This is an optimization exercise on Yosys and OpenROAD, whose aim is small area and a short achievable clock period, not a production implementation.
RTL that was checked went through simulation tests only; none was proved equivalent to the original.
Not every run is shown, and edits may drop behaviour that the tests do not exercise.
For runs 3 to 11, only the layout was checked, not whether the RTL still works.

==> design/flow/design.v <==
module plastic_neuron (
    input wire clk,
    input wire rst,
    input wire [15:0] input_signal,
    input wire [15:0] feedback_error,
    input wire enable_learning,
    output wire [31:0] output_signal
);
  reg [15:0] weight;
  wire learn = enable_learning & (|input_signal) & (|feedback_error);
  always @(posedge clk or posedge rst) begin
    if (rst) weight <= 16'd1000;
    else if (learn) weight <= weight + 16'd10;
  end
  wire one0 = weight[0] ^ 1'b0;
  wire two0 = (weight[1] & ~weight[0] & ~1'b0) | (~weight[1] & weight[0] & 1'b0);
  wire neg0 = weight[1];
  wire one1 = weight[2] ^ weight[1];
  wire two1 = (weight[3] & ~weight[2] & ~weight[1]) | (~weight[3] & weight[2] & weight[1]);
  wire neg1 = weight[3];
  wire one2 = weight[4] ^ weight[3];
  wire two2 = (weight[5] & ~weight[4] & ~weight[3]) | (~weight[5] & weight[4] & weight[3]);
  wire neg2 = weight[5];
  wire one3 = weight[6] ^ weight[5];
  wire two3 = (weight[7] & ~weight[6] & ~weight[5]) | (~weight[7] & weight[6] & weight[5]);
  wire neg3 = weight[7];
  wire one4 = weight[8] ^ weight[7];
  wire two4 = (weight[9] & ~weight[8] & ~weight[7]) | (~weight[9] & weight[8] & weight[7]);
  wire neg4 = weight[9];
  wire one5 = weight[10] ^ weight[9];
  wire two5 = (weight[11] & ~weight[10] & ~weight[9]) | (~weight[11] & weight[10] & weight[9]);
  wire neg5 = weight[11];
  wire one6 = weight[12] ^ weight[11];
  wire two6 = (weight[13] & ~weight[12] & ~weight[11]) | (~weight[13] & weight[12] & weight[11]);
  wire neg6 = weight[13];
  wire one7 = weight[14] ^ weight[13];
  wire two7 = (weight[15] & ~weight[14] & ~weight[13]) | (~weight[15] & weight[14] & weight[13]);
  wire neg7 = weight[15];
  wire pp1;
  wire pp2;
  wire pp3;
  wire pp4;
  wire pp5;
  wire pp6;
  wire pp7;
  wire pp8;
  wire pp9;
  wire pp10;
  wire pp11;
  wire pp12;
  wire pp13;
  wire pp14;
  wire pp15;
  wire pp16;
  wire pp17;
  wire pp18;
  wire pp19;
  wire pp20;
  wire pp21;
  wire pp22;
  wire pp23;
  wire pp24;
  wire pp25;
  wire pp26;
  wire pp27;
  wire pp28;
  wire pp29;
  wire pp30;
  wire pp31;
  wire pp32;
  wire pp33;
  wire pp34;
  wire pp35;
  wire pp36;
  wire pp37;
  wire pp38;
  wire pp39;
  wire pp40;
  wire pp41;
  wire pp42;
  wire pp43;
  wire pp44;
  wire pp45;
  wire pp46;
  wire pp47;
  wire pp48;
  wire pp49;
  wire pp50;
  wire pp51;
  wire pp52;
  wire pp53;
  wire pp54;
  wire pp55;
  wire pp56;
  wire pp57;
  wire pp58;
  wire pp59;
  wire pp60;
  wire pp61;
  wire pp62;
  wire pp63;
  wire pp64;
  wire pp65;
  wire pp66;
  wire pp67;
  wire pp68;
  wire pp69;
  wire pp70;
  wire pp71;
  wire pp72;
  wire pp73;
  wire pp74;
  wire pp75;
  wire pp76;
  wire pp77;
  wire pp78;
  wire pp79;
  wire pp80;
  wire pp81;
  wire pp82;
  wire pp83;
  wire pp84;
  wire pp85;
  wire pp86;
  wire pp87;
  wire pp88;
  wire pp89;
  wire pp90;
  wire pp91;
  wire pp92;
  wire pp93;
  wire pp94;
  wire pp95;
  wire pp96;
  wire pp97;
  wire pp98;
  wire pp99;
  wire pp100;
  wire pp101;
  wire pp102;
  wire pp103;
  wire pp104;
  wire pp105;
  wire pp106;
  wire pp107;
  wire pp108;
  wire pp109;
  wire pp110;
  wire pp111;
  wire pp112;
  wire pp113;
  wire pp114;
  wire pp115;
  wire pp116;
  wire pp117;
  wire pp118;
  wire pp119;
  wire pp120;
  wire pp121;
  wire pp122;
  wire pp123;
  wire pp124;
  wire pp125;
  wire pp126;
  wire pp127;
  wire pp128;
  wire pp129;
  wire pp130;
  wire pp131;
  wire pp132;
  wire pp133;
  wire pp134;
  wire pp135;
  wire pp136;
  wire nb137;
  wire nb138;
  wire nb139;
  wire nb140;
  wire nb141;
  wire nb142;
  wire nb143;
  wire nb144;
  wire s145;
  wire c146;
  wire s147;
  wire c148;
  wire s149;
  wire c150;
  wire s151;
  wire c152;
  wire s153;
  wire c154;
  wire s155;
  wire c156;
  wire s157;
  wire c158;
  wire s159;
  wire c160;
  wire s161;
  wire c162;
  wire s163;
  wire c164;
  wire s165;
  wire c166;
  wire s167;
  wire c168;
  wire s169;
  wire c170;
  wire s171;
  wire c172;
  wire s173;
  wire c174;
  wire s175;
  wire c176;
  wire s177;
  wire c178;
  wire s179;
  wire c180;
  wire s181;
  wire c182;
  wire s183;
  wire c184;
  wire s185;
  wire c186;
  wire s187;
  wire c188;
  wire s189;
  wire c190;
  wire s191;
  wire c192;
  wire s193;
  wire c194;
  wire s195;
  wire c196;
  wire s197;
  wire c198;
  wire s199;
  wire c200;
  wire s201;
  wire c202;
  wire s203;
  wire c204;
  wire s205;
  wire c206;
  wire s207;
  wire c208;
  wire s209;
  wire c210;
  wire s211;
  wire c212;
  wire s213;
  wire c214;
  wire s215;
  wire c216;
  wire s217;
  wire c218;
  wire s219;
  wire c220;
  wire s221;
  wire c222;
  wire s223;
  wire c224;
  wire s225;
  wire c226;
  wire s227;
  wire c228;
  wire s229;
  wire c230;
  wire s231;
  wire c232;
  wire s233;
  wire c234;
  wire s235;
  wire c236;
  wire s237;
  wire c238;
  wire s239;
  wire c240;
  wire s241;
  wire c242;
  wire s243;
  wire c244;
  wire s245;
  wire c246;
  wire s247;
  wire c248;
  wire s249;
  wire c250;
  wire s251;
  wire c252;
  wire s253;
  wire c254;
  wire s255;
  wire c256;
  wire s257;
  wire c258;
  wire s259;
  wire c260;
  wire s261;
  wire c262;
  wire s263;
  wire c264;
  wire s265;
  wire c266;
  wire s267;
  wire c268;
  wire s269;
  wire c270;
  wire s271;
  wire c272;
  wire s273;
  wire c274;
  wire s275;
  wire c276;
  wire s277;
  wire c278;
  wire s279;
  wire c280;
  wire s281;
  wire c282;
  wire s283;
  wire c284;
  wire s285;
  wire c286;
  wire s287;
  wire c288;
  wire s289;
  wire c290;
  wire s291;
  wire c292;
  wire s293;
  wire c294;
  wire s295;
  wire c296;
  wire s297;
  wire c298;
  wire s299;
  wire c300;
  wire s301;
  wire c302;
  wire s303;
  wire c304;
  wire s305;
  wire c306;
  wire s307;
  wire c308;
  wire s309;
  wire c310;
  wire s311;
  wire c312;
  wire s313;
  wire c314;
  wire s315;
  wire c316;
  wire s317;
  wire c318;
  wire s319;
  wire c320;
  wire s321;
  wire c322;
  wire s323;
  wire c324;
  wire s325;
  wire c326;
  wire s327;
  wire c328;
  wire s329;
  wire c330;
  wire s331;
  wire c332;
  wire s333;
  wire c334;
  wire s335;
  wire c336;
  wire s337;
  wire c338;
  wire s339;
  wire c340;
  wire s341;
  wire c342;
  wire s343;
  wire c344;
  wire s345;
  wire c346;
  wire s347;
  wire c348;
  wire s349;
  wire c350;
  wire s351;
  wire c352;
  wire s353;
  wire c354;
  wire s355;
  wire c356;
  wire s357;
  wire c358;
  wire s359;
  wire c360;
  wire s361;
  wire c362;
  wire s363;
  wire c364;
  wire s365;
  wire c366;
  wire s367;
  wire c368;
  wire s369;
  wire c370;
  wire s371;
  wire c372;
  wire s373;
  wire c374;
  wire s375;
  wire c376;
  wire s377;
  wire c378;
  wire s379;
  wire c380;
  wire s381;
  wire c382;
  wire [1:0] losum383;
  wire ap384;
  wire ap385;
  wire ap386;
  wire ap387;
  wire ap388;
  wire ap389;
  wire ap390;
  wire ap391;
  wire ap392;
  wire ap393;
  wire ap394;
  wire ap395;
  wire ap396;
  wire ap397;
  wire ap398;
  wire ap399;
  wire ap400;
  wire ap401;
  wire ap402;
  wire ap403;
  wire ap404;
  wire ap405;
  wire ap406;
  wire ap407;
  wire ap408;
  wire ap409;
  wire ap410;
  wire ap411;
  wire ap412;
  wire ap413;
  wire ap414;
  wire ag415;
  wire ag416;
  wire ag417;
  wire ag418;
  wire ag419;
  wire ag420;
  wire ag421;
  wire ag422;
  wire ag423;
  wire ag424;
  wire ag425;
  wire ag426;
  wire ag427;
  wire ag428;
  wire ag429;
  wire ag430;
  wire ag431;
  wire ag432;
  wire ag433;
  wire ag434;
  wire ag435;
  wire ag436;
  wire ag437;
  wire ag438;
  wire ag439;
  wire ag440;
  wire ag441;
  wire ag442;
  wire ag443;
  wire ag444;
  wire at445;
  wire at446;
  wire at447;
  wire at448;
  wire at449;
  wire at450;
  wire at451;
  wire at452;
  wire at453;
  wire at454;
  wire at455;
  wire at456;
  wire at457;
  wire at458;
  wire at459;
  wire at460;
  wire at461;
  wire at462;
  wire at463;
  wire at464;
  wire at465;
  wire at466;
  wire at467;
  wire at468;
  wire at469;
  wire at470;
  wire at471;
  wire at472;
  wire at473;
  wire pg474;
  wire pg475;
  wire pt476;
  wire pg477;
  wire pt478;
  wire pg479;
  wire pt480;
  wire pg481;
  wire pt482;
  wire pg483;
  wire pt484;
  wire pg485;
  wire pt486;
  wire pg487;
  wire pt488;
  wire pg489;
  wire pt490;
  wire pg491;
  wire pt492;
  wire pg493;
  wire pt494;
  wire pg495;
  wire pt496;
  wire pg497;
  wire pt498;
  wire pg499;
  wire pt500;
  wire pg501;
  wire pt502;
  wire pg503;
  wire pg504;
  wire pt505;
  wire pg506;
  wire pt507;
  wire pg508;
  wire pt509;
  wire pg510;
  wire pt511;
  wire pg512;
  wire pt513;
  wire pg514;
  wire pt515;
  wire pg516;
  wire pg517;
  wire pt518;
  wire pg519;
  wire pt520;
  wire pg521;
  wire iv522;
  wire pg523;
  wire iv524;
  wire pg525;
  wire pg526;
  wire pg527;
  wire iv528;
  wire pg529;
  wire pg530;
  wire pg531;
  wire pg532;
  wire pg533;
  wire iv534;
  wire pg535;
  wire pg536;
  wire iv537;
  wire pg538;
  wire pg539;
  wire pg540;
  wire pg541;
  wire pg542;
  wire iv543;
  wire pg544;
  wire pg545;
  wire pg546;
  wire pg547;
  wire iv548;
  wire pg549;
  wire pg550;
  wire pg551;
  wire pg552;
  wire iv553;
  wire pg554;
  wire as555;
  wire as556;
  wire as557;
  wire as558;
  wire as559;
  wire as560;
  wire as561;
  wire as562;
  wire as563;
  wire as564;
  wire as565;
  wire as566;
  wire as567;
  wire as568;
  wire as569;
  wire as570;
  wire as571;
  wire as572;
  wire as573;
  wire as574;
  wire as575;
  wire as576;
  wire as577;
  wire as578;
  wire as579;
  wire as580;
  wire as581;
  wire as582;
  wire as583;
  wire as584;
  reg [62:0] cut_q;
  assign pp1 = ((input_signal[0] & one0) ^ neg0);
  assign pp2 = (((input_signal[1] & one0) | (input_signal[0] & two0)) ^ neg0);
  assign pp3 = (((input_signal[2] & one0) | (input_signal[1] & two0)) ^ neg0);
  assign pp4 = (((input_signal[3] & one0) | (input_signal[2] & two0)) ^ neg0);
  assign pp5 = (((input_signal[4] & one0) | (input_signal[3] & two0)) ^ neg0);
  assign pp6 = (((input_signal[5] & one0) | (input_signal[4] & two0)) ^ neg0);
  assign pp7 = (((input_signal[6] & one0) | (input_signal[5] & two0)) ^ neg0);
  assign pp8 = (((input_signal[7] & one0) | (input_signal[6] & two0)) ^ neg0);
  assign pp9 = (((input_signal[8] & one0) | (input_signal[7] & two0)) ^ neg0);
  assign pp10 = (((input_signal[9] & one0) | (input_signal[8] & two0)) ^ neg0);
  assign pp11 = (((input_signal[10] & one0) | (input_signal[9] & two0)) ^ neg0);
  assign pp12 = (((input_signal[11] & one0) | (input_signal[10] & two0)) ^ neg0);
  assign pp13 = (((input_signal[12] & one0) | (input_signal[11] & two0)) ^ neg0);
  assign pp14 = (((input_signal[13] & one0) | (input_signal[12] & two0)) ^ neg0);
  assign pp15 = (((input_signal[14] & one0) | (input_signal[13] & two0)) ^ neg0);
  assign pp16 = (((input_signal[15] & one0) | (input_signal[14] & two0)) ^ neg0);
  assign pp17 = ~((input_signal[15] & (one0 | two0)) ^ neg0);
  assign pp18 = ((input_signal[0] & one1) ^ neg1);
  assign pp19 = (((input_signal[1] & one1) | (input_signal[0] & two1)) ^ neg1);
  assign pp20 = (((input_signal[2] & one1) | (input_signal[1] & two1)) ^ neg1);
  assign pp21 = (((input_signal[3] & one1) | (input_signal[2] & two1)) ^ neg1);
  assign pp22 = (((input_signal[4] & one1) | (input_signal[3] & two1)) ^ neg1);
  assign pp23 = (((input_signal[5] & one1) | (input_signal[4] & two1)) ^ neg1);
  assign pp24 = (((input_signal[6] & one1) | (input_signal[5] & two1)) ^ neg1);
  assign pp25 = (((input_signal[7] & one1) | (input_signal[6] & two1)) ^ neg1);
  assign pp26 = (((input_signal[8] & one1) | (input_signal[7] & two1)) ^ neg1);
  assign pp27 = (((input_signal[9] & one1) | (input_signal[8] & two1)) ^ neg1);
  assign pp28 = (((input_signal[10] & one1) | (input_signal[9] & two1)) ^ neg1);
  assign pp29 = (((input_signal[11] & one1) | (input_signal[10] & two1)) ^ neg1);
  assign pp30 = (((input_signal[12] & one1) | (input_signal[11] & two1)) ^ neg1);
  assign pp31 = (((input_signal[13] & one1) | (input_signal[12] & two1)) ^ neg1);
  assign pp32 = (((input_signal[14] & one1) | (input_signal[13] & two1)) ^ neg1);
  assign pp33 = (((input_signal[15] & one1) | (input_signal[14] & two1)) ^ neg1);
  assign pp34 = ~((input_signal[15] & (one1 | two1)) ^ neg1);
  assign pp35 = ((input_signal[0] & one2) ^ neg2);
  assign pp36 = (((input_signal[1] & one2) | (input_signal[0] & two2)) ^ neg2);
  assign pp37 = (((input_signal[2] & one2) | (input_signal[1] & two2)) ^ neg2);
  assign pp38 = (((input_signal[3] & one2) | (input_signal[2] & two2)) ^ neg2);
  assign pp39 = (((input_signal[4] & one2) | (input_signal[3] & two2)) ^ neg2);
  assign pp40 = (((input_signal[5] & one2) | (input_signal[4] & two2)) ^ neg2);
  assign pp41 = (((input_signal[6] & one2) | (input_signal[5] & two2)) ^ neg2);
  assign pp42 = (((input_signal[7] & one2) | (input_signal[6] & two2)) ^ neg2);
  assign pp43 = (((input_signal[8] & one2) | (input_signal[7] & two2)) ^ neg2);
  assign pp44 = (((input_signal[9] & one2) | (input_signal[8] & two2)) ^ neg2);
  assign pp45 = (((input_signal[10] & one2) | (input_signal[9] & two2)) ^ neg2);
  assign pp46 = (((input_signal[11] & one2) | (input_signal[10] & two2)) ^ neg2);
  assign pp47 = (((input_signal[12] & one2) | (input_signal[11] & two2)) ^ neg2);
  assign pp48 = (((input_signal[13] & one2) | (input_signal[12] & two2)) ^ neg2);
  assign pp49 = (((input_signal[14] & one2) | (input_signal[13] & two2)) ^ neg2);
  assign pp50 = (((input_signal[15] & one2) | (input_signal[14] & two2)) ^ neg2);
  assign pp51 = ~((input_signal[15] & (one2 | two2)) ^ neg2);
  assign pp52 = ((input_signal[0] & one3) ^ neg3);
  assign pp53 = (((input_signal[1] & one3) | (input_signal[0] & two3)) ^ neg3);
  assign pp54 = (((input_signal[2] & one3) | (input_signal[1] & two3)) ^ neg3);
  assign pp55 = (((input_signal[3] & one3) | (input_signal[2] & two3)) ^ neg3);
  assign pp56 = (((input_signal[4] & one3) | (input_signal[3] & two3)) ^ neg3);
  assign pp57 = (((input_signal[5] & one3) | (input_signal[4] & two3)) ^ neg3);
  assign pp58 = (((input_signal[6] & one3) | (input_signal[5] & two3)) ^ neg3);
  assign pp59 = (((input_signal[7] & one3) | (input_signal[6] & two3)) ^ neg3);
  assign pp60 = (((input_signal[8] & one3) | (input_signal[7] & two3)) ^ neg3);
  assign pp61 = (((input_signal[9] & one3) | (input_signal[8] & two3)) ^ neg3);
  assign pp62 = (((input_signal[10] & one3) | (input_signal[9] & two3)) ^ neg3);
  assign pp63 = (((input_signal[11] & one3) | (input_signal[10] & two3)) ^ neg3);
  assign pp64 = (((input_signal[12] & one3) | (input_signal[11] & two3)) ^ neg3);
  assign pp65 = (((input_signal[13] & one3) | (input_signal[12] & two3)) ^ neg3);
  assign pp66 = (((input_signal[14] & one3) | (input_signal[13] & two3)) ^ neg3);
  assign pp67 = (((input_signal[15] & one3) | (input_signal[14] & two3)) ^ neg3);
  assign pp68 = ~((input_signal[15] & (one3 | two3)) ^ neg3);
  assign pp69 = ((input_signal[0] & one4) ^ neg4);
  assign pp70 = (((input_signal[1] & one4) | (input_signal[0] & two4)) ^ neg4);
  assign pp71 = (((input_signal[2] & one4) | (input_signal[1] & two4)) ^ neg4);
  assign pp72 = (((input_signal[3] & one4) | (input_signal[2] & two4)) ^ neg4);
  assign pp73 = (((input_signal[4] & one4) | (input_signal[3] & two4)) ^ neg4);
  assign pp74 = (((input_signal[5] & one4) | (input_signal[4] & two4)) ^ neg4);
  assign pp75 = (((input_signal[6] & one4) | (input_signal[5] & two4)) ^ neg4);
  assign pp76 = (((input_signal[7] & one4) | (input_signal[6] & two4)) ^ neg4);
  assign pp77 = (((input_signal[8] & one4) | (input_signal[7] & two4)) ^ neg4);
  assign pp78 = (((input_signal[9] & one4) | (input_signal[8] & two4)) ^ neg4);
  assign pp79 = (((input_signal[10] & one4) | (input_signal[9] & two4)) ^ neg4);
  assign pp80 = (((input_signal[11] & one4) | (input_signal[10] & two4)) ^ neg4);
  assign pp81 = (((input_signal[12] & one4) | (input_signal[11] & two4)) ^ neg4);
  assign pp82 = (((input_signal[13] & one4) | (input_signal[12] & two4)) ^ neg4);
  assign pp83 = (((input_signal[14] & one4) | (input_signal[13] & two4)) ^ neg4);
  assign pp84 = (((input_signal[15] & one4) | (input_signal[14] & two4)) ^ neg4);
  assign pp85 = ~((input_signal[15] & (one4 | two4)) ^ neg4);
  assign pp86 = ((input_signal[0] & one5) ^ neg5);
  assign pp87 = (((input_signal[1] & one5) | (input_signal[0] & two5)) ^ neg5);
  assign pp88 = (((input_signal[2] & one5) | (input_signal[1] & two5)) ^ neg5);
  assign pp89 = (((input_signal[3] & one5) | (input_signal[2] & two5)) ^ neg5);
  assign pp90 = (((input_signal[4] & one5) | (input_signal[3] & two5)) ^ neg5);
  assign pp91 = (((input_signal[5] & one5) | (input_signal[4] & two5)) ^ neg5);
  assign pp92 = (((input_signal[6] & one5) | (input_signal[5] & two5)) ^ neg5);
  assign pp93 = (((input_signal[7] & one5) | (input_signal[6] & two5)) ^ neg5);
  assign pp94 = (((input_signal[8] & one5) | (input_signal[7] & two5)) ^ neg5);
  assign pp95 = (((input_signal[9] & one5) | (input_signal[8] & two5)) ^ neg5);
  assign pp96 = (((input_signal[10] & one5) | (input_signal[9] & two5)) ^ neg5);
  assign pp97 = (((input_signal[11] & one5) | (input_signal[10] & two5)) ^ neg5);
  assign pp98 = (((input_signal[12] & one5) | (input_signal[11] & two5)) ^ neg5);
  assign pp99 = (((input_signal[13] & one5) | (input_signal[12] & two5)) ^ neg5);
  assign pp100 = (((input_signal[14] & one5) | (input_signal[13] & two5)) ^ neg5);
  assign pp101 = (((input_signal[15] & one5) | (input_signal[14] & two5)) ^ neg5);
  assign pp102 = ~((input_signal[15] & (one5 | two5)) ^ neg5);
  assign pp103 = ((input_signal[0] & one6) ^ neg6);
  assign pp104 = (((input_signal[1] & one6) | (input_signal[0] & two6)) ^ neg6);
  assign pp105 = (((input_signal[2] & one6) | (input_signal[1] & two6)) ^ neg6);
  assign pp106 = (((input_signal[3] & one6) | (input_signal[2] & two6)) ^ neg6);
  assign pp107 = (((input_signal[4] & one6) | (input_signal[3] & two6)) ^ neg6);
  assign pp108 = (((input_signal[5] & one6) | (input_signal[4] & two6)) ^ neg6);
  assign pp109 = (((input_signal[6] & one6) | (input_signal[5] & two6)) ^ neg6);
  assign pp110 = (((input_signal[7] & one6) | (input_signal[6] & two6)) ^ neg6);
  assign pp111 = (((input_signal[8] & one6) | (input_signal[7] & two6)) ^ neg6);
  assign pp112 = (((input_signal[9] & one6) | (input_signal[8] & two6)) ^ neg6);
  assign pp113 = (((input_signal[10] & one6) | (input_signal[9] & two6)) ^ neg6);
  assign pp114 = (((input_signal[11] & one6) | (input_signal[10] & two6)) ^ neg6);
  assign pp115 = (((input_signal[12] & one6) | (input_signal[11] & two6)) ^ neg6);
  assign pp116 = (((input_signal[13] & one6) | (input_signal[12] & two6)) ^ neg6);
  assign pp117 = (((input_signal[14] & one6) | (input_signal[13] & two6)) ^ neg6);
  assign pp118 = (((input_signal[15] & one6) | (input_signal[14] & two6)) ^ neg6);
  assign pp119 = ~((input_signal[15] & (one6 | two6)) ^ neg6);
  assign pp120 = ((input_signal[0] & one7) ^ neg7);
  assign pp121 = (((input_signal[1] & one7) | (input_signal[0] & two7)) ^ neg7);
  assign pp122 = (((input_signal[2] & one7) | (input_signal[1] & two7)) ^ neg7);
  assign pp123 = (((input_signal[3] & one7) | (input_signal[2] & two7)) ^ neg7);
  assign pp124 = (((input_signal[4] & one7) | (input_signal[3] & two7)) ^ neg7);
  assign pp125 = (((input_signal[5] & one7) | (input_signal[4] & two7)) ^ neg7);
  assign pp126 = (((input_signal[6] & one7) | (input_signal[5] & two7)) ^ neg7);
  assign pp127 = (((input_signal[7] & one7) | (input_signal[6] & two7)) ^ neg7);
  assign pp128 = (((input_signal[8] & one7) | (input_signal[7] & two7)) ^ neg7);
  assign pp129 = (((input_signal[9] & one7) | (input_signal[8] & two7)) ^ neg7);
  assign pp130 = (((input_signal[10] & one7) | (input_signal[9] & two7)) ^ neg7);
  assign pp131 = (((input_signal[11] & one7) | (input_signal[10] & two7)) ^ neg7);
  assign pp132 = (((input_signal[12] & one7) | (input_signal[11] & two7)) ^ neg7);
  assign pp133 = (((input_signal[13] & one7) | (input_signal[12] & two7)) ^ neg7);
  assign pp134 = (((input_signal[14] & one7) | (input_signal[13] & two7)) ^ neg7);
  assign pp135 = (((input_signal[15] & one7) | (input_signal[14] & two7)) ^ neg7);
  assign pp136 = ~((input_signal[15] & (one7 | two7)) ^ neg7);
  assign nb137 = ~pp17;
  assign nb138 = ~pp33;
  assign nb139 = ~pp50;
  assign nb140 = ~pp67;
  assign nb141 = ~pp84;
  assign nb142 = ~pp101;
  assign nb143 = ~pp118;
  assign nb144 = ~pp135;
  pn_ha u_s145 (.a(pp11), .b(pp26), .s(s145), .co(c146));
  pn_ha u_s147 (.a(pp12), .b(pp27), .s(s147), .co(c148));
  pn_fa u_s149 (.a(pp13), .b(pp28), .c(pp43), .s(s149), .co(c150));
  pn_ha u_s151 (.a(pp58), .b(pp73), .s(s151), .co(c152));
  pn_fa u_s153 (.a(pp14), .b(pp29), .c(pp44), .s(s153), .co(c154));
  pn_ha u_s155 (.a(pp59), .b(pp74), .s(s155), .co(c156));
  pn_fa u_s157 (.a(pp15), .b(pp30), .c(pp45), .s(s157), .co(c158));
  pn_fa u_s159 (.a(pp60), .b(pp75), .c(pp90), .s(s159), .co(c160));
  pn_ha u_s161 (.a(pp105), .b(pp120), .s(s161), .co(c162));
  pn_fa u_s163 (.a(pp16), .b(pp31), .c(pp46), .s(s163), .co(c164));
  pn_fa u_s165 (.a(pp61), .b(pp76), .c(pp91), .s(s165), .co(c166));
  pn_ha u_s167 (.a(pp106), .b(pp121), .s(s167), .co(c168));
  pn_fa u_s169 (.a(pp32), .b(pp47), .c(pp62), .s(s169), .co(c170));
  pn_fa u_s171 (.a(pp77), .b(pp92), .c(pp107), .s(s171), .co(c172));
  pn_ha u_s173 (.a(pp122), .b(nb137), .s(s173), .co(c174));
  pn_fa u_s175 (.a(pp48), .b(pp63), .c(pp78), .s(s175), .co(c176));
  pn_fa u_s177 (.a(pp93), .b(pp108), .c(pp123), .s(s177), .co(c178));
  pn_ha u_s179 (.a(pp17), .b(nb138), .s(s179), .co(c180));
  pn_fa u_s181 (.a(pp34), .b(pp49), .c(pp64), .s(s181), .co(c182));
  pn_fa u_s183 (.a(pp79), .b(pp94), .c(pp109), .s(s183), .co(c184));
  pn_ha u_s185 (.a(pp124), .b(pp33), .s(s185), .co(c186));
  pn_fa u_s187 (.a(pp65), .b(pp80), .c(pp95), .s(s187), .co(c188));
  pn_ha u_s189 (.a(pp110), .b(pp125), .s(s189), .co(c190));
  pn_fa u_s191 (.a(pp51), .b(pp66), .c(pp81), .s(s191), .co(c192));
  pn_ha u_s193 (.a(pp96), .b(pp111), .s(s193), .co(c194));
  pn_ha u_s195 (.a(pp82), .b(pp97), .s(s195), .co(c196));
  pn_ha u_s197 (.a(pp68), .b(pp83), .s(s197), .co(c198));
  pn_ha u_s199 (.a(pp7), .b(pp22), .s(s199), .co(c200));
  pn_ha u_s201 (.a(pp8), .b(pp23), .s(s201), .co(c202));
  pn_fa u_s203 (.a(pp9), .b(pp24), .c(pp39), .s(s203), .co(c204));
  pn_ha u_s205 (.a(pp54), .b(pp69), .s(s205), .co(c206));
  pn_fa u_s207 (.a(pp10), .b(pp25), .c(pp40), .s(s207), .co(c208));
  pn_ha u_s209 (.a(pp55), .b(pp70), .s(s209), .co(c210));
  pn_fa u_s211 (.a(s145), .b(pp41), .c(pp56), .s(s211), .co(c212));
  pn_fa u_s213 (.a(pp71), .b(pp86), .c(neg5), .s(s213), .co(c214));
  pn_fa u_s215 (.a(c146), .b(s147), .c(pp42), .s(s215), .co(c216));
  pn_fa u_s217 (.a(pp57), .b(pp72), .c(pp87), .s(s217), .co(c218));
  pn_fa u_s219 (.a(c148), .b(s149), .c(s151), .s(s219), .co(c220));
  pn_fa u_s221 (.a(pp88), .b(pp103), .c(neg6), .s(s221), .co(c222));
  pn_fa u_s223 (.a(c150), .b(c152), .c(s153), .s(s223), .co(c224));
  pn_fa u_s225 (.a(s155), .b(pp89), .c(pp104), .s(s225), .co(c226));
  pn_fa u_s227 (.a(c154), .b(c156), .c(s157), .s(s227), .co(c228));
  pn_fa u_s229 (.a(s159), .b(s161), .c(neg7), .s(s229), .co(c230));
  pn_fa u_s231 (.a(c158), .b(c160), .c(c162), .s(s231), .co(c232));
  pn_fa u_s233 (.a(s163), .b(s165), .c(s167), .s(s233), .co(c234));
  pn_fa u_s235 (.a(c164), .b(c166), .c(c168), .s(s235), .co(c236));
  pn_fa u_s237 (.a(s169), .b(s171), .c(s173), .s(s237), .co(c238));
  pn_fa u_s239 (.a(c170), .b(c172), .c(c174), .s(s239), .co(c240));
  pn_fa u_s241 (.a(s175), .b(s177), .c(s179), .s(s241), .co(c242));
  pn_fa u_s243 (.a(c176), .b(c178), .c(c180), .s(s243), .co(c244));
  pn_fa u_s245 (.a(s181), .b(s183), .c(s185), .s(s245), .co(c246));
  pn_fa u_s247 (.a(c182), .b(c184), .c(c186), .s(s247), .co(c248));
  pn_fa u_s249 (.a(s187), .b(s189), .c(nb139), .s(s249), .co(c250));
  pn_fa u_s251 (.a(c188), .b(c190), .c(s191), .s(s251), .co(c252));
  pn_fa u_s253 (.a(s193), .b(pp126), .c(pp50), .s(s253), .co(c254));
  pn_fa u_s255 (.a(c192), .b(c194), .c(s195), .s(s255), .co(c256));
  pn_fa u_s257 (.a(pp112), .b(pp127), .c(nb140), .s(s257), .co(c258));
  pn_fa u_s259 (.a(c196), .b(s197), .c(pp98), .s(s259), .co(c260));
  pn_fa u_s261 (.a(pp113), .b(pp128), .c(pp67), .s(s261), .co(c262));
  pn_fa u_s263 (.a(c198), .b(pp99), .c(pp114), .s(s263), .co(c264));
  pn_ha u_s265 (.a(pp129), .b(nb141), .s(s265), .co(c266));
  pn_fa u_s267 (.a(pp85), .b(pp100), .c(pp115), .s(s267), .co(c268));
  pn_ha u_s269 (.a(pp130), .b(pp84), .s(s269), .co(c270));
  pn_ha u_s271 (.a(pp116), .b(pp131), .s(s271), .co(c272));
  pn_ha u_s273 (.a(pp102), .b(pp117), .s(s273), .co(c274));
  pn_ha u_s275 (.a(pp5), .b(pp20), .s(s275), .co(c276));
  pn_ha u_s277 (.a(pp6), .b(pp21), .s(s277), .co(c278));
  pn_fa u_s279 (.a(s199), .b(pp37), .c(pp52), .s(s279), .co(c280));
  pn_fa u_s281 (.a(c200), .b(s201), .c(pp38), .s(s281), .co(c282));
  pn_fa u_s283 (.a(c202), .b(s203), .c(s205), .s(s283), .co(c284));
  pn_fa u_s285 (.a(c204), .b(c206), .c(s207), .s(s285), .co(c286));
  pn_fa u_s287 (.a(c208), .b(c210), .c(s211), .s(s287), .co(c288));
  pn_fa u_s289 (.a(c212), .b(c214), .c(s215), .s(s289), .co(c290));
  pn_fa u_s291 (.a(c216), .b(c218), .c(s219), .s(s291), .co(c292));
  pn_fa u_s293 (.a(c220), .b(c222), .c(s223), .s(s293), .co(c294));
  pn_fa u_s295 (.a(c224), .b(c226), .c(s227), .s(s295), .co(c296));
  pn_fa u_s297 (.a(c228), .b(c230), .c(s231), .s(s297), .co(c298));
  pn_fa u_s299 (.a(c232), .b(c234), .c(s235), .s(s299), .co(c300));
  pn_fa u_s301 (.a(c236), .b(c238), .c(s239), .s(s301), .co(c302));
  pn_fa u_s303 (.a(c240), .b(c242), .c(s243), .s(s303), .co(c304));
  pn_fa u_s305 (.a(c244), .b(c246), .c(s247), .s(s305), .co(c306));
  pn_fa u_s307 (.a(c248), .b(c250), .c(s251), .s(s307), .co(c308));
  pn_fa u_s309 (.a(c252), .b(c254), .c(s255), .s(s309), .co(c310));
  pn_fa u_s311 (.a(c256), .b(c258), .c(s259), .s(s311), .co(c312));
  pn_fa u_s313 (.a(c260), .b(c262), .c(s263), .s(s313), .co(c314));
  pn_fa u_s315 (.a(c264), .b(c266), .c(s267), .s(s315), .co(c316));
  pn_fa u_s317 (.a(c268), .b(c270), .c(s271), .s(s317), .co(c318));
  pn_fa u_s319 (.a(c272), .b(s273), .c(pp132), .s(s319), .co(c320));
  pn_ha u_s321 (.a(c274), .b(pp133), .s(s321), .co(c322));
  pn_ha u_s323 (.a(pp119), .b(pp134), .s(s323), .co(c324));
  pn_ha u_s325 (.a(pp3), .b(pp18), .s(s325), .co(c326));
  pn_ha u_s327 (.a(pp4), .b(pp19), .s(s327), .co(c328));
  pn_fa u_s329 (.a(s275), .b(pp35), .c(neg2), .s(s329), .co(c330));
  pn_fa u_s331 (.a(c276), .b(s277), .c(pp36), .s(s331), .co(c332));
  pn_fa u_s333 (.a(c278), .b(s279), .c(neg3), .s(s333), .co(c334));
  pn_fa u_s335 (.a(c280), .b(s281), .c(pp53), .s(s335), .co(c336));
  pn_fa u_s337 (.a(c282), .b(s283), .c(neg4), .s(s337), .co(c338));
  pn_fa u_s339 (.a(c284), .b(s285), .c(s209), .s(s339), .co(c340));
  pn_fa u_s341 (.a(c286), .b(s287), .c(s213), .s(s341), .co(c342));
  pn_fa u_s343 (.a(c288), .b(s289), .c(s217), .s(s343), .co(c344));
  pn_fa u_s345 (.a(c290), .b(s291), .c(s221), .s(s345), .co(c346));
  pn_fa u_s347 (.a(c292), .b(s293), .c(s225), .s(s347), .co(c348));
  pn_fa u_s349 (.a(c294), .b(s295), .c(s229), .s(s349), .co(c350));
  pn_fa u_s351 (.a(c296), .b(s297), .c(s233), .s(s351), .co(c352));
  pn_fa u_s353 (.a(c298), .b(s299), .c(s237), .s(s353), .co(c354));
  pn_fa u_s355 (.a(c300), .b(s301), .c(s241), .s(s355), .co(c356));
  pn_fa u_s357 (.a(c302), .b(s303), .c(s245), .s(s357), .co(c358));
  pn_fa u_s359 (.a(c304), .b(s305), .c(s249), .s(s359), .co(c360));
  pn_fa u_s361 (.a(c306), .b(s307), .c(s253), .s(s361), .co(c362));
  pn_fa u_s363 (.a(c308), .b(s309), .c(s257), .s(s363), .co(c364));
  pn_fa u_s365 (.a(c310), .b(s311), .c(s261), .s(s365), .co(c366));
  pn_fa u_s367 (.a(c312), .b(s313), .c(s265), .s(s367), .co(c368));
  pn_fa u_s369 (.a(c314), .b(s315), .c(s269), .s(s369), .co(c370));
  pn_fa u_s371 (.a(c316), .b(s317), .c(nb142), .s(s371), .co(c372));
  pn_fa u_s373 (.a(c318), .b(s319), .c(pp101), .s(s373), .co(c374));
  pn_fa u_s375 (.a(c320), .b(s321), .c(nb143), .s(s375), .co(c376));
  pn_fa u_s377 (.a(c322), .b(s323), .c(pp118), .s(s377), .co(c378));
  pn_ha u_s379 (.a(c324), .b(nb144), .s(s379), .co(c380));
  pn_ha u_s381 (.a(pp136), .b(pp135), .s(s381), .co(c382));
  assign losum383 = {pp1} + {neg0};
  pn_xor2 u_ap384 (.a(cut_q[1]), .b(cut_q[32]), .y(ap384));
  pn_xor2 u_ap385 (.a(cut_q[2]), .b(cut_q[33]), .y(ap385));
  pn_xor2 u_ap386 (.a(cut_q[3]), .b(cut_q[34]), .y(ap386));
  pn_xor2 u_ap387 (.a(cut_q[4]), .b(cut_q[35]), .y(ap387));
  pn_xor2 u_ap388 (.a(cut_q[5]), .b(cut_q[36]), .y(ap388));
  pn_xor2 u_ap389 (.a(cut_q[6]), .b(cut_q[37]), .y(ap389));
  pn_xor2 u_ap390 (.a(cut_q[7]), .b(cut_q[38]), .y(ap390));
  pn_xor2 u_ap391 (.a(cut_q[8]), .b(cut_q[39]), .y(ap391));
  pn_xor2 u_ap392 (.a(cut_q[9]), .b(cut_q[40]), .y(ap392));
  pn_xor2 u_ap393 (.a(cut_q[10]), .b(cut_q[41]), .y(ap393));
  pn_xor2 u_ap394 (.a(cut_q[11]), .b(cut_q[42]), .y(ap394));
  pn_xor2 u_ap395 (.a(cut_q[12]), .b(cut_q[43]), .y(ap395));
  pn_xor2 u_ap396 (.a(cut_q[13]), .b(cut_q[44]), .y(ap396));
  pn_xor2 u_ap397 (.a(cut_q[14]), .b(cut_q[45]), .y(ap397));
  pn_xor2 u_ap398 (.a(cut_q[15]), .b(cut_q[46]), .y(ap398));
  pn_xor2 u_ap399 (.a(cut_q[16]), .b(cut_q[47]), .y(ap399));
  pn_xor2 u_ap400 (.a(cut_q[17]), .b(cut_q[48]), .y(ap400));
  pn_xor2 u_ap401 (.a(cut_q[18]), .b(cut_q[49]), .y(ap401));
  pn_xor2 u_ap402 (.a(cut_q[19]), .b(cut_q[50]), .y(ap402));
  pn_xor2 u_ap403 (.a(cut_q[20]), .b(cut_q[51]), .y(ap403));
  pn_xor2 u_ap404 (.a(cut_q[21]), .b(cut_q[52]), .y(ap404));
  pn_xor2 u_ap405 (.a(cut_q[22]), .b(cut_q[53]), .y(ap405));
  pn_xor2 u_ap406 (.a(cut_q[23]), .b(cut_q[54]), .y(ap406));
  pn_xor2 u_ap407 (.a(cut_q[24]), .b(cut_q[55]), .y(ap407));
  pn_xor2 u_ap408 (.a(cut_q[25]), .b(cut_q[56]), .y(ap408));
  pn_xor2 u_ap409 (.a(cut_q[26]), .b(cut_q[57]), .y(ap409));
  pn_xor2 u_ap410 (.a(cut_q[27]), .b(cut_q[58]), .y(ap410));
  pn_xor2 u_ap411 (.a(cut_q[28]), .b(cut_q[59]), .y(ap411));
  pn_xor2 u_ap412 (.a(cut_q[29]), .b(cut_q[60]), .y(ap412));
  pn_xor2 u_ap413 (.a(cut_q[30]), .b(cut_q[61]), .y(ap413));
  pn_xor2 u_ap414 (.a(cut_q[31]), .b(cut_q[62]), .y(ap414));
  pn_nand2 u_ag415 (.a(cut_q[1]), .b(cut_q[32]), .y(ag415));
  pn_nand2 u_ag416 (.a(cut_q[2]), .b(cut_q[33]), .y(ag416));
  pn_nand2 u_ag417 (.a(cut_q[3]), .b(cut_q[34]), .y(ag417));
  pn_nand2 u_ag418 (.a(cut_q[4]), .b(cut_q[35]), .y(ag418));
  pn_nand2 u_ag419 (.a(cut_q[5]), .b(cut_q[36]), .y(ag419));
  pn_nand2 u_ag420 (.a(cut_q[6]), .b(cut_q[37]), .y(ag420));
  pn_nand2 u_ag421 (.a(cut_q[7]), .b(cut_q[38]), .y(ag421));
  pn_nand2 u_ag422 (.a(cut_q[8]), .b(cut_q[39]), .y(ag422));
  pn_nand2 u_ag423 (.a(cut_q[9]), .b(cut_q[40]), .y(ag423));
  pn_nand2 u_ag424 (.a(cut_q[10]), .b(cut_q[41]), .y(ag424));
  pn_nand2 u_ag425 (.a(cut_q[11]), .b(cut_q[42]), .y(ag425));
  pn_nand2 u_ag426 (.a(cut_q[12]), .b(cut_q[43]), .y(ag426));
  pn_nand2 u_ag427 (.a(cut_q[13]), .b(cut_q[44]), .y(ag427));
  pn_nand2 u_ag428 (.a(cut_q[14]), .b(cut_q[45]), .y(ag428));
  pn_nand2 u_ag429 (.a(cut_q[15]), .b(cut_q[46]), .y(ag429));
  pn_nand2 u_ag430 (.a(cut_q[16]), .b(cut_q[47]), .y(ag430));
  pn_nand2 u_ag431 (.a(cut_q[17]), .b(cut_q[48]), .y(ag431));
  pn_nand2 u_ag432 (.a(cut_q[18]), .b(cut_q[49]), .y(ag432));
  pn_nand2 u_ag433 (.a(cut_q[19]), .b(cut_q[50]), .y(ag433));
  pn_nand2 u_ag434 (.a(cut_q[20]), .b(cut_q[51]), .y(ag434));
  pn_nand2 u_ag435 (.a(cut_q[21]), .b(cut_q[52]), .y(ag435));
  pn_nand2 u_ag436 (.a(cut_q[22]), .b(cut_q[53]), .y(ag436));
  pn_nand2 u_ag437 (.a(cut_q[23]), .b(cut_q[54]), .y(ag437));
  pn_nand2 u_ag438 (.a(cut_q[24]), .b(cut_q[55]), .y(ag438));
  pn_nand2 u_ag439 (.a(cut_q[25]), .b(cut_q[56]), .y(ag439));
  pn_nand2 u_ag440 (.a(cut_q[26]), .b(cut_q[57]), .y(ag440));
  pn_nand2 u_ag441 (.a(cut_q[27]), .b(cut_q[58]), .y(ag441));
  pn_nand2 u_ag442 (.a(cut_q[28]), .b(cut_q[59]), .y(ag442));
  pn_nand2 u_ag443 (.a(cut_q[29]), .b(cut_q[60]), .y(ag443));
  pn_nand2 u_ag444 (.a(cut_q[30]), .b(cut_q[61]), .y(ag444));
  pn_nor2 u_at445 (.a(cut_q[2]), .b(cut_q[33]), .y(at445));
  pn_nor2 u_at446 (.a(cut_q[3]), .b(cut_q[34]), .y(at446));
  pn_nor2 u_at447 (.a(cut_q[4]), .b(cut_q[35]), .y(at447));
  pn_nor2 u_at448 (.a(cut_q[5]), .b(cut_q[36]), .y(at448));
  pn_nor2 u_at449 (.a(cut_q[6]), .b(cut_q[37]), .y(at449));
  pn_nor2 u_at450 (.a(cut_q[7]), .b(cut_q[38]), .y(at450));
  pn_nor2 u_at451 (.a(cut_q[8]), .b(cut_q[39]), .y(at451));
  pn_nor2 u_at452 (.a(cut_q[9]), .b(cut_q[40]), .y(at452));
  pn_nor2 u_at453 (.a(cut_q[10]), .b(cut_q[41]), .y(at453));
  pn_nor2 u_at454 (.a(cut_q[11]), .b(cut_q[42]), .y(at454));
  pn_nor2 u_at455 (.a(cut_q[12]), .b(cut_q[43]), .y(at455));
  pn_nor2 u_at456 (.a(cut_q[13]), .b(cut_q[44]), .y(at456));
  pn_nor2 u_at457 (.a(cut_q[14]), .b(cut_q[45]), .y(at457));
  pn_nor2 u_at458 (.a(cut_q[15]), .b(cut_q[46]), .y(at458));
  pn_nor2 u_at459 (.a(cut_q[16]), .b(cut_q[47]), .y(at459));
  pn_nor2 u_at460 (.a(cut_q[17]), .b(cut_q[48]), .y(at460));
  pn_nor2 u_at461 (.a(cut_q[18]), .b(cut_q[49]), .y(at461));
  pn_nor2 u_at462 (.a(cut_q[19]), .b(cut_q[50]), .y(at462));
  pn_nor2 u_at463 (.a(cut_q[20]), .b(cut_q[51]), .y(at463));
  pn_nor2 u_at464 (.a(cut_q[21]), .b(cut_q[52]), .y(at464));
  pn_nor2 u_at465 (.a(cut_q[22]), .b(cut_q[53]), .y(at465));
  pn_nor2 u_at466 (.a(cut_q[23]), .b(cut_q[54]), .y(at466));
  pn_nor2 u_at467 (.a(cut_q[24]), .b(cut_q[55]), .y(at467));
  pn_nor2 u_at468 (.a(cut_q[25]), .b(cut_q[56]), .y(at468));
  pn_nor2 u_at469 (.a(cut_q[26]), .b(cut_q[57]), .y(at469));
  pn_nor2 u_at470 (.a(cut_q[27]), .b(cut_q[58]), .y(at470));
  pn_nor2 u_at471 (.a(cut_q[28]), .b(cut_q[59]), .y(at471));
  pn_nor2 u_at472 (.a(cut_q[29]), .b(cut_q[60]), .y(at472));
  pn_nor2 u_at473 (.a(cut_q[30]), .b(cut_q[61]), .y(at473));
  pn_oai21 u_pg474 (.g1(ag416), .t1(at445), .g0(ag415), .y(pg474));
  pn_oai21 u_pg475 (.g1(ag418), .t1(at447), .g0(ag417), .y(pg475));
  pn_nor2 u_pt476 (.a(at447), .b(at446), .y(pt476));
  pn_oai21 u_pg477 (.g1(ag420), .t1(at449), .g0(ag419), .y(pg477));
  pn_nor2 u_pt478 (.a(at449), .b(at448), .y(pt478));
  pn_oai21 u_pg479 (.g1(ag422), .t1(at451), .g0(ag421), .y(pg479));
  pn_nor2 u_pt480 (.a(at451), .b(at450), .y(pt480));
  pn_oai21 u_pg481 (.g1(ag424), .t1(at453), .g0(ag423), .y(pg481));
  pn_nor2 u_pt482 (.a(at453), .b(at452), .y(pt482));
  pn_oai21 u_pg483 (.g1(ag426), .t1(at455), .g0(ag425), .y(pg483));
  pn_nor2 u_pt484 (.a(at455), .b(at454), .y(pt484));
  pn_oai21 u_pg485 (.g1(ag428), .t1(at457), .g0(ag427), .y(pg485));
  pn_nor2 u_pt486 (.a(at457), .b(at456), .y(pt486));
  pn_oai21 u_pg487 (.g1(ag430), .t1(at459), .g0(ag429), .y(pg487));
  pn_nor2 u_pt488 (.a(at459), .b(at458), .y(pt488));
  pn_oai21 u_pg489 (.g1(ag432), .t1(at461), .g0(ag431), .y(pg489));
  pn_nor2 u_pt490 (.a(at461), .b(at460), .y(pt490));
  pn_oai21 u_pg491 (.g1(ag434), .t1(at463), .g0(ag433), .y(pg491));
  pn_nor2 u_pt492 (.a(at463), .b(at462), .y(pt492));
  pn_oai21 u_pg493 (.g1(ag436), .t1(at465), .g0(ag435), .y(pg493));
  pn_nor2 u_pt494 (.a(at465), .b(at464), .y(pt494));
  pn_oai21 u_pg495 (.g1(ag438), .t1(at467), .g0(ag437), .y(pg495));
  pn_nor2 u_pt496 (.a(at467), .b(at466), .y(pt496));
  pn_oai21 u_pg497 (.g1(ag440), .t1(at469), .g0(ag439), .y(pg497));
  pn_nor2 u_pt498 (.a(at469), .b(at468), .y(pt498));
  pn_oai21 u_pg499 (.g1(ag442), .t1(at471), .g0(ag441), .y(pg499));
  pn_nor2 u_pt500 (.a(at471), .b(at470), .y(pt500));
  pn_oai21 u_pg501 (.g1(ag444), .t1(at473), .g0(ag443), .y(pg501));
  pn_nor2 u_pt502 (.a(at473), .b(at472), .y(pt502));
  pn_aoi21 u_pg503 (.g1(pg475), .t1(pt476), .g0(pg474), .y(pg503));
  pn_aoi21 u_pg504 (.g1(pg479), .t1(pt480), .g0(pg477), .y(pg504));
  pn_nand2 u_pt505 (.a(pt480), .b(pt478), .y(pt505));
  pn_aoi21 u_pg506 (.g1(pg483), .t1(pt484), .g0(pg481), .y(pg506));
  pn_nand2 u_pt507 (.a(pt484), .b(pt482), .y(pt507));
  pn_aoi21 u_pg508 (.g1(pg487), .t1(pt488), .g0(pg485), .y(pg508));
  pn_nand2 u_pt509 (.a(pt488), .b(pt486), .y(pt509));
  pn_aoi21 u_pg510 (.g1(pg491), .t1(pt492), .g0(pg489), .y(pg510));
  pn_nand2 u_pt511 (.a(pt492), .b(pt490), .y(pt511));
  pn_aoi21 u_pg512 (.g1(pg495), .t1(pt496), .g0(pg493), .y(pg512));
  pn_nand2 u_pt513 (.a(pt496), .b(pt494), .y(pt513));
  pn_aoi21 u_pg514 (.g1(pg499), .t1(pt500), .g0(pg497), .y(pg514));
  pn_nand2 u_pt515 (.a(pt500), .b(pt498), .y(pt515));
  pn_oai21 u_pg516 (.g1(pg504), .t1(pt505), .g0(pg503), .y(pg516));
  pn_oai21 u_pg517 (.g1(pg508), .t1(pt509), .g0(pg506), .y(pg517));
  pn_nor2 u_pt518 (.a(pt509), .b(pt507), .y(pt518));
  pn_oai21 u_pg519 (.g1(pg512), .t1(pt513), .g0(pg510), .y(pg519));
  pn_nor2 u_pt520 (.a(pt513), .b(pt511), .y(pt520));
  pn_aoi21 u_pg521 (.g1(pg517), .t1(pt518), .g0(pg516), .y(pg521));
  pn_inv u_iv522 (.a(pg521), .y(iv522));
  pn_aoi21 u_pg523 (.g1(pg519), .t1(pt520), .g0(iv522), .y(pg523));
  pn_inv u_iv524 (.a(pg516), .y(iv524));
  pn_oai21 u_pg525 (.g1(pg506), .t1(pt507), .g0(iv524), .y(pg525));
  pn_oai21 u_pg526 (.g1(pg510), .t1(pt511), .g0(pg521), .y(pg526));
  pn_oai21 u_pg527 (.g1(pg514), .t1(pt515), .g0(pg523), .y(pg527));
  pn_inv u_iv528 (.a(pg503), .y(iv528));
  pn_aoi21 u_pg529 (.g1(pg477), .t1(pt478), .g0(iv528), .y(pg529));
  pn_aoi21 u_pg530 (.g1(pg481), .t1(pt482), .g0(pg516), .y(pg530));
  pn_aoi21 u_pg531 (.g1(pg485), .t1(pt486), .g0(pg525), .y(pg531));
  pn_aoi21 u_pg532 (.g1(pg489), .t1(pt490), .g0(iv522), .y(pg532));
  pn_aoi21 u_pg533 (.g1(pg493), .t1(pt494), .g0(pg526), .y(pg533));
  pn_inv u_iv534 (.a(pg523), .y(iv534));
  pn_aoi21 u_pg535 (.g1(pg497), .t1(pt498), .g0(iv534), .y(pg535));
  pn_aoi21 u_pg536 (.g1(pg501), .t1(pt502), .g0(pg527), .y(pg536));
  pn_inv u_iv537 (.a(pg474), .y(iv537));
  pn_oai21 u_pg538 (.g1(ag417), .t1(at446), .g0(iv537), .y(pg538));
  pn_oai21 u_pg539 (.g1(ag419), .t1(at448), .g0(pg503), .y(pg539));
  pn_oai21 u_pg540 (.g1(ag421), .t1(at450), .g0(pg529), .y(pg540));
  pn_oai21 u_pg541 (.g1(ag423), .t1(at452), .g0(iv524), .y(pg541));
  pn_oai21 u_pg542 (.g1(ag425), .t1(at454), .g0(pg530), .y(pg542));
  pn_inv u_iv543 (.a(pg525), .y(iv543));
  pn_oai21 u_pg544 (.g1(ag427), .t1(at456), .g0(iv543), .y(pg544));
  pn_oai21 u_pg545 (.g1(ag429), .t1(at458), .g0(pg531), .y(pg545));
  pn_oai21 u_pg546 (.g1(ag431), .t1(at460), .g0(pg521), .y(pg546));
  pn_oai21 u_pg547 (.g1(ag433), .t1(at462), .g0(pg532), .y(pg547));
  pn_inv u_iv548 (.a(pg526), .y(iv548));
  pn_oai21 u_pg549 (.g1(ag435), .t1(at464), .g0(iv548), .y(pg549));
  pn_oai21 u_pg550 (.g1(ag437), .t1(at466), .g0(pg533), .y(pg550));
  pn_oai21 u_pg551 (.g1(ag439), .t1(at468), .g0(pg523), .y(pg551));
  pn_oai21 u_pg552 (.g1(ag441), .t1(at470), .g0(pg535), .y(pg552));
  pn_inv u_iv553 (.a(pg527), .y(iv553));
  pn_oai21 u_pg554 (.g1(ag443), .t1(at472), .g0(iv553), .y(pg554));
  pn_xnor2 u_as555 (.a(ap385), .b(ag415), .y(as555));
  pn_xor2 u_as556 (.a(ap386), .b(pg474), .y(as556));
  pn_xor2 u_as557 (.a(ap387), .b(pg538), .y(as557));
  pn_xnor2 u_as558 (.a(ap388), .b(pg503), .y(as558));
  pn_xor2 u_as559 (.a(ap389), .b(pg539), .y(as559));
  pn_xnor2 u_as560 (.a(ap390), .b(pg529), .y(as560));
  pn_xor2 u_as561 (.a(ap391), .b(pg540), .y(as561));
  pn_xor2 u_as562 (.a(ap392), .b(pg516), .y(as562));
  pn_xor2 u_as563 (.a(ap393), .b(pg541), .y(as563));
  pn_xnor2 u_as564 (.a(ap394), .b(pg530), .y(as564));
  pn_xor2 u_as565 (.a(ap395), .b(pg542), .y(as565));
  pn_xor2 u_as566 (.a(ap396), .b(pg525), .y(as566));
  pn_xor2 u_as567 (.a(ap397), .b(pg544), .y(as567));
  pn_xnor2 u_as568 (.a(ap398), .b(pg531), .y(as568));
  pn_xor2 u_as569 (.a(ap399), .b(pg545), .y(as569));
  pn_xnor2 u_as570 (.a(ap400), .b(pg521), .y(as570));
  pn_xor2 u_as571 (.a(ap401), .b(pg546), .y(as571));
  pn_xnor2 u_as572 (.a(ap402), .b(pg532), .y(as572));
  pn_xor2 u_as573 (.a(ap403), .b(pg547), .y(as573));
  pn_xor2 u_as574 (.a(ap404), .b(pg526), .y(as574));
  pn_xor2 u_as575 (.a(ap405), .b(pg549), .y(as575));
  pn_xnor2 u_as576 (.a(ap406), .b(pg533), .y(as576));
  pn_xor2 u_as577 (.a(ap407), .b(pg550), .y(as577));
  pn_xnor2 u_as578 (.a(ap408), .b(pg523), .y(as578));
  pn_xor2 u_as579 (.a(ap409), .b(pg551), .y(as579));
  pn_xnor2 u_as580 (.a(ap410), .b(pg535), .y(as580));
  pn_xor2 u_as581 (.a(ap411), .b(pg552), .y(as581));
  pn_xor2 u_as582 (.a(ap412), .b(pg527), .y(as582));
  pn_xor2 u_as583 (.a(ap413), .b(pg554), .y(as583));
  pn_xnor2 u_as584 (.a(ap414), .b(pg536), .y(as584));
  always @(posedge clk or posedge rst) begin
    if (rst) begin
      cut_q <= 63'd0;
    end else begin
      cut_q <= {1'b1, s381, s379, s377, s375, s373, s371, s369, s367, s365, s363, s361, s359, s357, s355, s353, s351, s349, s347, s345, s343, s341, s339, s337, s335, s333, s331, s329, s327, neg1, losum383[1], c382, c380, c378, c376, c374, c372, c370, c368, c366, c364, c362, c360, c358, c356, c354, c352, c350, c348, c346, c344, c342, c340, c338, c336, c334, c332, c330, c328, c326, s325, pp2, losum383[0]};
    end
  end
  assign output_signal = {{as584, as583, as582, as581, as580, as579, as578, as577, as576, as575, as574, as573, as572, as571, as570, as569, as568, as567, as566, as565, as564, as563, as562, as561, as560, as559, as558, as557, as556, as555, ap384}, {cut_q[0]}};
endmodule
module pn_inv (input wire a, output wire y);
  assign y = ~a;
endmodule
module pn_nand2 (input wire a, input wire b, output wire y);
  assign y = ~(a & b);
endmodule
module pn_nor2 (input wire a, input wire b, output wire y);
  assign y = ~(a | b);
endmodule
module pn_nand3 (input wire a, input wire b, input wire c, output wire y);
  assign y = ~(a & b & c);
endmodule
module pn_xor2e (input wire a, input wire b, input wire e, output wire y);
  assign y = (a ^ b) & e;
endmodule
module pn_xor2 (input wire a, input wire b, output wire y);
  assign y = a ^ b;
endmodule
module pn_xnor2 (input wire a, input wire b, output wire y);
  assign y = ~(a ^ b);
endmodule
module pn_aoi21 (input wire g1, input wire t1, input wire g0, output wire y);
  assign y = ~(g1 | (t1 & g0));
endmodule
module pn_oai21 (input wire g1, input wire t1, input wire g0, output wire y);
  assign y = ~(g1 & (t1 | g0));
endmodule
module pn_fa (input wire a, input wire b, input wire c, output wire s, output wire co);
  assign s = a ^ b ^ c;
  assign co = (a & b) | (a & c) | (b & c);
endmodule
module pn_ha (input wire a, input wire b, output wire s, output wire co);
  assign s = a ^ b;
  assign co = a & b;
endmodule
==> design/flow/flow/run.sh <==
#!/bin/bash
# Layout flow: the standard flow (standard.sh), with the standard
# synthesis unchanged, and the I/O port buffers made from the plain buffer
# family (buf_N) instead of the delay-buffer cells buffer_ports picks on its
# own, so that repair_timing can size them. Each step's output goes to its
# own log in this folder.
set -euo pipefail
bash standard.sh synth > synth.log 2>&1
bash standard.sh BUFFER_PORTS_ARGS="-buffer_cell sky130_fd_sc_hd__buf_1" finish > layout.log 2>&1
==> design/flow/standard.sh <==
#!/bin/bash
# synth_recipe.tcl (not shown) runs the flow's synth.tcl, then flattens the netlist and writes it again
# the make line also repeats each setting of config.mk as NAME=value (left out here)
make -C /OpenROAD-flow-scripts/flow DESIGN_CONFIG=/design/flow/config.mk WORK_HOME=/design/flow/orfs CLKGATE_MAP_FILE= SYNTH_SCRIPT=/design/flow/synth_recipe.tcl "${@:-finish}"
==> design/flow/config.mk <==
export PLATFORM = sky130hd
export DESIGN_NAME = plastic_neuron
export DESIGN_NICKNAME = plastic_neuron
export VERILOG_FILES = /design/flow/design.v
export SDC_FILE = /design/flow/constraint.sdc
export NUM_CORES = 4
export LEC_CHECK = 0
export CAP_MARGIN = 20
export CORE_MARGIN = 2
export CORE_UTILIZATION = 40
export SETUP_SLACK_MARGIN = 3.0
export SLEW_MARGIN = 20
export SYNTH_HIERARCHICAL = 1
==> design/flow/constraint.sdc <==
create_clock -name core_clock -period 7.0 [get_ports {clk}]
set_input_delay 1.4000 -clock core_clock [delete_from_list [all_inputs] [get_ports {clk}]]
set_output_delay 1.4000 -clock core_clock [all_outputs]
set_load 0.01 [all_outputs]
==> run notes, run 1 <==
----------------------------------------------------
[Placement]
  RePlAce Congestion ... 0.7989
  Final HPWL from detailed placement ... between 10 and 15 mm
  Count of input and output buffers ... 65

[Logic synthesis]
  Number of enable flip-flop cells after synthesis ... 0
  Number of cells produced by synthesis ... 848
  Total of flip-flops plus latches after synthesis ... 77
  Synth async-reset ratio ... 1.000

[Cells and area]
  Storage element area ... roughly 0.002 mm²
  Area occupied by multi-input gates ... 0.006107 mm²
  Share of the final layout cell area in multi-input gates ... 0.6591
  Registers with the most flip-flops ... cut_q: 62 flops, weight: 15 flops
  Logic inverters ... 18
  Post-route cell area ... 0.009265 mm²
  Layout clock buffer count ... 13
  Number of signal-net buffers in the layout ... slightly below 90
  Share of cells above drive strength 1 ... 0.1432
  Final core utilization ... 0.4435
  Number of standard cells in the layout, taps in and fillers out ... between 1,000 and 1,500

[Worst hold path]
  Min-delay worst type ... flop to flop
  Endpoint of the worst hold path ... weight[14]

[Run status]
  Run status ... timing/DRC/antenna clean

[Route]
  Vias per inst ... 5.276
  Post-DRT Antenna Nets ... 0
  Number of search-and-repair iterations in the first detailed-routing pass ... 5
  DRC marker count from the first detailed-route iteration ... 315

[Worst setup path]
  CP Capture Point ... cut_q[46]
  Worst Reg-to-Reg Cells ... 9
  Kind of critical path ... primary input to flop
  Delay-heaviest family, CP ... adder cells
  Startpoint type of the worst setup path ... primary input
  Crit path max fanout ... 16
  Worst path most repeated cell ... fa_1
  Peak per-stage delay on the critical path ... 0.54 ns
  RR Startpoint ... weight[7]
  Cells traversed along the worst timing path ... clkdlybuf4s15_2 > a22oi_1 > xnor2_1 > fa_1 > fa_1 > fa_1 > fa_1
  Endpoint of the worst-slack reg-to-reg timing path ... cut_q[49]
  Logic depth of the worst path, buffers included ... 7

[STA]
  Setup slack after layout ... 3.096 ns
  Actual transition at the worst max-transition pin ... ~0.9 ns
  Final Slew Violations ... 0
  Setup_tns ... 0 ns
  Unrepaired setup endpoints after global routing ... yes
  Final Skew ... 0.009283 ns

[Die]
  Num tapcells ... about 280
  Count of boundary I/O pins ... 67
  Initial Utilization ... 0.4060

[Clock tree]
  Worst skew pair latency ... 0.35 ns
  Number of gates resized after CTS ... 40
  Post-CTS setup buffer count ... 7

[Flow run]
  Max Cap Viol ... 0

[GRT]
  Overall Global Routing Usage ... 0.1750
  Initial antenna violation count ... 0

----------------------------------------------------
==> run 1: layer usage <==
| layer | track usage | vias up | routed length (µm) |
|---|---|---|---|
| met2 | 0.2782 | 145 | 8784 |
| met3 | 0.02896 | 22 | 892 |
| met5 | 0 | - | 0 |
| met1 | 0.2429 | 2977 | 8632 |
| li1 | - | 2802 | - |
| met4 | 0.06000 | 0 | 319 |
==> run 1: synth_stat cells, drive strengths merged (17+ instances only) <==
master / count / area (µm²)
xnor2: 128 / 1121
a22oi: 98 / 735.7
fa: 90 / 1802
dfrtp: 71 / 1777
xor2: 68 / 595.6
buf: 59 / 389.1
nand2: 54 / 210.2
nor2: 53 / 198.9
o21ai: 48 / 240.2
clkbuf: 42 / 172.7
ha: 37 / 462.9
a21oi: 17 / 145.1
inv: 17 / 63.81
nor2b: 17 / 106.4
==> run 1: logic make-up after synthesis <==
family,after synthesis,synth area share
other cells,2,0.0008855
buf+inv,119,0.07421
compound gates,172,0.1410
xor+xnor,196,0.2024
flops,77,0.2281
fa+ha+maj,127,0.2670
simple gates,154,0.08498
mux,1,0.001328
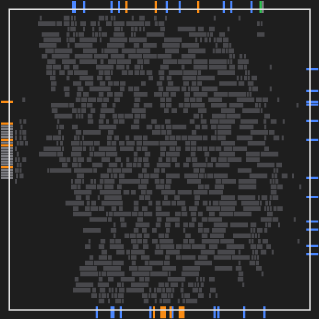
Fig. 1. Ports around the boundary (run 1).
(2 px per µm) Pins as bars across the die edge, other pins in gray.
[`input_signal`] orange | pins: 16 | direction: input | edge: 8 bottom, 5 left, 3 top
[`output_signal`] blue | pins: 32 | direction: output | edge: 12 right, 10 bottom, 10 top
[`clk`] green | pins: 1 | direction: input | edge: top
all pins by edge: 22 left, 18 bottom, 15 top, 12 right

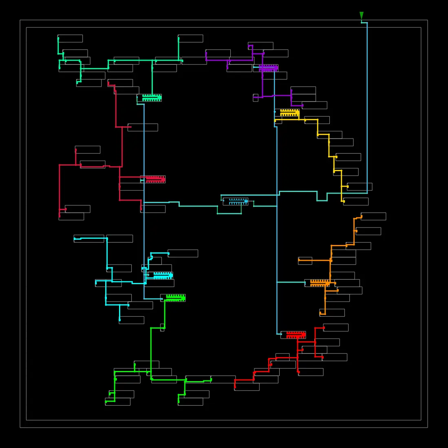
Fig. 2. CTS result over the die (run 1).
count of clock tree sinks: 77
H-Tree Depth: 3
CTS Root Cell: clkbuf_16
total number of sequential cells: 77

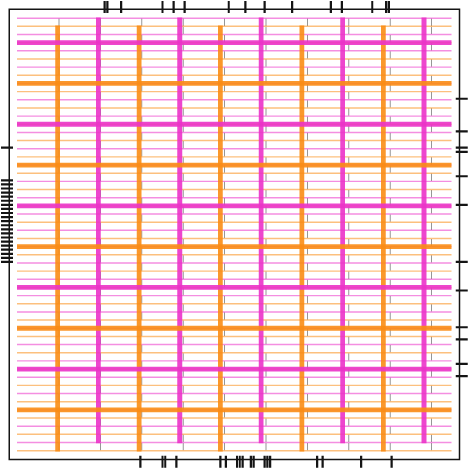
Fig. 3. Supply network (run 1).
(3 px per µm) Pins as bars on the die edge. Tap cells in gray.
[VSS] orange
[VDD] magenta
tap cells: 275
met4 straps: 10
signal pins: 67
rows: 53
met1 rails: 54
width of the die: 149.6 µm
Core Box Area: 0.02089 mm²

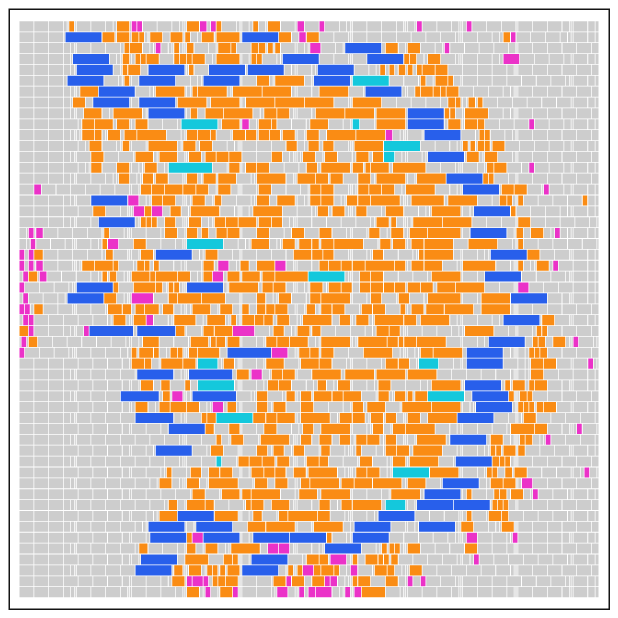
Fig. 4. Cells colored by class (run 1).
(4 px per µm) Fill, decap, tap and diode cells in gray.
[clock drivers and dummy loads] cyan | cells: 16 | share of their area: 3.5%
[all other logic] orange | cells: 670 | share of their area: 69%
[flops] blue | cells: 77 | share of their area: 22%
[other buffers and delay cells] magenta | cells: 89 | share of their area: 5.4%

Fig. 5: run 1, port wiring
(4 px per µm)
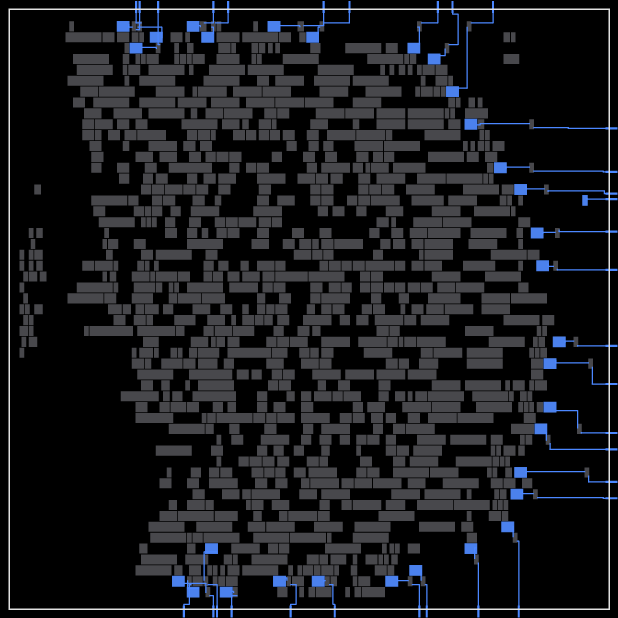

## Run 2: what changed since run 1
--- a/design/flow/flow/run.sh
+++ b/design/flow/flow/run.sh
@@ -6,4 +6,4 @@
 # own log in this folder.
 set -euo pipefail
 bash standard.sh synth > synth.log 2>&1
-bash standard.sh BUFFER_PORTS_ARGS="-buffer_cell sky130_fd_sc_hd__buf_1" finish > layout.log 2>&1
+bash standard.sh BUFFER_PORTS_ARGS="-buffer_cell sky130_fd_sc_hd__buf_4" finish > layout.log 2>&1
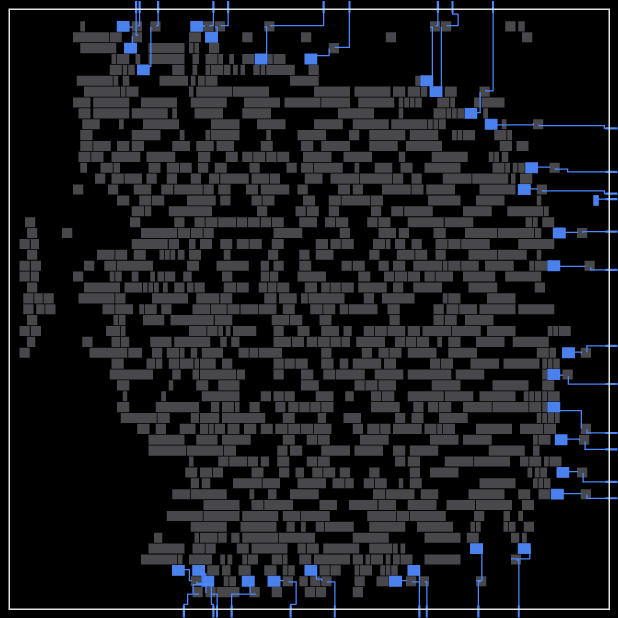
Fig. 6. Port wiring (run 2).
(4 px per µm)
[`output_signal`] blue | bits: 32 | direction: output | end cells: 32 | wire: 443 µm
count of boundary I/O pins: 67
count of input and output buffers: 65

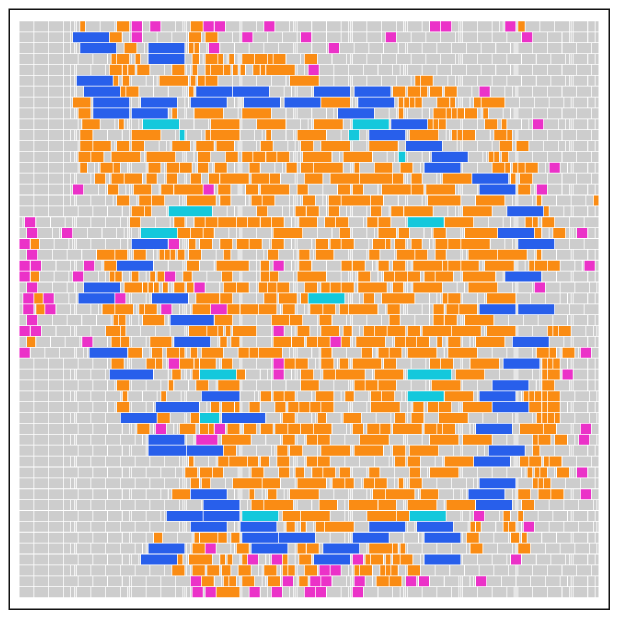
Fig. 7. Cells colored by class (run 2).
(4 px per µm) Fill, decap, tap and diode cells in gray.
[other buffers and delay cells] magenta | cells: 90 | share of their area: 7.5%
[all other logic] orange | cells: 670 | share of their area: 68%
[clock drivers and dummy loads] cyan | cells: 15 | share of their area: 3.5%
[flops] blue | cells: 77 | share of their area: 21%

==> run 2 against run 1 <==
Worst setup slack better by 0.087 ns; area after synthesis did not move; via count decreased by 1.0%; non-clock buffer count is 1 higher; critical path type is now flop to flop; flip-flop and latch count stayed put; critical endpoint is now cut_q[49].
==> run notes, run 2 <==
----------------------------------------------------
[Worst setup path]
  RR Startpoint ... weight[11]
  Worst Reg-to-Reg Cells ... 8
  Cells traversed along the worst timing path ... buf_4 > ha_1 > a22oi_1 > xnor2_1 > fa_1 > fa_1 > fa_1 > fa_1
  Crit path max fanout ... 25
  CP Capture Point ... cut_q[49]
  Delay-heaviest family, CP ... adder cells
  Startpoint type of the worst setup path ... flop
  Peak per-stage delay on the critical path ... 0.78 ns
  Endpoint of the worst-slack reg-to-reg timing path ... cut_q[49]

[Cells and area]
  Area occupied by multi-input gates ... 0.006108 mm²
  Registers with the most flip-flops ... cut_q: 62 flops, weight: 15 flops
  Share of cells above drive strength 1 ... 0.2031
  Final core utilization ... 0.4537
  Number of standard cells in the layout, taps in and fillers out ... 1,127
  Post-route cell area ... 0.009477 mm²
  Storage element area ... 0.001951 mm²

[Die]
  Width of the die ... 149.6 µm
  Initial Utilization ... 0.4060
  Core Box Area ... 0.02089 mm²

[Clock tree]
  Post-CTS setup buffer count ... 9
  Worst skew pair latency ... around 0.36 ns
  H-Tree Depth ... 3
  Number of gates resized after CTS ... 18

[Logic synthesis]
  Total of flip-flops plus latches after synthesis ... 77
  Cell with the most instances after synthesis ... xnor2_1
  Yosys top cell area share ... 0.2125
  Library cell occupying the most area in the post-synthesis netlist ... fa_1
  Most frequent cells after synthesis ... xnor2_1 (128), a22oi_1 (98), fa_1 (90), dfrtp_1 (71), xor2_1 (68)
  Number of enable flip-flop cells after synthesis ... 0
  Top cells by area, synth ... fa_1 (21%), dfrtp_1 (21%), xnor2_1 (13%)

[GRT]
  Overall Global Routing Usage ... 0.1784

[Route]
  Post-DRT Antenna Nets ... 0
  Vias per inst ... between 5 and 6
  Number of search-and-repair iterations in the first detailed-routing pass ... 5
  DRC marker count from the first detailed-route iteration ... 397

[Flow run]
  Max Cap Viol ... 0

[Run status]
  Run status ... timing/DRC/antenna clean

[STA]
  Setup_tns ... 0 ns
  Final Slew Violations ... 0
  Setup slack after layout ... 3.183 ns
  Actual transition at the worst max-transition pin ... slightly below 1 ns

[Worst hold path]
  Endpoint of the worst hold path ... weight[14]

[Placement]
  RePlAce Congestion ... a little under 0.8

----------------------------------------------------
-- run 2: changes by cell type in the layout (fill, tap and decap cells not counted), sizes merged --
| cell | before | now |
|---|---|---|
| clkdlybuf4s15 | 2 | 0 |
| clkbuf | 14 | 11 |
| buf | 86 | 90 |
| bufinv | 1 | 2 |
-- run 2: per-layer routing --
| layer | GRT usage | up-vias | share of wire |
|---|---|---|---|
| li1 | - | 2798 | - |
| met1 | 0.2384 | 2935 | 0.45 |
| met2 | 0.2924 | 135 | 0.49 |
| met3 | 0.03567 | 17 | 0.050 |
| met4 | 0.05571 | 0 | 0.015 |
| met5 | 0 | - | 0 |
-- run 2: layout make-up --
class | count | area share
multi-input cells | 652 | 0.6446
flip-flops and latches | 77 | 0.2058
repair buffers | 90 | 0.07248
well taps | 275 | 0.03631
clock buffers | 11 | 0.02561
clock inverters | 4 | 0.007658
inverters | 18 | 0.007526
-- run 2: kinds of logic (layout without fill, tap and decap cells) --
group           count (synthesis)  in the layout  synth area share
xor+xnor                      196            196            0.2024
compound gates                172            172            0.1410
simple gates                  154            154           0.08498
fa+ha+maj                     127            127            0.2670
buf+inv                       119            123           0.07421
flops                          77             77            0.2281
other cells                     2              2         0.0008855
mux                             1              1          0.001328
## Run 3: what changed since run 2
--- a/design/flow/design.v
+++ b/design/flow/design.v
@@ -538,88 +538,144 @@
   wire pt500;
   wire pg501;
   wire pt502;
-  wire pg503;
+  wire iv503;
   wire pg504;
-  wire pt505;
-  wire pg506;
-  wire pt507;
+  wire pg505;
+  wire iv506;
+  wire iv507;
   wire pg508;
   wire pt509;
   wire pg510;
   wire pt511;
-  wire pg512;
-  wire pt513;
+  wire iv512;
+  wire iv513;
   wire pg514;
   wire pt515;
   wire pg516;
-  wire pg517;
-  wire pt518;
-  wire pg519;
-  wire pt520;
-  wire pg521;
-  wire iv522;
-  wire pg523;
+  wire pt517;
+  wire iv518;
+  wire iv519;
+  wire pg520;
+  wire pt521;
+  wire pg522;
+  wire pt523;
   wire iv524;
-  wire pg525;
+  wire iv525;
   wire pg526;
-  wire pg527;
-  wire iv528;
-  wire pg529;
-  wire pg530;
-  wire pg531;
+  wire pt527;
+  wire pg528;
+  wire pt529;
+  wire iv530;
+  wire iv531;
   wire pg532;
-  wire pg533;
-  wire iv534;
-  wire pg535;
-  wire pg536;
+  wire pt533;
+  wire pg534;
+  wire pt535;
+  wire iv536;
   wire iv537;
   wire pg538;
-  wire pg539;
+  wire pt539;
   wire pg540;
-  wire pg541;
+  wire pt541;
   wire pg542;
   wire iv543;
   wire pg544;
   wire pg545;
   wire pg546;
   wire pg547;
-  wire iv548;
-  wire pg549;
-  wire pg550;
+  wire pt548;
+  wire iv549;
+  wire iv550;
   wire pg551;
-  wire pg552;
-  wire iv553;
-  wire pg554;
-  wire as555;
-  wire as556;
-  wire as557;
-  wire as558;
-  wire as559;
-  wire as560;
-  wire as561;
-  wire as562;
-  wire as563;
-  wire as564;
-  wire as565;
-  wire as566;
-  wire as567;
-  wire as568;
-  wire as569;
-  wire as570;
-  wire as571;
-  wire as572;
-  wire as573;
-  wire as574;
-  wire as575;
-  wire as576;
-  wire as577;
-  wire as578;
-  wire as579;
-  wire as580;
-  wire as581;
-  wire as582;
-  wire as583;
-  wire as584;
+  wire pt552;
+  wire pg553;
+  wire pt554;
+  wire pg555;
+  wire pt556;
+  wire pg557;
+  wire pt558;
+  wire iv559;
+  wire iv560;
+  wire pg561;
+  wire pt562;
+  wire pg563;
+  wire pt564;
+  wire pg565;
+  wire pt566;
+  wire pg567;
+  wire pt568;
+  wire iv569;
+  wire iv570;
+  wire pg571;
+  wire pt572;
+  wire iv573;
+  wire pg574;
+  wire pg575;
+  wire pg576;
+  wire pg577;
+  wire pg578;
+  wire pg579;
+  wire pg580;
+  wire pg581;
+  wire iv582;
+  wire iv583;
+  wire pg584;
+  wire pt585;
+  wire pg586;
+  wire pt587;
+  wire pg588;
+  wire pt589;
+  wire pg590;
+  wire pt591;
+  wire pg592;
+  wire pt593;
+  wire pg594;
+  wire pt595;
+  wire pg596;
+  wire iv597;
+  wire pg598;
+  wire pg599;
+  wire pg600;
+  wire pg601;
+  wire pg602;
+  wire pg603;
+  wire pg604;
+  wire pg605;
+  wire pg606;
+  wire pg607;
+  wire pg608;
+  wire pg609;
+  wire pg610;
+  wire as611;
+  wire as612;
+  wire as613;
+  wire as614;
+  wire as615;
+  wire as616;
+  wire as617;
+  wire as618;
+  wire as619;
+  wire as620;
+  wire as621;
+  wire as622;
+  wire as623;
+  wire as624;
+  wire as625;
+  wire as626;
+  wire as627;
+  wire as628;
+  wire as629;
+  wire as630;
+  wire as631;
+  wire as632;
+  wire as633;
+  wire as634;
+  wire as635;
+  wire as636;
+  wire as637;
+  wire as638;
+  wire as639;
+  wire as640;
   reg [62:0] cut_q;
   assign pp1 = ((input_signal[0] & one0) ^ neg0);
   assign pp2 = (((input_signal[1] & one0) | (input_signal[0] & two0)) ^ neg0);
@@ -1004,88 +1060,144 @@
   pn_nor2 u_pt500 (.a(at471), .b(at470), .y(pt500));
   pn_oai21 u_pg501 (.g1(ag444), .t1(at473), .g0(ag443), .y(pg501));
   pn_nor2 u_pt502 (.a(at473), .b(at472), .y(pt502));
-  pn_aoi21 u_pg503 (.g1(pg475), .t1(pt476), .g0(pg474), .y(pg503));
-  pn_aoi21 u_pg504 (.g1(pg479), .t1(pt480), .g0(pg477), .y(pg504));
-  pn_nand2 u_pt505 (.a(pt480), .b(pt478), .y(pt505));
-  pn_aoi21 u_pg506 (.g1(pg483), .t1(pt484), .g0(pg481), .y(pg506));
-  pn_nand2 u_pt507 (.a(pt484), .b(pt482), .y(pt507));
-  pn_aoi21 u_pg508 (.g1(pg487), .t1(pt488), .g0(pg485), .y(pg508));
-  pn_nand2 u_pt509 (.a(pt488), .b(pt486), .y(pt509));
-  pn_aoi21 u_pg510 (.g1(pg491), .t1(pt492), .g0(pg489), .y(pg510));
-  pn_nand2 u_pt511 (.a(pt492), .b(pt490), .y(pt511));
-  pn_aoi21 u_pg512 (.g1(pg495), .t1(pt496), .g0(pg493), .y(pg512));
-  pn_nand2 u_pt513 (.a(pt496), .b(pt494), .y(pt513));
-  pn_aoi21 u_pg514 (.g1(pg499), .t1(pt500), .g0(pg497), .y(pg514));
-  pn_nand2 u_pt515 (.a(pt500), .b(pt498), .y(pt515));
-  pn_oai21 u_pg516 (.g1(pg504), .t1(pt505), .g0(pg503), .y(pg516));
-  pn_oai21 u_pg517 (.g1(pg508), .t1(pt509), .g0(pg506), .y(pg517));
-  pn_nor2 u_pt518 (.a(pt509), .b(pt507), .y(pt518));
-  pn_oai21 u_pg519 (.g1(pg512), .t1(pt513), .g0(pg510), .y(pg519));
-  pn_nor2 u_pt520 (.a(pt513), .b(pt511), .y(pt520));
-  pn_aoi21 u_pg521 (.g1(pg517), .t1(pt518), .g0(pg516), .y(pg521));
-  pn_inv u_iv522 (.a(pg521), .y(iv522));
-  pn_aoi21 u_pg523 (.g1(pg519), .t1(pt520), .g0(iv522), .y(pg523));
-  pn_inv u_iv524 (.a(pg516), .y(iv524));
-  pn_oai21 u_pg525 (.g1(pg506), .t1(pt507), .g0(iv524), .y(pg525));
-  pn_oai21 u_pg526 (.g1(pg510), .t1(pt511), .g0(pg521), .y(pg526));
-  pn_oai21 u_pg527 (.g1(pg514), .t1(pt515), .g0(pg523), .y(pg527));
-  pn_inv u_iv528 (.a(pg503), .y(iv528));
-  pn_aoi21 u_pg529 (.g1(pg477), .t1(pt478), .g0(iv528), .y(pg529));
-  pn_aoi21 u_pg530 (.g1(pg481), .t1(pt482), .g0(pg516), .y(pg530));
-  pn_aoi21 u_pg531 (.g1(pg485), .t1(pt486), .g0(pg525), .y(pg531));
-  pn_aoi21 u_pg532 (.g1(pg489), .t1(pt490), .g0(iv522), .y(pg532));
-  pn_aoi21 u_pg533 (.g1(pg493), .t1(pt494), .g0(pg526), .y(pg533));
-  pn_inv u_iv534 (.a(pg523), .y(iv534));
-  pn_aoi21 u_pg535 (.g1(pg497), .t1(pt498), .g0(iv534), .y(pg535));
-  pn_aoi21 u_pg536 (.g1(pg501), .t1(pt502), .g0(pg527), .y(pg536));
-  pn_inv u_iv537 (.a(pg474), .y(iv537));
-  pn_oai21 u_pg538 (.g1(ag417), .t1(at446), .g0(iv537), .y(pg538));
-  pn_oai21 u_pg539 (.g1(ag419), .t1(at448), .g0(pg503), .y(pg539));
-  pn_oai21 u_pg540 (.g1(ag421), .t1(at450), .g0(pg529), .y(pg540));
-  pn_oai21 u_pg541 (.g1(ag423), .t1(at452), .g0(iv524), .y(pg541));
-  pn_oai21 u_pg542 (.g1(ag425), .t1(at454), .g0(pg530), .y(pg542));
-  pn_inv u_iv543 (.a(pg525), .y(iv543));
-  pn_oai21 u_pg544 (.g1(ag427), .t1(at456), .g0(iv543), .y(pg544));
-  pn_oai21 u_pg545 (.g1(ag429), .t1(at458), .g0(pg531), .y(pg545));
-  pn_oai21 u_pg546 (.g1(ag431), .t1(at460), .g0(pg521), .y(pg546));
-  pn_oai21 u_pg547 (.g1(ag433), .t1(at462), .g0(pg532), .y(pg547));
-  pn_inv u_iv548 (.a(pg526), .y(iv548));
-  pn_oai21 u_pg549 (.g1(ag435), .t1(at464), .g0(iv548), .y(pg549));
-  pn_oai21 u_pg550 (.g1(ag437), .t1(at466), .g0(pg533), .y(pg550));
-  pn_oai21 u_pg551 (.g1(ag439), .t1(at468), .g0(pg523), .y(pg551));
-  pn_oai21 u_pg552 (.g1(ag441), .t1(at470), .g0(pg535), .y(pg552));
-  pn_inv u_iv553 (.a(pg527), .y(iv553));
-  pn_oai21 u_pg554 (.g1(ag443), .t1(at472), .g0(iv553), .y(pg554));
-  pn_xnor2 u_as555 (.a(ap385), .b(ag415), .y(as555));
-  pn_xor2 u_as556 (.a(ap386), .b(pg474), .y(as556));
-  pn_xor2 u_as557 (.a(ap387), .b(pg538), .y(as557));
-  pn_xnor2 u_as558 (.a(ap388), .b(pg503), .y(as558));
-  pn_xor2 u_as559 (.a(ap389), .b(pg539), .y(as559));
-  pn_xnor2 u_as560 (.a(ap390), .b(pg529), .y(as560));
-  pn_xor2 u_as561 (.a(ap391), .b(pg540), .y(as561));
-  pn_xor2 u_as562 (.a(ap392), .b(pg516), .y(as562));
-  pn_xor2 u_as563 (.a(ap393), .b(pg541), .y(as563));
-  pn_xnor2 u_as564 (.a(ap394), .b(pg530), .y(as564));
-  pn_xor2 u_as565 (.a(ap395), .b(pg542), .y(as565));
-  pn_xor2 u_as566 (.a(ap396), .b(pg525), .y(as566));
-  pn_xor2 u_as567 (.a(ap397), .b(pg544), .y(as567));
-  pn_xnor2 u_as568 (.a(ap398), .b(pg531), .y(as568));
-  pn_xor2 u_as569 (.a(ap399), .b(pg545), .y(as569));
-  pn_xnor2 u_as570 (.a(ap400), .b(pg521), .y(as570));
-  pn_xor2 u_as571 (.a(ap401), .b(pg546), .y(as571));
-  pn_xnor2 u_as572 (.a(ap402), .b(pg532), .y(as572));
-  pn_xor2 u_as573 (.a(ap403), .b(pg547), .y(as573));
-  pn_xor2 u_as574 (.a(ap404), .b(pg526), .y(as574));
-  pn_xor2 u_as575 (.a(ap405), .b(pg549), .y(as575));
-  pn_xnor2 u_as576 (.a(ap406), .b(pg533), .y(as576));
-  pn_xor2 u_as577 (.a(ap407), .b(pg550), .y(as577));
-  pn_xnor2 u_as578 (.a(ap408), .b(pg523), .y(as578));
-  pn_xor2 u_as579 (.a(ap409), .b(pg551), .y(as579));
-  pn_xnor2 u_as580 (.a(ap410), .b(pg535), .y(as580));
-  pn_xor2 u_as581 (.a(ap411), .b(pg552), .y(as581));
-  pn_xor2 u_as582 (.a(ap412), .b(pg527), .y(as582));
-  pn_xor2 u_as583 (.a(ap413), .b(pg554), .y(as583));
-  pn_xnor2 u_as584 (.a(ap414), .b(pg536), .y(as584));
+  pn_inv u_iv503 (.a(pg474), .y(iv503));
+  pn_oai21 u_pg504 (.g1(ag417), .t1(at446), .g0(iv503), .y(pg504));
+  pn_aoi21 u_pg505 (.g1(pg475), .t1(pt476), .g0(pg474), .y(pg505));
+  pn_inv u_iv506 (.a(pg477), .y(iv506));
+  pn_inv u_iv507 (.a(pt478), .y(iv507));
+  pn_oai21 u_pg508 (.g1(ag421), .t1(at450), .g0(iv506), .y(pg508));
+  pn_nor2 u_pt509 (.a(at450), .b(iv507), .y(pt509));
+  pn_aoi21 u_pg510 (.g1(pg479), .t1(pt480), .g0(pg477), .y(pg510));
+  pn_nand2 u_pt511 (.a(pt480), .b(pt478), .y(pt511));
+  pn_inv u_iv512 (.a(pg481), .y(iv512));
+  pn_inv u_iv513 (.a(pt482), .y(iv513));
+  pn_oai21 u_pg514 (.g1(ag425), .t1(at454), .g0(iv512), .y(pg514));
+  pn_nor2 u_pt515 (.a(at454), .b(iv513), .y(pt515));
+  pn_aoi21 u_pg516 (.g1(pg483), .t1(pt484), .g0(pg481), .y(pg516));
+  pn_nand2 u_pt517 (.a(pt484), .b(pt482), .y(pt517));
+  pn_inv u_iv518 (.a(pg485), .y(iv518));
+  pn_inv u_iv519 (.a(pt486), .y(iv519));
+  pn_oai21 u_pg520 (.g1(ag429), .t1(at458), .g0(iv518), .y(pg520));
+  pn_nor2 u_pt521 (.a(at458), .b(iv519), .y(pt521));
+  pn_aoi21 u_pg522 (.g1(pg487), .t1(pt488), .g0(pg485), .y(pg522));
+  pn_nand2 u_pt523 (.a(pt488), .b(pt486), .y(pt523));
+  pn_inv u_iv524 (.a(pg489), .y(iv524));
+  pn_inv u_iv525 (.a(pt490), .y(iv525));
+  pn_oai21 u_pg526 (.g1(ag433), .t1(at462), .g0(iv524), .y(pg526));
+  pn_nor2 u_pt527 (.a(at462), .b(iv525), .y(pt527));
+  pn_aoi21 u_pg528 (.g1(pg491), .t1(pt492), .g0(pg489), .y(pg528));
+  pn_nand2 u_pt529 (.a(pt492), .b(pt490), .y(pt529));
+  pn_inv u_iv530 (.a(pg493), .y(iv530));
+  pn_inv u_iv531 (.a(pt494), .y(iv531));
+  pn_oai21 u_pg532 (.g1(ag437), .t1(at466), .g0(iv530), .y(pg532));
+  pn_nor2 u_pt533 (.a(at466), .b(iv531), .y(pt533));
+  pn_aoi21 u_pg534 (.g1(pg495), .t1(pt496), .g0(pg493), .y(pg534));
+  pn_nand2 u_pt535 (.a(pt496), .b(pt494), .y(pt535));
+  pn_inv u_iv536 (.a(pg497), .y(iv536));
+  pn_inv u_iv537 (.a(pt498), .y(iv537));
+  pn_oai21 u_pg538 (.g1(ag441), .t1(at470), .g0(iv536), .y(pg538));
+  pn_nor2 u_pt539 (.a(at470), .b(iv537), .y(pt539));
+  pn_aoi21 u_pg540 (.g1(pg499), .t1(pt500), .g0(pg497), .y(pg540));
+  pn_nand2 u_pt541 (.a(pt500), .b(pt498), .y(pt541));
+  pn_oai21 u_pg542 (.g1(ag419), .t1(at448), .g0(pg505), .y(pg542));
+  pn_inv u_iv543 (.a(pg505), .y(iv543));
+  pn_aoi21 u_pg544 (.g1(pg477), .t1(pt478), .g0(iv543), .y(pg544));
+  pn_aoi21 u_pg545 (.g1(pg508), .t1(pt509), .g0(iv543), .y(pg545));
+  pn_oai21 u_pg546 (.g1(pg510), .t1(pt511), .g0(pg505), .y(pg546));
+  pn_oai21 u_pg547 (.g1(ag427), .t1(at456), .g0(pg516), .y(pg547));
+  pn_nor2 u_pt548 (.a(at456), .b(pt517), .y(pt548));
+  pn_inv u_iv549 (.a(pg516), .y(iv549));
+  pn_inv u_iv550 (.a(pt517), .y(iv550));
+  pn_aoi21 u_pg551 (.g1(pg485), .t1(pt486), .g0(iv549), .y(pg551));
+  pn_nand2 u_pt552 (.a(pt486), .b(iv550), .y(pt552));
+  pn_aoi21 u_pg553 (.g1(pg520), .t1(pt521), .g0(iv549), .y(pg553));
+  pn_nand2 u_pt554 (.a(pt521), .b(iv550), .y(pt554));
+  pn_oai21 u_pg555 (.g1(pg522), .t1(pt523), .g0(pg516), .y(pg555));
+  pn_nor2 u_pt556 (.a(pt523), .b(pt517), .y(pt556));
+  pn_oai21 u_pg557 (.g1(ag435), .t1(at464), .g0(pg528), .y(pg557));
+  pn_nor2 u_pt558 (.a(at464), .b(pt529), .y(pt558));
+  pn_inv u_iv559 (.a(pg528), .y(iv559));
+  pn_inv u_iv560 (.a(pt529), .y(iv560));
+  pn_aoi21 u_pg561 (.g1(pg493), .t1(pt494), .g0(iv559), .y(pg561));
+  pn_nand2 u_pt562 (.a(pt494), .b(iv560), .y(pt562));
+  pn_aoi21 u_pg563 (.g1(pg532), .t1(pt533), .g0(iv559), .y(pg563));
+  pn_nand2 u_pt564 (.a(pt533), .b(iv560), .y(pt564));
+  pn_oai21 u_pg565 (.g1(pg534), .t1(pt535), .g0(pg528), .y(pg565));
+  pn_nor2 u_pt566 (.a(pt535), .b(pt529), .y(pt566));
+  pn_oai21 u_pg567 (.g1(ag443), .t1(at472), .g0(pg540), .y(pg567));
+  pn_nor2 u_pt568 (.a(at472), .b(pt541), .y(pt568));
+  pn_inv u_iv569 (.a(pg540), .y(iv569));
+  pn_inv u_iv570 (.a(pt541), .y(iv570));
+  pn_aoi21 u_pg571 (.g1(pg501), .t1(pt502), .g0(iv569), .y(pg571));
+  pn_nand2 u_pt572 (.a(pt502), .b(iv570), .y(pt572));
+  pn_inv u_iv573 (.a(pg546), .y(iv573));
+  pn_oai21 u_pg574 (.g1(ag423), .t1(at452), .g0(iv573), .y(pg574));
+  pn_aoi21 u_pg575 (.g1(pg481), .t1(pt482), .g0(pg546), .y(pg575));
+  pn_aoi21 u_pg576 (.g1(pg514), .t1(pt515), .g0(pg546), .y(pg576));
+  pn_oai21 u_pg577 (.g1(pg516), .t1(pt517), .g0(iv573), .y(pg577));
+  pn_aoi21 u_pg578 (.g1(pg547), .t1(pt548), .g0(pg546), .y(pg578));
+  pn_oai21 u_pg579 (.g1(pg551), .t1(pt552), .g0(iv573), .y(pg579));
+  pn_oai21 u_pg580 (.g1(pg553), .t1(pt554), .g0(iv573), .y(pg580));
+  pn_aoi21 u_pg581 (.g1(pg555), .t1(pt556), .g0(pg546), .y(pg581));
+  pn_inv u_iv582 (.a(pg565), .y(iv582));
+  pn_inv u_iv583 (.a(pt566), .y(iv583));
+  pn_oai21 u_pg584 (.g1(ag439), .t1(at468), .g0(iv582), .y(pg584));
+  pn_nor2 u_pt585 (.a(at468), .b(iv583), .y(pt585));
+  pn_aoi21 u_pg586 (.g1(pg497), .t1(pt498), .g0(pg565), .y(pg586));
+  pn_nand2 u_pt587 (.a(pt498), .b(pt566), .y(pt587));
+  pn_aoi21 u_pg588 (.g1(pg538), .t1(pt539), .g0(pg565), .y(pg588));
+  pn_nand2 u_pt589 (.a(pt539), .b(pt566), .y(pt589));
+  pn_oai21 u_pg590 (.g1(pg540), .t1(pt541), .g0(iv582), .y(pg590));
+  pn_nor2 u_pt591 (.a(pt541), .b(iv583), .y(pt591));
+  pn_aoi21 u_pg592 (.g1(pg567), .t1(pt568), .g0(pg565), .y(pg592));
+  pn_nand2 u_pt593 (.a(pt568), .b(pt566), .y(pt593));
+  pn_oai21 u_pg594 (.g1(pg571), .t1(pt572), .g0(iv582), .y(pg594));
+  pn_nor2 u_pt595 (.a(pt572), .b(iv583), .y(pt595));
+  pn_oai21 u_pg596 (.g1(ag431), .t1(at460), .g0(pg581), .y(pg596));
+  pn_inv u_iv597 (.a(pg581), .y(iv597));
+  pn_aoi21 u_pg598 (.g1(pg489), .t1(pt490), .g0(iv597), .y(pg598));
+  pn_aoi21 u_pg599 (.g1(pg526), .t1(pt527), .g0(iv597), .y(pg599));
+  pn_oai21 u_pg600 (.g1(pg528), .t1(pt529), .g0(pg581), .y(pg600));
+  pn_aoi21 u_pg601 (.g1(pg557), .t1(pt558), .g0(iv597), .y(pg601));
+  pn_oai21 u_pg602 (.g1(pg561), .t1(pt562), .g0(pg581), .y(pg602));
+  pn_oai21 u_pg603 (.g1(pg563), .t1(pt564), .g0(pg581), .y(pg603));
+  pn_aoi21 u_pg604 (.g1(pg565), .t1(pt566), .g0(iv597), .y(pg604));
+  pn_aoi21 u_pg605 (.g1(pg584), .t1(pt585), .g0(iv597), .y(pg605));
+  pn_oai21 u_pg606 (.g1(pg586), .t1(pt587), .g0(pg581), .y(pg606));
+  pn_oai21 u_pg607 (.g1(pg588), .t1(pt589), .g0(pg581), .y(pg607));
+  pn_aoi21 u_pg608 (.g1(pg590), .t1(pt591), .g0(iv597), .y(pg608));
+  pn_oai21 u_pg609 (.g1(pg592), .t1(pt593), .g0(pg581), .y(pg609));
+  pn_aoi21 u_pg610 (.g1(pg594), .t1(pt595), .g0(iv597), .y(pg610));
+  pn_xnor2 u_as611 (.a(ap385), .b(ag415), .y(as611));
+  pn_xor2 u_as612 (.a(ap386), .b(pg474), .y(as612));
+  pn_xor2 u_as613 (.a(ap387), .b(pg504), .y(as613));
+  pn_xnor2 u_as614 (.a(ap388), .b(pg505), .y(as614));
+  pn_xor2 u_as615 (.a(ap389), .b(pg542), .y(as615));
+  pn_xnor2 u_as616 (.a(ap390), .b(pg544), .y(as616));
+  pn_xnor2 u_as617 (.a(ap391), .b(pg545), .y(as617));
+  pn_xor2 u_as618 (.a(ap392), .b(pg546), .y(as618));
+  pn_xor2 u_as619 (.a(ap393), .b(pg574), .y(as619));
+  pn_xnor2 u_as620 (.a(ap394), .b(pg575), .y(as620));
+  pn_xnor2 u_as621 (.a(ap395), .b(pg576), .y(as621));
+  pn_xor2 u_as622 (.a(ap396), .b(pg577), .y(as622));
+  pn_xnor2 u_as623 (.a(ap397), .b(pg578), .y(as623));
+  pn_xor2 u_as624 (.a(ap398), .b(pg579), .y(as624));
+  pn_xor2 u_as625 (.a(ap399), .b(pg580), .y(as625));
+  pn_xnor2 u_as626 (.a(ap400), .b(pg581), .y(as626));
+  pn_xor2 u_as627 (.a(ap401), .b(pg596), .y(as627));
+  pn_xnor2 u_as628 (.a(ap402), .b(pg598), .y(as628));
+  pn_xnor2 u_as629 (.a(ap403), .b(pg599), .y(as629));
+  pn_xor2 u_as630 (.a(ap404), .b(pg600), .y(as630));
+  pn_xnor2 u_as631 (.a(ap405), .b(pg601), .y(as631));
+  pn_xor2 u_as632 (.a(ap406), .b(pg602), .y(as632));
+  pn_xor2 u_as633 (.a(ap407), .b(pg603), .y(as633));
+  pn_xnor2 u_as634 (.a(ap408), .b(pg604), .y(as634));
+  pn_xnor2 u_as635 (.a(ap409), .b(pg605), .y(as635));
+  pn_xor2 u_as636 (.a(ap410), .b(pg606), .y(as636));
+  pn_xor2 u_as637 (.a(ap411), .b(pg607), .y(as637));
+  pn_xnor2 u_as638 (.a(ap412), .b(pg608), .y(as638));
+  pn_xor2 u_as639 (.a(ap413), .b(pg609), .y(as639));
+  pn_xnor2 u_as640 (.a(ap414), .b(pg610), .y(as640));
   always @(posedge clk or posedge rst) begin
     if (rst) begin
       cut_q <= 63'd0;
@@ -1093,7 +1205,7 @@
       cut_q <= {1'b1, s381, s379, s377, s375, s373, s371, s369, s367, s365, s363, s361, s359, s357, s355, s353, s351, s349, s347, s345, s343, s341, s339, s337, s335, s333, s331, s329, s327, neg1, losum383[1], c382, c380, c378, c376, c374, c372, c370, c368, c366, c364, c362, c360, c358, c356, c354, c352, c350, c348, c346, c344, c342, c340, c338, c336, c334, c332, c330, c328, c326, s325, pp2, losum383[0]};
     end
   end
-  assign output_signal = {{as584, as583, as582, as581, as580, as579, as578, as577, as576, as575, as574, as573, as572, as571, as570, as569, as568, as567, as566, as565, as564, as563, as562, as561, as560, as559, as558, as557, as556, as555, ap384}, {cut_q[0]}};
+  assign output_signal = {{as640, as639, as638, as637, as636, as635, as634, as633, as632, as631, as630, as629, as628, as627, as626, as625, as624, as623, as622, as621, as620, as619, as618, as617, as616, as615, as614, as613, as612, as611, ap384}, {cut_q[0]}};
 endmodule
 module pn_inv (input wire a, output wire y);
   assign y = ~a;
==> run 3 against run 2 <==
Largest cell class unchanged; critical path depth down 1; area after synthesis up 3.3%; hold slack better by 0.0011 ns; first-iteration DRC count up 18%; still clean on timing, DRC and antenna; cell area up 2.1%; wire length up 3.9%; clock skew up 0.0041 ns; die area up 3.2%.
==> run notes, run 3 <==
----------------------------------------------------
[Logic synthesis]
  Post-synthesis share of cell area spent on full adders, half adders and majority gates ... 0.2585
  Most frequent cells after synthesis ... xnor2_1 (132), a22oi_1 (98), fa_1 (90), dfrtp_1 (71), nor2_1 (65)
  Total of flip-flops plus latches after synthesis ... 77
  Yosys top cell area share ... 0.2057
  Multiplexer fraction of the synthesized cell area ... 0.001285
  Xor and xnor area share after synthesis ... 0.1959
  Library cell occupying the most area in the post-synthesis netlist ... fa_1
  Simple logic cell fraction of the synthesized area ... 0.09083
  Synth async-reset ratio ... 1.000
  Dominant combinational cell family by area after synthesis ... adder cells
  Top cells by area, synth ... fa_1 (21%), dfrtp_1 (20%), xnor2_1 (13%)
  Number of enable flip-flop cells after synthesis ... 0
  Synthesized-area fraction occupied by ao, oa, aoi and oai cells ... 0.1531

[STA]
  Unrepaired setup endpoints after global routing ... no
  Final Skew ... 0.01372 ns
  Actual transition at the worst max-transition pin ... 0.7053 ns

[Cells and area]
  Share of cells above drive strength 1 ... 0.1860
  Number of standard cells in the layout, taps in and fillers out ... 1,183

[Placement]
  Count of input and output buffers ... 65
  RePlAce Congestion ... about 0.8

[GRT]
  Highest-utilization routing layer at the global route stage ... met2
  Fraction of met2 tracks used by global routing ... 0.2851
  Global routing usage on met3 ... 0.03309
  Initial antenna violation count ... 0
  Overall Global Routing Usage ... 0.1708
  Met1 track demand over resource ... 0.2319

[Clock tree]
  CTS Root Cell ... clkbuf_16
  Worst skew pair latency ... 0.35 ns
  Number of gates resized after CTS ... 14
  H-Tree Depth ... 3

[Worst setup path]
  Crit path max fanout ... 25
  CP Capture Point ... cut_q[46]
  Worst path most repeated cell ... fa_1
  Cells traversed along the worst timing path ... ha_2 > a22oi_1 > xnor2_1 > fa_1 > fa_1 > fa_1 > fa_1
  Kind of critical path ... flop to flop
  Worst Reg-to-Reg Cells ... 7
  RR Startpoint ... weight[9]
  Startpoint type of the worst setup path ... flop
  Peak per-stage delay on the critical path ... 0.84 ns
  Endpoint of the worst-slack reg-to-reg timing path ... cut_q[46]

[Route]
  DRC marker count from the first detailed-route iteration ... 470
  Number of search-and-repair iterations in the first detailed-routing pass ... 6
  DRT met1 WL ... 8.851 mm
  Wire length on met2 ... 9.401 mm
  Top layer in use ... met4
  Vias per inst ... 5.210
  Post-DRT Antenna Nets ... 0

[Flow run]
  Max Cap Viol ... 0

[Worst hold path]
  Min-delay worst type ... flop to flop

[Run status]
  Run status ... timing/DRC/antenna clean

----------------------------------------------------
run 3: cell types whose count changed in the layout (fill, tap and decap cells not counted), moves of 7 or more:
cell     change
o21ai_1     +11
inv_1       +16
nand2_1      +8
nor2_2       -7
a21oi_2     +13
buf_4        -7
nor2_1      +19
run 3: critical path, delay by kind of cell (launching register included):
family,cells,cell delay (ns)
flip-flops,1,0.84
adder cells (fa/ha/maj),5,2.39
AO/OA/AOI/OAI,1,0.25
XOR/XNOR,1,0.17
run 3: per-stage QoR:
step                area (µm²)  setup WS, ns    util  hold slack, ns
global placement          9191         2.548  0.4238          0.5136
global route              9673         3.001  0.4460          0.5492
CTS                       9588         3.011  0.4421          0.5247
finish                    9673         3.196  0.4460          0.5259
detailed placement        9191         2.367  0.4238          0.5147
floorplan                 8887         2.963       -          0.3848
run 3: area by class of cell:
cell class                 instances  share of cell area
clock buffer                      12             0.02445
clock inverter                     4            0.007632
inverter                          34             0.01423
multi-input combinational        692              0.6492
sequential                        77              0.2015
tap                              280             0.03622
timing repair buffer              84             0.06674
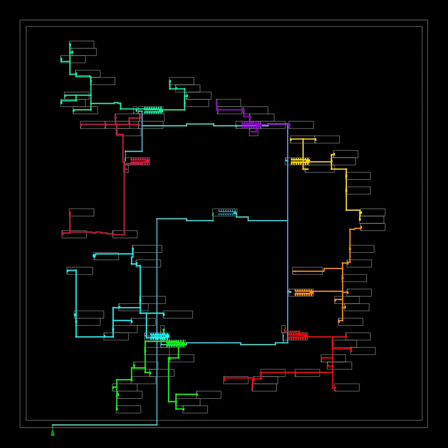
Fig. 8. CTS result over the die (run 3).
TritonCTS Buffers: 9

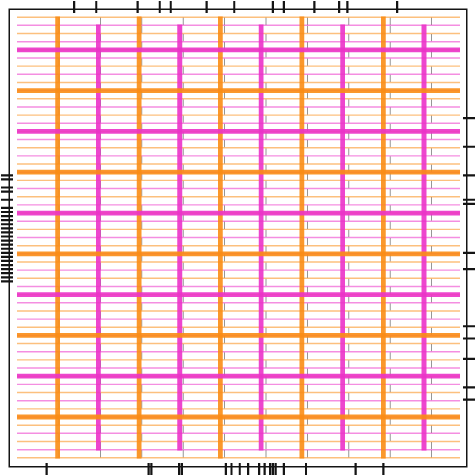
Fig. 9. Supply network (run 3).
(3 px per µm) Pins as bars on the die edge. Tap cells in gray.
[VDD] magenta
[VSS] orange
met1 rails: 55
met4 straps: 10
signal pins: 67
rows: 54
width of the die: 152.0 µm
vertical die dimension: 152.0 µm

## Run 4: what changed since run 3
--- a/design/flow/design.v
+++ b/design/flow/design.v
@@ -821,15 +821,15 @@
   assign nb142 = ~pp101;
   assign nb143 = ~pp118;
   assign nb144 = ~pp135;
-  pn_ha u_s145 (.a(pp11), .b(pp26), .s(s145), .co(c146));
+  pn_ha u_s145 (.a(neg5), .b(pp11), .s(s145), .co(c146));
   pn_ha u_s147 (.a(pp12), .b(pp27), .s(s147), .co(c148));
-  pn_fa u_s149 (.a(pp13), .b(pp28), .c(pp43), .s(s149), .co(c150));
-  pn_ha u_s151 (.a(pp58), .b(pp73), .s(s151), .co(c152));
+  pn_fa u_s149 (.a(neg6), .b(pp13), .c(pp28), .s(s149), .co(c150));
+  pn_ha u_s151 (.a(pp43), .b(pp58), .s(s151), .co(c152));
   pn_fa u_s153 (.a(pp14), .b(pp29), .c(pp44), .s(s153), .co(c154));
   pn_ha u_s155 (.a(pp59), .b(pp74), .s(s155), .co(c156));
-  pn_fa u_s157 (.a(pp15), .b(pp30), .c(pp45), .s(s157), .co(c158));
-  pn_fa u_s159 (.a(pp60), .b(pp75), .c(pp90), .s(s159), .co(c160));
-  pn_ha u_s161 (.a(pp105), .b(pp120), .s(s161), .co(c162));
+  pn_fa u_s157 (.a(neg7), .b(pp15), .c(pp30), .s(s157), .co(c158));
+  pn_fa u_s159 (.a(pp45), .b(pp60), .c(pp75), .s(s159), .co(c160));
+  pn_ha u_s161 (.a(pp90), .b(pp105), .s(s161), .co(c162));
   pn_fa u_s163 (.a(pp16), .b(pp31), .c(pp46), .s(s163), .co(c164));
   pn_fa u_s165 (.a(pp61), .b(pp76), .c(pp91), .s(s165), .co(c166));
   pn_ha u_s167 (.a(pp106), .b(pp121), .s(s167), .co(c168));
@@ -848,99 +848,99 @@
   pn_ha u_s193 (.a(pp96), .b(pp111), .s(s193), .co(c194));
   pn_ha u_s195 (.a(pp82), .b(pp97), .s(s195), .co(c196));
   pn_ha u_s197 (.a(pp68), .b(pp83), .s(s197), .co(c198));
-  pn_ha u_s199 (.a(pp7), .b(pp22), .s(s199), .co(c200));
+  pn_ha u_s199 (.a(neg3), .b(pp7), .s(s199), .co(c200));
   pn_ha u_s201 (.a(pp8), .b(pp23), .s(s201), .co(c202));
-  pn_fa u_s203 (.a(pp9), .b(pp24), .c(pp39), .s(s203), .co(c204));
-  pn_ha u_s205 (.a(pp54), .b(pp69), .s(s205), .co(c206));
+  pn_fa u_s203 (.a(neg4), .b(pp9), .c(pp24), .s(s203), .co(c204));
+  pn_ha u_s205 (.a(pp39), .b(pp54), .s(s205), .co(c206));
   pn_fa u_s207 (.a(pp10), .b(pp25), .c(pp40), .s(s207), .co(c208));
   pn_ha u_s209 (.a(pp55), .b(pp70), .s(s209), .co(c210));
-  pn_fa u_s211 (.a(s145), .b(pp41), .c(pp56), .s(s211), .co(c212));
-  pn_fa u_s213 (.a(pp71), .b(pp86), .c(neg5), .s(s213), .co(c214));
-  pn_fa u_s215 (.a(c146), .b(s147), .c(pp42), .s(s215), .co(c216));
-  pn_fa u_s217 (.a(pp57), .b(pp72), .c(pp87), .s(s217), .co(c218));
-  pn_fa u_s219 (.a(c148), .b(s149), .c(s151), .s(s219), .co(c220));
-  pn_fa u_s221 (.a(pp88), .b(pp103), .c(neg6), .s(s221), .co(c222));
-  pn_fa u_s223 (.a(c150), .b(c152), .c(s153), .s(s223), .co(c224));
-  pn_fa u_s225 (.a(s155), .b(pp89), .c(pp104), .s(s225), .co(c226));
-  pn_fa u_s227 (.a(c154), .b(c156), .c(s157), .s(s227), .co(c228));
-  pn_fa u_s229 (.a(s159), .b(s161), .c(neg7), .s(s229), .co(c230));
-  pn_fa u_s231 (.a(c158), .b(c160), .c(c162), .s(s231), .co(c232));
-  pn_fa u_s233 (.a(s163), .b(s165), .c(s167), .s(s233), .co(c234));
-  pn_fa u_s235 (.a(c164), .b(c166), .c(c168), .s(s235), .co(c236));
-  pn_fa u_s237 (.a(s169), .b(s171), .c(s173), .s(s237), .co(c238));
-  pn_fa u_s239 (.a(c170), .b(c172), .c(c174), .s(s239), .co(c240));
-  pn_fa u_s241 (.a(s175), .b(s177), .c(s179), .s(s241), .co(c242));
-  pn_fa u_s243 (.a(c176), .b(c178), .c(c180), .s(s243), .co(c244));
-  pn_fa u_s245 (.a(s181), .b(s183), .c(s185), .s(s245), .co(c246));
-  pn_fa u_s247 (.a(c182), .b(c184), .c(c186), .s(s247), .co(c248));
-  pn_fa u_s249 (.a(s187), .b(s189), .c(nb139), .s(s249), .co(c250));
-  pn_fa u_s251 (.a(c188), .b(c190), .c(s191), .s(s251), .co(c252));
-  pn_fa u_s253 (.a(s193), .b(pp126), .c(pp50), .s(s253), .co(c254));
-  pn_fa u_s255 (.a(c192), .b(c194), .c(s195), .s(s255), .co(c256));
-  pn_fa u_s257 (.a(pp112), .b(pp127), .c(nb140), .s(s257), .co(c258));
-  pn_fa u_s259 (.a(c196), .b(s197), .c(pp98), .s(s259), .co(c260));
-  pn_fa u_s261 (.a(pp113), .b(pp128), .c(pp67), .s(s261), .co(c262));
-  pn_fa u_s263 (.a(c198), .b(pp99), .c(pp114), .s(s263), .co(c264));
-  pn_ha u_s265 (.a(pp129), .b(nb141), .s(s265), .co(c266));
+  pn_fa u_s211 (.a(pp26), .b(pp41), .c(pp56), .s(s211), .co(c212));
+  pn_fa u_s213 (.a(pp71), .b(pp86), .c(s145), .s(s213), .co(c214));
+  pn_fa u_s215 (.a(pp42), .b(pp57), .c(pp72), .s(s215), .co(c216));
+  pn_fa u_s217 (.a(pp87), .b(c146), .c(s147), .s(s217), .co(c218));
+  pn_fa u_s219 (.a(pp73), .b(pp88), .c(pp103), .s(s219), .co(c220));
+  pn_fa u_s221 (.a(c148), .b(s151), .c(s149), .s(s221), .co(c222));
+  pn_fa u_s223 (.a(pp89), .b(pp104), .c(c152), .s(s223), .co(c224));
+  pn_fa u_s225 (.a(s155), .b(c150), .c(s153), .s(s225), .co(c226));
+  pn_fa u_s227 (.a(pp120), .b(c156), .c(s161), .s(s227), .co(c228));
+  pn_fa u_s229 (.a(c154), .b(s157), .c(s159), .s(s229), .co(c230));
+  pn_fa u_s231 (.a(c162), .b(s167), .c(c158), .s(s231), .co(c232));
+  pn_fa u_s233 (.a(c160), .b(s163), .c(s165), .s(s233), .co(c234));
+  pn_fa u_s235 (.a(c168), .b(s173), .c(c164), .s(s235), .co(c236));
+  pn_fa u_s237 (.a(c166), .b(s169), .c(s171), .s(s237), .co(c238));
+  pn_fa u_s239 (.a(c174), .b(s179), .c(c170), .s(s239), .co(c240));
+  pn_fa u_s241 (.a(c172), .b(s175), .c(s177), .s(s241), .co(c242));
+  pn_fa u_s243 (.a(c180), .b(s185), .c(c176), .s(s243), .co(c244));
+  pn_fa u_s245 (.a(c178), .b(s181), .c(s183), .s(s245), .co(c246));
+  pn_fa u_s247 (.a(nb139), .b(c186), .c(s189), .s(s247), .co(c248));
+  pn_fa u_s249 (.a(c182), .b(c184), .c(s187), .s(s249), .co(c250));
+  pn_fa u_s251 (.a(pp126), .b(pp50), .c(c190), .s(s251), .co(c252));
+  pn_fa u_s253 (.a(s193), .b(c188), .c(s191), .s(s253), .co(c254));
+  pn_fa u_s255 (.a(pp112), .b(pp127), .c(nb140), .s(s255), .co(c256));
+  pn_fa u_s257 (.a(c194), .b(s195), .c(c192), .s(s257), .co(c258));
+  pn_fa u_s259 (.a(pp98), .b(pp113), .c(pp128), .s(s259), .co(c260));
+  pn_fa u_s261 (.a(pp67), .b(c196), .c(s197), .s(s261), .co(c262));
+  pn_fa u_s263 (.a(pp99), .b(pp114), .c(pp129), .s(s263), .co(c264));
+  pn_ha u_s265 (.a(nb141), .b(c198), .s(s265), .co(c266));
   pn_fa u_s267 (.a(pp85), .b(pp100), .c(pp115), .s(s267), .co(c268));
   pn_ha u_s269 (.a(pp130), .b(pp84), .s(s269), .co(c270));
   pn_ha u_s271 (.a(pp116), .b(pp131), .s(s271), .co(c272));
   pn_ha u_s273 (.a(pp102), .b(pp117), .s(s273), .co(c274));
-  pn_ha u_s275 (.a(pp5), .b(pp20), .s(s275), .co(c276));
+  pn_ha u_s275 (.a(neg2), .b(pp5), .s(s275), .co(c276));
   pn_ha u_s277 (.a(pp6), .b(pp21), .s(s277), .co(c278));
-  pn_fa u_s279 (.a(s199), .b(pp37), .c(pp52), .s(s279), .co(c280));
-  pn_fa u_s281 (.a(c200), .b(s201), .c(pp38), .s(s281), .co(c282));
-  pn_fa u_s283 (.a(c202), .b(s203), .c(s205), .s(s283), .co(c284));
-  pn_fa u_s285 (.a(c204), .b(c206), .c(s207), .s(s285), .co(c286));
-  pn_fa u_s287 (.a(c208), .b(c210), .c(s211), .s(s287), .co(c288));
-  pn_fa u_s289 (.a(c212), .b(c214), .c(s215), .s(s289), .co(c290));
-  pn_fa u_s291 (.a(c216), .b(c218), .c(s219), .s(s291), .co(c292));
-  pn_fa u_s293 (.a(c220), .b(c222), .c(s223), .s(s293), .co(c294));
-  pn_fa u_s295 (.a(c224), .b(c226), .c(s227), .s(s295), .co(c296));
+  pn_fa u_s279 (.a(pp22), .b(pp37), .c(pp52), .s(s279), .co(c280));
+  pn_fa u_s281 (.a(pp38), .b(pp53), .c(c200), .s(s281), .co(c282));
+  pn_fa u_s283 (.a(pp69), .b(c202), .c(s205), .s(s283), .co(c284));
+  pn_fa u_s285 (.a(c206), .b(s209), .c(c204), .s(s285), .co(c286));
+  pn_fa u_s287 (.a(c210), .b(c208), .c(s211), .s(s287), .co(c288));
+  pn_fa u_s289 (.a(c212), .b(s215), .c(c214), .s(s289), .co(c290));
+  pn_fa u_s291 (.a(c216), .b(s219), .c(c218), .s(s291), .co(c292));
+  pn_fa u_s293 (.a(c220), .b(s223), .c(c222), .s(s293), .co(c294));
+  pn_fa u_s295 (.a(c224), .b(s227), .c(c226), .s(s295), .co(c296));
   pn_fa u_s297 (.a(c228), .b(c230), .c(s231), .s(s297), .co(c298));
   pn_fa u_s299 (.a(c232), .b(c234), .c(s235), .s(s299), .co(c300));
   pn_fa u_s301 (.a(c236), .b(c238), .c(s239), .s(s301), .co(c302));
   pn_fa u_s303 (.a(c240), .b(c242), .c(s243), .s(s303), .co(c304));
-  pn_fa u_s305 (.a(c244), .b(c246), .c(s247), .s(s305), .co(c306));
-  pn_fa u_s307 (.a(c248), .b(c250), .c(s251), .s(s307), .co(c308));
-  pn_fa u_s309 (.a(c252), .b(c254), .c(s255), .s(s309), .co(c310));
-  pn_fa u_s311 (.a(c256), .b(c258), .c(s259), .s(s311), .co(c312));
-  pn_fa u_s313 (.a(c260), .b(c262), .c(s263), .s(s313), .co(c314));
-  pn_fa u_s315 (.a(c264), .b(c266), .c(s267), .s(s315), .co(c316));
-  pn_fa u_s317 (.a(c268), .b(c270), .c(s271), .s(s317), .co(c318));
-  pn_fa u_s319 (.a(c272), .b(s273), .c(pp132), .s(s319), .co(c320));
-  pn_ha u_s321 (.a(c274), .b(pp133), .s(s321), .co(c322));
+  pn_fa u_s305 (.a(c244), .b(s247), .c(c246), .s(s305), .co(c306));
+  pn_fa u_s307 (.a(s251), .b(c248), .c(c250), .s(s307), .co(c308));
+  pn_fa u_s309 (.a(s255), .b(c252), .c(c254), .s(s309), .co(c310));
+  pn_fa u_s311 (.a(c256), .b(s259), .c(c258), .s(s311), .co(c312));
+  pn_fa u_s313 (.a(c260), .b(s263), .c(s265), .s(s313), .co(c314));
+  pn_fa u_s315 (.a(s269), .b(c264), .c(c266), .s(s315), .co(c316));
+  pn_fa u_s317 (.a(nb142), .b(c270), .c(s271), .s(s317), .co(c318));
+  pn_fa u_s319 (.a(pp132), .b(pp101), .c(c272), .s(s319), .co(c320));
+  pn_ha u_s321 (.a(pp133), .b(nb143), .s(s321), .co(c322));
   pn_ha u_s323 (.a(pp119), .b(pp134), .s(s323), .co(c324));
-  pn_ha u_s325 (.a(pp3), .b(pp18), .s(s325), .co(c326));
+  pn_ha u_s325 (.a(neg1), .b(pp3), .s(s325), .co(c326));
   pn_ha u_s327 (.a(pp4), .b(pp19), .s(s327), .co(c328));
-  pn_fa u_s329 (.a(s275), .b(pp35), .c(neg2), .s(s329), .co(c330));
-  pn_fa u_s331 (.a(c276), .b(s277), .c(pp36), .s(s331), .co(c332));
-  pn_fa u_s333 (.a(c278), .b(s279), .c(neg3), .s(s333), .co(c334));
-  pn_fa u_s335 (.a(c280), .b(s281), .c(pp53), .s(s335), .co(c336));
-  pn_fa u_s337 (.a(c282), .b(s283), .c(neg4), .s(s337), .co(c338));
-  pn_fa u_s339 (.a(c284), .b(s285), .c(s209), .s(s339), .co(c340));
-  pn_fa u_s341 (.a(c286), .b(s287), .c(s213), .s(s341), .co(c342));
-  pn_fa u_s343 (.a(c288), .b(s289), .c(s217), .s(s343), .co(c344));
-  pn_fa u_s345 (.a(c290), .b(s291), .c(s221), .s(s345), .co(c346));
-  pn_fa u_s347 (.a(c292), .b(s293), .c(s225), .s(s347), .co(c348));
-  pn_fa u_s349 (.a(c294), .b(s295), .c(s229), .s(s349), .co(c350));
-  pn_fa u_s351 (.a(c296), .b(s297), .c(s233), .s(s351), .co(c352));
-  pn_fa u_s353 (.a(c298), .b(s299), .c(s237), .s(s353), .co(c354));
-  pn_fa u_s355 (.a(c300), .b(s301), .c(s241), .s(s355), .co(c356));
-  pn_fa u_s357 (.a(c302), .b(s303), .c(s245), .s(s357), .co(c358));
-  pn_fa u_s359 (.a(c304), .b(s305), .c(s249), .s(s359), .co(c360));
-  pn_fa u_s361 (.a(c306), .b(s307), .c(s253), .s(s361), .co(c362));
-  pn_fa u_s363 (.a(c308), .b(s309), .c(s257), .s(s363), .co(c364));
-  pn_fa u_s365 (.a(c310), .b(s311), .c(s261), .s(s365), .co(c366));
-  pn_fa u_s367 (.a(c312), .b(s313), .c(s265), .s(s367), .co(c368));
-  pn_fa u_s369 (.a(c314), .b(s315), .c(s269), .s(s369), .co(c370));
-  pn_fa u_s371 (.a(c316), .b(s317), .c(nb142), .s(s371), .co(c372));
-  pn_fa u_s373 (.a(c318), .b(s319), .c(pp101), .s(s373), .co(c374));
-  pn_fa u_s375 (.a(c320), .b(s321), .c(nb143), .s(s375), .co(c376));
-  pn_fa u_s377 (.a(c322), .b(s323), .c(pp118), .s(s377), .co(c378));
-  pn_ha u_s379 (.a(c324), .b(nb144), .s(s379), .co(c380));
+  pn_fa u_s329 (.a(pp20), .b(pp35), .c(s275), .s(s329), .co(c330));
+  pn_fa u_s331 (.a(pp36), .b(c276), .c(s277), .s(s331), .co(c332));
+  pn_fa u_s333 (.a(c278), .b(s199), .c(s279), .s(s333), .co(c334));
+  pn_fa u_s335 (.a(s201), .b(c280), .c(s281), .s(s335), .co(c336));
+  pn_fa u_s337 (.a(s203), .b(c282), .c(s283), .s(s337), .co(c338));
+  pn_fa u_s339 (.a(s207), .b(c284), .c(s285), .s(s339), .co(c340));
+  pn_fa u_s341 (.a(c286), .b(s213), .c(s287), .s(s341), .co(c342));
+  pn_fa u_s343 (.a(s217), .b(c288), .c(s289), .s(s343), .co(c344));
+  pn_fa u_s345 (.a(s221), .b(c290), .c(s291), .s(s345), .co(c346));
+  pn_fa u_s347 (.a(s225), .b(c292), .c(s293), .s(s347), .co(c348));
+  pn_fa u_s349 (.a(s229), .b(c294), .c(s295), .s(s349), .co(c350));
+  pn_fa u_s351 (.a(s233), .b(c296), .c(s297), .s(s351), .co(c352));
+  pn_fa u_s353 (.a(s237), .b(c298), .c(s299), .s(s353), .co(c354));
+  pn_fa u_s355 (.a(s241), .b(c300), .c(s301), .s(s355), .co(c356));
+  pn_fa u_s357 (.a(s245), .b(c302), .c(s303), .s(s357), .co(c358));
+  pn_fa u_s359 (.a(s249), .b(c304), .c(s305), .s(s359), .co(c360));
+  pn_fa u_s361 (.a(s253), .b(c306), .c(s307), .s(s361), .co(c362));
+  pn_fa u_s363 (.a(s257), .b(c308), .c(s309), .s(s363), .co(c364));
+  pn_fa u_s365 (.a(s261), .b(c310), .c(s311), .s(s365), .co(c366));
+  pn_fa u_s367 (.a(c262), .b(s313), .c(c312), .s(s367), .co(c368));
+  pn_fa u_s369 (.a(s267), .b(s315), .c(c314), .s(s369), .co(c370));
+  pn_fa u_s371 (.a(c268), .b(s317), .c(c316), .s(s371), .co(c372));
+  pn_fa u_s373 (.a(s273), .b(s319), .c(c318), .s(s373), .co(c374));
+  pn_fa u_s375 (.a(c274), .b(s321), .c(c320), .s(s375), .co(c376));
+  pn_fa u_s377 (.a(pp118), .b(c322), .c(s323), .s(s377), .co(c378));
+  pn_ha u_s379 (.a(nb144), .b(c324), .s(s379), .co(c380));
   pn_ha u_s381 (.a(pp136), .b(pp135), .s(s381), .co(c382));
-  assign losum383 = {pp1} + {neg0};
+  assign losum383 = {neg0} + {pp1};
   pn_xor2 u_ap384 (.a(cut_q[1]), .b(cut_q[32]), .y(ap384));
   pn_xor2 u_ap385 (.a(cut_q[2]), .b(cut_q[33]), .y(ap385));
   pn_xor2 u_ap386 (.a(cut_q[3]), .b(cut_q[34]), .y(ap386));
@@ -1202,7 +1202,7 @@
     if (rst) begin
       cut_q <= 63'd0;
     end else begin
-      cut_q <= {1'b1, s381, s379, s377, s375, s373, s371, s369, s367, s365, s363, s361, s359, s357, s355, s353, s351, s349, s347, s345, s343, s341, s339, s337, s335, s333, s331, s329, s327, neg1, losum383[1], c382, c380, c378, c376, c374, c372, c370, c368, c366, c364, c362, c360, c358, c356, c354, c352, c350, c348, c346, c344, c342, c340, c338, c336, c334, c332, c330, c328, c326, s325, pp2, losum383[0]};
+      cut_q <= {1'b1, s381, s379, s377, s375, s373, s371, s369, s367, s365, s363, s361, s359, s357, s355, s353, s351, s349, s347, s345, s343, s341, s339, s337, s335, s333, s331, s329, s327, pp18, losum383[1], c382, c380, c378, c376, c374, c372, c370, c368, c366, c364, c362, c360, c358, c356, c354, c352, c350, c348, c346, c344, c342, c340, c338, c336, c334, c332, c330, c328, c326, s325, pp2, losum383[0]};
     end
   end
   assign output_signal = {{as640, as639, as638, as637, as636, as635, as634, as633, as632, as631, as630, as629, as628, as627, as626, as625, as624, as623, as622, as621, as620, as619, as618, as617, as616, as615, as614, as613, as612, as611, ap384}, {cut_q[0]}};
@@ -1216,12 +1216,6 @@
 module pn_nor2 (input wire a, input wire b, output wire y);
   assign y = ~(a | b);
 endmodule
-module pn_nand3 (input wire a, input wire b, input wire c, output wire y);
-  assign y = ~(a & b & c);
-endmodule
-module pn_xor2e (input wire a, input wire b, input wire e, output wire y);
-  assign y = (a ^ b) & e;
-endmodule
 module pn_xor2 (input wire a, input wire b, output wire y);
   assign y = a ^ b;
 endmodule
==> design/flow/flow/run.sh (replaced) <==
#!/bin/bash
# Layout flow: the standard flow (standard.sh) with the standard
# synthesis unchanged, and two changes to how the layout is made:
#  - the I/O port buffers are plain buf_2 cells (which repair_timing can
#    size) instead of the delay buffers buffer_ports picks on its own;
#  - clock tree synthesis builds from clkbuf_8 cells and adds no dummy loads.
# Each step logs to its own file in this folder.
set -euo pipefail
bash standard.sh synth > synth.log 2>&1
bash standard.sh BUFFER_PORTS_ARGS="-buffer_cell sky130_fd_sc_hd__buf_2" \
  CTS_ARGS="-sink_clustering_enable -repair_clock_nets -dont_use_dummy_load -buf_list sky130_fd_sc_hd__clkbuf_8" \
  finish > layout.log 2>&1
--- a/design/flow/config.mk
+++ b/design/flow/config.mk
@@ -5,9 +5,9 @@
 export SDC_FILE = /design/flow/constraint.sdc
 export NUM_CORES = 4
 export LEC_CHECK = 0
-export CAP_MARGIN = 20
+export CAP_MARGIN = 5
 export CORE_MARGIN = 2
 export CORE_UTILIZATION = 40
 export SETUP_SLACK_MARGIN = 3.0
-export SLEW_MARGIN = 20
+export SLEW_MARGIN = 5
 export SYNTH_HIERARCHICAL = 1
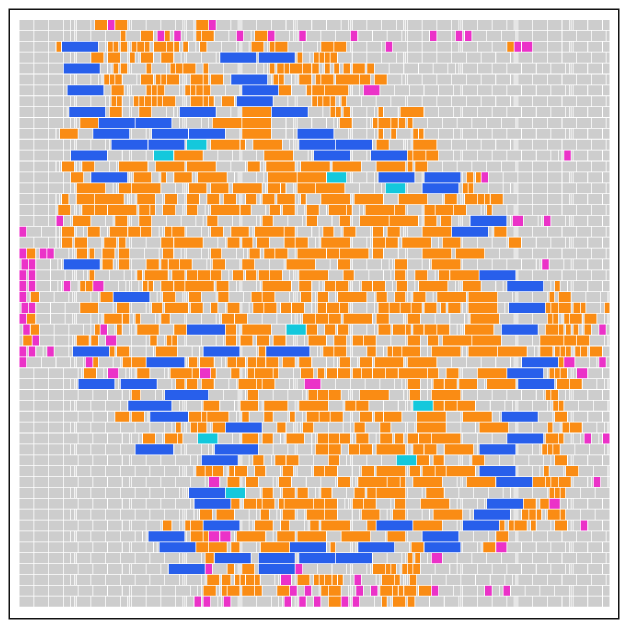
Fig. 10. Cells colored by class (run 4).
(4 px per µm) Fill, decap, tap and diode cells in gray.
[all other logic] orange | cells: 726 | share of their area: 72%
[flops] blue | cells: 77 | share of their area: 22%
[other buffers and delay cells] magenta | cells: 82 | share of their area: 5.2%
[cells driving clock nets] cyan | cells: 9 | share of their area: 1.4%

==> run 4 against run 3 <==
Still clean; register-to-register slack worse by 0.07 ns; cell area shrank 4.1%; first-iteration DRC count decreased by 6.4%; wire length is 2.9% higher; sequential share of layout area rose by 0.89 points; clock skew up 0.021 ns; final cell count decreased by 0.76%.
==> run notes, run 4 <==
----------------------------------------------------
[Worst setup path]
  Kind of critical path ... flop to flop
  Worst path bufs/invs ... 2
  Worst Reg-to-Reg Cells ... 9
  Worst path most repeated cell ... fa_1
  Cells traversed along the worst timing path ... inv_1 > ha_1 > clkinv_2 > a22oi_1 > xnor2_1 > fa_1 > fa_1 > fa_1 > fa_1
  Logic depth of the worst path, buffers included ... 9
  Endpoint of the worst-slack reg-to-reg timing path ... cut_q[48]
  CP Capture Point ... cut_q[48]

[Cells and area]
  Share of cells above drive strength 1 ... 0.1723
  Number of standard cells in the layout, taps in and fillers out ... 1,174
  Post-route cell area ... 0.009274 mm²

[Route]
  Top layer in use ... met4
  Wire length on met2 ... just under 10 mm
  Number of search-and-repair iterations in the first detailed-routing pass ... 5
  Post-DRT Antenna Nets ... 0
  DRC marker count from the first detailed-route iteration ... 440

[Logic synthesis]
  Total of flip-flops plus latches after synthesis ... 77
  Yosys top cell area share ... 0.2057
  Synth async-reset ratio ... 1.000
  Number of cells produced by synthesis ... 904
  Most frequent cells after synthesis ... xnor2_1 (132), a22oi_1 (98), fa_1 (90), dfrtp_1 (71), nor2_1 (65)

[Placement]
  Area of placed instances ... 0.008934 mm²
  Count of input and output buffers ... 65
  Final HPWL from detailed placement ... ~15 mm

[Die]
  Count of boundary I/O pins ... 67

[Run status]
  Run status ... timing/DRC/antenna clean

[STA]
  Worst hold margin ... 0.5271 ns
  Final Slew Violations ... 0
  Final Skew ... 0.03436 ns

[Clock tree]
  CTS Root Cell ... clkbuf_8
  Worst skew pair latency ... 0.38 ns

[Flow run]
  Max Cap Viol ... 0

[Worst hold path]
  Endpoint of the worst hold path ... weight[8]

----------------------------------------------------
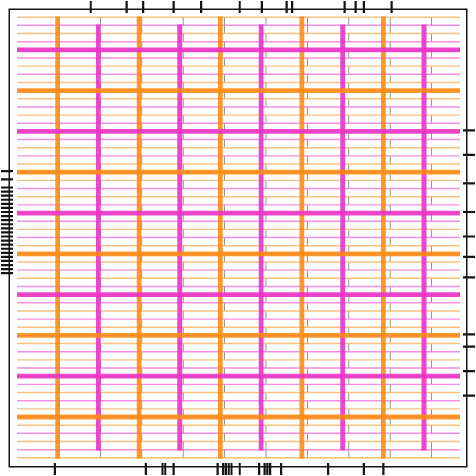
Fig. 11. Supply network (run 4).
(3 px per µm) Pins as bars on the die edge. Tap cells in gray.
[VSS] orange
[VDD] magenta
met1 rails: 55
rows: 54
met5 straps: 10
met4 straps: 10
Core Box Area: 0.02169 mm²

run 4: kinds of logic (layout without fill, tap and decap cells):
| logic type | count (synthesis) | count (layout) | synth area share |
|---|---|---|---|
| AOI/OAI and AO/OA | 192 | 192 | 0.1531 |
| muxes | 1 | 1 | 0.001285 |
| DFF | 77 | 77 | 0.2208 |
| adders and majority gates | 127 | 127 | 0.2585 |
| xor gates and xnor gates | 196 | 196 | 0.1959 |
| other | 2 | 2 | 0.0008572 |
| buffers and inverters | 135 | 125 | 0.07869 |
| and+or+nand+nor | 174 | 174 | 0.09083 |
run 4: area by class of cell:
cell class,count,area share
clock buffers,9,0.01336
inverters,34,0.01444
multi-input cells,692,0.6743
flip-flops and latches,77,0.2105
well taps,280,0.03778
repair buffers,82,0.04965
run 4: what timing repair did:
item                                    CTS  global route
buffers inserted                          5             5
endpoints found under the setup margin   42            28
endpoints found under the hold margin     0             0
gates resized for setup                  16            18
pin swaps                                 2             3
--- run 5 (changed files replaced; the others as in run 4) ---
removed: design/flow/flow/run.sh
removed: design/flow/standard.sh
==> design/flow/design.v <==
module plastic_neuron (
    input wire clk,
    input wire rst,
    input wire [15:0] input_signal,
    input wire [15:0] feedback_error,
    input wire enable_learning,
    output wire [31:0] output_signal
);
  reg [15:0] weight;
  wire learn = enable_learning & (|input_signal) & (|feedback_error);
  always @(posedge clk or posedge rst) begin
    if (rst) weight <= 16'd1000;
    else if (learn) weight <= weight + 16'd10;
  end
  wire one0 = weight[0] ^ 1'b0;
  wire two0 = (weight[1] & ~weight[0] & ~1'b0) | (~weight[1] & weight[0] & 1'b0);
  wire neg0 = weight[1];
  wire one1 = weight[2] ^ weight[1];
  wire two1 = (weight[3] & ~weight[2] & ~weight[1]) | (~weight[3] & weight[2] & weight[1]);
  wire neg1 = weight[3];
  wire one2 = weight[4] ^ weight[3];
  wire two2 = (weight[5] & ~weight[4] & ~weight[3]) | (~weight[5] & weight[4] & weight[3]);
  wire neg2 = weight[5];
  wire one3 = weight[6] ^ weight[5];
  wire two3 = (weight[7] & ~weight[6] & ~weight[5]) | (~weight[7] & weight[6] & weight[5]);
  wire neg3 = weight[7];
  wire one4 = weight[8] ^ weight[7];
  wire two4 = (weight[9] & ~weight[8] & ~weight[7]) | (~weight[9] & weight[8] & weight[7]);
  wire neg4 = weight[9];
  wire one5 = weight[10] ^ weight[9];
  wire two5 = (weight[11] & ~weight[10] & ~weight[9]) | (~weight[11] & weight[10] & weight[9]);
  wire neg5 = weight[11];
  wire one6 = weight[12] ^ weight[11];
  wire two6 = (weight[13] & ~weight[12] & ~weight[11]) | (~weight[13] & weight[12] & weight[11]);
  wire neg6 = weight[13];
  wire one7 = weight[14] ^ weight[13];
  wire two7 = (weight[15] & ~weight[14] & ~weight[13]) | (~weight[15] & weight[14] & weight[13]);
  wire neg7 = weight[15];
  wire pp1;
  wire pp2;
  wire pp3;
  wire pp4;
  wire pp5;
  wire pp6;
  wire pp7;
  wire pp8;
  wire pp9;
  wire pp10;
  wire pp11;
  wire pp12;
  wire pp13;
  wire pp14;
  wire pp15;
  wire pp16;
  wire pp17;
  wire pp18;
  wire pp19;
  wire pp20;
  wire pp21;
  wire pp22;
  wire pp23;
  wire pp24;
  wire pp25;
  wire pp26;
  wire pp27;
  wire pp28;
  wire pp29;
  wire pp30;
  wire pp31;
  wire pp32;
  wire pp33;
  wire pp34;
  wire pp35;
  wire pp36;
  wire pp37;
  wire pp38;
  wire pp39;
  wire pp40;
  wire pp41;
  wire pp42;
  wire pp43;
  wire pp44;
  wire pp45;
  wire pp46;
  wire pp47;
  wire pp48;
  wire pp49;
  wire pp50;
  wire pp51;
  wire pp52;
  wire pp53;
  wire pp54;
  wire pp55;
  wire pp56;
  wire pp57;
  wire pp58;
  wire pp59;
  wire pp60;
  wire pp61;
  wire pp62;
  wire pp63;
  wire pp64;
  wire pp65;
  wire pp66;
  wire pp67;
  wire pp68;
  wire pp69;
  wire pp70;
  wire pp71;
  wire pp72;
  wire pp73;
  wire pp74;
  wire pp75;
  wire pp76;
  wire pp77;
  wire pp78;
  wire pp79;
  wire pp80;
  wire pp81;
  wire pp82;
  wire pp83;
  wire pp84;
  wire pp85;
  wire pp86;
  wire pp87;
  wire pp88;
  wire pp89;
  wire pp90;
  wire pp91;
  wire pp92;
  wire pp93;
  wire pp94;
  wire pp95;
  wire pp96;
  wire pp97;
  wire pp98;
  wire pp99;
  wire pp100;
  wire pp101;
  wire pp102;
  wire pp103;
  wire pp104;
  wire pp105;
  wire pp106;
  wire pp107;
  wire pp108;
  wire pp109;
  wire pp110;
  wire pp111;
  wire pp112;
  wire pp113;
  wire pp114;
  wire pp115;
  wire pp116;
  wire pp117;
  wire pp118;
  wire pp119;
  wire pp120;
  wire pp121;
  wire pp122;
  wire pp123;
  wire pp124;
  wire pp125;
  wire pp126;
  wire pp127;
  wire pp128;
  wire pp129;
  wire pp130;
  wire pp131;
  wire pp132;
  wire pp133;
  wire pp134;
  wire pp135;
  wire pp136;
  wire nb137;
  wire nb138;
  wire nb139;
  wire nb140;
  wire nb141;
  wire nb142;
  wire nb143;
  wire nb144;
  wire s145;
  wire c146;
  wire s147;
  wire c148;
  wire s149;
  wire c150;
  wire s151;
  wire c152;
  wire s153;
  wire c154;
  wire s155;
  wire c156;
  wire s157;
  wire c158;
  wire s159;
  wire c160;
  wire s161;
  wire c162;
  wire s163;
  wire c164;
  wire s165;
  wire c166;
  wire s167;
  wire c168;
  wire s169;
  wire c170;
  wire s171;
  wire c172;
  wire s173;
  wire c174;
  wire s175;
  wire c176;
  wire s177;
  wire c178;
  wire s179;
  wire c180;
  wire s181;
  wire c182;
  wire s183;
  wire c184;
  wire s185;
  wire c186;
  wire s187;
  wire c188;
  wire s189;
  wire c190;
  wire s191;
  wire c192;
  wire s193;
  wire c194;
  wire s195;
  wire c196;
  wire s197;
  wire c198;
  wire s199;
  wire c200;
  wire s201;
  wire c202;
  wire s203;
  wire c204;
  wire s205;
  wire c206;
  wire s207;
  wire c208;
  wire s209;
  wire c210;
  wire s211;
  wire c212;
  wire s213;
  wire c214;
  wire s215;
  wire c216;
  wire s217;
  wire c218;
  wire s219;
  wire c220;
  wire s221;
  wire c222;
  wire s223;
  wire c224;
  wire s225;
  wire c226;
  wire s227;
  wire c228;
  wire s229;
  wire c230;
  wire s231;
  wire c232;
  wire s233;
  wire c234;
  wire s235;
  wire c236;
  wire s237;
  wire c238;
  wire s239;
  wire c240;
  wire s241;
  wire c242;
  wire s243;
  wire c244;
  wire s245;
  wire c246;
  wire s247;
  wire c248;
  wire s249;
  wire c250;
  wire s251;
  wire c252;
  wire s253;
  wire c254;
  wire s255;
  wire c256;
  wire s257;
  wire c258;
  wire s259;
  wire c260;
  wire s261;
  wire c262;
  wire s263;
  wire c264;
  wire s265;
  wire c266;
  wire s267;
  wire c268;
  wire s269;
  wire c270;
  wire s271;
  wire c272;
  wire s273;
  wire c274;
  wire s275;
  wire c276;
  wire s277;
  wire c278;
  wire s279;
  wire c280;
  wire s281;
  wire c282;
  wire s283;
  wire c284;
  wire s285;
  wire c286;
  wire s287;
  wire c288;
  wire s289;
  wire c290;
  wire s291;
  wire c292;
  wire s293;
  wire c294;
  wire s295;
  wire c296;
  wire s297;
  wire c298;
  wire s299;
  wire c300;
  wire s301;
  wire c302;
  wire s303;
  wire c304;
  wire s305;
  wire c306;
  wire s307;
  wire c308;
  wire s309;
  wire c310;
  wire s311;
  wire c312;
  wire s313;
  wire c314;
  wire s315;
  wire c316;
  wire s317;
  wire c318;
  wire s319;
  wire c320;
  wire s321;
  wire c322;
  wire s323;
  wire c324;
  wire s325;
  wire c326;
  wire s327;
  wire c328;
  wire s329;
  wire c330;
  wire s331;
  wire c332;
  wire s333;
  wire c334;
  wire s335;
  wire c336;
  wire s337;
  wire c338;
  wire s339;
  wire c340;
  wire s341;
  wire c342;
  wire s343;
  wire c344;
  wire s345;
  wire c346;
  wire s347;
  wire c348;
  wire s349;
  wire c350;
  wire s351;
  wire c352;
  wire s353;
  wire c354;
  wire s355;
  wire c356;
  wire s357;
  wire c358;
  wire s359;
  wire c360;
  wire s361;
  wire c362;
  wire s363;
  wire c364;
  wire s365;
  wire c366;
  wire s367;
  wire c368;
  wire s369;
  wire c370;
  wire s371;
  wire c372;
  wire s373;
  wire c374;
  wire s375;
  wire c376;
  wire s377;
  wire c378;
  wire s379;
  wire c380;
  wire s381;
  wire c382;
  wire [1:0] losum383;
  wire ap384;
  wire ap385;
  wire ap386;
  wire ap387;
  wire ap388;
  wire ap389;
  wire ap390;
  wire ap391;
  wire ap392;
  wire ap393;
  wire ap394;
  wire ap395;
  wire ap396;
  wire ap397;
  wire ap398;
  wire ap399;
  wire ap400;
  wire ap401;
  wire ap402;
  wire ap403;
  wire ap404;
  wire ap405;
  wire ap406;
  wire ap407;
  wire ap408;
  wire ap409;
  wire ap410;
  wire ap411;
  wire ap412;
  wire ap413;
  wire ap414;
  wire ag415;
  wire ag416;
  wire ag417;
  wire ag418;
  wire ag419;
  wire ag420;
  wire ag421;
  wire ag422;
  wire ag423;
  wire ag424;
  wire ag425;
  wire ag426;
  wire ag427;
  wire ag428;
  wire ag429;
  wire ag430;
  wire ag431;
  wire ag432;
  wire ag433;
  wire ag434;
  wire ag435;
  wire ag436;
  wire ag437;
  wire ag438;
  wire ag439;
  wire ag440;
  wire ag441;
  wire ag442;
  wire ag443;
  wire ag444;
  wire at445;
  wire at446;
  wire at447;
  wire at448;
  wire at449;
  wire at450;
  wire at451;
  wire at452;
  wire at453;
  wire at454;
  wire at455;
  wire at456;
  wire at457;
  wire at458;
  wire at459;
  wire at460;
  wire at461;
  wire at462;
  wire at463;
  wire at464;
  wire at465;
  wire at466;
  wire at467;
  wire at468;
  wire at469;
  wire at470;
  wire at471;
  wire at472;
  wire at473;
  wire pg474;
  wire pg475;
  wire pt476;
  wire pg477;
  wire pt478;
  wire pg479;
  wire pt480;
  wire pg481;
  wire pt482;
  wire pg483;
  wire pt484;
  wire pg485;
  wire pt486;
  wire pg487;
  wire pt488;
  wire pg489;
  wire pt490;
  wire pg491;
  wire pt492;
  wire pg493;
  wire pt494;
  wire pg495;
  wire pt496;
  wire pg497;
  wire pt498;
  wire pg499;
  wire pt500;
  wire pg501;
  wire pt502;
  wire pg503;
  wire pt504;
  wire pg505;
  wire pt506;
  wire pg507;
  wire pt508;
  wire pg509;
  wire pt510;
  wire pg511;
  wire pt512;
  wire pg513;
  wire pt514;
  wire pg515;
  wire pt516;
  wire pg517;
  wire pt518;
  wire pg519;
  wire pt520;
  wire pg521;
  wire pt522;
  wire pg523;
  wire pt524;
  wire pg525;
  wire pt526;
  wire pg527;
  wire pt528;
  wire pg529;
  wire pt530;
  wire iv531;
  wire pg532;
  wire pg533;
  wire pg534;
  wire pt535;
  wire pg536;
  wire pt537;
  wire pg538;
  wire pt539;
  wire pg540;
  wire pt541;
  wire pg542;
  wire pt543;
  wire pg544;
  wire pt545;
  wire pg546;
  wire pt547;
  wire pg548;
  wire pt549;
  wire pg550;
  wire pt551;
  wire pg552;
  wire pt553;
  wire pg554;
  wire pt555;
  wire pg556;
  wire pt557;
  wire pg558;
  wire pt559;
  wire pg560;
  wire pt561;
  wire pg562;
  wire pt563;
  wire pg564;
  wire pt565;
  wire pg566;
  wire pt567;
  wire pg568;
  wire pt569;
  wire pg570;
  wire pt571;
  wire pg572;
  wire pt573;
  wire pg574;
  wire pt575;
  wire pg576;
  wire pt577;
  wire pg578;
  wire pt579;
  wire pg580;
  wire pt581;
  wire pg582;
  wire pt583;
  wire pg584;
  wire pt585;
  wire pg586;
  wire iv587;
  wire pg588;
  wire pg589;
  wire pg590;
  wire pg591;
  wire pt592;
  wire pg593;
  wire pt594;
  wire pg595;
  wire pt596;
  wire pg597;
  wire pt598;
  wire pg599;
  wire pt600;
  wire pg601;
  wire pt602;
  wire pg603;
  wire pt604;
  wire pg605;
  wire pt606;
  wire pg607;
  wire pt608;
  wire pg609;
  wire pt610;
  wire pg611;
  wire pt612;
  wire pg613;
  wire pt614;
  wire pg615;
  wire pt616;
  wire pg617;
  wire pt618;
  wire pg619;
  wire pt620;
  wire pg621;
  wire pt622;
  wire pg623;
  wire pt624;
  wire pg625;
  wire pt626;
  wire pg627;
  wire pt628;
  wire pg629;
  wire pt630;
  wire pg631;
  wire pt632;
  wire pg633;
  wire pt634;
  wire pg635;
  wire pg636;
  wire iv637;
  wire pg638;
  wire iv639;
  wire pg640;
  wire pg641;
  wire pg642;
  wire pg643;
  wire pg644;
  wire pg645;
  wire pt646;
  wire pg647;
  wire pt648;
  wire pg649;
  wire pt650;
  wire pg651;
  wire pt652;
  wire pg653;
  wire pt654;
  wire pg655;
  wire pt656;
  wire pg657;
  wire pt658;
  wire pg659;
  wire pt660;
  wire pg661;
  wire pt662;
  wire pg663;
  wire pt664;
  wire pg665;
  wire pt666;
  wire pg667;
  wire pt668;
  wire pg669;
  wire pt670;
  wire pg671;
  wire pt672;
  wire pg673;
  wire pg674;
  wire pg675;
  wire pg676;
  wire iv677;
  wire pg678;
  wire iv679;
  wire pg680;
  wire iv681;
  wire pg682;
  wire iv683;
  wire pg684;
  wire pg685;
  wire pg686;
  wire pg687;
  wire pg688;
  wire pg689;
  wire pg690;
  wire as691;
  wire as692;
  wire as693;
  wire as694;
  wire as695;
  wire as696;
  wire as697;
  wire as698;
  wire as699;
  wire as700;
  wire as701;
  wire as702;
  wire as703;
  wire as704;
  wire as705;
  wire as706;
  wire as707;
  wire as708;
  wire as709;
  wire as710;
  wire as711;
  wire as712;
  wire as713;
  wire as714;
  wire as715;
  wire as716;
  wire as717;
  wire as718;
  wire as719;
  wire as720;
  reg [87:0] cut_q;
  assign pp1 = ((input_signal[0] & one0) ^ neg0);
  assign pp2 = (((input_signal[1] & one0) | (input_signal[0] & two0)) ^ neg0);
  assign pp3 = (((input_signal[2] & one0) | (input_signal[1] & two0)) ^ neg0);
  assign pp4 = (((input_signal[3] & one0) | (input_signal[2] & two0)) ^ neg0);
  assign pp5 = (((input_signal[4] & one0) | (input_signal[3] & two0)) ^ neg0);
  assign pp6 = (((input_signal[5] & one0) | (input_signal[4] & two0)) ^ neg0);
  assign pp7 = (((input_signal[6] & one0) | (input_signal[5] & two0)) ^ neg0);
  assign pp8 = (((input_signal[7] & one0) | (input_signal[6] & two0)) ^ neg0);
  assign pp9 = (((input_signal[8] & one0) | (input_signal[7] & two0)) ^ neg0);
  assign pp10 = (((input_signal[9] & one0) | (input_signal[8] & two0)) ^ neg0);
  assign pp11 = (((input_signal[10] & one0) | (input_signal[9] & two0)) ^ neg0);
  assign pp12 = (((input_signal[11] & one0) | (input_signal[10] & two0)) ^ neg0);
  assign pp13 = (((input_signal[12] & one0) | (input_signal[11] & two0)) ^ neg0);
  assign pp14 = (((input_signal[13] & one0) | (input_signal[12] & two0)) ^ neg0);
  assign pp15 = (((input_signal[14] & one0) | (input_signal[13] & two0)) ^ neg0);
  assign pp16 = (((input_signal[15] & one0) | (input_signal[14] & two0)) ^ neg0);
  assign pp17 = ~((input_signal[15] & (one0 | two0)) ^ neg0);
  assign pp18 = ((input_signal[0] & one1) ^ neg1);
  assign pp19 = (((input_signal[1] & one1) | (input_signal[0] & two1)) ^ neg1);
  assign pp20 = (((input_signal[2] & one1) | (input_signal[1] & two1)) ^ neg1);
  assign pp21 = (((input_signal[3] & one1) | (input_signal[2] & two1)) ^ neg1);
  assign pp22 = (((input_signal[4] & one1) | (input_signal[3] & two1)) ^ neg1);
  assign pp23 = (((input_signal[5] & one1) | (input_signal[4] & two1)) ^ neg1);
  assign pp24 = (((input_signal[6] & one1) | (input_signal[5] & two1)) ^ neg1);
  assign pp25 = (((input_signal[7] & one1) | (input_signal[6] & two1)) ^ neg1);
  assign pp26 = (((input_signal[8] & one1) | (input_signal[7] & two1)) ^ neg1);
  assign pp27 = (((input_signal[9] & one1) | (input_signal[8] & two1)) ^ neg1);
  assign pp28 = (((input_signal[10] & one1) | (input_signal[9] & two1)) ^ neg1);
  assign pp29 = (((input_signal[11] & one1) | (input_signal[10] & two1)) ^ neg1);
  assign pp30 = (((input_signal[12] & one1) | (input_signal[11] & two1)) ^ neg1);
  assign pp31 = (((input_signal[13] & one1) | (input_signal[12] & two1)) ^ neg1);
  assign pp32 = (((input_signal[14] & one1) | (input_signal[13] & two1)) ^ neg1);
  assign pp33 = (((input_signal[15] & one1) | (input_signal[14] & two1)) ^ neg1);
  assign pp34 = ~((input_signal[15] & (one1 | two1)) ^ neg1);
  assign pp35 = ((input_signal[0] & one2) ^ neg2);
  assign pp36 = (((input_signal[1] & one2) | (input_signal[0] & two2)) ^ neg2);
  assign pp37 = (((input_signal[2] & one2) | (input_signal[1] & two2)) ^ neg2);
  assign pp38 = (((input_signal[3] & one2) | (input_signal[2] & two2)) ^ neg2);
  assign pp39 = (((input_signal[4] & one2) | (input_signal[3] & two2)) ^ neg2);
  assign pp40 = (((input_signal[5] & one2) | (input_signal[4] & two2)) ^ neg2);
  assign pp41 = (((input_signal[6] & one2) | (input_signal[5] & two2)) ^ neg2);
  assign pp42 = (((input_signal[7] & one2) | (input_signal[6] & two2)) ^ neg2);
  assign pp43 = (((input_signal[8] & one2) | (input_signal[7] & two2)) ^ neg2);
  assign pp44 = (((input_signal[9] & one2) | (input_signal[8] & two2)) ^ neg2);
  assign pp45 = (((input_signal[10] & one2) | (input_signal[9] & two2)) ^ neg2);
  assign pp46 = (((input_signal[11] & one2) | (input_signal[10] & two2)) ^ neg2);
  assign pp47 = (((input_signal[12] & one2) | (input_signal[11] & two2)) ^ neg2);
  assign pp48 = (((input_signal[13] & one2) | (input_signal[12] & two2)) ^ neg2);
  assign pp49 = (((input_signal[14] & one2) | (input_signal[13] & two2)) ^ neg2);
  assign pp50 = (((input_signal[15] & one2) | (input_signal[14] & two2)) ^ neg2);
  assign pp51 = ~((input_signal[15] & (one2 | two2)) ^ neg2);
  assign pp52 = ((input_signal[0] & one3) ^ neg3);
  assign pp53 = (((input_signal[1] & one3) | (input_signal[0] & two3)) ^ neg3);
  assign pp54 = (((input_signal[2] & one3) | (input_signal[1] & two3)) ^ neg3);
  assign pp55 = (((input_signal[3] & one3) | (input_signal[2] & two3)) ^ neg3);
  assign pp56 = (((input_signal[4] & one3) | (input_signal[3] & two3)) ^ neg3);
  assign pp57 = (((input_signal[5] & one3) | (input_signal[4] & two3)) ^ neg3);
  assign pp58 = (((input_signal[6] & one3) | (input_signal[5] & two3)) ^ neg3);
  assign pp59 = (((input_signal[7] & one3) | (input_signal[6] & two3)) ^ neg3);
  assign pp60 = (((input_signal[8] & one3) | (input_signal[7] & two3)) ^ neg3);
  assign pp61 = (((input_signal[9] & one3) | (input_signal[8] & two3)) ^ neg3);
  assign pp62 = (((input_signal[10] & one3) | (input_signal[9] & two3)) ^ neg3);
  assign pp63 = (((input_signal[11] & one3) | (input_signal[10] & two3)) ^ neg3);
  assign pp64 = (((input_signal[12] & one3) | (input_signal[11] & two3)) ^ neg3);
  assign pp65 = (((input_signal[13] & one3) | (input_signal[12] & two3)) ^ neg3);
  assign pp66 = (((input_signal[14] & one3) | (input_signal[13] & two3)) ^ neg3);
  assign pp67 = (((input_signal[15] & one3) | (input_signal[14] & two3)) ^ neg3);
  assign pp68 = ~((input_signal[15] & (one3 | two3)) ^ neg3);
  assign pp69 = ((input_signal[0] & one4) ^ neg4);
  assign pp70 = (((input_signal[1] & one4) | (input_signal[0] & two4)) ^ neg4);
  assign pp71 = (((input_signal[2] & one4) | (input_signal[1] & two4)) ^ neg4);
  assign pp72 = (((input_signal[3] & one4) | (input_signal[2] & two4)) ^ neg4);
  assign pp73 = (((input_signal[4] & one4) | (input_signal[3] & two4)) ^ neg4);
  assign pp74 = (((input_signal[5] & one4) | (input_signal[4] & two4)) ^ neg4);
  assign pp75 = (((input_signal[6] & one4) | (input_signal[5] & two4)) ^ neg4);
  assign pp76 = (((input_signal[7] & one4) | (input_signal[6] & two4)) ^ neg4);
  assign pp77 = (((input_signal[8] & one4) | (input_signal[7] & two4)) ^ neg4);
  assign pp78 = (((input_signal[9] & one4) | (input_signal[8] & two4)) ^ neg4);
  assign pp79 = (((input_signal[10] & one4) | (input_signal[9] & two4)) ^ neg4);
  assign pp80 = (((input_signal[11] & one4) | (input_signal[10] & two4)) ^ neg4);
  assign pp81 = (((input_signal[12] & one4) | (input_signal[11] & two4)) ^ neg4);
  assign pp82 = (((input_signal[13] & one4) | (input_signal[12] & two4)) ^ neg4);
  assign pp83 = (((input_signal[14] & one4) | (input_signal[13] & two4)) ^ neg4);
  assign pp84 = (((input_signal[15] & one4) | (input_signal[14] & two4)) ^ neg4);
  assign pp85 = ~((input_signal[15] & (one4 | two4)) ^ neg4);
  assign pp86 = ((input_signal[0] & one5) ^ neg5);
  assign pp87 = (((input_signal[1] & one5) | (input_signal[0] & two5)) ^ neg5);
  assign pp88 = (((input_signal[2] & one5) | (input_signal[1] & two5)) ^ neg5);
  assign pp89 = (((input_signal[3] & one5) | (input_signal[2] & two5)) ^ neg5);
  assign pp90 = (((input_signal[4] & one5) | (input_signal[3] & two5)) ^ neg5);
  assign pp91 = (((input_signal[5] & one5) | (input_signal[4] & two5)) ^ neg5);
  assign pp92 = (((input_signal[6] & one5) | (input_signal[5] & two5)) ^ neg5);
  assign pp93 = (((input_signal[7] & one5) | (input_signal[6] & two5)) ^ neg5);
  assign pp94 = (((input_signal[8] & one5) | (input_signal[7] & two5)) ^ neg5);
  assign pp95 = (((input_signal[9] & one5) | (input_signal[8] & two5)) ^ neg5);
  assign pp96 = (((input_signal[10] & one5) | (input_signal[9] & two5)) ^ neg5);
  assign pp97 = (((input_signal[11] & one5) | (input_signal[10] & two5)) ^ neg5);
  assign pp98 = (((input_signal[12] & one5) | (input_signal[11] & two5)) ^ neg5);
  assign pp99 = (((input_signal[13] & one5) | (input_signal[12] & two5)) ^ neg5);
  assign pp100 = (((input_signal[14] & one5) | (input_signal[13] & two5)) ^ neg5);
  assign pp101 = (((input_signal[15] & one5) | (input_signal[14] & two5)) ^ neg5);
  assign pp102 = ~((input_signal[15] & (one5 | two5)) ^ neg5);
  assign pp103 = ((input_signal[0] & one6) ^ neg6);
  assign pp104 = (((input_signal[1] & one6) | (input_signal[0] & two6)) ^ neg6);
  assign pp105 = (((input_signal[2] & one6) | (input_signal[1] & two6)) ^ neg6);
  assign pp106 = (((input_signal[3] & one6) | (input_signal[2] & two6)) ^ neg6);
  assign pp107 = (((input_signal[4] & one6) | (input_signal[3] & two6)) ^ neg6);
  assign pp108 = (((input_signal[5] & one6) | (input_signal[4] & two6)) ^ neg6);
  assign pp109 = (((input_signal[6] & one6) | (input_signal[5] & two6)) ^ neg6);
  assign pp110 = (((input_signal[7] & one6) | (input_signal[6] & two6)) ^ neg6);
  assign pp111 = (((input_signal[8] & one6) | (input_signal[7] & two6)) ^ neg6);
  assign pp112 = (((input_signal[9] & one6) | (input_signal[8] & two6)) ^ neg6);
  assign pp113 = (((input_signal[10] & one6) | (input_signal[9] & two6)) ^ neg6);
  assign pp114 = (((input_signal[11] & one6) | (input_signal[10] & two6)) ^ neg6);
  assign pp115 = (((input_signal[12] & one6) | (input_signal[11] & two6)) ^ neg6);
  assign pp116 = (((input_signal[13] & one6) | (input_signal[12] & two6)) ^ neg6);
  assign pp117 = (((input_signal[14] & one6) | (input_signal[13] & two6)) ^ neg6);
  assign pp118 = (((input_signal[15] & one6) | (input_signal[14] & two6)) ^ neg6);
  assign pp119 = ~((input_signal[15] & (one6 | two6)) ^ neg6);
  assign pp120 = ((input_signal[0] & one7) ^ neg7);
  assign pp121 = (((input_signal[1] & one7) | (input_signal[0] & two7)) ^ neg7);
  assign pp122 = (((input_signal[2] & one7) | (input_signal[1] & two7)) ^ neg7);
  assign pp123 = (((input_signal[3] & one7) | (input_signal[2] & two7)) ^ neg7);
  assign pp124 = (((input_signal[4] & one7) | (input_signal[3] & two7)) ^ neg7);
  assign pp125 = (((input_signal[5] & one7) | (input_signal[4] & two7)) ^ neg7);
  assign pp126 = (((input_signal[6] & one7) | (input_signal[5] & two7)) ^ neg7);
  assign pp127 = (((input_signal[7] & one7) | (input_signal[6] & two7)) ^ neg7);
  assign pp128 = (((input_signal[8] & one7) | (input_signal[7] & two7)) ^ neg7);
  assign pp129 = (((input_signal[9] & one7) | (input_signal[8] & two7)) ^ neg7);
  assign pp130 = (((input_signal[10] & one7) | (input_signal[9] & two7)) ^ neg7);
  assign pp131 = (((input_signal[11] & one7) | (input_signal[10] & two7)) ^ neg7);
  assign pp132 = (((input_signal[12] & one7) | (input_signal[11] & two7)) ^ neg7);
  assign pp133 = (((input_signal[13] & one7) | (input_signal[12] & two7)) ^ neg7);
  assign pp134 = (((input_signal[14] & one7) | (input_signal[13] & two7)) ^ neg7);
  assign pp135 = (((input_signal[15] & one7) | (input_signal[14] & two7)) ^ neg7);
  assign pp136 = ~((input_signal[15] & (one7 | two7)) ^ neg7);
  assign nb137 = ~pp17;
  assign nb138 = ~pp33;
  assign nb139 = ~pp50;
  assign nb140 = ~pp67;
  assign nb141 = ~pp84;
  assign nb142 = ~pp101;
  assign nb143 = ~pp118;
  assign nb144 = ~pp135;
  pn_ha u_s145 (.a(pp11), .b(pp26), .s(s145), .co(c146));
  pn_ha u_s147 (.a(pp12), .b(pp27), .s(s147), .co(c148));
  pn_fa u_s149 (.a(pp13), .b(pp28), .c(pp43), .s(s149), .co(c150));
  pn_ha u_s151 (.a(pp58), .b(pp73), .s(s151), .co(c152));
  pn_fa u_s153 (.a(pp14), .b(pp29), .c(pp44), .s(s153), .co(c154));
  pn_ha u_s155 (.a(pp59), .b(pp74), .s(s155), .co(c156));
  pn_fa u_s157 (.a(pp15), .b(pp30), .c(pp45), .s(s157), .co(c158));
  pn_fa u_s159 (.a(pp60), .b(pp75), .c(pp90), .s(s159), .co(c160));
  pn_ha u_s161 (.a(pp105), .b(pp120), .s(s161), .co(c162));
  pn_fa u_s163 (.a(pp16), .b(pp31), .c(pp46), .s(s163), .co(c164));
  pn_fa u_s165 (.a(pp61), .b(pp76), .c(pp91), .s(s165), .co(c166));
  pn_ha u_s167 (.a(pp106), .b(pp121), .s(s167), .co(c168));
  pn_fa u_s169 (.a(pp32), .b(pp47), .c(pp62), .s(s169), .co(c170));
  pn_fa u_s171 (.a(pp77), .b(pp92), .c(pp107), .s(s171), .co(c172));
  pn_ha u_s173 (.a(pp122), .b(nb137), .s(s173), .co(c174));
  pn_fa u_s175 (.a(pp48), .b(pp63), .c(pp78), .s(s175), .co(c176));
  pn_fa u_s177 (.a(pp93), .b(pp108), .c(pp123), .s(s177), .co(c178));
  pn_ha u_s179 (.a(pp17), .b(nb138), .s(s179), .co(c180));
  pn_fa u_s181 (.a(pp34), .b(pp49), .c(pp64), .s(s181), .co(c182));
  pn_fa u_s183 (.a(pp79), .b(pp94), .c(pp109), .s(s183), .co(c184));
  pn_ha u_s185 (.a(pp124), .b(pp33), .s(s185), .co(c186));
  pn_fa u_s187 (.a(pp65), .b(pp80), .c(pp95), .s(s187), .co(c188));
  pn_ha u_s189 (.a(pp110), .b(pp125), .s(s189), .co(c190));
  pn_fa u_s191 (.a(pp51), .b(pp66), .c(pp81), .s(s191), .co(c192));
  pn_ha u_s193 (.a(pp96), .b(pp111), .s(s193), .co(c194));
  pn_ha u_s195 (.a(pp82), .b(pp97), .s(s195), .co(c196));
  pn_ha u_s197 (.a(pp68), .b(pp83), .s(s197), .co(c198));
  pn_ha u_s199 (.a(pp7), .b(pp22), .s(s199), .co(c200));
  pn_ha u_s201 (.a(pp8), .b(pp23), .s(s201), .co(c202));
  pn_fa u_s203 (.a(pp9), .b(pp24), .c(pp39), .s(s203), .co(c204));
  pn_ha u_s205 (.a(pp54), .b(pp69), .s(s205), .co(c206));
  pn_fa u_s207 (.a(pp10), .b(pp25), .c(pp40), .s(s207), .co(c208));
  pn_ha u_s209 (.a(pp55), .b(pp70), .s(s209), .co(c210));
  pn_fa u_s211 (.a(s145), .b(pp41), .c(pp56), .s(s211), .co(c212));
  pn_fa u_s213 (.a(pp71), .b(pp86), .c(neg5), .s(s213), .co(c214));
  pn_fa u_s215 (.a(c146), .b(s147), .c(pp42), .s(s215), .co(c216));
  pn_fa u_s217 (.a(pp57), .b(pp72), .c(pp87), .s(s217), .co(c218));
  pn_fa u_s219 (.a(c148), .b(s149), .c(s151), .s(s219), .co(c220));
  pn_fa u_s221 (.a(pp88), .b(pp103), .c(neg6), .s(s221), .co(c222));
  pn_fa u_s223 (.a(c150), .b(c152), .c(s153), .s(s223), .co(c224));
  pn_fa u_s225 (.a(s155), .b(pp89), .c(pp104), .s(s225), .co(c226));
  pn_fa u_s227 (.a(c154), .b(c156), .c(s157), .s(s227), .co(c228));
  pn_fa u_s229 (.a(s159), .b(s161), .c(neg7), .s(s229), .co(c230));
  pn_fa u_s231 (.a(c158), .b(c160), .c(c162), .s(s231), .co(c232));
  pn_fa u_s233 (.a(s163), .b(s165), .c(s167), .s(s233), .co(c234));
  pn_fa u_s235 (.a(c164), .b(c166), .c(c168), .s(s235), .co(c236));
  pn_fa u_s237 (.a(s169), .b(s171), .c(s173), .s(s237), .co(c238));
  pn_fa u_s239 (.a(c170), .b(c172), .c(c174), .s(s239), .co(c240));
  pn_fa u_s241 (.a(s175), .b(s177), .c(s179), .s(s241), .co(c242));
  pn_fa u_s243 (.a(c176), .b(c178), .c(c180), .s(s243), .co(c244));
  pn_fa u_s245 (.a(s181), .b(s183), .c(s185), .s(s245), .co(c246));
  pn_fa u_s247 (.a(c182), .b(c184), .c(c186), .s(s247), .co(c248));
  pn_fa u_s249 (.a(s187), .b(s189), .c(nb139), .s(s249), .co(c250));
  pn_fa u_s251 (.a(c188), .b(c190), .c(s191), .s(s251), .co(c252));
  pn_fa u_s253 (.a(s193), .b(pp126), .c(pp50), .s(s253), .co(c254));
  pn_fa u_s255 (.a(c192), .b(c194), .c(s195), .s(s255), .co(c256));
  pn_fa u_s257 (.a(pp112), .b(pp127), .c(nb140), .s(s257), .co(c258));
  pn_fa u_s259 (.a(c196), .b(s197), .c(pp98), .s(s259), .co(c260));
  pn_fa u_s261 (.a(pp113), .b(pp128), .c(pp67), .s(s261), .co(c262));
  pn_fa u_s263 (.a(c198), .b(pp99), .c(pp114), .s(s263), .co(c264));
  pn_ha u_s265 (.a(pp129), .b(nb141), .s(s265), .co(c266));
  pn_fa u_s267 (.a(pp85), .b(pp100), .c(pp115), .s(s267), .co(c268));
  pn_ha u_s269 (.a(pp130), .b(pp84), .s(s269), .co(c270));
  pn_ha u_s271 (.a(pp116), .b(pp131), .s(s271), .co(c272));
  pn_ha u_s273 (.a(pp102), .b(pp117), .s(s273), .co(c274));
  pn_ha u_s275 (.a(pp5), .b(pp20), .s(s275), .co(c276));
  pn_ha u_s277 (.a(pp6), .b(pp21), .s(s277), .co(c278));
  pn_fa u_s279 (.a(s199), .b(pp37), .c(pp52), .s(s279), .co(c280));
  pn_fa u_s281 (.a(c200), .b(s201), .c(pp38), .s(s281), .co(c282));
  pn_fa u_s283 (.a(c202), .b(s203), .c(s205), .s(s283), .co(c284));
  pn_fa u_s285 (.a(c204), .b(c206), .c(s207), .s(s285), .co(c286));
  pn_fa u_s287 (.a(c208), .b(c210), .c(s211), .s(s287), .co(c288));
  pn_fa u_s289 (.a(c212), .b(c214), .c(s215), .s(s289), .co(c290));
  pn_fa u_s291 (.a(c216), .b(c218), .c(s219), .s(s291), .co(c292));
  pn_fa u_s293 (.a(c220), .b(c222), .c(s223), .s(s293), .co(c294));
  pn_fa u_s295 (.a(c224), .b(c226), .c(s227), .s(s295), .co(c296));
  pn_fa u_s297 (.a(c228), .b(c230), .c(s231), .s(s297), .co(c298));
  pn_fa u_s299 (.a(c232), .b(c234), .c(s235), .s(s299), .co(c300));
  pn_fa u_s301 (.a(c236), .b(c238), .c(s239), .s(s301), .co(c302));
  pn_fa u_s303 (.a(c240), .b(c242), .c(s243), .s(s303), .co(c304));
  pn_fa u_s305 (.a(c244), .b(c246), .c(s247), .s(s305), .co(c306));
  pn_fa u_s307 (.a(c248), .b(c250), .c(s251), .s(s307), .co(c308));
  pn_fa u_s309 (.a(c252), .b(c254), .c(s255), .s(s309), .co(c310));
  pn_fa u_s311 (.a(c256), .b(c258), .c(s259), .s(s311), .co(c312));
  pn_fa u_s313 (.a(c260), .b(c262), .c(s263), .s(s313), .co(c314));
  pn_fa u_s315 (.a(c264), .b(c266), .c(s267), .s(s315), .co(c316));
  pn_fa u_s317 (.a(c268), .b(c270), .c(s271), .s(s317), .co(c318));
  pn_fa u_s319 (.a(c272), .b(s273), .c(pp132), .s(s319), .co(c320));
  pn_ha u_s321 (.a(c274), .b(pp133), .s(s321), .co(c322));
  pn_ha u_s323 (.a(pp119), .b(pp134), .s(s323), .co(c324));
  pn_ha u_s325 (.a(cut_q[0]), .b(cut_q[1]), .s(s325), .co(c326));
  pn_ha u_s327 (.a(cut_q[2]), .b(cut_q[3]), .s(s327), .co(c328));
  pn_fa u_s329 (.a(cut_q[4]), .b(cut_q[5]), .c(cut_q[6]), .s(s329), .co(c330));
  pn_fa u_s331 (.a(cut_q[7]), .b(cut_q[8]), .c(cut_q[9]), .s(s331), .co(c332));
  pn_fa u_s333 (.a(cut_q[10]), .b(cut_q[11]), .c(cut_q[12]), .s(s333), .co(c334));
  pn_fa u_s335 (.a(cut_q[13]), .b(cut_q[14]), .c(cut_q[15]), .s(s335), .co(c336));
  pn_fa u_s337 (.a(cut_q[16]), .b(cut_q[17]), .c(cut_q[18]), .s(s337), .co(c338));
  pn_fa u_s339 (.a(cut_q[19]), .b(cut_q[20]), .c(cut_q[21]), .s(s339), .co(c340));
  pn_fa u_s341 (.a(cut_q[22]), .b(cut_q[23]), .c(cut_q[24]), .s(s341), .co(c342));
  pn_fa u_s343 (.a(cut_q[25]), .b(cut_q[26]), .c(cut_q[27]), .s(s343), .co(c344));
  pn_fa u_s345 (.a(cut_q[28]), .b(cut_q[29]), .c(cut_q[30]), .s(s345), .co(c346));
  pn_fa u_s347 (.a(cut_q[31]), .b(cut_q[32]), .c(cut_q[33]), .s(s347), .co(c348));
  pn_fa u_s349 (.a(cut_q[34]), .b(cut_q[35]), .c(cut_q[36]), .s(s349), .co(c350));
  pn_fa u_s351 (.a(cut_q[37]), .b(cut_q[38]), .c(cut_q[39]), .s(s351), .co(c352));
  pn_fa u_s353 (.a(cut_q[40]), .b(cut_q[41]), .c(cut_q[42]), .s(s353), .co(c354));
  pn_fa u_s355 (.a(cut_q[43]), .b(cut_q[44]), .c(cut_q[45]), .s(s355), .co(c356));
  pn_fa u_s357 (.a(cut_q[46]), .b(cut_q[47]), .c(cut_q[48]), .s(s357), .co(c358));
  pn_fa u_s359 (.a(cut_q[49]), .b(cut_q[50]), .c(cut_q[51]), .s(s359), .co(c360));
  pn_fa u_s361 (.a(cut_q[52]), .b(cut_q[53]), .c(cut_q[54]), .s(s361), .co(c362));
  pn_fa u_s363 (.a(cut_q[55]), .b(cut_q[56]), .c(cut_q[57]), .s(s363), .co(c364));
  pn_fa u_s365 (.a(cut_q[58]), .b(cut_q[59]), .c(cut_q[60]), .s(s365), .co(c366));
  pn_fa u_s367 (.a(cut_q[61]), .b(cut_q[62]), .c(cut_q[63]), .s(s367), .co(c368));
  pn_fa u_s369 (.a(cut_q[64]), .b(cut_q[65]), .c(cut_q[66]), .s(s369), .co(c370));
  pn_fa u_s371 (.a(cut_q[67]), .b(cut_q[68]), .c(cut_q[69]), .s(s371), .co(c372));
  pn_fa u_s373 (.a(cut_q[70]), .b(cut_q[71]), .c(cut_q[72]), .s(s373), .co(c374));
  pn_fa u_s375 (.a(cut_q[73]), .b(cut_q[74]), .c(cut_q[75]), .s(s375), .co(c376));
  pn_fa u_s377 (.a(cut_q[76]), .b(cut_q[77]), .c(cut_q[78]), .s(s377), .co(c378));
  pn_ha u_s379 (.a(cut_q[79]), .b(cut_q[80]), .s(s379), .co(c380));
  pn_ha u_s381 (.a(cut_q[81]), .b(cut_q[82]), .s(s381), .co(c382));
  assign losum383 = {pp1} + {neg0};
  pn_xor2 u_ap384 (.a(cut_q[84]), .b(cut_q[85]), .y(ap384));
  pn_xor2 u_ap385 (.a(s325), .b(cut_q[86]), .y(ap385));
  pn_xor2 u_ap386 (.a(c326), .b(s327), .y(ap386));
  pn_xor2 u_ap387 (.a(c328), .b(s329), .y(ap387));
  pn_xor2 u_ap388 (.a(c330), .b(s331), .y(ap388));
  pn_xor2 u_ap389 (.a(c332), .b(s333), .y(ap389));
  pn_xor2 u_ap390 (.a(c334), .b(s335), .y(ap390));
  pn_xor2 u_ap391 (.a(c336), .b(s337), .y(ap391));
  pn_xor2 u_ap392 (.a(c338), .b(s339), .y(ap392));
  pn_xor2 u_ap393 (.a(c340), .b(s341), .y(ap393));
  pn_xor2 u_ap394 (.a(c342), .b(s343), .y(ap394));
  pn_xor2 u_ap395 (.a(c344), .b(s345), .y(ap395));
  pn_xor2 u_ap396 (.a(c346), .b(s347), .y(ap396));
  pn_xor2 u_ap397 (.a(c348), .b(s349), .y(ap397));
  pn_xor2 u_ap398 (.a(c350), .b(s351), .y(ap398));
  pn_xor2 u_ap399 (.a(c352), .b(s353), .y(ap399));
  pn_xor2 u_ap400 (.a(c354), .b(s355), .y(ap400));
  pn_xor2 u_ap401 (.a(c356), .b(s357), .y(ap401));
  pn_xor2 u_ap402 (.a(c358), .b(s359), .y(ap402));
  pn_xor2 u_ap403 (.a(c360), .b(s361), .y(ap403));
  pn_xor2 u_ap404 (.a(c362), .b(s363), .y(ap404));
  pn_xor2 u_ap405 (.a(c364), .b(s365), .y(ap405));
  pn_xor2 u_ap406 (.a(c366), .b(s367), .y(ap406));
  pn_xor2 u_ap407 (.a(c368), .b(s369), .y(ap407));
  pn_xor2 u_ap408 (.a(c370), .b(s371), .y(ap408));
  pn_xor2 u_ap409 (.a(c372), .b(s373), .y(ap409));
  pn_xor2 u_ap410 (.a(c374), .b(s375), .y(ap410));
  pn_xor2 u_ap411 (.a(c376), .b(s377), .y(ap411));
  pn_xor2 u_ap412 (.a(c378), .b(s379), .y(ap412));
  pn_xor2 u_ap413 (.a(c380), .b(s381), .y(ap413));
  pn_xor2 u_ap414 (.a(c382), .b(cut_q[87]), .y(ap414));
  pn_nand2 u_ag415 (.a(cut_q[84]), .b(cut_q[85]), .y(ag415));
  pn_nand2 u_ag416 (.a(s325), .b(cut_q[86]), .y(ag416));
  pn_nand2 u_ag417 (.a(c326), .b(s327), .y(ag417));
  pn_nand2 u_ag418 (.a(c328), .b(s329), .y(ag418));
  pn_nand2 u_ag419 (.a(c330), .b(s331), .y(ag419));
  pn_nand2 u_ag420 (.a(c332), .b(s333), .y(ag420));
  pn_nand2 u_ag421 (.a(c334), .b(s335), .y(ag421));
  pn_nand2 u_ag422 (.a(c336), .b(s337), .y(ag422));
  pn_nand2 u_ag423 (.a(c338), .b(s339), .y(ag423));
  pn_nand2 u_ag424 (.a(c340), .b(s341), .y(ag424));
  pn_nand2 u_ag425 (.a(c342), .b(s343), .y(ag425));
  pn_nand2 u_ag426 (.a(c344), .b(s345), .y(ag426));
  pn_nand2 u_ag427 (.a(c346), .b(s347), .y(ag427));
  pn_nand2 u_ag428 (.a(c348), .b(s349), .y(ag428));
  pn_nand2 u_ag429 (.a(c350), .b(s351), .y(ag429));
  pn_nand2 u_ag430 (.a(c352), .b(s353), .y(ag430));
  pn_nand2 u_ag431 (.a(c354), .b(s355), .y(ag431));
  pn_nand2 u_ag432 (.a(c356), .b(s357), .y(ag432));
  pn_nand2 u_ag433 (.a(c358), .b(s359), .y(ag433));
  pn_nand2 u_ag434 (.a(c360), .b(s361), .y(ag434));
  pn_nand2 u_ag435 (.a(c362), .b(s363), .y(ag435));
  pn_nand2 u_ag436 (.a(c364), .b(s365), .y(ag436));
  pn_nand2 u_ag437 (.a(c366), .b(s367), .y(ag437));
  pn_nand2 u_ag438 (.a(c368), .b(s369), .y(ag438));
  pn_nand2 u_ag439 (.a(c370), .b(s371), .y(ag439));
  pn_nand2 u_ag440 (.a(c372), .b(s373), .y(ag440));
  pn_nand2 u_ag441 (.a(c374), .b(s375), .y(ag441));
  pn_nand2 u_ag442 (.a(c376), .b(s377), .y(ag442));
  pn_nand2 u_ag443 (.a(c378), .b(s379), .y(ag443));
  pn_nand2 u_ag444 (.a(c380), .b(s381), .y(ag444));
  pn_nor2 u_at445 (.a(s325), .b(cut_q[86]), .y(at445));
  pn_nor2 u_at446 (.a(c326), .b(s327), .y(at446));
  pn_nor2 u_at447 (.a(c328), .b(s329), .y(at447));
  pn_nor2 u_at448 (.a(c330), .b(s331), .y(at448));
  pn_nor2 u_at449 (.a(c332), .b(s333), .y(at449));
  pn_nor2 u_at450 (.a(c334), .b(s335), .y(at450));
  pn_nor2 u_at451 (.a(c336), .b(s337), .y(at451));
  pn_nor2 u_at452 (.a(c338), .b(s339), .y(at452));
  pn_nor2 u_at453 (.a(c340), .b(s341), .y(at453));
  pn_nor2 u_at454 (.a(c342), .b(s343), .y(at454));
  pn_nor2 u_at455 (.a(c344), .b(s345), .y(at455));
  pn_nor2 u_at456 (.a(c346), .b(s347), .y(at456));
  pn_nor2 u_at457 (.a(c348), .b(s349), .y(at457));
  pn_nor2 u_at458 (.a(c350), .b(s351), .y(at458));
  pn_nor2 u_at459 (.a(c352), .b(s353), .y(at459));
  pn_nor2 u_at460 (.a(c354), .b(s355), .y(at460));
  pn_nor2 u_at461 (.a(c356), .b(s357), .y(at461));
  pn_nor2 u_at462 (.a(c358), .b(s359), .y(at462));
  pn_nor2 u_at463 (.a(c360), .b(s361), .y(at463));
  pn_nor2 u_at464 (.a(c362), .b(s363), .y(at464));
  pn_nor2 u_at465 (.a(c364), .b(s365), .y(at465));
  pn_nor2 u_at466 (.a(c366), .b(s367), .y(at466));
  pn_nor2 u_at467 (.a(c368), .b(s369), .y(at467));
  pn_nor2 u_at468 (.a(c370), .b(s371), .y(at468));
  pn_nor2 u_at469 (.a(c372), .b(s373), .y(at469));
  pn_nor2 u_at470 (.a(c374), .b(s375), .y(at470));
  pn_nor2 u_at471 (.a(c376), .b(s377), .y(at471));
  pn_nor2 u_at472 (.a(c378), .b(s379), .y(at472));
  pn_nor2 u_at473 (.a(c380), .b(s381), .y(at473));
  pn_oai21 u_pg474 (.g1(ag416), .t1(at445), .g0(ag415), .y(pg474));
  pn_oai21 u_pg475 (.g1(ag417), .t1(at446), .g0(ag416), .y(pg475));
  pn_nor2 u_pt476 (.a(at446), .b(at445), .y(pt476));
  pn_oai21 u_pg477 (.g1(ag418), .t1(at447), .g0(ag417), .y(pg477));
  pn_nor2 u_pt478 (.a(at447), .b(at446), .y(pt478));
  pn_oai21 u_pg479 (.g1(ag419), .t1(at448), .g0(ag418), .y(pg479));
  pn_nor2 u_pt480 (.a(at448), .b(at447), .y(pt480));
  pn_oai21 u_pg481 (.g1(ag420), .t1(at449), .g0(ag419), .y(pg481));
  pn_nor2 u_pt482 (.a(at449), .b(at448), .y(pt482));
  pn_oai21 u_pg483 (.g1(ag421), .t1(at450), .g0(ag420), .y(pg483));
  pn_nor2 u_pt484 (.a(at450), .b(at449), .y(pt484));
  pn_oai21 u_pg485 (.g1(ag422), .t1(at451), .g0(ag421), .y(pg485));
  pn_nor2 u_pt486 (.a(at451), .b(at450), .y(pt486));
  pn_oai21 u_pg487 (.g1(ag423), .t1(at452), .g0(ag422), .y(pg487));
  pn_nor2 u_pt488 (.a(at452), .b(at451), .y(pt488));
  pn_oai21 u_pg489 (.g1(ag424), .t1(at453), .g0(ag423), .y(pg489));
  pn_nor2 u_pt490 (.a(at453), .b(at452), .y(pt490));
  pn_oai21 u_pg491 (.g1(ag425), .t1(at454), .g0(ag424), .y(pg491));
  pn_nor2 u_pt492 (.a(at454), .b(at453), .y(pt492));
  pn_oai21 u_pg493 (.g1(ag426), .t1(at455), .g0(ag425), .y(pg493));
  pn_nor2 u_pt494 (.a(at455), .b(at454), .y(pt494));
  pn_oai21 u_pg495 (.g1(ag427), .t1(at456), .g0(ag426), .y(pg495));
  pn_nor2 u_pt496 (.a(at456), .b(at455), .y(pt496));
  pn_oai21 u_pg497 (.g1(ag428), .t1(at457), .g0(ag427), .y(pg497));
  pn_nor2 u_pt498 (.a(at457), .b(at456), .y(pt498));
  pn_oai21 u_pg499 (.g1(ag429), .t1(at458), .g0(ag428), .y(pg499));
  pn_nor2 u_pt500 (.a(at458), .b(at457), .y(pt500));
  pn_oai21 u_pg501 (.g1(ag430), .t1(at459), .g0(ag429), .y(pg501));
  pn_nor2 u_pt502 (.a(at459), .b(at458), .y(pt502));
  pn_oai21 u_pg503 (.g1(ag431), .t1(at460), .g0(ag430), .y(pg503));
  pn_nor2 u_pt504 (.a(at460), .b(at459), .y(pt504));
  pn_oai21 u_pg505 (.g1(ag432), .t1(at461), .g0(ag431), .y(pg505));
  pn_nor2 u_pt506 (.a(at461), .b(at460), .y(pt506));
  pn_oai21 u_pg507 (.g1(ag433), .t1(at462), .g0(ag432), .y(pg507));
  pn_nor2 u_pt508 (.a(at462), .b(at461), .y(pt508));
  pn_oai21 u_pg509 (.g1(ag434), .t1(at463), .g0(ag433), .y(pg509));
  pn_nor2 u_pt510 (.a(at463), .b(at462), .y(pt510));
  pn_oai21 u_pg511 (.g1(ag435), .t1(at464), .g0(ag434), .y(pg511));
  pn_nor2 u_pt512 (.a(at464), .b(at463), .y(pt512));
  pn_oai21 u_pg513 (.g1(ag436), .t1(at465), .g0(ag435), .y(pg513));
  pn_nor2 u_pt514 (.a(at465), .b(at464), .y(pt514));
  pn_oai21 u_pg515 (.g1(ag437), .t1(at466), .g0(ag436), .y(pg515));
  pn_nor2 u_pt516 (.a(at466), .b(at465), .y(pt516));
  pn_oai21 u_pg517 (.g1(ag438), .t1(at467), .g0(ag437), .y(pg517));
  pn_nor2 u_pt518 (.a(at467), .b(at466), .y(pt518));
  pn_oai21 u_pg519 (.g1(ag439), .t1(at468), .g0(ag438), .y(pg519));
  pn_nor2 u_pt520 (.a(at468), .b(at467), .y(pt520));
  pn_oai21 u_pg521 (.g1(ag440), .t1(at469), .g0(ag439), .y(pg521));
  pn_nor2 u_pt522 (.a(at469), .b(at468), .y(pt522));
  pn_oai21 u_pg523 (.g1(ag441), .t1(at470), .g0(ag440), .y(pg523));
  pn_nor2 u_pt524 (.a(at470), .b(at469), .y(pt524));
  pn_oai21 u_pg525 (.g1(ag442), .t1(at471), .g0(ag441), .y(pg525));
  pn_nor2 u_pt526 (.a(at471), .b(at470), .y(pt526));
  pn_oai21 u_pg527 (.g1(ag443), .t1(at472), .g0(ag442), .y(pg527));
  pn_nor2 u_pt528 (.a(at472), .b(at471), .y(pt528));
  pn_oai21 u_pg529 (.g1(ag444), .t1(at473), .g0(ag443), .y(pg529));
  pn_nor2 u_pt530 (.a(at473), .b(at472), .y(pt530));
  pn_inv u_iv531 (.a(ag415), .y(iv531));
  pn_aoi21 u_pg532 (.g1(pg475), .t1(pt476), .g0(iv531), .y(pg532));
  pn_aoi21 u_pg533 (.g1(pg477), .t1(pt478), .g0(pg474), .y(pg533));
  pn_aoi21 u_pg534 (.g1(pg479), .t1(pt480), .g0(pg475), .y(pg534));
  pn_nand2 u_pt535 (.a(pt480), .b(pt476), .y(pt535));
  pn_aoi21 u_pg536 (.g1(pg481), .t1(pt482), .g0(pg477), .y(pg536));
  pn_nand2 u_pt537 (.a(pt482), .b(pt478), .y(pt537));
  pn_aoi21 u_pg538 (.g1(pg483), .t1(pt484), .g0(pg479), .y(pg538));
  pn_nand2 u_pt539 (.a(pt484), .b(pt480), .y(pt539));
  pn_aoi21 u_pg540 (.g1(pg485), .t1(pt486), .g0(pg481), .y(pg540));
  pn_nand2 u_pt541 (.a(pt486), .b(pt482), .y(pt541));
  pn_aoi21 u_pg542 (.g1(pg487), .t1(pt488), .g0(pg483), .y(pg542));
  pn_nand2 u_pt543 (.a(pt488), .b(pt484), .y(pt543));
  pn_aoi21 u_pg544 (.g1(pg489), .t1(pt490), .g0(pg485), .y(pg544));
  pn_nand2 u_pt545 (.a(pt490), .b(pt486), .y(pt545));
  pn_aoi21 u_pg546 (.g1(pg491), .t1(pt492), .g0(pg487), .y(pg546));
  pn_nand2 u_pt547 (.a(pt492), .b(pt488), .y(pt547));
  pn_aoi21 u_pg548 (.g1(pg493), .t1(pt494), .g0(pg489), .y(pg548));
  pn_nand2 u_pt549 (.a(pt494), .b(pt490), .y(pt549));
  pn_aoi21 u_pg550 (.g1(pg495), .t1(pt496), .g0(pg491), .y(pg550));
  pn_nand2 u_pt551 (.a(pt496), .b(pt492), .y(pt551));
  pn_aoi21 u_pg552 (.g1(pg497), .t1(pt498), .g0(pg493), .y(pg552));
  pn_nand2 u_pt553 (.a(pt498), .b(pt494), .y(pt553));
  pn_aoi21 u_pg554 (.g1(pg499), .t1(pt500), .g0(pg495), .y(pg554));
  pn_nand2 u_pt555 (.a(pt500), .b(pt496), .y(pt555));
  pn_aoi21 u_pg556 (.g1(pg501), .t1(pt502), .g0(pg497), .y(pg556));
  pn_nand2 u_pt557 (.a(pt502), .b(pt498), .y(pt557));
  pn_aoi21 u_pg558 (.g1(pg503), .t1(pt504), .g0(pg499), .y(pg558));
  pn_nand2 u_pt559 (.a(pt504), .b(pt500), .y(pt559));
  pn_aoi21 u_pg560 (.g1(pg505), .t1(pt506), .g0(pg501), .y(pg560));
  pn_nand2 u_pt561 (.a(pt506), .b(pt502), .y(pt561));
  pn_aoi21 u_pg562 (.g1(pg507), .t1(pt508), .g0(pg503), .y(pg562));
  pn_nand2 u_pt563 (.a(pt508), .b(pt504), .y(pt563));
  pn_aoi21 u_pg564 (.g1(pg509), .t1(pt510), .g0(pg505), .y(pg564));
  pn_nand2 u_pt565 (.a(pt510), .b(pt506), .y(pt565));
  pn_aoi21 u_pg566 (.g1(pg511), .t1(pt512), .g0(pg507), .y(pg566));
  pn_nand2 u_pt567 (.a(pt512), .b(pt508), .y(pt567));
  pn_aoi21 u_pg568 (.g1(pg513), .t1(pt514), .g0(pg509), .y(pg568));
  pn_nand2 u_pt569 (.a(pt514), .b(pt510), .y(pt569));
  pn_aoi21 u_pg570 (.g1(pg515), .t1(pt516), .g0(pg511), .y(pg570));
  pn_nand2 u_pt571 (.a(pt516), .b(pt512), .y(pt571));
  pn_aoi21 u_pg572 (.g1(pg517), .t1(pt518), .g0(pg513), .y(pg572));
  pn_nand2 u_pt573 (.a(pt518), .b(pt514), .y(pt573));
  pn_aoi21 u_pg574 (.g1(pg519), .t1(pt520), .g0(pg515), .y(pg574));
  pn_nand2 u_pt575 (.a(pt520), .b(pt516), .y(pt575));
  pn_aoi21 u_pg576 (.g1(pg521), .t1(pt522), .g0(pg517), .y(pg576));
  pn_nand2 u_pt577 (.a(pt522), .b(pt518), .y(pt577));
  pn_aoi21 u_pg578 (.g1(pg523), .t1(pt524), .g0(pg519), .y(pg578));
  pn_nand2 u_pt579 (.a(pt524), .b(pt520), .y(pt579));
  pn_aoi21 u_pg580 (.g1(pg525), .t1(pt526), .g0(pg521), .y(pg580));
  pn_nand2 u_pt581 (.a(pt526), .b(pt522), .y(pt581));
  pn_aoi21 u_pg582 (.g1(pg527), .t1(pt528), .g0(pg523), .y(pg582));
  pn_nand2 u_pt583 (.a(pt528), .b(pt524), .y(pt583));
  pn_aoi21 u_pg584 (.g1(pg529), .t1(pt530), .g0(pg525), .y(pg584));
  pn_nand2 u_pt585 (.a(pt530), .b(pt526), .y(pt585));
  pn_oai21 u_pg586 (.g1(pg534), .t1(pt535), .g0(ag415), .y(pg586));
  pn_inv u_iv587 (.a(pg474), .y(iv587));
  pn_oai21 u_pg588 (.g1(pg536), .t1(pt537), .g0(iv587), .y(pg588));
  pn_oai21 u_pg589 (.g1(pg538), .t1(pt539), .g0(pg532), .y(pg589));
  pn_oai21 u_pg590 (.g1(pg540), .t1(pt541), .g0(pg533), .y(pg590));
  pn_oai21 u_pg591 (.g1(pg542), .t1(pt543), .g0(pg534), .y(pg591));
  pn_nor2 u_pt592 (.a(pt543), .b(pt535), .y(pt592));
  pn_oai21 u_pg593 (.g1(pg544), .t1(pt545), .g0(pg536), .y(pg593));
  pn_nor2 u_pt594 (.a(pt545), .b(pt537), .y(pt594));
  pn_oai21 u_pg595 (.g1(pg546), .t1(pt547), .g0(pg538), .y(pg595));
  pn_nor2 u_pt596 (.a(pt547), .b(pt539), .y(pt596));
  pn_oai21 u_pg597 (.g1(pg548), .t1(pt549), .g0(pg540), .y(pg597));
  pn_nor2 u_pt598 (.a(pt549), .b(pt541), .y(pt598));
  pn_oai21 u_pg599 (.g1(pg550), .t1(pt551), .g0(pg542), .y(pg599));
  pn_nor2 u_pt600 (.a(pt551), .b(pt543), .y(pt600));
  pn_oai21 u_pg601 (.g1(pg552), .t1(pt553), .g0(pg544), .y(pg601));
  pn_nor2 u_pt602 (.a(pt553), .b(pt545), .y(pt602));
  pn_oai21 u_pg603 (.g1(pg554), .t1(pt555), .g0(pg546), .y(pg603));
  pn_nor2 u_pt604 (.a(pt555), .b(pt547), .y(pt604));
  pn_oai21 u_pg605 (.g1(pg556), .t1(pt557), .g0(pg548), .y(pg605));
  pn_nor2 u_pt606 (.a(pt557), .b(pt549), .y(pt606));
  pn_oai21 u_pg607 (.g1(pg558), .t1(pt559), .g0(pg550), .y(pg607));
  pn_nor2 u_pt608 (.a(pt559), .b(pt551), .y(pt608));
  pn_oai21 u_pg609 (.g1(pg560), .t1(pt561), .g0(pg552), .y(pg609));
  pn_nor2 u_pt610 (.a(pt561), .b(pt553), .y(pt610));
  pn_oai21 u_pg611 (.g1(pg562), .t1(pt563), .g0(pg554), .y(pg611));
  pn_nor2 u_pt612 (.a(pt563), .b(pt555), .y(pt612));
  pn_oai21 u_pg613 (.g1(pg564), .t1(pt565), .g0(pg556), .y(pg613));
  pn_nor2 u_pt614 (.a(pt565), .b(pt557), .y(pt614));
  pn_oai21 u_pg615 (.g1(pg566), .t1(pt567), .g0(pg558), .y(pg615));
  pn_nor2 u_pt616 (.a(pt567), .b(pt559), .y(pt616));
  pn_oai21 u_pg617 (.g1(pg568), .t1(pt569), .g0(pg560), .y(pg617));
  pn_nor2 u_pt618 (.a(pt569), .b(pt561), .y(pt618));
  pn_oai21 u_pg619 (.g1(pg570), .t1(pt571), .g0(pg562), .y(pg619));
  pn_nor2 u_pt620 (.a(pt571), .b(pt563), .y(pt620));
  pn_oai21 u_pg621 (.g1(pg572), .t1(pt573), .g0(pg564), .y(pg621));
  pn_nor2 u_pt622 (.a(pt573), .b(pt565), .y(pt622));
  pn_oai21 u_pg623 (.g1(pg574), .t1(pt575), .g0(pg566), .y(pg623));
  pn_nor2 u_pt624 (.a(pt575), .b(pt567), .y(pt624));
  pn_oai21 u_pg625 (.g1(pg576), .t1(pt577), .g0(pg568), .y(pg625));
  pn_nor2 u_pt626 (.a(pt577), .b(pt569), .y(pt626));
  pn_oai21 u_pg627 (.g1(pg578), .t1(pt579), .g0(pg570), .y(pg627));
  pn_nor2 u_pt628 (.a(pt579), .b(pt571), .y(pt628));
  pn_oai21 u_pg629 (.g1(pg580), .t1(pt581), .g0(pg572), .y(pg629));
  pn_nor2 u_pt630 (.a(pt581), .b(pt573), .y(pt630));
  pn_oai21 u_pg631 (.g1(pg582), .t1(pt583), .g0(pg574), .y(pg631));
  pn_nor2 u_pt632 (.a(pt583), .b(pt575), .y(pt632));
  pn_oai21 u_pg633 (.g1(pg584), .t1(pt585), .g0(pg576), .y(pg633));
  pn_nor2 u_pt634 (.a(pt585), .b(pt577), .y(pt634));
  pn_aoi21 u_pg635 (.g1(pg591), .t1(pt592), .g0(iv531), .y(pg635));
  pn_aoi21 u_pg636 (.g1(pg593), .t1(pt594), .g0(pg474), .y(pg636));
  pn_inv u_iv637 (.a(pg532), .y(iv637));
  pn_aoi21 u_pg638 (.g1(pg595), .t1(pt596), .g0(iv637), .y(pg638));
  pn_inv u_iv639 (.a(pg533), .y(iv639));
  pn_aoi21 u_pg640 (.g1(pg597), .t1(pt598), .g0(iv639), .y(pg640));
  pn_aoi21 u_pg641 (.g1(pg599), .t1(pt600), .g0(pg586), .y(pg641));
  pn_aoi21 u_pg642 (.g1(pg601), .t1(pt602), .g0(pg588), .y(pg642));
  pn_aoi21 u_pg643 (.g1(pg603), .t1(pt604), .g0(pg589), .y(pg643));
  pn_aoi21 u_pg644 (.g1(pg605), .t1(pt606), .g0(pg590), .y(pg644));
  pn_aoi21 u_pg645 (.g1(pg607), .t1(pt608), .g0(pg591), .y(pg645));
  pn_nand2 u_pt646 (.a(pt608), .b(pt592), .y(pt646));
  pn_aoi21 u_pg647 (.g1(pg609), .t1(pt610), .g0(pg593), .y(pg647));
  pn_nand2 u_pt648 (.a(pt610), .b(pt594), .y(pt648));
  pn_aoi21 u_pg649 (.g1(pg611), .t1(pt612), .g0(pg595), .y(pg649));
  pn_nand2 u_pt650 (.a(pt612), .b(pt596), .y(pt650));
  pn_aoi21 u_pg651 (.g1(pg613), .t1(pt614), .g0(pg597), .y(pg651));
  pn_nand2 u_pt652 (.a(pt614), .b(pt598), .y(pt652));
  pn_aoi21 u_pg653 (.g1(pg615), .t1(pt616), .g0(pg599), .y(pg653));
  pn_nand2 u_pt654 (.a(pt616), .b(pt600), .y(pt654));
  pn_aoi21 u_pg655 (.g1(pg617), .t1(pt618), .g0(pg601), .y(pg655));
  pn_nand2 u_pt656 (.a(pt618), .b(pt602), .y(pt656));
  pn_aoi21 u_pg657 (.g1(pg619), .t1(pt620), .g0(pg603), .y(pg657));
  pn_nand2 u_pt658 (.a(pt620), .b(pt604), .y(pt658));
  pn_aoi21 u_pg659 (.g1(pg621), .t1(pt622), .g0(pg605), .y(pg659));
  pn_nand2 u_pt660 (.a(pt622), .b(pt606), .y(pt660));
  pn_aoi21 u_pg661 (.g1(pg623), .t1(pt624), .g0(pg607), .y(pg661));
  pn_nand2 u_pt662 (.a(pt624), .b(pt608), .y(pt662));
  pn_aoi21 u_pg663 (.g1(pg625), .t1(pt626), .g0(pg609), .y(pg663));
  pn_nand2 u_pt664 (.a(pt626), .b(pt610), .y(pt664));
  pn_aoi21 u_pg665 (.g1(pg627), .t1(pt628), .g0(pg611), .y(pg665));
  pn_nand2 u_pt666 (.a(pt628), .b(pt612), .y(pt666));
  pn_aoi21 u_pg667 (.g1(pg629), .t1(pt630), .g0(pg613), .y(pg667));
  pn_nand2 u_pt668 (.a(pt630), .b(pt614), .y(pt668));
  pn_aoi21 u_pg669 (.g1(pg631), .t1(pt632), .g0(pg615), .y(pg669));
  pn_nand2 u_pt670 (.a(pt632), .b(pt616), .y(pt670));
  pn_aoi21 u_pg671 (.g1(pg633), .t1(pt634), .g0(pg617), .y(pg671));
  pn_nand2 u_pt672 (.a(pt634), .b(pt618), .y(pt672));
  pn_oai21 u_pg673 (.g1(pg645), .t1(pt646), .g0(ag415), .y(pg673));
  pn_oai21 u_pg674 (.g1(pg647), .t1(pt648), .g0(iv587), .y(pg674));
  pn_oai21 u_pg675 (.g1(pg649), .t1(pt650), .g0(pg532), .y(pg675));
  pn_oai21 u_pg676 (.g1(pg651), .t1(pt652), .g0(pg533), .y(pg676));
  pn_inv u_iv677 (.a(pg586), .y(iv677));
  pn_oai21 u_pg678 (.g1(pg653), .t1(pt654), .g0(iv677), .y(pg678));
  pn_inv u_iv679 (.a(pg588), .y(iv679));
  pn_oai21 u_pg680 (.g1(pg655), .t1(pt656), .g0(iv679), .y(pg680));
  pn_inv u_iv681 (.a(pg589), .y(iv681));
  pn_oai21 u_pg682 (.g1(pg657), .t1(pt658), .g0(iv681), .y(pg682));
  pn_inv u_iv683 (.a(pg590), .y(iv683));
  pn_oai21 u_pg684 (.g1(pg659), .t1(pt660), .g0(iv683), .y(pg684));
  pn_oai21 u_pg685 (.g1(pg661), .t1(pt662), .g0(pg635), .y(pg685));
  pn_oai21 u_pg686 (.g1(pg663), .t1(pt664), .g0(pg636), .y(pg686));
  pn_oai21 u_pg687 (.g1(pg665), .t1(pt666), .g0(pg638), .y(pg687));
  pn_oai21 u_pg688 (.g1(pg667), .t1(pt668), .g0(pg640), .y(pg688));
  pn_oai21 u_pg689 (.g1(pg669), .t1(pt670), .g0(pg641), .y(pg689));
  pn_oai21 u_pg690 (.g1(pg671), .t1(pt672), .g0(pg642), .y(pg690));
  pn_xnor2 u_as691 (.a(ap385), .b(ag415), .y(as691));
  pn_xor2 u_as692 (.a(ap386), .b(pg474), .y(as692));
  pn_xnor2 u_as693 (.a(ap387), .b(pg532), .y(as693));
  pn_xnor2 u_as694 (.a(ap388), .b(pg533), .y(as694));
  pn_xor2 u_as695 (.a(ap389), .b(pg586), .y(as695));
  pn_xor2 u_as696 (.a(ap390), .b(pg588), .y(as696));
  pn_xor2 u_as697 (.a(ap391), .b(pg589), .y(as697));
  pn_xor2 u_as698 (.a(ap392), .b(pg590), .y(as698));
  pn_xnor2 u_as699 (.a(ap393), .b(pg635), .y(as699));
  pn_xnor2 u_as700 (.a(ap394), .b(pg636), .y(as700));
  pn_xnor2 u_as701 (.a(ap395), .b(pg638), .y(as701));
  pn_xnor2 u_as702 (.a(ap396), .b(pg640), .y(as702));
  pn_xnor2 u_as703 (.a(ap397), .b(pg641), .y(as703));
  pn_xnor2 u_as704 (.a(ap398), .b(pg642), .y(as704));
  pn_xnor2 u_as705 (.a(ap399), .b(pg643), .y(as705));
  pn_xnor2 u_as706 (.a(ap400), .b(pg644), .y(as706));
  pn_xor2 u_as707 (.a(ap401), .b(pg673), .y(as707));
  pn_xor2 u_as708 (.a(ap402), .b(pg674), .y(as708));
  pn_xor2 u_as709 (.a(ap403), .b(pg675), .y(as709));
  pn_xor2 u_as710 (.a(ap404), .b(pg676), .y(as710));
  pn_xor2 u_as711 (.a(ap405), .b(pg678), .y(as711));
  pn_xor2 u_as712 (.a(ap406), .b(pg680), .y(as712));
  pn_xor2 u_as713 (.a(ap407), .b(pg682), .y(as713));
  pn_xor2 u_as714 (.a(ap408), .b(pg684), .y(as714));
  pn_xor2 u_as715 (.a(ap409), .b(pg685), .y(as715));
  pn_xor2 u_as716 (.a(ap410), .b(pg686), .y(as716));
  pn_xor2 u_as717 (.a(ap411), .b(pg687), .y(as717));
  pn_xor2 u_as718 (.a(ap412), .b(pg688), .y(as718));
  pn_xor2 u_as719 (.a(ap413), .b(pg689), .y(as719));
  pn_xor2 u_as720 (.a(ap414), .b(pg690), .y(as720));
  always @(posedge clk or posedge rst) begin
    if (rst) begin
      cut_q <= 88'd0;
    end else begin
      cut_q <= {1'b1, neg1, losum383[1], pp2, losum383[0], pp135, pp136, nb144, c324, pp118, s323, c322, nb143, s321, c320, pp101, s319, c318, nb142, s317, c316, s269, s315, c314, s265, s313, c312, s261, s311, c310, s257, s309, c308, s253, s307, c306, s249, s305, c304, s245, s303, c302, s241, s301, c300, s237, s299, c298, s233, s297, c296, s229, s295, c294, s225, s293, c292, s221, s291, c290, s217, s289, c288, s213, s287, c286, s209, s285, c284, neg4, s283, c282, pp53, s281, c280, neg3, s279, c278, pp36, s277, c276, neg2, pp35, s275, pp19, pp4, pp18, pp3};
    end
  end
  assign output_signal = {{as720, as719, as718, as717, as716, as715, as714, as713, as712, as711, as710, as709, as708, as707, as706, as705, as704, as703, as702, as701, as700, as699, as698, as697, as696, as695, as694, as693, as692, as691, ap384}, {cut_q[83]}};
endmodule
module pn_inv (input wire a, output wire y);
  assign y = ~a;
endmodule
module pn_nand2 (input wire a, input wire b, output wire y);
  assign y = ~(a & b);
endmodule
module pn_nor2 (input wire a, input wire b, output wire y);
  assign y = ~(a | b);
endmodule
module pn_xor2 (input wire a, input wire b, output wire y);
  assign y = a ^ b;
endmodule
module pn_xnor2 (input wire a, input wire b, output wire y);
  assign y = ~(a ^ b);
endmodule
module pn_aoi21 (input wire g1, input wire t1, input wire g0, output wire y);
  assign y = ~(g1 | (t1 & g0));
endmodule
module pn_oai21 (input wire g1, input wire t1, input wire g0, output wire y);
  assign y = ~(g1 & (t1 | g0));
endmodule
module pn_fa (input wire a, input wire b, input wire c, output wire s, output wire co);
  assign s = a ^ b ^ c;
  assign co = (a & b) | (a & c) | (b & c);
endmodule
module pn_ha (input wire a, input wire b, output wire s, output wire co);
  assign s = a ^ b;
  assign co = a & b;
endmodule
==> design/flow/run.sh <==
#!/bin/bash
# synth_recipe.tcl (not shown) runs the flow's synth.tcl, then flattens the netlist and writes it again
# the make line also repeats each setting of config.mk as NAME=value (left out here)
make -C /OpenROAD-flow-scripts/flow DESIGN_CONFIG=/design/flow/config.mk WORK_HOME=/design/flow/orfs CLKGATE_MAP_FILE= SYNTH_SCRIPT=/design/flow/synth_recipe.tcl finish
==> design/flow/config.mk <==
export PLATFORM = sky130hd
export DESIGN_NAME = plastic_neuron
export DESIGN_NICKNAME = plastic_neuron
export VERILOG_FILES = /design/flow/design.v
export SDC_FILE = /design/flow/constraint.sdc
export NUM_CORES = 4
export LEC_CHECK = 0
export CAP_MARGIN = 20
export CORE_MARGIN = 2
export CORE_UTILIZATION = 40
export SETUP_SLACK_MARGIN = 3.0
export SLEW_MARGIN = 20
export SYNTH_HIERARCHICAL = 1
==> run 5 against run 4 <==
Still clean; critical path depth is the same; cell area rose by 27%; wire length rose by 37%; flip-flop and latch count is 25 higher; worst setup slack lost 0.24 ns; first-iteration DRC count rose by 19%; core utilization rose by 5.7 points; global-route usage increased by 3.3 points; highest routed layer unchanged.
==> run notes, run 5 <==
----------------------------------------------------
[Run status]
  Run status ... timing/DRC/antenna clean

[Cells and area]
  Share of cells above drive strength 1 ... 0.2897
  Non-clock buffer contribution to total cell area ... 0.07726
  Final core utilization ... 0.4842
  Registers with the most flip-flops ... cut_q: 87 flops, weight: 15 flops
  Area occupied by multi-input gates ... 0.007508 mm²
  Share of the final layout cell area in multi-input gates ... 0.6395
  Number of signal-net buffers in the layout ... 108
  Multi-input gates ... about 790
  Logic inverters ... 18
  Number of standard cells in the layout, taps in and fillers out ... approximately 1,400
  Largest cell class by area ... multi-input gates

[Die]
  Vertical die dimension ... 160.8 µm
  Num tapcells ... 324
  Count of boundary I/O pins ... 67
  Initial Utilization ... 0.4054

[STA]
  Setup_tns ... 0 ns
  Setup slack after layout ... 2.888 ns
  Actual transition at the worst max-transition pin ... 0.8209 ns
  Unrepaired setup endpoints after global routing ... yes

[Worst setup path]
  Endpoint of the worst-slack reg-to-reg timing path ... cut_q[41]
  Peak per-stage delay on the critical path ... 0.55 ns
  Startpoint type of the worst setup path ... flop
  Delay-heaviest family, CP ... adder cells
  Logic depth of the worst path, buffers included ... 9
  Cells traversed along the worst timing path ... fa_2 > nor2_4 > nor2_4 > a21oi_2 > o21ai_2 > a21oi_2 > buf_4 > xnor2_1 > dlygate4sd2_1
  Worst Reg-to-Reg Cells ... 6
  Crit path max fanout ... 3
  RR Startpoint ... weight[7]

[Clock tree]
  TritonCTS Buffers ... 9
  H-Tree Depth ... 3
  Post-CTS setup buffer count ... 19
  Number of gates resized after CTS ... 238
  Worst skew pair latency ... 0.35 ns

[Placement]
  RePlAce Congestion ... 0.9312
  Count of input and output buffers ... 65
  Area of placed instances ... 0.01041 mm²
  Worst Setup Slack post-DPL ... 2.557 ns

[Flow run]
  Max Cap Viol ... 0

[Worst hold path]
  Endpoint of the worst hold path ... weight[14]

[Logic synthesis]
  Xor and xnor area share after synthesis ... 0.1746
  Synthesized-area fraction occupied by ao, oa, aoi and oai cells ... 0.1693
  Most frequent cells after synthesis ... xnor2_1 (128), a22oi_1 (98), dfrtp_1 (96), fa_1 (90)
  Number of enable flip-flop cells after synthesis ... 0
  Multiplexer fraction of the synthesized cell area ... 0.001146
  Total of flip-flops plus latches after synthesis ... 102

[Route]
  Post-DRT Antenna Nets ... 0
  DRC marker count from the first detailed-route iteration ... 525
  Number of search-and-repair iterations in the first detailed-routing pass ... 7

[GRT]
  Overall Global Routing Usage ... 0.2123
  Initial antenna violation count ... 0

----------------------------------------------------
-- run 5: cell types whose count changed in the layout (fill, tap and decap cells not counted), moves of 23 or more --
cell / before / now
clkdlybuf4s50_1: 0 / 26
nor2_1: 60 / 23
o21ai_2: 3 / 27
buf_4: 15 / 38
nand2_2: 0 / 23
nor2_4: 0 / 41
dfrtp_1: 69 / 96
buf_2: 65 / 16
-- run 5: Yosys stat by module (local to each module, per instance) --
| module | times used | flops+latches | area (µm²) |
|---|---|---|---|
| plastic_neuron | 1 | 102 | 5758 |
| pn_fa | 90 | 0 | 20.02 |
| pn_ha | 29 | 0 | 12.51 |
| pn_aoi21 | 50 | 0 | 8.758 |
| pn_xnor2 | 11 | 0 | 8.758 |
| pn_xor2 | 50 | 0 | 8.758 |
| pn_oai21 | 69 | 0 | 5.005 |
| pn_inv | 8 | 0 | 3.754 |
| pn_nand2 | 70 | 0 | 3.754 |
| pn_nor2 | 79 | 0 | 3.754 |
-- run 5: layer usage --
metal  up-vias  wire [µm]  track usage  share of wire
met1      3691      12150       0.2888           0.45
met5         -          0            0              0
met2       263      12700       0.3452           0.47
met3        67       1451      0.03409          0.053
li1       3395          -            -              -
met4         0        895      0.07549          0.033
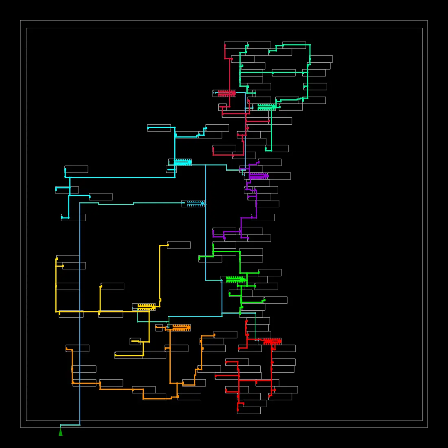
Fig. 12. CTS result over the die (run 5).
total number of sequential cells: 102
count of clock tree sinks: 102

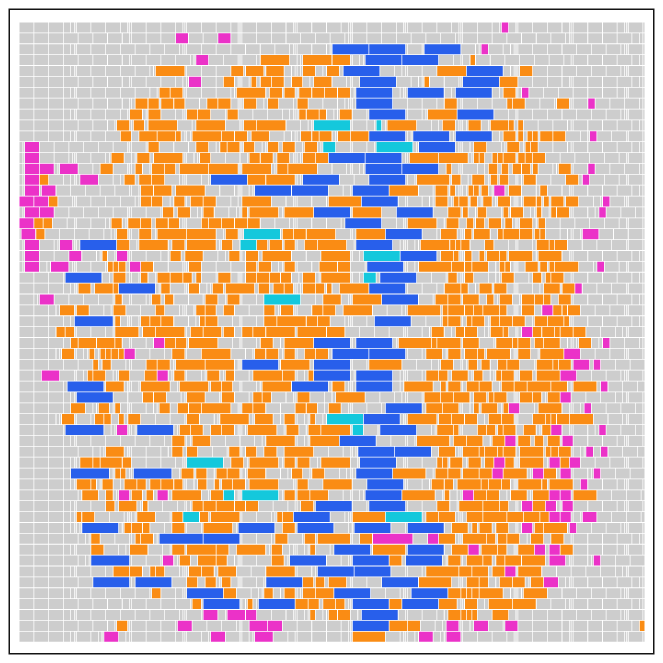
Fig. 13. Cells colored by class (run 5).
(4 px per µm) Fill, decap, tap and diode cells in gray.
[clock drivers and dummy loads] cyan | cells: 16 | share of their area: 2.5%
[flops] blue | cells: 102 | share of their area: 23%
[all other logic] orange | cells: 806 | share of their area: 67%
[other buffers and delay cells] magenta | cells: 108 | share of their area: 8.0%
share of the final layout cell area in sequential cells: 0.2183
site row count: 57
post-route cell area: 0.01174 mm²

## Run 6: what changed since run 5
==> design/flow/flow/run.sh (new file) <==
#!/bin/bash
# Layout flow: the standard flow (standard.sh), with the standard
# synthesis unchanged, and the I/O port buffers made from the plain buffer
# family (buf_N) instead of the delay-buffer cells buffer_ports picks on its
# own, so that repair_timing can size them. Each step's output goes to its
# own log in this folder.
set -euo pipefail
bash standard.sh synth > synth.log 2>&1
bash standard.sh BUFFER_PORTS_ARGS="-buffer_cell sky130_fd_sc_hd__buf_4" finish > layout.log 2>&1
==> design/flow/standard.sh (new file) <==
#!/bin/bash
# synth_recipe.tcl (not shown) runs the flow's synth.tcl, then flattens the netlist and writes it again
# the make line also repeats each setting of config.mk as NAME=value (left out here)
make -C /OpenROAD-flow-scripts/flow DESIGN_CONFIG=/design/flow/config.mk WORK_HOME=/design/flow/orfs CLKGATE_MAP_FILE= SYNTH_SCRIPT=/design/flow/synth_recipe.tcl "${@:-finish}"
removed: design/flow/run.sh
==> run 6 against run 5 <==
Still clean; cell area down 3.5%; critical endpoint is now output_signal[18]; clock skew up 0.0034 ns; flip-flop and latch count unchanged; global-route usage down 0.41 points; via count down 1.4%; critical path type unchanged.
==> run notes, run 6 <==
----------------------------------------------------
[Logic synthesis]
  Cell with the most instances after synthesis ... xnor2_1
  Number of cells produced by synthesis ... 1,009
  Netlist area before placement ... 0.009829 mm²
  Total of flip-flops plus latches after synthesis ... around 100
  Number of enable flip-flop cells after synthesis ... 0
  Top cells by area, synth ... dfrtp_1 (24%), fa_1 (18%), xnor2_1 (11%)
  Most frequent cells after synthesis ... xnor2_1 (128), a22oi_1 (98), dfrtp_1 (96), fa_1 (90)
  Synth async-reset ratio ... 1.000
  Yosys top cell area share ... 0.2444

[STA]
  Final Slew Violations ... 0
  Setup slack after layout ... 2.951 ns
  Setup_tns ... 0 ns
  Final Skew ... 0.01614 ns
  Actual transition at the worst max-transition pin ... 0.9423 ns
  Unrepaired setup endpoints after global routing ... yes

[Clock tree]
  Worst skew pair latency ... 0.36 ns
  Count of clock tree sinks ... 102
  CTS Root Cell ... clkbuf_16
  TritonCTS Buffers ... 9

[Placement]
  Placed insts ... ~1,300
  Final HPWL from detailed placement ... 19.42 mm
  RePlAce Congestion ... 0.8638
  Worst Setup Slack post-DPL ... 2.949 ns

[Worst setup path]
  Peak per-stage delay on the critical path ... ~0.52 ns
  Startpoint type of the worst setup path ... flop
  Worst Reg-to-Reg Cells ... 6
  Endpoint of the worst-slack reg-to-reg timing path ... cut_q[53]
  Crit path max fanout ... 3
  Cells traversed along the worst timing path ... fa_2 > nor2_4 > o21ai_2 > a21oi_2 > o21ai_2 > buf_4 > a21oi_2 > o21ai_1 > xor2_1 > buf_4
  RR Startpoint ... weight[5]

[Die]
  Site row count ... 57
  Count of boundary I/O pins ... 67
  Initial Utilization ... 0.4054

[GRT]
  Highest-utilization routing layer at the global route stage ... met2
  Global routing usage on met3 ... 0.03435
  Initial antenna violation count ... 0
  Fraction of met2 tracks used by global routing ... 0.3325
  Met1 track demand over resource ... 0.2860
  Overall Global Routing Usage ... 0.2082

[Route]
  DRC marker count from the first detailed-route iteration ... 505
  Routed wirelength normalized by instance count ... 19.83 µm
  Post-DRT Antenna Nets ... 0
  Number of search-and-repair iterations in the first detailed-routing pass ... 5
  DRC viols ... 0

[Cells and area]
  Number of standard cells in the layout, taps in and fillers out ... 1,340
  Registers with the most flip-flops ... cut_q: 87 flops, weight: 15 flops
  Post-route cell area ... 0.01133 mm²
  Final core utilization ... 0.4671
  Share of cells above drive strength 1 ... 0.3110

[Run status]
  Run status ... timing/DRC/antenna clean

[Worst hold path]
  Min-delay worst type ... flop to flop

----------------------------------------------------
-- run 6: layer usage --
metal	share of wire	vias to the layer above
met5	0	-
met4	0.025	0
met3	0.065	52
met2	0.47	275
met1	0.44	3627
li1	-	3359
-- run 6: cell families after synthesis --
kind of cell / Yosys count / synth area share
adders and majority gates: 127 / 0.2304
muxes: 1 / 0.001146
other: 2 / 0.0007640
AOI/OAI and AO/OA: 240 / 0.1693
buffers and inverters: 119 / 0.06403
DFF: 102 / 0.2604
xor gates and xnor gates: 196 / 0.1746
and+or+nand+nor: 222 / 0.09929
-- run 6: repair_timing --
action / 4_1_cts / 5_1_grt
setup buffers: 9 / 8
setup endpoints to repair: 22 / 28
gates resized for setup: 102 / 92
pin swaps: 16 / 25
-- run 6: area by class of cell --
cell class                 instances  area, µm²
clock buffer                       9      225.2
clock inverter                     6      52.55
fill                            2251      12920
inverter                          18      75.07
multi-input combinational        788       7307
sequential                       102       2564
tap                              324      405.4
timing repair buffer              93      698.2
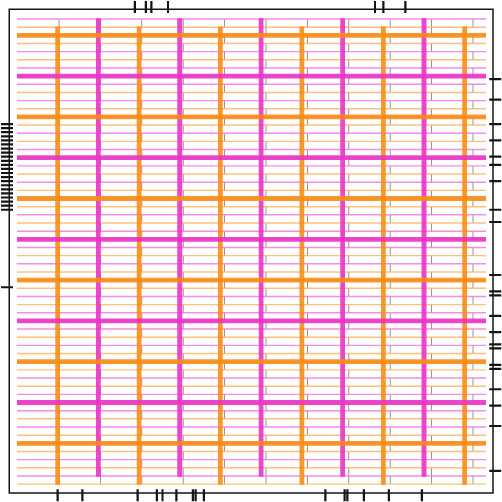
Fig. 14. Supply network (run 6).
(3 px per µm) Pins as bars on the die edge. Tap cells in gray.
[VSS] orange
[VDD] magenta
tap cells: 324
signal pins: 67
met4 straps: 11
met5 straps: 11
Core Box Area: 0.02425 mm²
vertical die dimension: 160.8 µm
width of the die: 160.8 µm

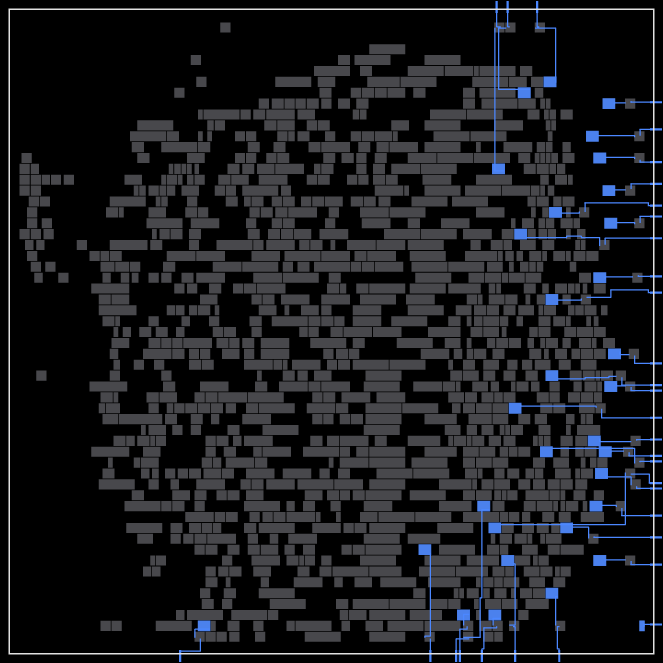
Fig. 15. Port wiring (run 6).
(4 px per µm)
[`output_signal`] blue | bits: 32 | direction: output | end cells: 32 | wire: 634 µm

==> run 7: too many edits to list; what changed since run 6 <==
design/flow/design.v: 1398 -> 1398 lines; modules unchanged: 9
  plastic_neuron: edited, 1369 -> 1369 lines
==> design/flow/run.sh (new file) <==
#!/bin/bash
# synth_recipe.tcl (not shown) runs the flow's synth.tcl, then flattens the netlist and writes it again
# the make line also repeats each setting of config.mk as NAME=value (left out here)
make -C /OpenROAD-flow-scripts/flow DESIGN_CONFIG=/design/flow/config.mk WORK_HOME=/design/flow/orfs CLKGATE_MAP_FILE= SYNTH_SCRIPT=/design/flow/synth_recipe.tcl finish
removed: design/flow/flow/run.sh
removed: design/flow/standard.sh
==> run 7 against run 6 <==
Final cell count down 4.6%; critical path depth shrank 3; worst setup slack improved by 0.11 ns; via count is 2.9% lower; fmax is 2.9% higher; highest routed layer unchanged; core utilization shrank 0.098 points; non-clock buffer count increased by 2; synthesized cell count down 2.5%; die area down 6.2%; clock skew shrank 0.0087 ns.
==> run notes, run 7 <==
----------------------------------------------------
[Cells and area]
  Final core utilization ... 0.4662
  Fill cell total of the finished layout ... 2,140
  Share of cells above drive strength 1 ... 0.2082
  Post-route cell area ... roughly 0.011 mm²

[Logic synthesis]
  Number of enable flip-flop cells after synthesis ... 0
  Dominant combinational cell family by area after synthesis ... adder cells
  Synthesized-area fraction occupied by ao, oa, aoi and oai cells ... 0.1808
  Cell with the most instances after synthesis ... xnor2_1
  Yosys top cell area share ... 0.1958
  Most frequent cells after synthesis ... xnor2_1 (128), a22oi_1 (98), fa_1 (90), nand2_1 (87), nor2_1 (87)
  Netlist area before placement ... 0.009204 mm²
  Synth async-reset ratio ... 1.000
  Total of flip-flops plus latches after synthesis ... 77
  Multiplexer fraction of the synthesized cell area ... 0.001223
  Library cell occupying the most area in the post-synthesis netlist ... fa_1

[STA]
  Actual transition at the worst max-transition pin ... between 0.9 and 1 ns
  Unrepaired setup endpoints after global routing ... yes
  Final Slew Violations ... 0
  Final Skew ... between 0.007 and 0.008 ns
  Setup slack after layout ... 3.064 ns

[Route]
  DRC viols ... 0
  Post-DRT Antenna Nets ... 0
  Routed wirelength normalized by instance count ... 19.67 µm
  Vias per inst ... 5.552
  Number of search-and-repair iterations in the first detailed-routing pass ... 6
  DRC marker count from the first detailed-route iteration ... 524

[Worst setup path]
  Endpoint of the worst-slack reg-to-reg timing path ... cut_q[52]
  Startpoint type of the worst setup path ... primary input
  Crit path max fanout ... 16
  Cells traversed along the worst timing path ... clkdlybuf4s18_2 > a22oi_1 > xnor2_1 > fa_1 > fa_1 > fa_1 > fa_1
  Worst path most repeated cell ... fa_1

[Placement]
  Area of placed instances ... 0.009806 mm²
  Placed insts ... 1,242
  Final HPWL from detailed placement ... 18.77 mm

[Clock tree]
  Number of gates resized after CTS ... 70
  CTS Root Cell ... clkbuf_16
  H-Tree Depth ... 3

[Run status]
  Run status ... timing/DRC/antenna clean

[Flow run]
  Max Cap Viol ... 0

[Die]
  Site row count ... 55
  Count of boundary I/O pins ... 67

----------------------------------------------------
## run 7: changes by cell type after synthesis, sizes merged
cell,previous run,this run
dfrtp,96,71
## run 7: final cells by class
cell class	count	area, µm²	share of cell area
clock buffers	10	239.0	0.02264
flip-flops and latches	77	1952	0.1849
clock inverters	6	92.59	0.008773
inverters	18	73.82	0.006995
repair buffers	95	847.1	0.08026
well taps	285	356.6	0.03379
multi-input cells	788	6993	0.6626
## run 7: worst max-delay path by stage
stage,start,endpoint
2_1_floorplan,input_signal[9],cut_q[44]
3_3_place_gp,input_signal[4],cut_q[46]
3_5_place_dp,input_signal[12],cut_q[45]
4_1_cts,cut_q[1],output_signal[31]
5_1_grt,cut_q[7],output_signal[31]
6_report,input_signal[8],cut_q[50]
## run 7: routing by layer
layer | GRT usage | share of wire | wire length, µm | vias to the layer above
li1 | - | - | - | 3296
met1 | 0.2810 | 0.44 | 11090 | 3474
met2 | 0.3378 | 0.46 | 11650 | 276
met3 | 0.04528 | 0.069 | 1742 | 55
met5 | 0 | 0 | 0 | -
met4 | 0.06815 | 0.027 | 671 | 0
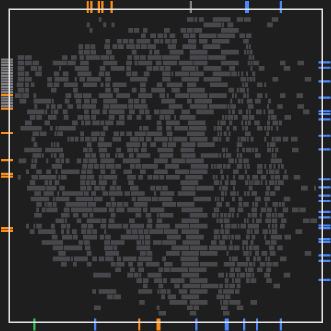
Fig. 16. Ports around the boundary (run 7).
(2 px per µm) Pins as bars across the die edge, other pins in gray.
[`clk`] green | pins: 1 | direction: input | edge: bottom
[`output_signal`] blue | pins: 32 | direction: output | edge: 22 right, 7 bottom, 3 top
[`input_signal`] orange | pins: 16 | direction: input | edge: 8 left, 5 top, 3 bottom
all pins by edge: 25 left, 22 right, 11 bottom, 9 top

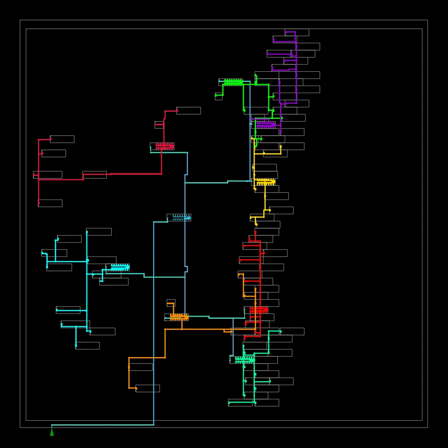
Fig. 17. CTS result over the die (run 7).
count of clock tree sinks: 77
total number of sequential cells: 77

## Run 8: what changed since run 7
==> design/flow/flow/run.sh (new file) <==
#!/bin/bash
# Layout flow: the standard flow (standard.sh), with the standard
# synthesis unchanged, and the I/O port buffers made from the plain buffer
# family (buf_N) instead of the delay-buffer cells buffer_ports picks on its
# own, so that repair_timing can size them. Each step's output goes to its
# own log in this folder.
set -euo pipefail
bash standard.sh synth > synth.log 2>&1
bash standard.sh BUFFER_PORTS_ARGS="-buffer_cell sky130_fd_sc_hd__buf_4" finish > layout.log 2>&1
==> design/flow/standard.sh (new file) <==
#!/bin/bash
# synth_recipe.tcl (not shown) runs the flow's synth.tcl, then flattens the netlist and writes it again
# the make line also repeats each setting of config.mk as NAME=value (left out here)
make -C /OpenROAD-flow-scripts/flow DESIGN_CONFIG=/design/flow/config.mk WORK_HOME=/design/flow/orfs CLKGATE_MAP_FILE= SYNTH_SCRIPT=/design/flow/synth_recipe.tcl "${@:-finish}"
removed: design/flow/run.sh
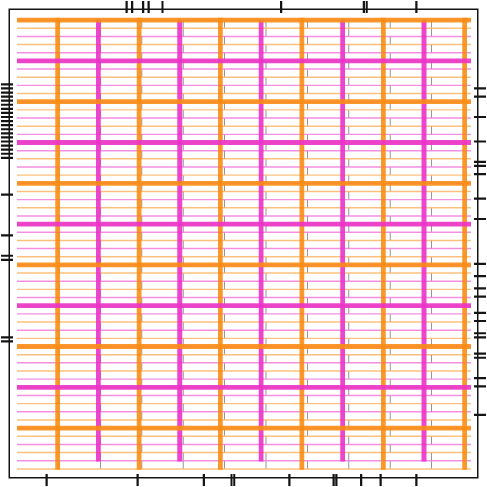
Fig. 18. Supply network (run 8).
(3 px per µm) Pins as bars on the die edge. Tap cells in gray.
[VDD] magenta
[VSS] orange
met1 rails: 56
tap cells: 285
met5 straps: 11
rows: 55
Core Box Area: 0.02264 mm²
vertical die dimension: 155.7 µm
width of the die: 155.7 µm

==> run 8 against run 7 <==
Flip-flop and latch count did not move; synthesized cell count unchanged; critical endpoint is now cut_q[47].
==> run notes, run 8 <==
----------------------------------------------------
[Worst setup path]
  Crit path from ... weight[5]
  Kind of critical path ... flop to flop

[Placement]
  Area of placed instances ... 0.009644 mm²
  RePlAce Congestion ... 0.9176
  Worst Setup Slack post-DPL ... ~2.4 ns

[Logic synthesis]
  Most frequent cells after synthesis ... xnor2_1 (128), a22oi_1 (98), fa_1 (90), nand2_1 (87), nor2_1 (87)
  Top cells by area, synth ... fa_1 (20%), dfrtp_1 (19%), xnor2_1 (12%)
  Total of flip-flops plus latches after synthesis ... 77
  Yosys top cell area share ... 0.1958
  Number of enable flip-flop cells after synthesis ... 0

[Clock tree]
  H-Tree Depth ... 3

[Cells and area]
  Non-clock buffer contribution to total cell area ... 0.06413
  Multi-input gates ... about 790
  Layout clock buffer count ... 9
  Post-route cell area ... 0.01009 mm²
  Final core utilization ... 0.4455

[STA]
  Actual transition at the worst max-transition pin ... ~0.72 ns
  Setup slack after layout ... 3.143 ns
  Final Slew Violations ... 0

[Run status]
  Run status ... timing/DRC/antenna clean

[Flow run]
  Max Cap Viol ... 0

[Route]
  Post-DRT Antenna Nets ... 0
  DRT met1 WL ... 11.14 mm

[Worst hold path]
  Min-delay worst type ... flop to flop

----------------------------------------------------
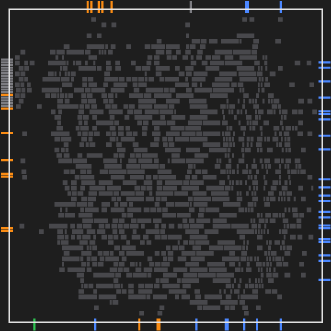
Fig. 19. Ports around the boundary (run 8).
(2 px per µm) Pins as bars across the die edge, other pins in gray.
[`input_signal`] orange | pins: 16 | direction: input | edge: 8 left, 5 top, 3 bottom
[`clk`] green | pins: 1 | direction: input | edge: bottom
[`output_signal`] blue | pins: 32 | direction: output | edge: 22 right, 7 bottom, 3 top
all pins by edge: 25 left, 22 right, 11 bottom, 9 top

-- run 8: cell counts after synthesis --
Identical to the previous run, type by type.
-- run 8: worst max-delay path, stage by stage, from the launching register on --
cell and delay [ns]:
dfstp_4 0.86, ha_2 0.50, a22oi_1 0.26, xnor2_1 0.12, fa_1 0.47, fa_1 0.54, fa_1 0.44, fa_1 0.51
-- run 8: cells by family (layout without fill, tap and decap cells) --
logic type      count (synthesis)  after routing  synth area share
xor+xnor                      196            196            0.1865
compound gates                240            240            0.1808
flops                          77             77            0.2102
buf+inv                       119            116           0.06838
other cells                     2              2         0.0008160
mux                             1              1          0.001223
fa+ha+maj                     127            127            0.2461
simple gates                  222            222            0.1060
-- run 8: what timing repair did --
item | 4_1_cts | 5_1_grt
buffers inserted | 1 | 6
gates resized for setup | 12 | 3
pin swaps | 0 | 1
endpoints found under the setup margin | 34 | 13
Fig. 20: run 8, CTS result over the die
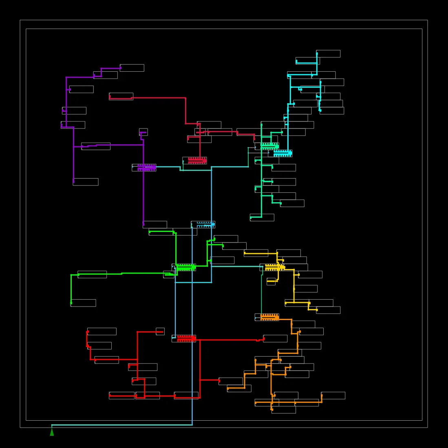

## Run 9: what changed since run 8
--- a/design/flow/config.mk
+++ b/design/flow/config.mk
@@ -8,6 +8,6 @@
 export CAP_MARGIN = 20
 export CORE_MARGIN = 2
 export CORE_UTILIZATION = 40
-export SETUP_SLACK_MARGIN = 3.0
+export SETUP_SLACK_MARGIN = 3.3
 export SLEW_MARGIN = 20
 export SYNTH_HIERARCHICAL = 1
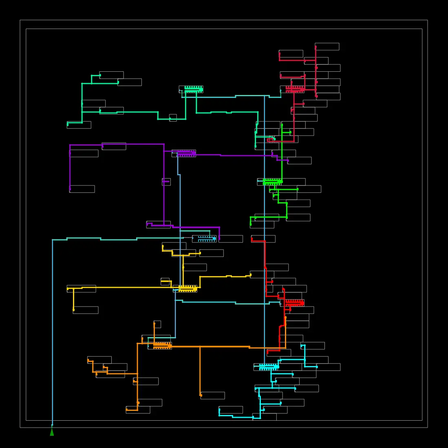
Fig. 21. CTS result over the die (run 9).

==> run 9 against run 8 <==
Global-route usage grew 0.92 points; register-to-register slack improved by 0.24 ns; hold slack better by 0.027 ns; cell area is 5.0% higher; wire length rose by 3.2%; highest routed layer unchanged; via count grew 0.47%.
==> run notes, run 9 <==
----------------------------------------------------
[Placement]
  Count of input and output buffers ... 65
  Worst Setup Slack post-DPL ... 2.349 ns
  Placed insts ... 1,243

[Cells and area]
  Logic inverters ... 19
  Registers with the most flip-flops ... cut_q: 62 flops, weight: 15 flops
  Total number of sequential cells ... 77
  Number of standard cells in the layout, taps in and fillers out ... between 1,000 and 1,500
  Multi-input gates ... slightly below 800
  Area occupied by multi-input gates ... 0.007071 mm²
  Fill cell total of the finished layout ... 2,096
  Number of signal-net buffers in the layout ... 101
  Largest cell class by area ... multi-input gates
  Non-clock buffer contribution to total cell area ... 0.08104
  Share of cells above drive strength 1 ... 0.2677

[Worst setup path]
  Worst Reg-to-Reg Cells ... 10
  Master of the slowest instance on the critical path ... fa_1
  Delay-heaviest family, CP ... adder cells
  Peak per-stage delay on the critical path ... roughly 0.62 ns
  Crit path from ... input_signal[5]
  Kind of critical path ... primary input to flop
  Logic depth of the worst path, buffers included ... 7
  Crit path max fanout ... 16
  Worst path bufs/invs ... 1
  RR Startpoint ... weight[3]
  Cells traversed along the worst timing path ... buf_4 > a22oi_1 > xnor2_1 > fa_1 > fa_1 > fa_1 > fa_2

[Die]
  Core Box Area ... 0.02264 mm²
  Vertical die dimension ... 155.7 µm
  Width of the die ... 155.7 µm
  Initial Utilization ... 0.4065

[STA]
  Unrepaired setup endpoints after global routing ... yes
  Actual transition at the worst max-transition pin ... 0.7165 ns

[Logic synthesis]
  Number of enable flip-flop cells after synthesis ... 0
  Cell with the most instances after synthesis ... xnor2_1
  Top cells by area, synth ... fa_1 (20%), dfrtp_1 (19%), xnor2_1 (12%)
  Number of cells produced by synthesis ... 984
  Netlist area before placement ... 0.009204 mm²

[GRT]
  Overall Global Routing Usage ... 0.2180
  Initial antenna violation count ... 0

[Clock tree]
  Post-CTS setup buffer count ... 18
  Worst skew pair latency ... around 0.37 ns
  Count of clock tree sinks ... 77

[Route]
  DRC viols ... 0
  Routed wirelength normalized by instance count ... 20.00 µm
  DRC marker count from the first detailed-route iteration ... 487

[Run status]
  Run status ... timing/DRC/antenna clean

[Flow run]
  Max Cap Viol ... 0

[Worst hold path]
  Min-delay worst type ... flop to flop

----------------------------------------------------
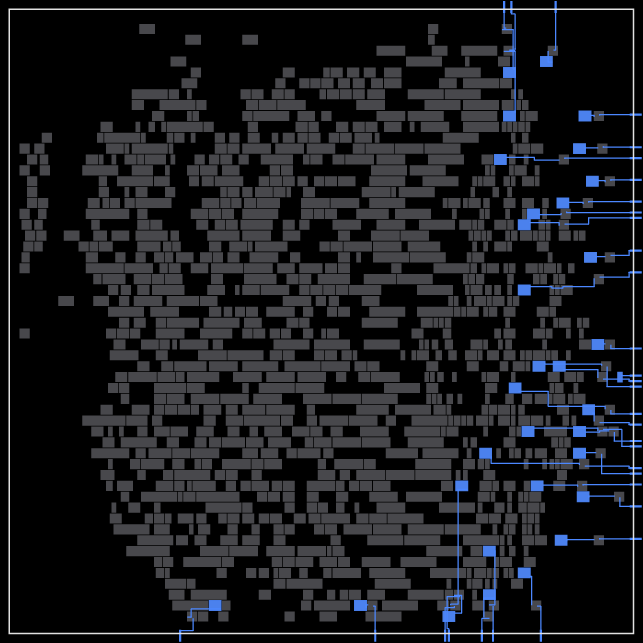
Fig. 22. Port wiring (run 9).
(4 px per µm)
[`output_signal`] blue | bits: 32 | direction: output | end cells: 32 | wire: 587 µm

[run 9: worst paths after layout]
kind,endpoint,slack (ns)
max,cut_q[50],3.34
min reg2reg,weight[12],0.55
max in group asynchronous,weight[1],5.24
min in group asynchronous,cut_q[31],1.21
max reg2reg,cut_q[50],3.38
min,weight[12],0.55
[run 9: cell families after synthesis]
logic type      share of synthesized area
compound gates                     0.1808
xor+xnor                           0.1865
fa+ha+maj                          0.2461
buf+inv                           0.06838
flops                              0.2102
mux                              0.001223
other cells                     0.0008160
simple gates                       0.1060
[run 9: stage by stage]
| step | hold WS (ns) | area [µm²] |
|---|---|---|
| 6_report | 0.5533 | 10590 |
| 5_1_grt | 0.5640 | 10590 |
| 4_1_cts | 0.5409 | 10330 |
| 3_5_place_dp | 0.5213 | 9732 |
| 3_3_place_gp | 0.5191 | 9732 |
| 2_1_floorplan | 0.3848 | 9554 |
[run 9: metal layers]
layer  GRT usage  part of all wire  up-vias  wire length, µm
li1            -                 -     3318                -
met1      0.2907              0.44     3442            11370
met2      0.3506              0.46      311            11720
met3     0.03556             0.072       50             1840
met4     0.09699             0.031        0              794
met5           0                 0        -                0
## Run 10: large edit since run 9, in outline
design/flow/design.v: 1398 -> 1228 lines; modules unchanged: 9
  plastic_neuron: edited, 1369 -> 1193 lines
  pn_nand3: new, 3 lines
  pn_xor2e: new, 3 lines
==> module pn_nand3 as of run 10 <==
module pn_nand3 (input wire a, input wire b, input wire c, output wire y);
  assign y = ~(a & b & c);
endmodule
==> module pn_xor2e as of run 10 <==
module pn_xor2e (input wire a, input wire b, input wire e, output wire y);
  assign y = (a ^ b) & e;
endmodule
--- a/design/flow/config.mk
+++ b/design/flow/config.mk
@@ -9,5 +9,5 @@
 export CORE_MARGIN = 2
 export CORE_UTILIZATION = 40
-export SETUP_SLACK_MARGIN = 3.3
+export SETUP_SLACK_MARGIN = 3.0
 export SLEW_MARGIN = 20
 export SYNTH_HIERARCHICAL = 1
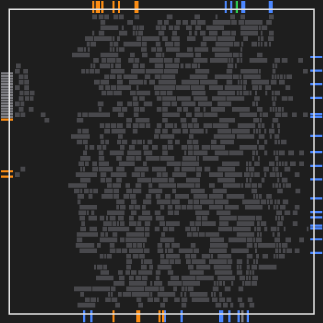
Fig. 23. Ports around the boundary (run 10).
(2 px per µm) Pins as bars across the die edge, other pins in gray.
[`output_signal`] blue | pins: 32 | direction: output | edge: 17 right, 9 bottom, 6 top
[`input_signal`] orange | pins: 16 | direction: input | edge: 8 top, 5 bottom, 3 left
[`clk`] green | pins: 1 | direction: input | edge: top
all pins by edge: 20 left, 17 right, 15 top, 15 bottom
width of the die: 151.7 µm
vertical die dimension: 151.7 µm

==> run 10 against run 9 <==
Non-clock buffer count decreased by 21; core utilization shrank 2.2 points; flip-flop and latch count stayed put; global-route usage down 2.1 points; critical path type is now flop to primary output.
==> run notes, run 10 <==
----------------------------------------------------
[Logic synthesis]
  Xor and xnor area share after synthesis ... 0.1968
  Most frequent cells after synthesis ... xnor2_1 (123), a22oi_1 (98), fa_1 (90), xor2_1 (73), dfrtp_1 (71)
  Number of enable flip-flop cells after synthesis ... 0
  Number of cells produced by synthesis ... 896
  Multiplexer fraction of the synthesized cell area ... 0.001291

[Placement]
  Count of input and output buffers ... 65
  RePlAce Congestion ... 0.8619

[Cells and area]
  Fill cell total of the finished layout ... 2,091
  Share of the final layout cell area in multi-input gates ... 0.6529
  Layout clock buffer count ... 11
  Storage element area ... 0.001951 mm²
  Area occupied by multi-input gates ... ~0.0063 mm²
  Share of cells above drive strength 1 ... 0.1852
  Logic inverters ... 20
  Total number of sequential cells ... a little under 80

[STA]
  Unrepaired setup endpoints after global routing ... yes
  Setup_tns ... 0 ns

[GRT]
  Highest-utilization routing layer at the global route stage ... met2

[Die]
  Site row count ... 54

[Route]
  Number of search-and-repair iterations in the first detailed-routing pass ... 5
  DRT met1 WL ... 9.814 mm

[Clock tree]
  Worst skew pair latency ... 0.36 ns

[Run status]
  Run status ... timing/DRC/antenna clean

----------------------------------------------------
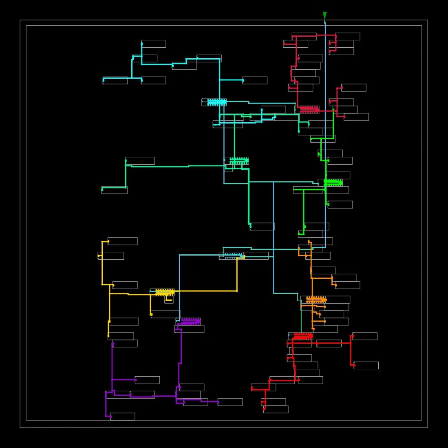
Fig. 24. CTS result over the die (run 10).

==> run 10: cell types whose count changed in the layout (fill, tap and decap cells not counted), sizes merged, moves of 3 or more <==
cell / before / now
xor2: 68 / 73
o21ai: 82 / 62
xnor2: 128 / 123
buf: 101 / 80
bufinv: 0 / 3
a21oi: 51 / 26
nand2: 88 / 68
clkinvlp: 4 / 0
nor2: 87 / 62
==> run 10: final timing paths <==
check | startpoint | endpoint | slack [ns]
max in group asynchronous | rst | cut_q[56] | 4.92
hold reg to reg | weight[8] | weight[8] | 0.53
hold / removal | weight[8] | weight[8] | 0.53
setup reg to reg | weight[9] | cut_q[50] | 3.13
setup / recovery | cut_q[1] | output_signal[24] | 3.11
min in group asynchronous | rst | cut_q[35] | 1.05
==> run 10: per-stage QoR <==
step	hold slack (ns)	worst slack (ns)	utilization	cell area (µm²)
after floorplan	0.3848	2.963	-	8850
after global placement	0.5144	2.500	0.4237	9161
after detailed placement	0.5120	2.430	0.4237	9161
after CTS	0.5269	3.019	0.4427	9572
after global routing	0.5454	2.985	0.4454	9629
final	0.5266	3.105	0.4454	9629
Fig. 25: run 10, port wiring
(4 px per µm)
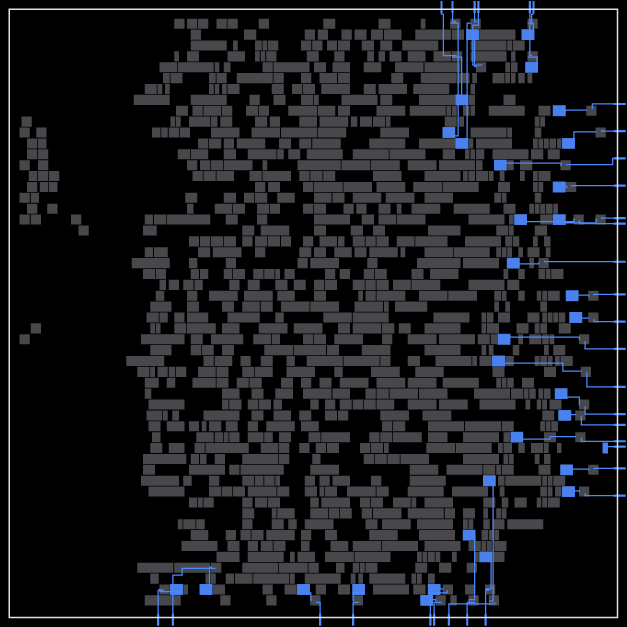

## Run 11: large edit since run 10, in outline
design/flow/design.v: 1228 -> 1140 lines; modules unchanged: 10
  plastic_neuron: edited, 1193 -> 1105 lines
  pn_xork: new, 3 lines
  removed: pn_xor2e
==> module pn_xork as of run 11 <==
module pn_xork (input wire a, input wire b, input wire k, output wire y);
  assign y = ~(~(a ^ b) | k);
endmodule
==> design/flow/flow/run.sh (replaced) <==
#!/bin/bash
# Layout flow: the standard flow (standard.sh) with the standard
# synthesis unchanged, and two changes to how the layout is made:
#  - the I/O port buffers are plain buf_2 cells (which repair_timing can
#    size) instead of the delay buffers buffer_ports picks on its own;
#  - clock tree synthesis builds from clkbuf_8 cells and adds no dummy loads.
# Each step logs to its own file in this folder.
set -euo pipefail
bash standard.sh synth > synth.log 2>&1
bash standard.sh BUFFER_PORTS_ARGS="-buffer_cell sky130_fd_sc_hd__buf_2" \
  CTS_ARGS="-sink_clustering_enable -repair_clock_nets -dont_use_dummy_load -buf_list sky130_fd_sc_hd__clkbuf_8" \
  finish > layout.log 2>&1
--- a/design/flow/config.mk
+++ b/design/flow/config.mk
@@ -6,8 +6,8 @@
 export NUM_CORES = 4
 export LEC_CHECK = 0
-export CAP_MARGIN = 20
+export CAP_MARGIN = 5
 export CORE_MARGIN = 2
 export CORE_UTILIZATION = 40
 export SETUP_SLACK_MARGIN = 3.0
-export SLEW_MARGIN = 20
+export SLEW_MARGIN = 5
 export SYNTH_HIERARCHICAL = 1
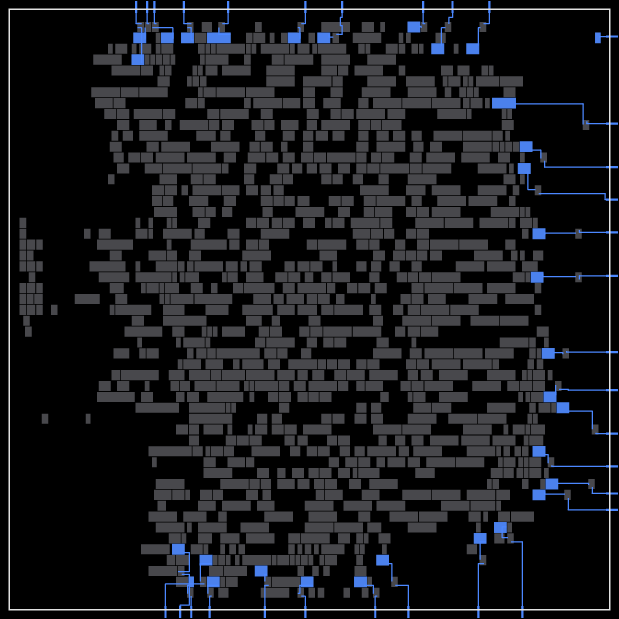
Fig. 26. Port wiring (run 11).
(4 px per µm)
[`output_signal`] blue | bits: 32 | direction: output | end cells: 32 | wire: 431 µm

==> run 11 against run 10 <==
Wire length fell by 7.9%; synthesized cell count fell by 0.89%; critical path depth rose by 4; clock skew rose by 0.0034 ns; fmax fell by 11%; cell area fell by 3.7%; largest cell class unchanged; highest routed layer is now met5; hold slack improved by 0.0070 ns; worst setup slack got worse by 0.48 ns.
==> run notes, run 11 <==
----------------------------------------------------
[Run status]
  Run status ... timing/DRC/antenna clean

[Cells and area]
  Number of standard cells in the layout, taps in and fillers out ... approximately 1,200
  Share of cells above drive strength 1 ... 0.2085
  Registers with the most flip-flops ... cut_q: 61 flops, weight: 15 flops, z: 1 flops

[Worst setup path]
  Master of the slowest instance on the critical path ... dfstp_4
  Kind of critical path ... flop to primary output
  Crit path max fanout ... 8
  Endpoint of the worst-slack reg-to-reg timing path ... cut_q[49]
  Startpoint type of the worst setup path ... flop

[Placement]
  Placed insts ... roughly 1,100
  Final HPWL from detailed placement ... 13.84 mm
  Count of input and output buffers ... 65

[GRT]
  Overall Global Routing Usage ... 0.1870
  Met1 track demand over resource ... 0.2527
  Global routing usage on met3 ... 0.02805

[STA]
  Final Skew ... 0.01880 ns
  Final Slew Violations ... 0

[Clock tree]
  Count of clock tree sinks ... 77
  Post-CTS setup buffer count ... 11

[Route]
  Top layer in use ... met5
  Post-DRT Antenna Nets ... 0
  Wire length on met2 ... 9.270 mm

[Worst hold path]
  Min-delay worst type ... flop to flop

[Logic synthesis]
  Number of enable flip-flop cells after synthesis ... 0

----------------------------------------------------
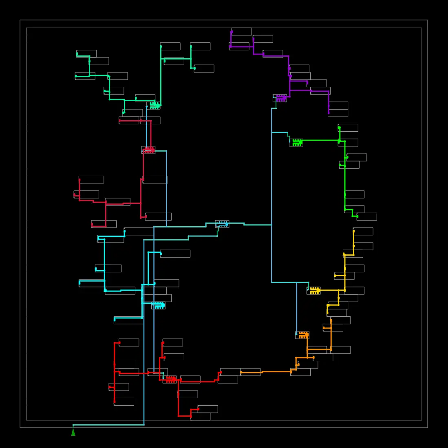
Fig. 27. CTS result over the die (run 11).
CTS Root Cell: clkbuf_8

==> run 11: final cells by class <==
| class | instances | area, µm² | share of cell area |
|---|---|---|---|
| Timing Repair Buffer | 98 | 629.4 | 0.06790 |
| Sequential cell | 77 | 1652 | 0.1782 |
| Clock buffer | 9 | 123.9 | 0.01336 |
| Timing Repair inverter | 1 | 7.507 | 0.0008099 |
| Inverter | 14 | 58.81 | 0.006344 |
| Multi-Input combinational cell | 693 | 6454 | 0.6963 |
| Tap cell | 275 | 344.1 | 0.03712 |
==> run 11: kinds of logic (layout without fill, tap and decap cells) <==
family,count (synthesis),count (layout),synth area share
muxes,1,1,0.001766
AOI/OAI and AO/OA,172,172,0.1440
buffers and inverters,119,122,0.07552
other,2,3,0.0008836
DFF,77,77,0.1918
xor gates and xnor gates,201,201,0.2080
adders and majority gates,127,127,0.2665
and+or+nand+nor,189,189,0.1116
==> run 11: worst max-delay path, delay by kind of cell (launching register included) <==
family / cells / cell delay [ns]
XOR/XNOR: 1 / 0.10
flip-flops: 1 / 0.63
AO/OA/AOI/OAI: 5 / 0.76
buffers and inverters: 7 / 1.00
AND/OR/NAND/NOR: 1 / 0.09

==> re-timing with driven ports <==
How much do the figures lean on ideal ports? The routed layouts below were timed once more, with nothing changed but the port constraints. Step 1, drivers: a clkbuf_16 drives clk and a buf_2 each remaining input, both assumed. Step 2 also shifts input and output timing later by t, the mid clock arrival at the registers, as if the neighbouring blocks saw the same clock. Slacks: no drivers / after step 1 / after step 2; pairs: no drivers / after step 1.
run | t (ns) | slack for setup (ns) | worst register clock-pin slew, ns
run 1 | 0.390 | 3.096 / 3.078 / 2.731 | 0.06 / 0.06
run 2 | 0.394 | 3.183 / 3.149 / 2.918 | 0.06 / 0.06
run 3 | 0.388 | 3.196 / 3.193 / 2.876 | 0.06 / 0.06
run 4 | 0.397 | 3.130 / 3.130 / 2.808 | 0.09 / 0.09
run 5 | 0.393 | 2.888 / 2.843 / 2.662 | 0.08 / 0.08
run 6 | 0.390 | 2.951 / 2.909 / 3.117 | 0.08 / 0.08
run 7 | 0.389 | 3.064 / 3.033 / 2.693 | 0.07 / 0.07
run 8 | 0.383 | 3.143 / 3.143 / 2.798 | 0.07 / 0.07
run 9 | 0.399 | 3.336 / 3.333 / 2.934 | 0.07 / 0.07
run 10 | 0.394 | 3.105 / 3.059 / 2.748 | 0.07 / 0.07
run 11 | 0.411 | 2.625 / 2.585 / 2.797 | 0.08 / 0.08
After both steps setup and hold are still met in every run listed. The setup slack of run 9, which loses most, moves by -0.003 ns with the drivers and by -0.402 ns with both steps.
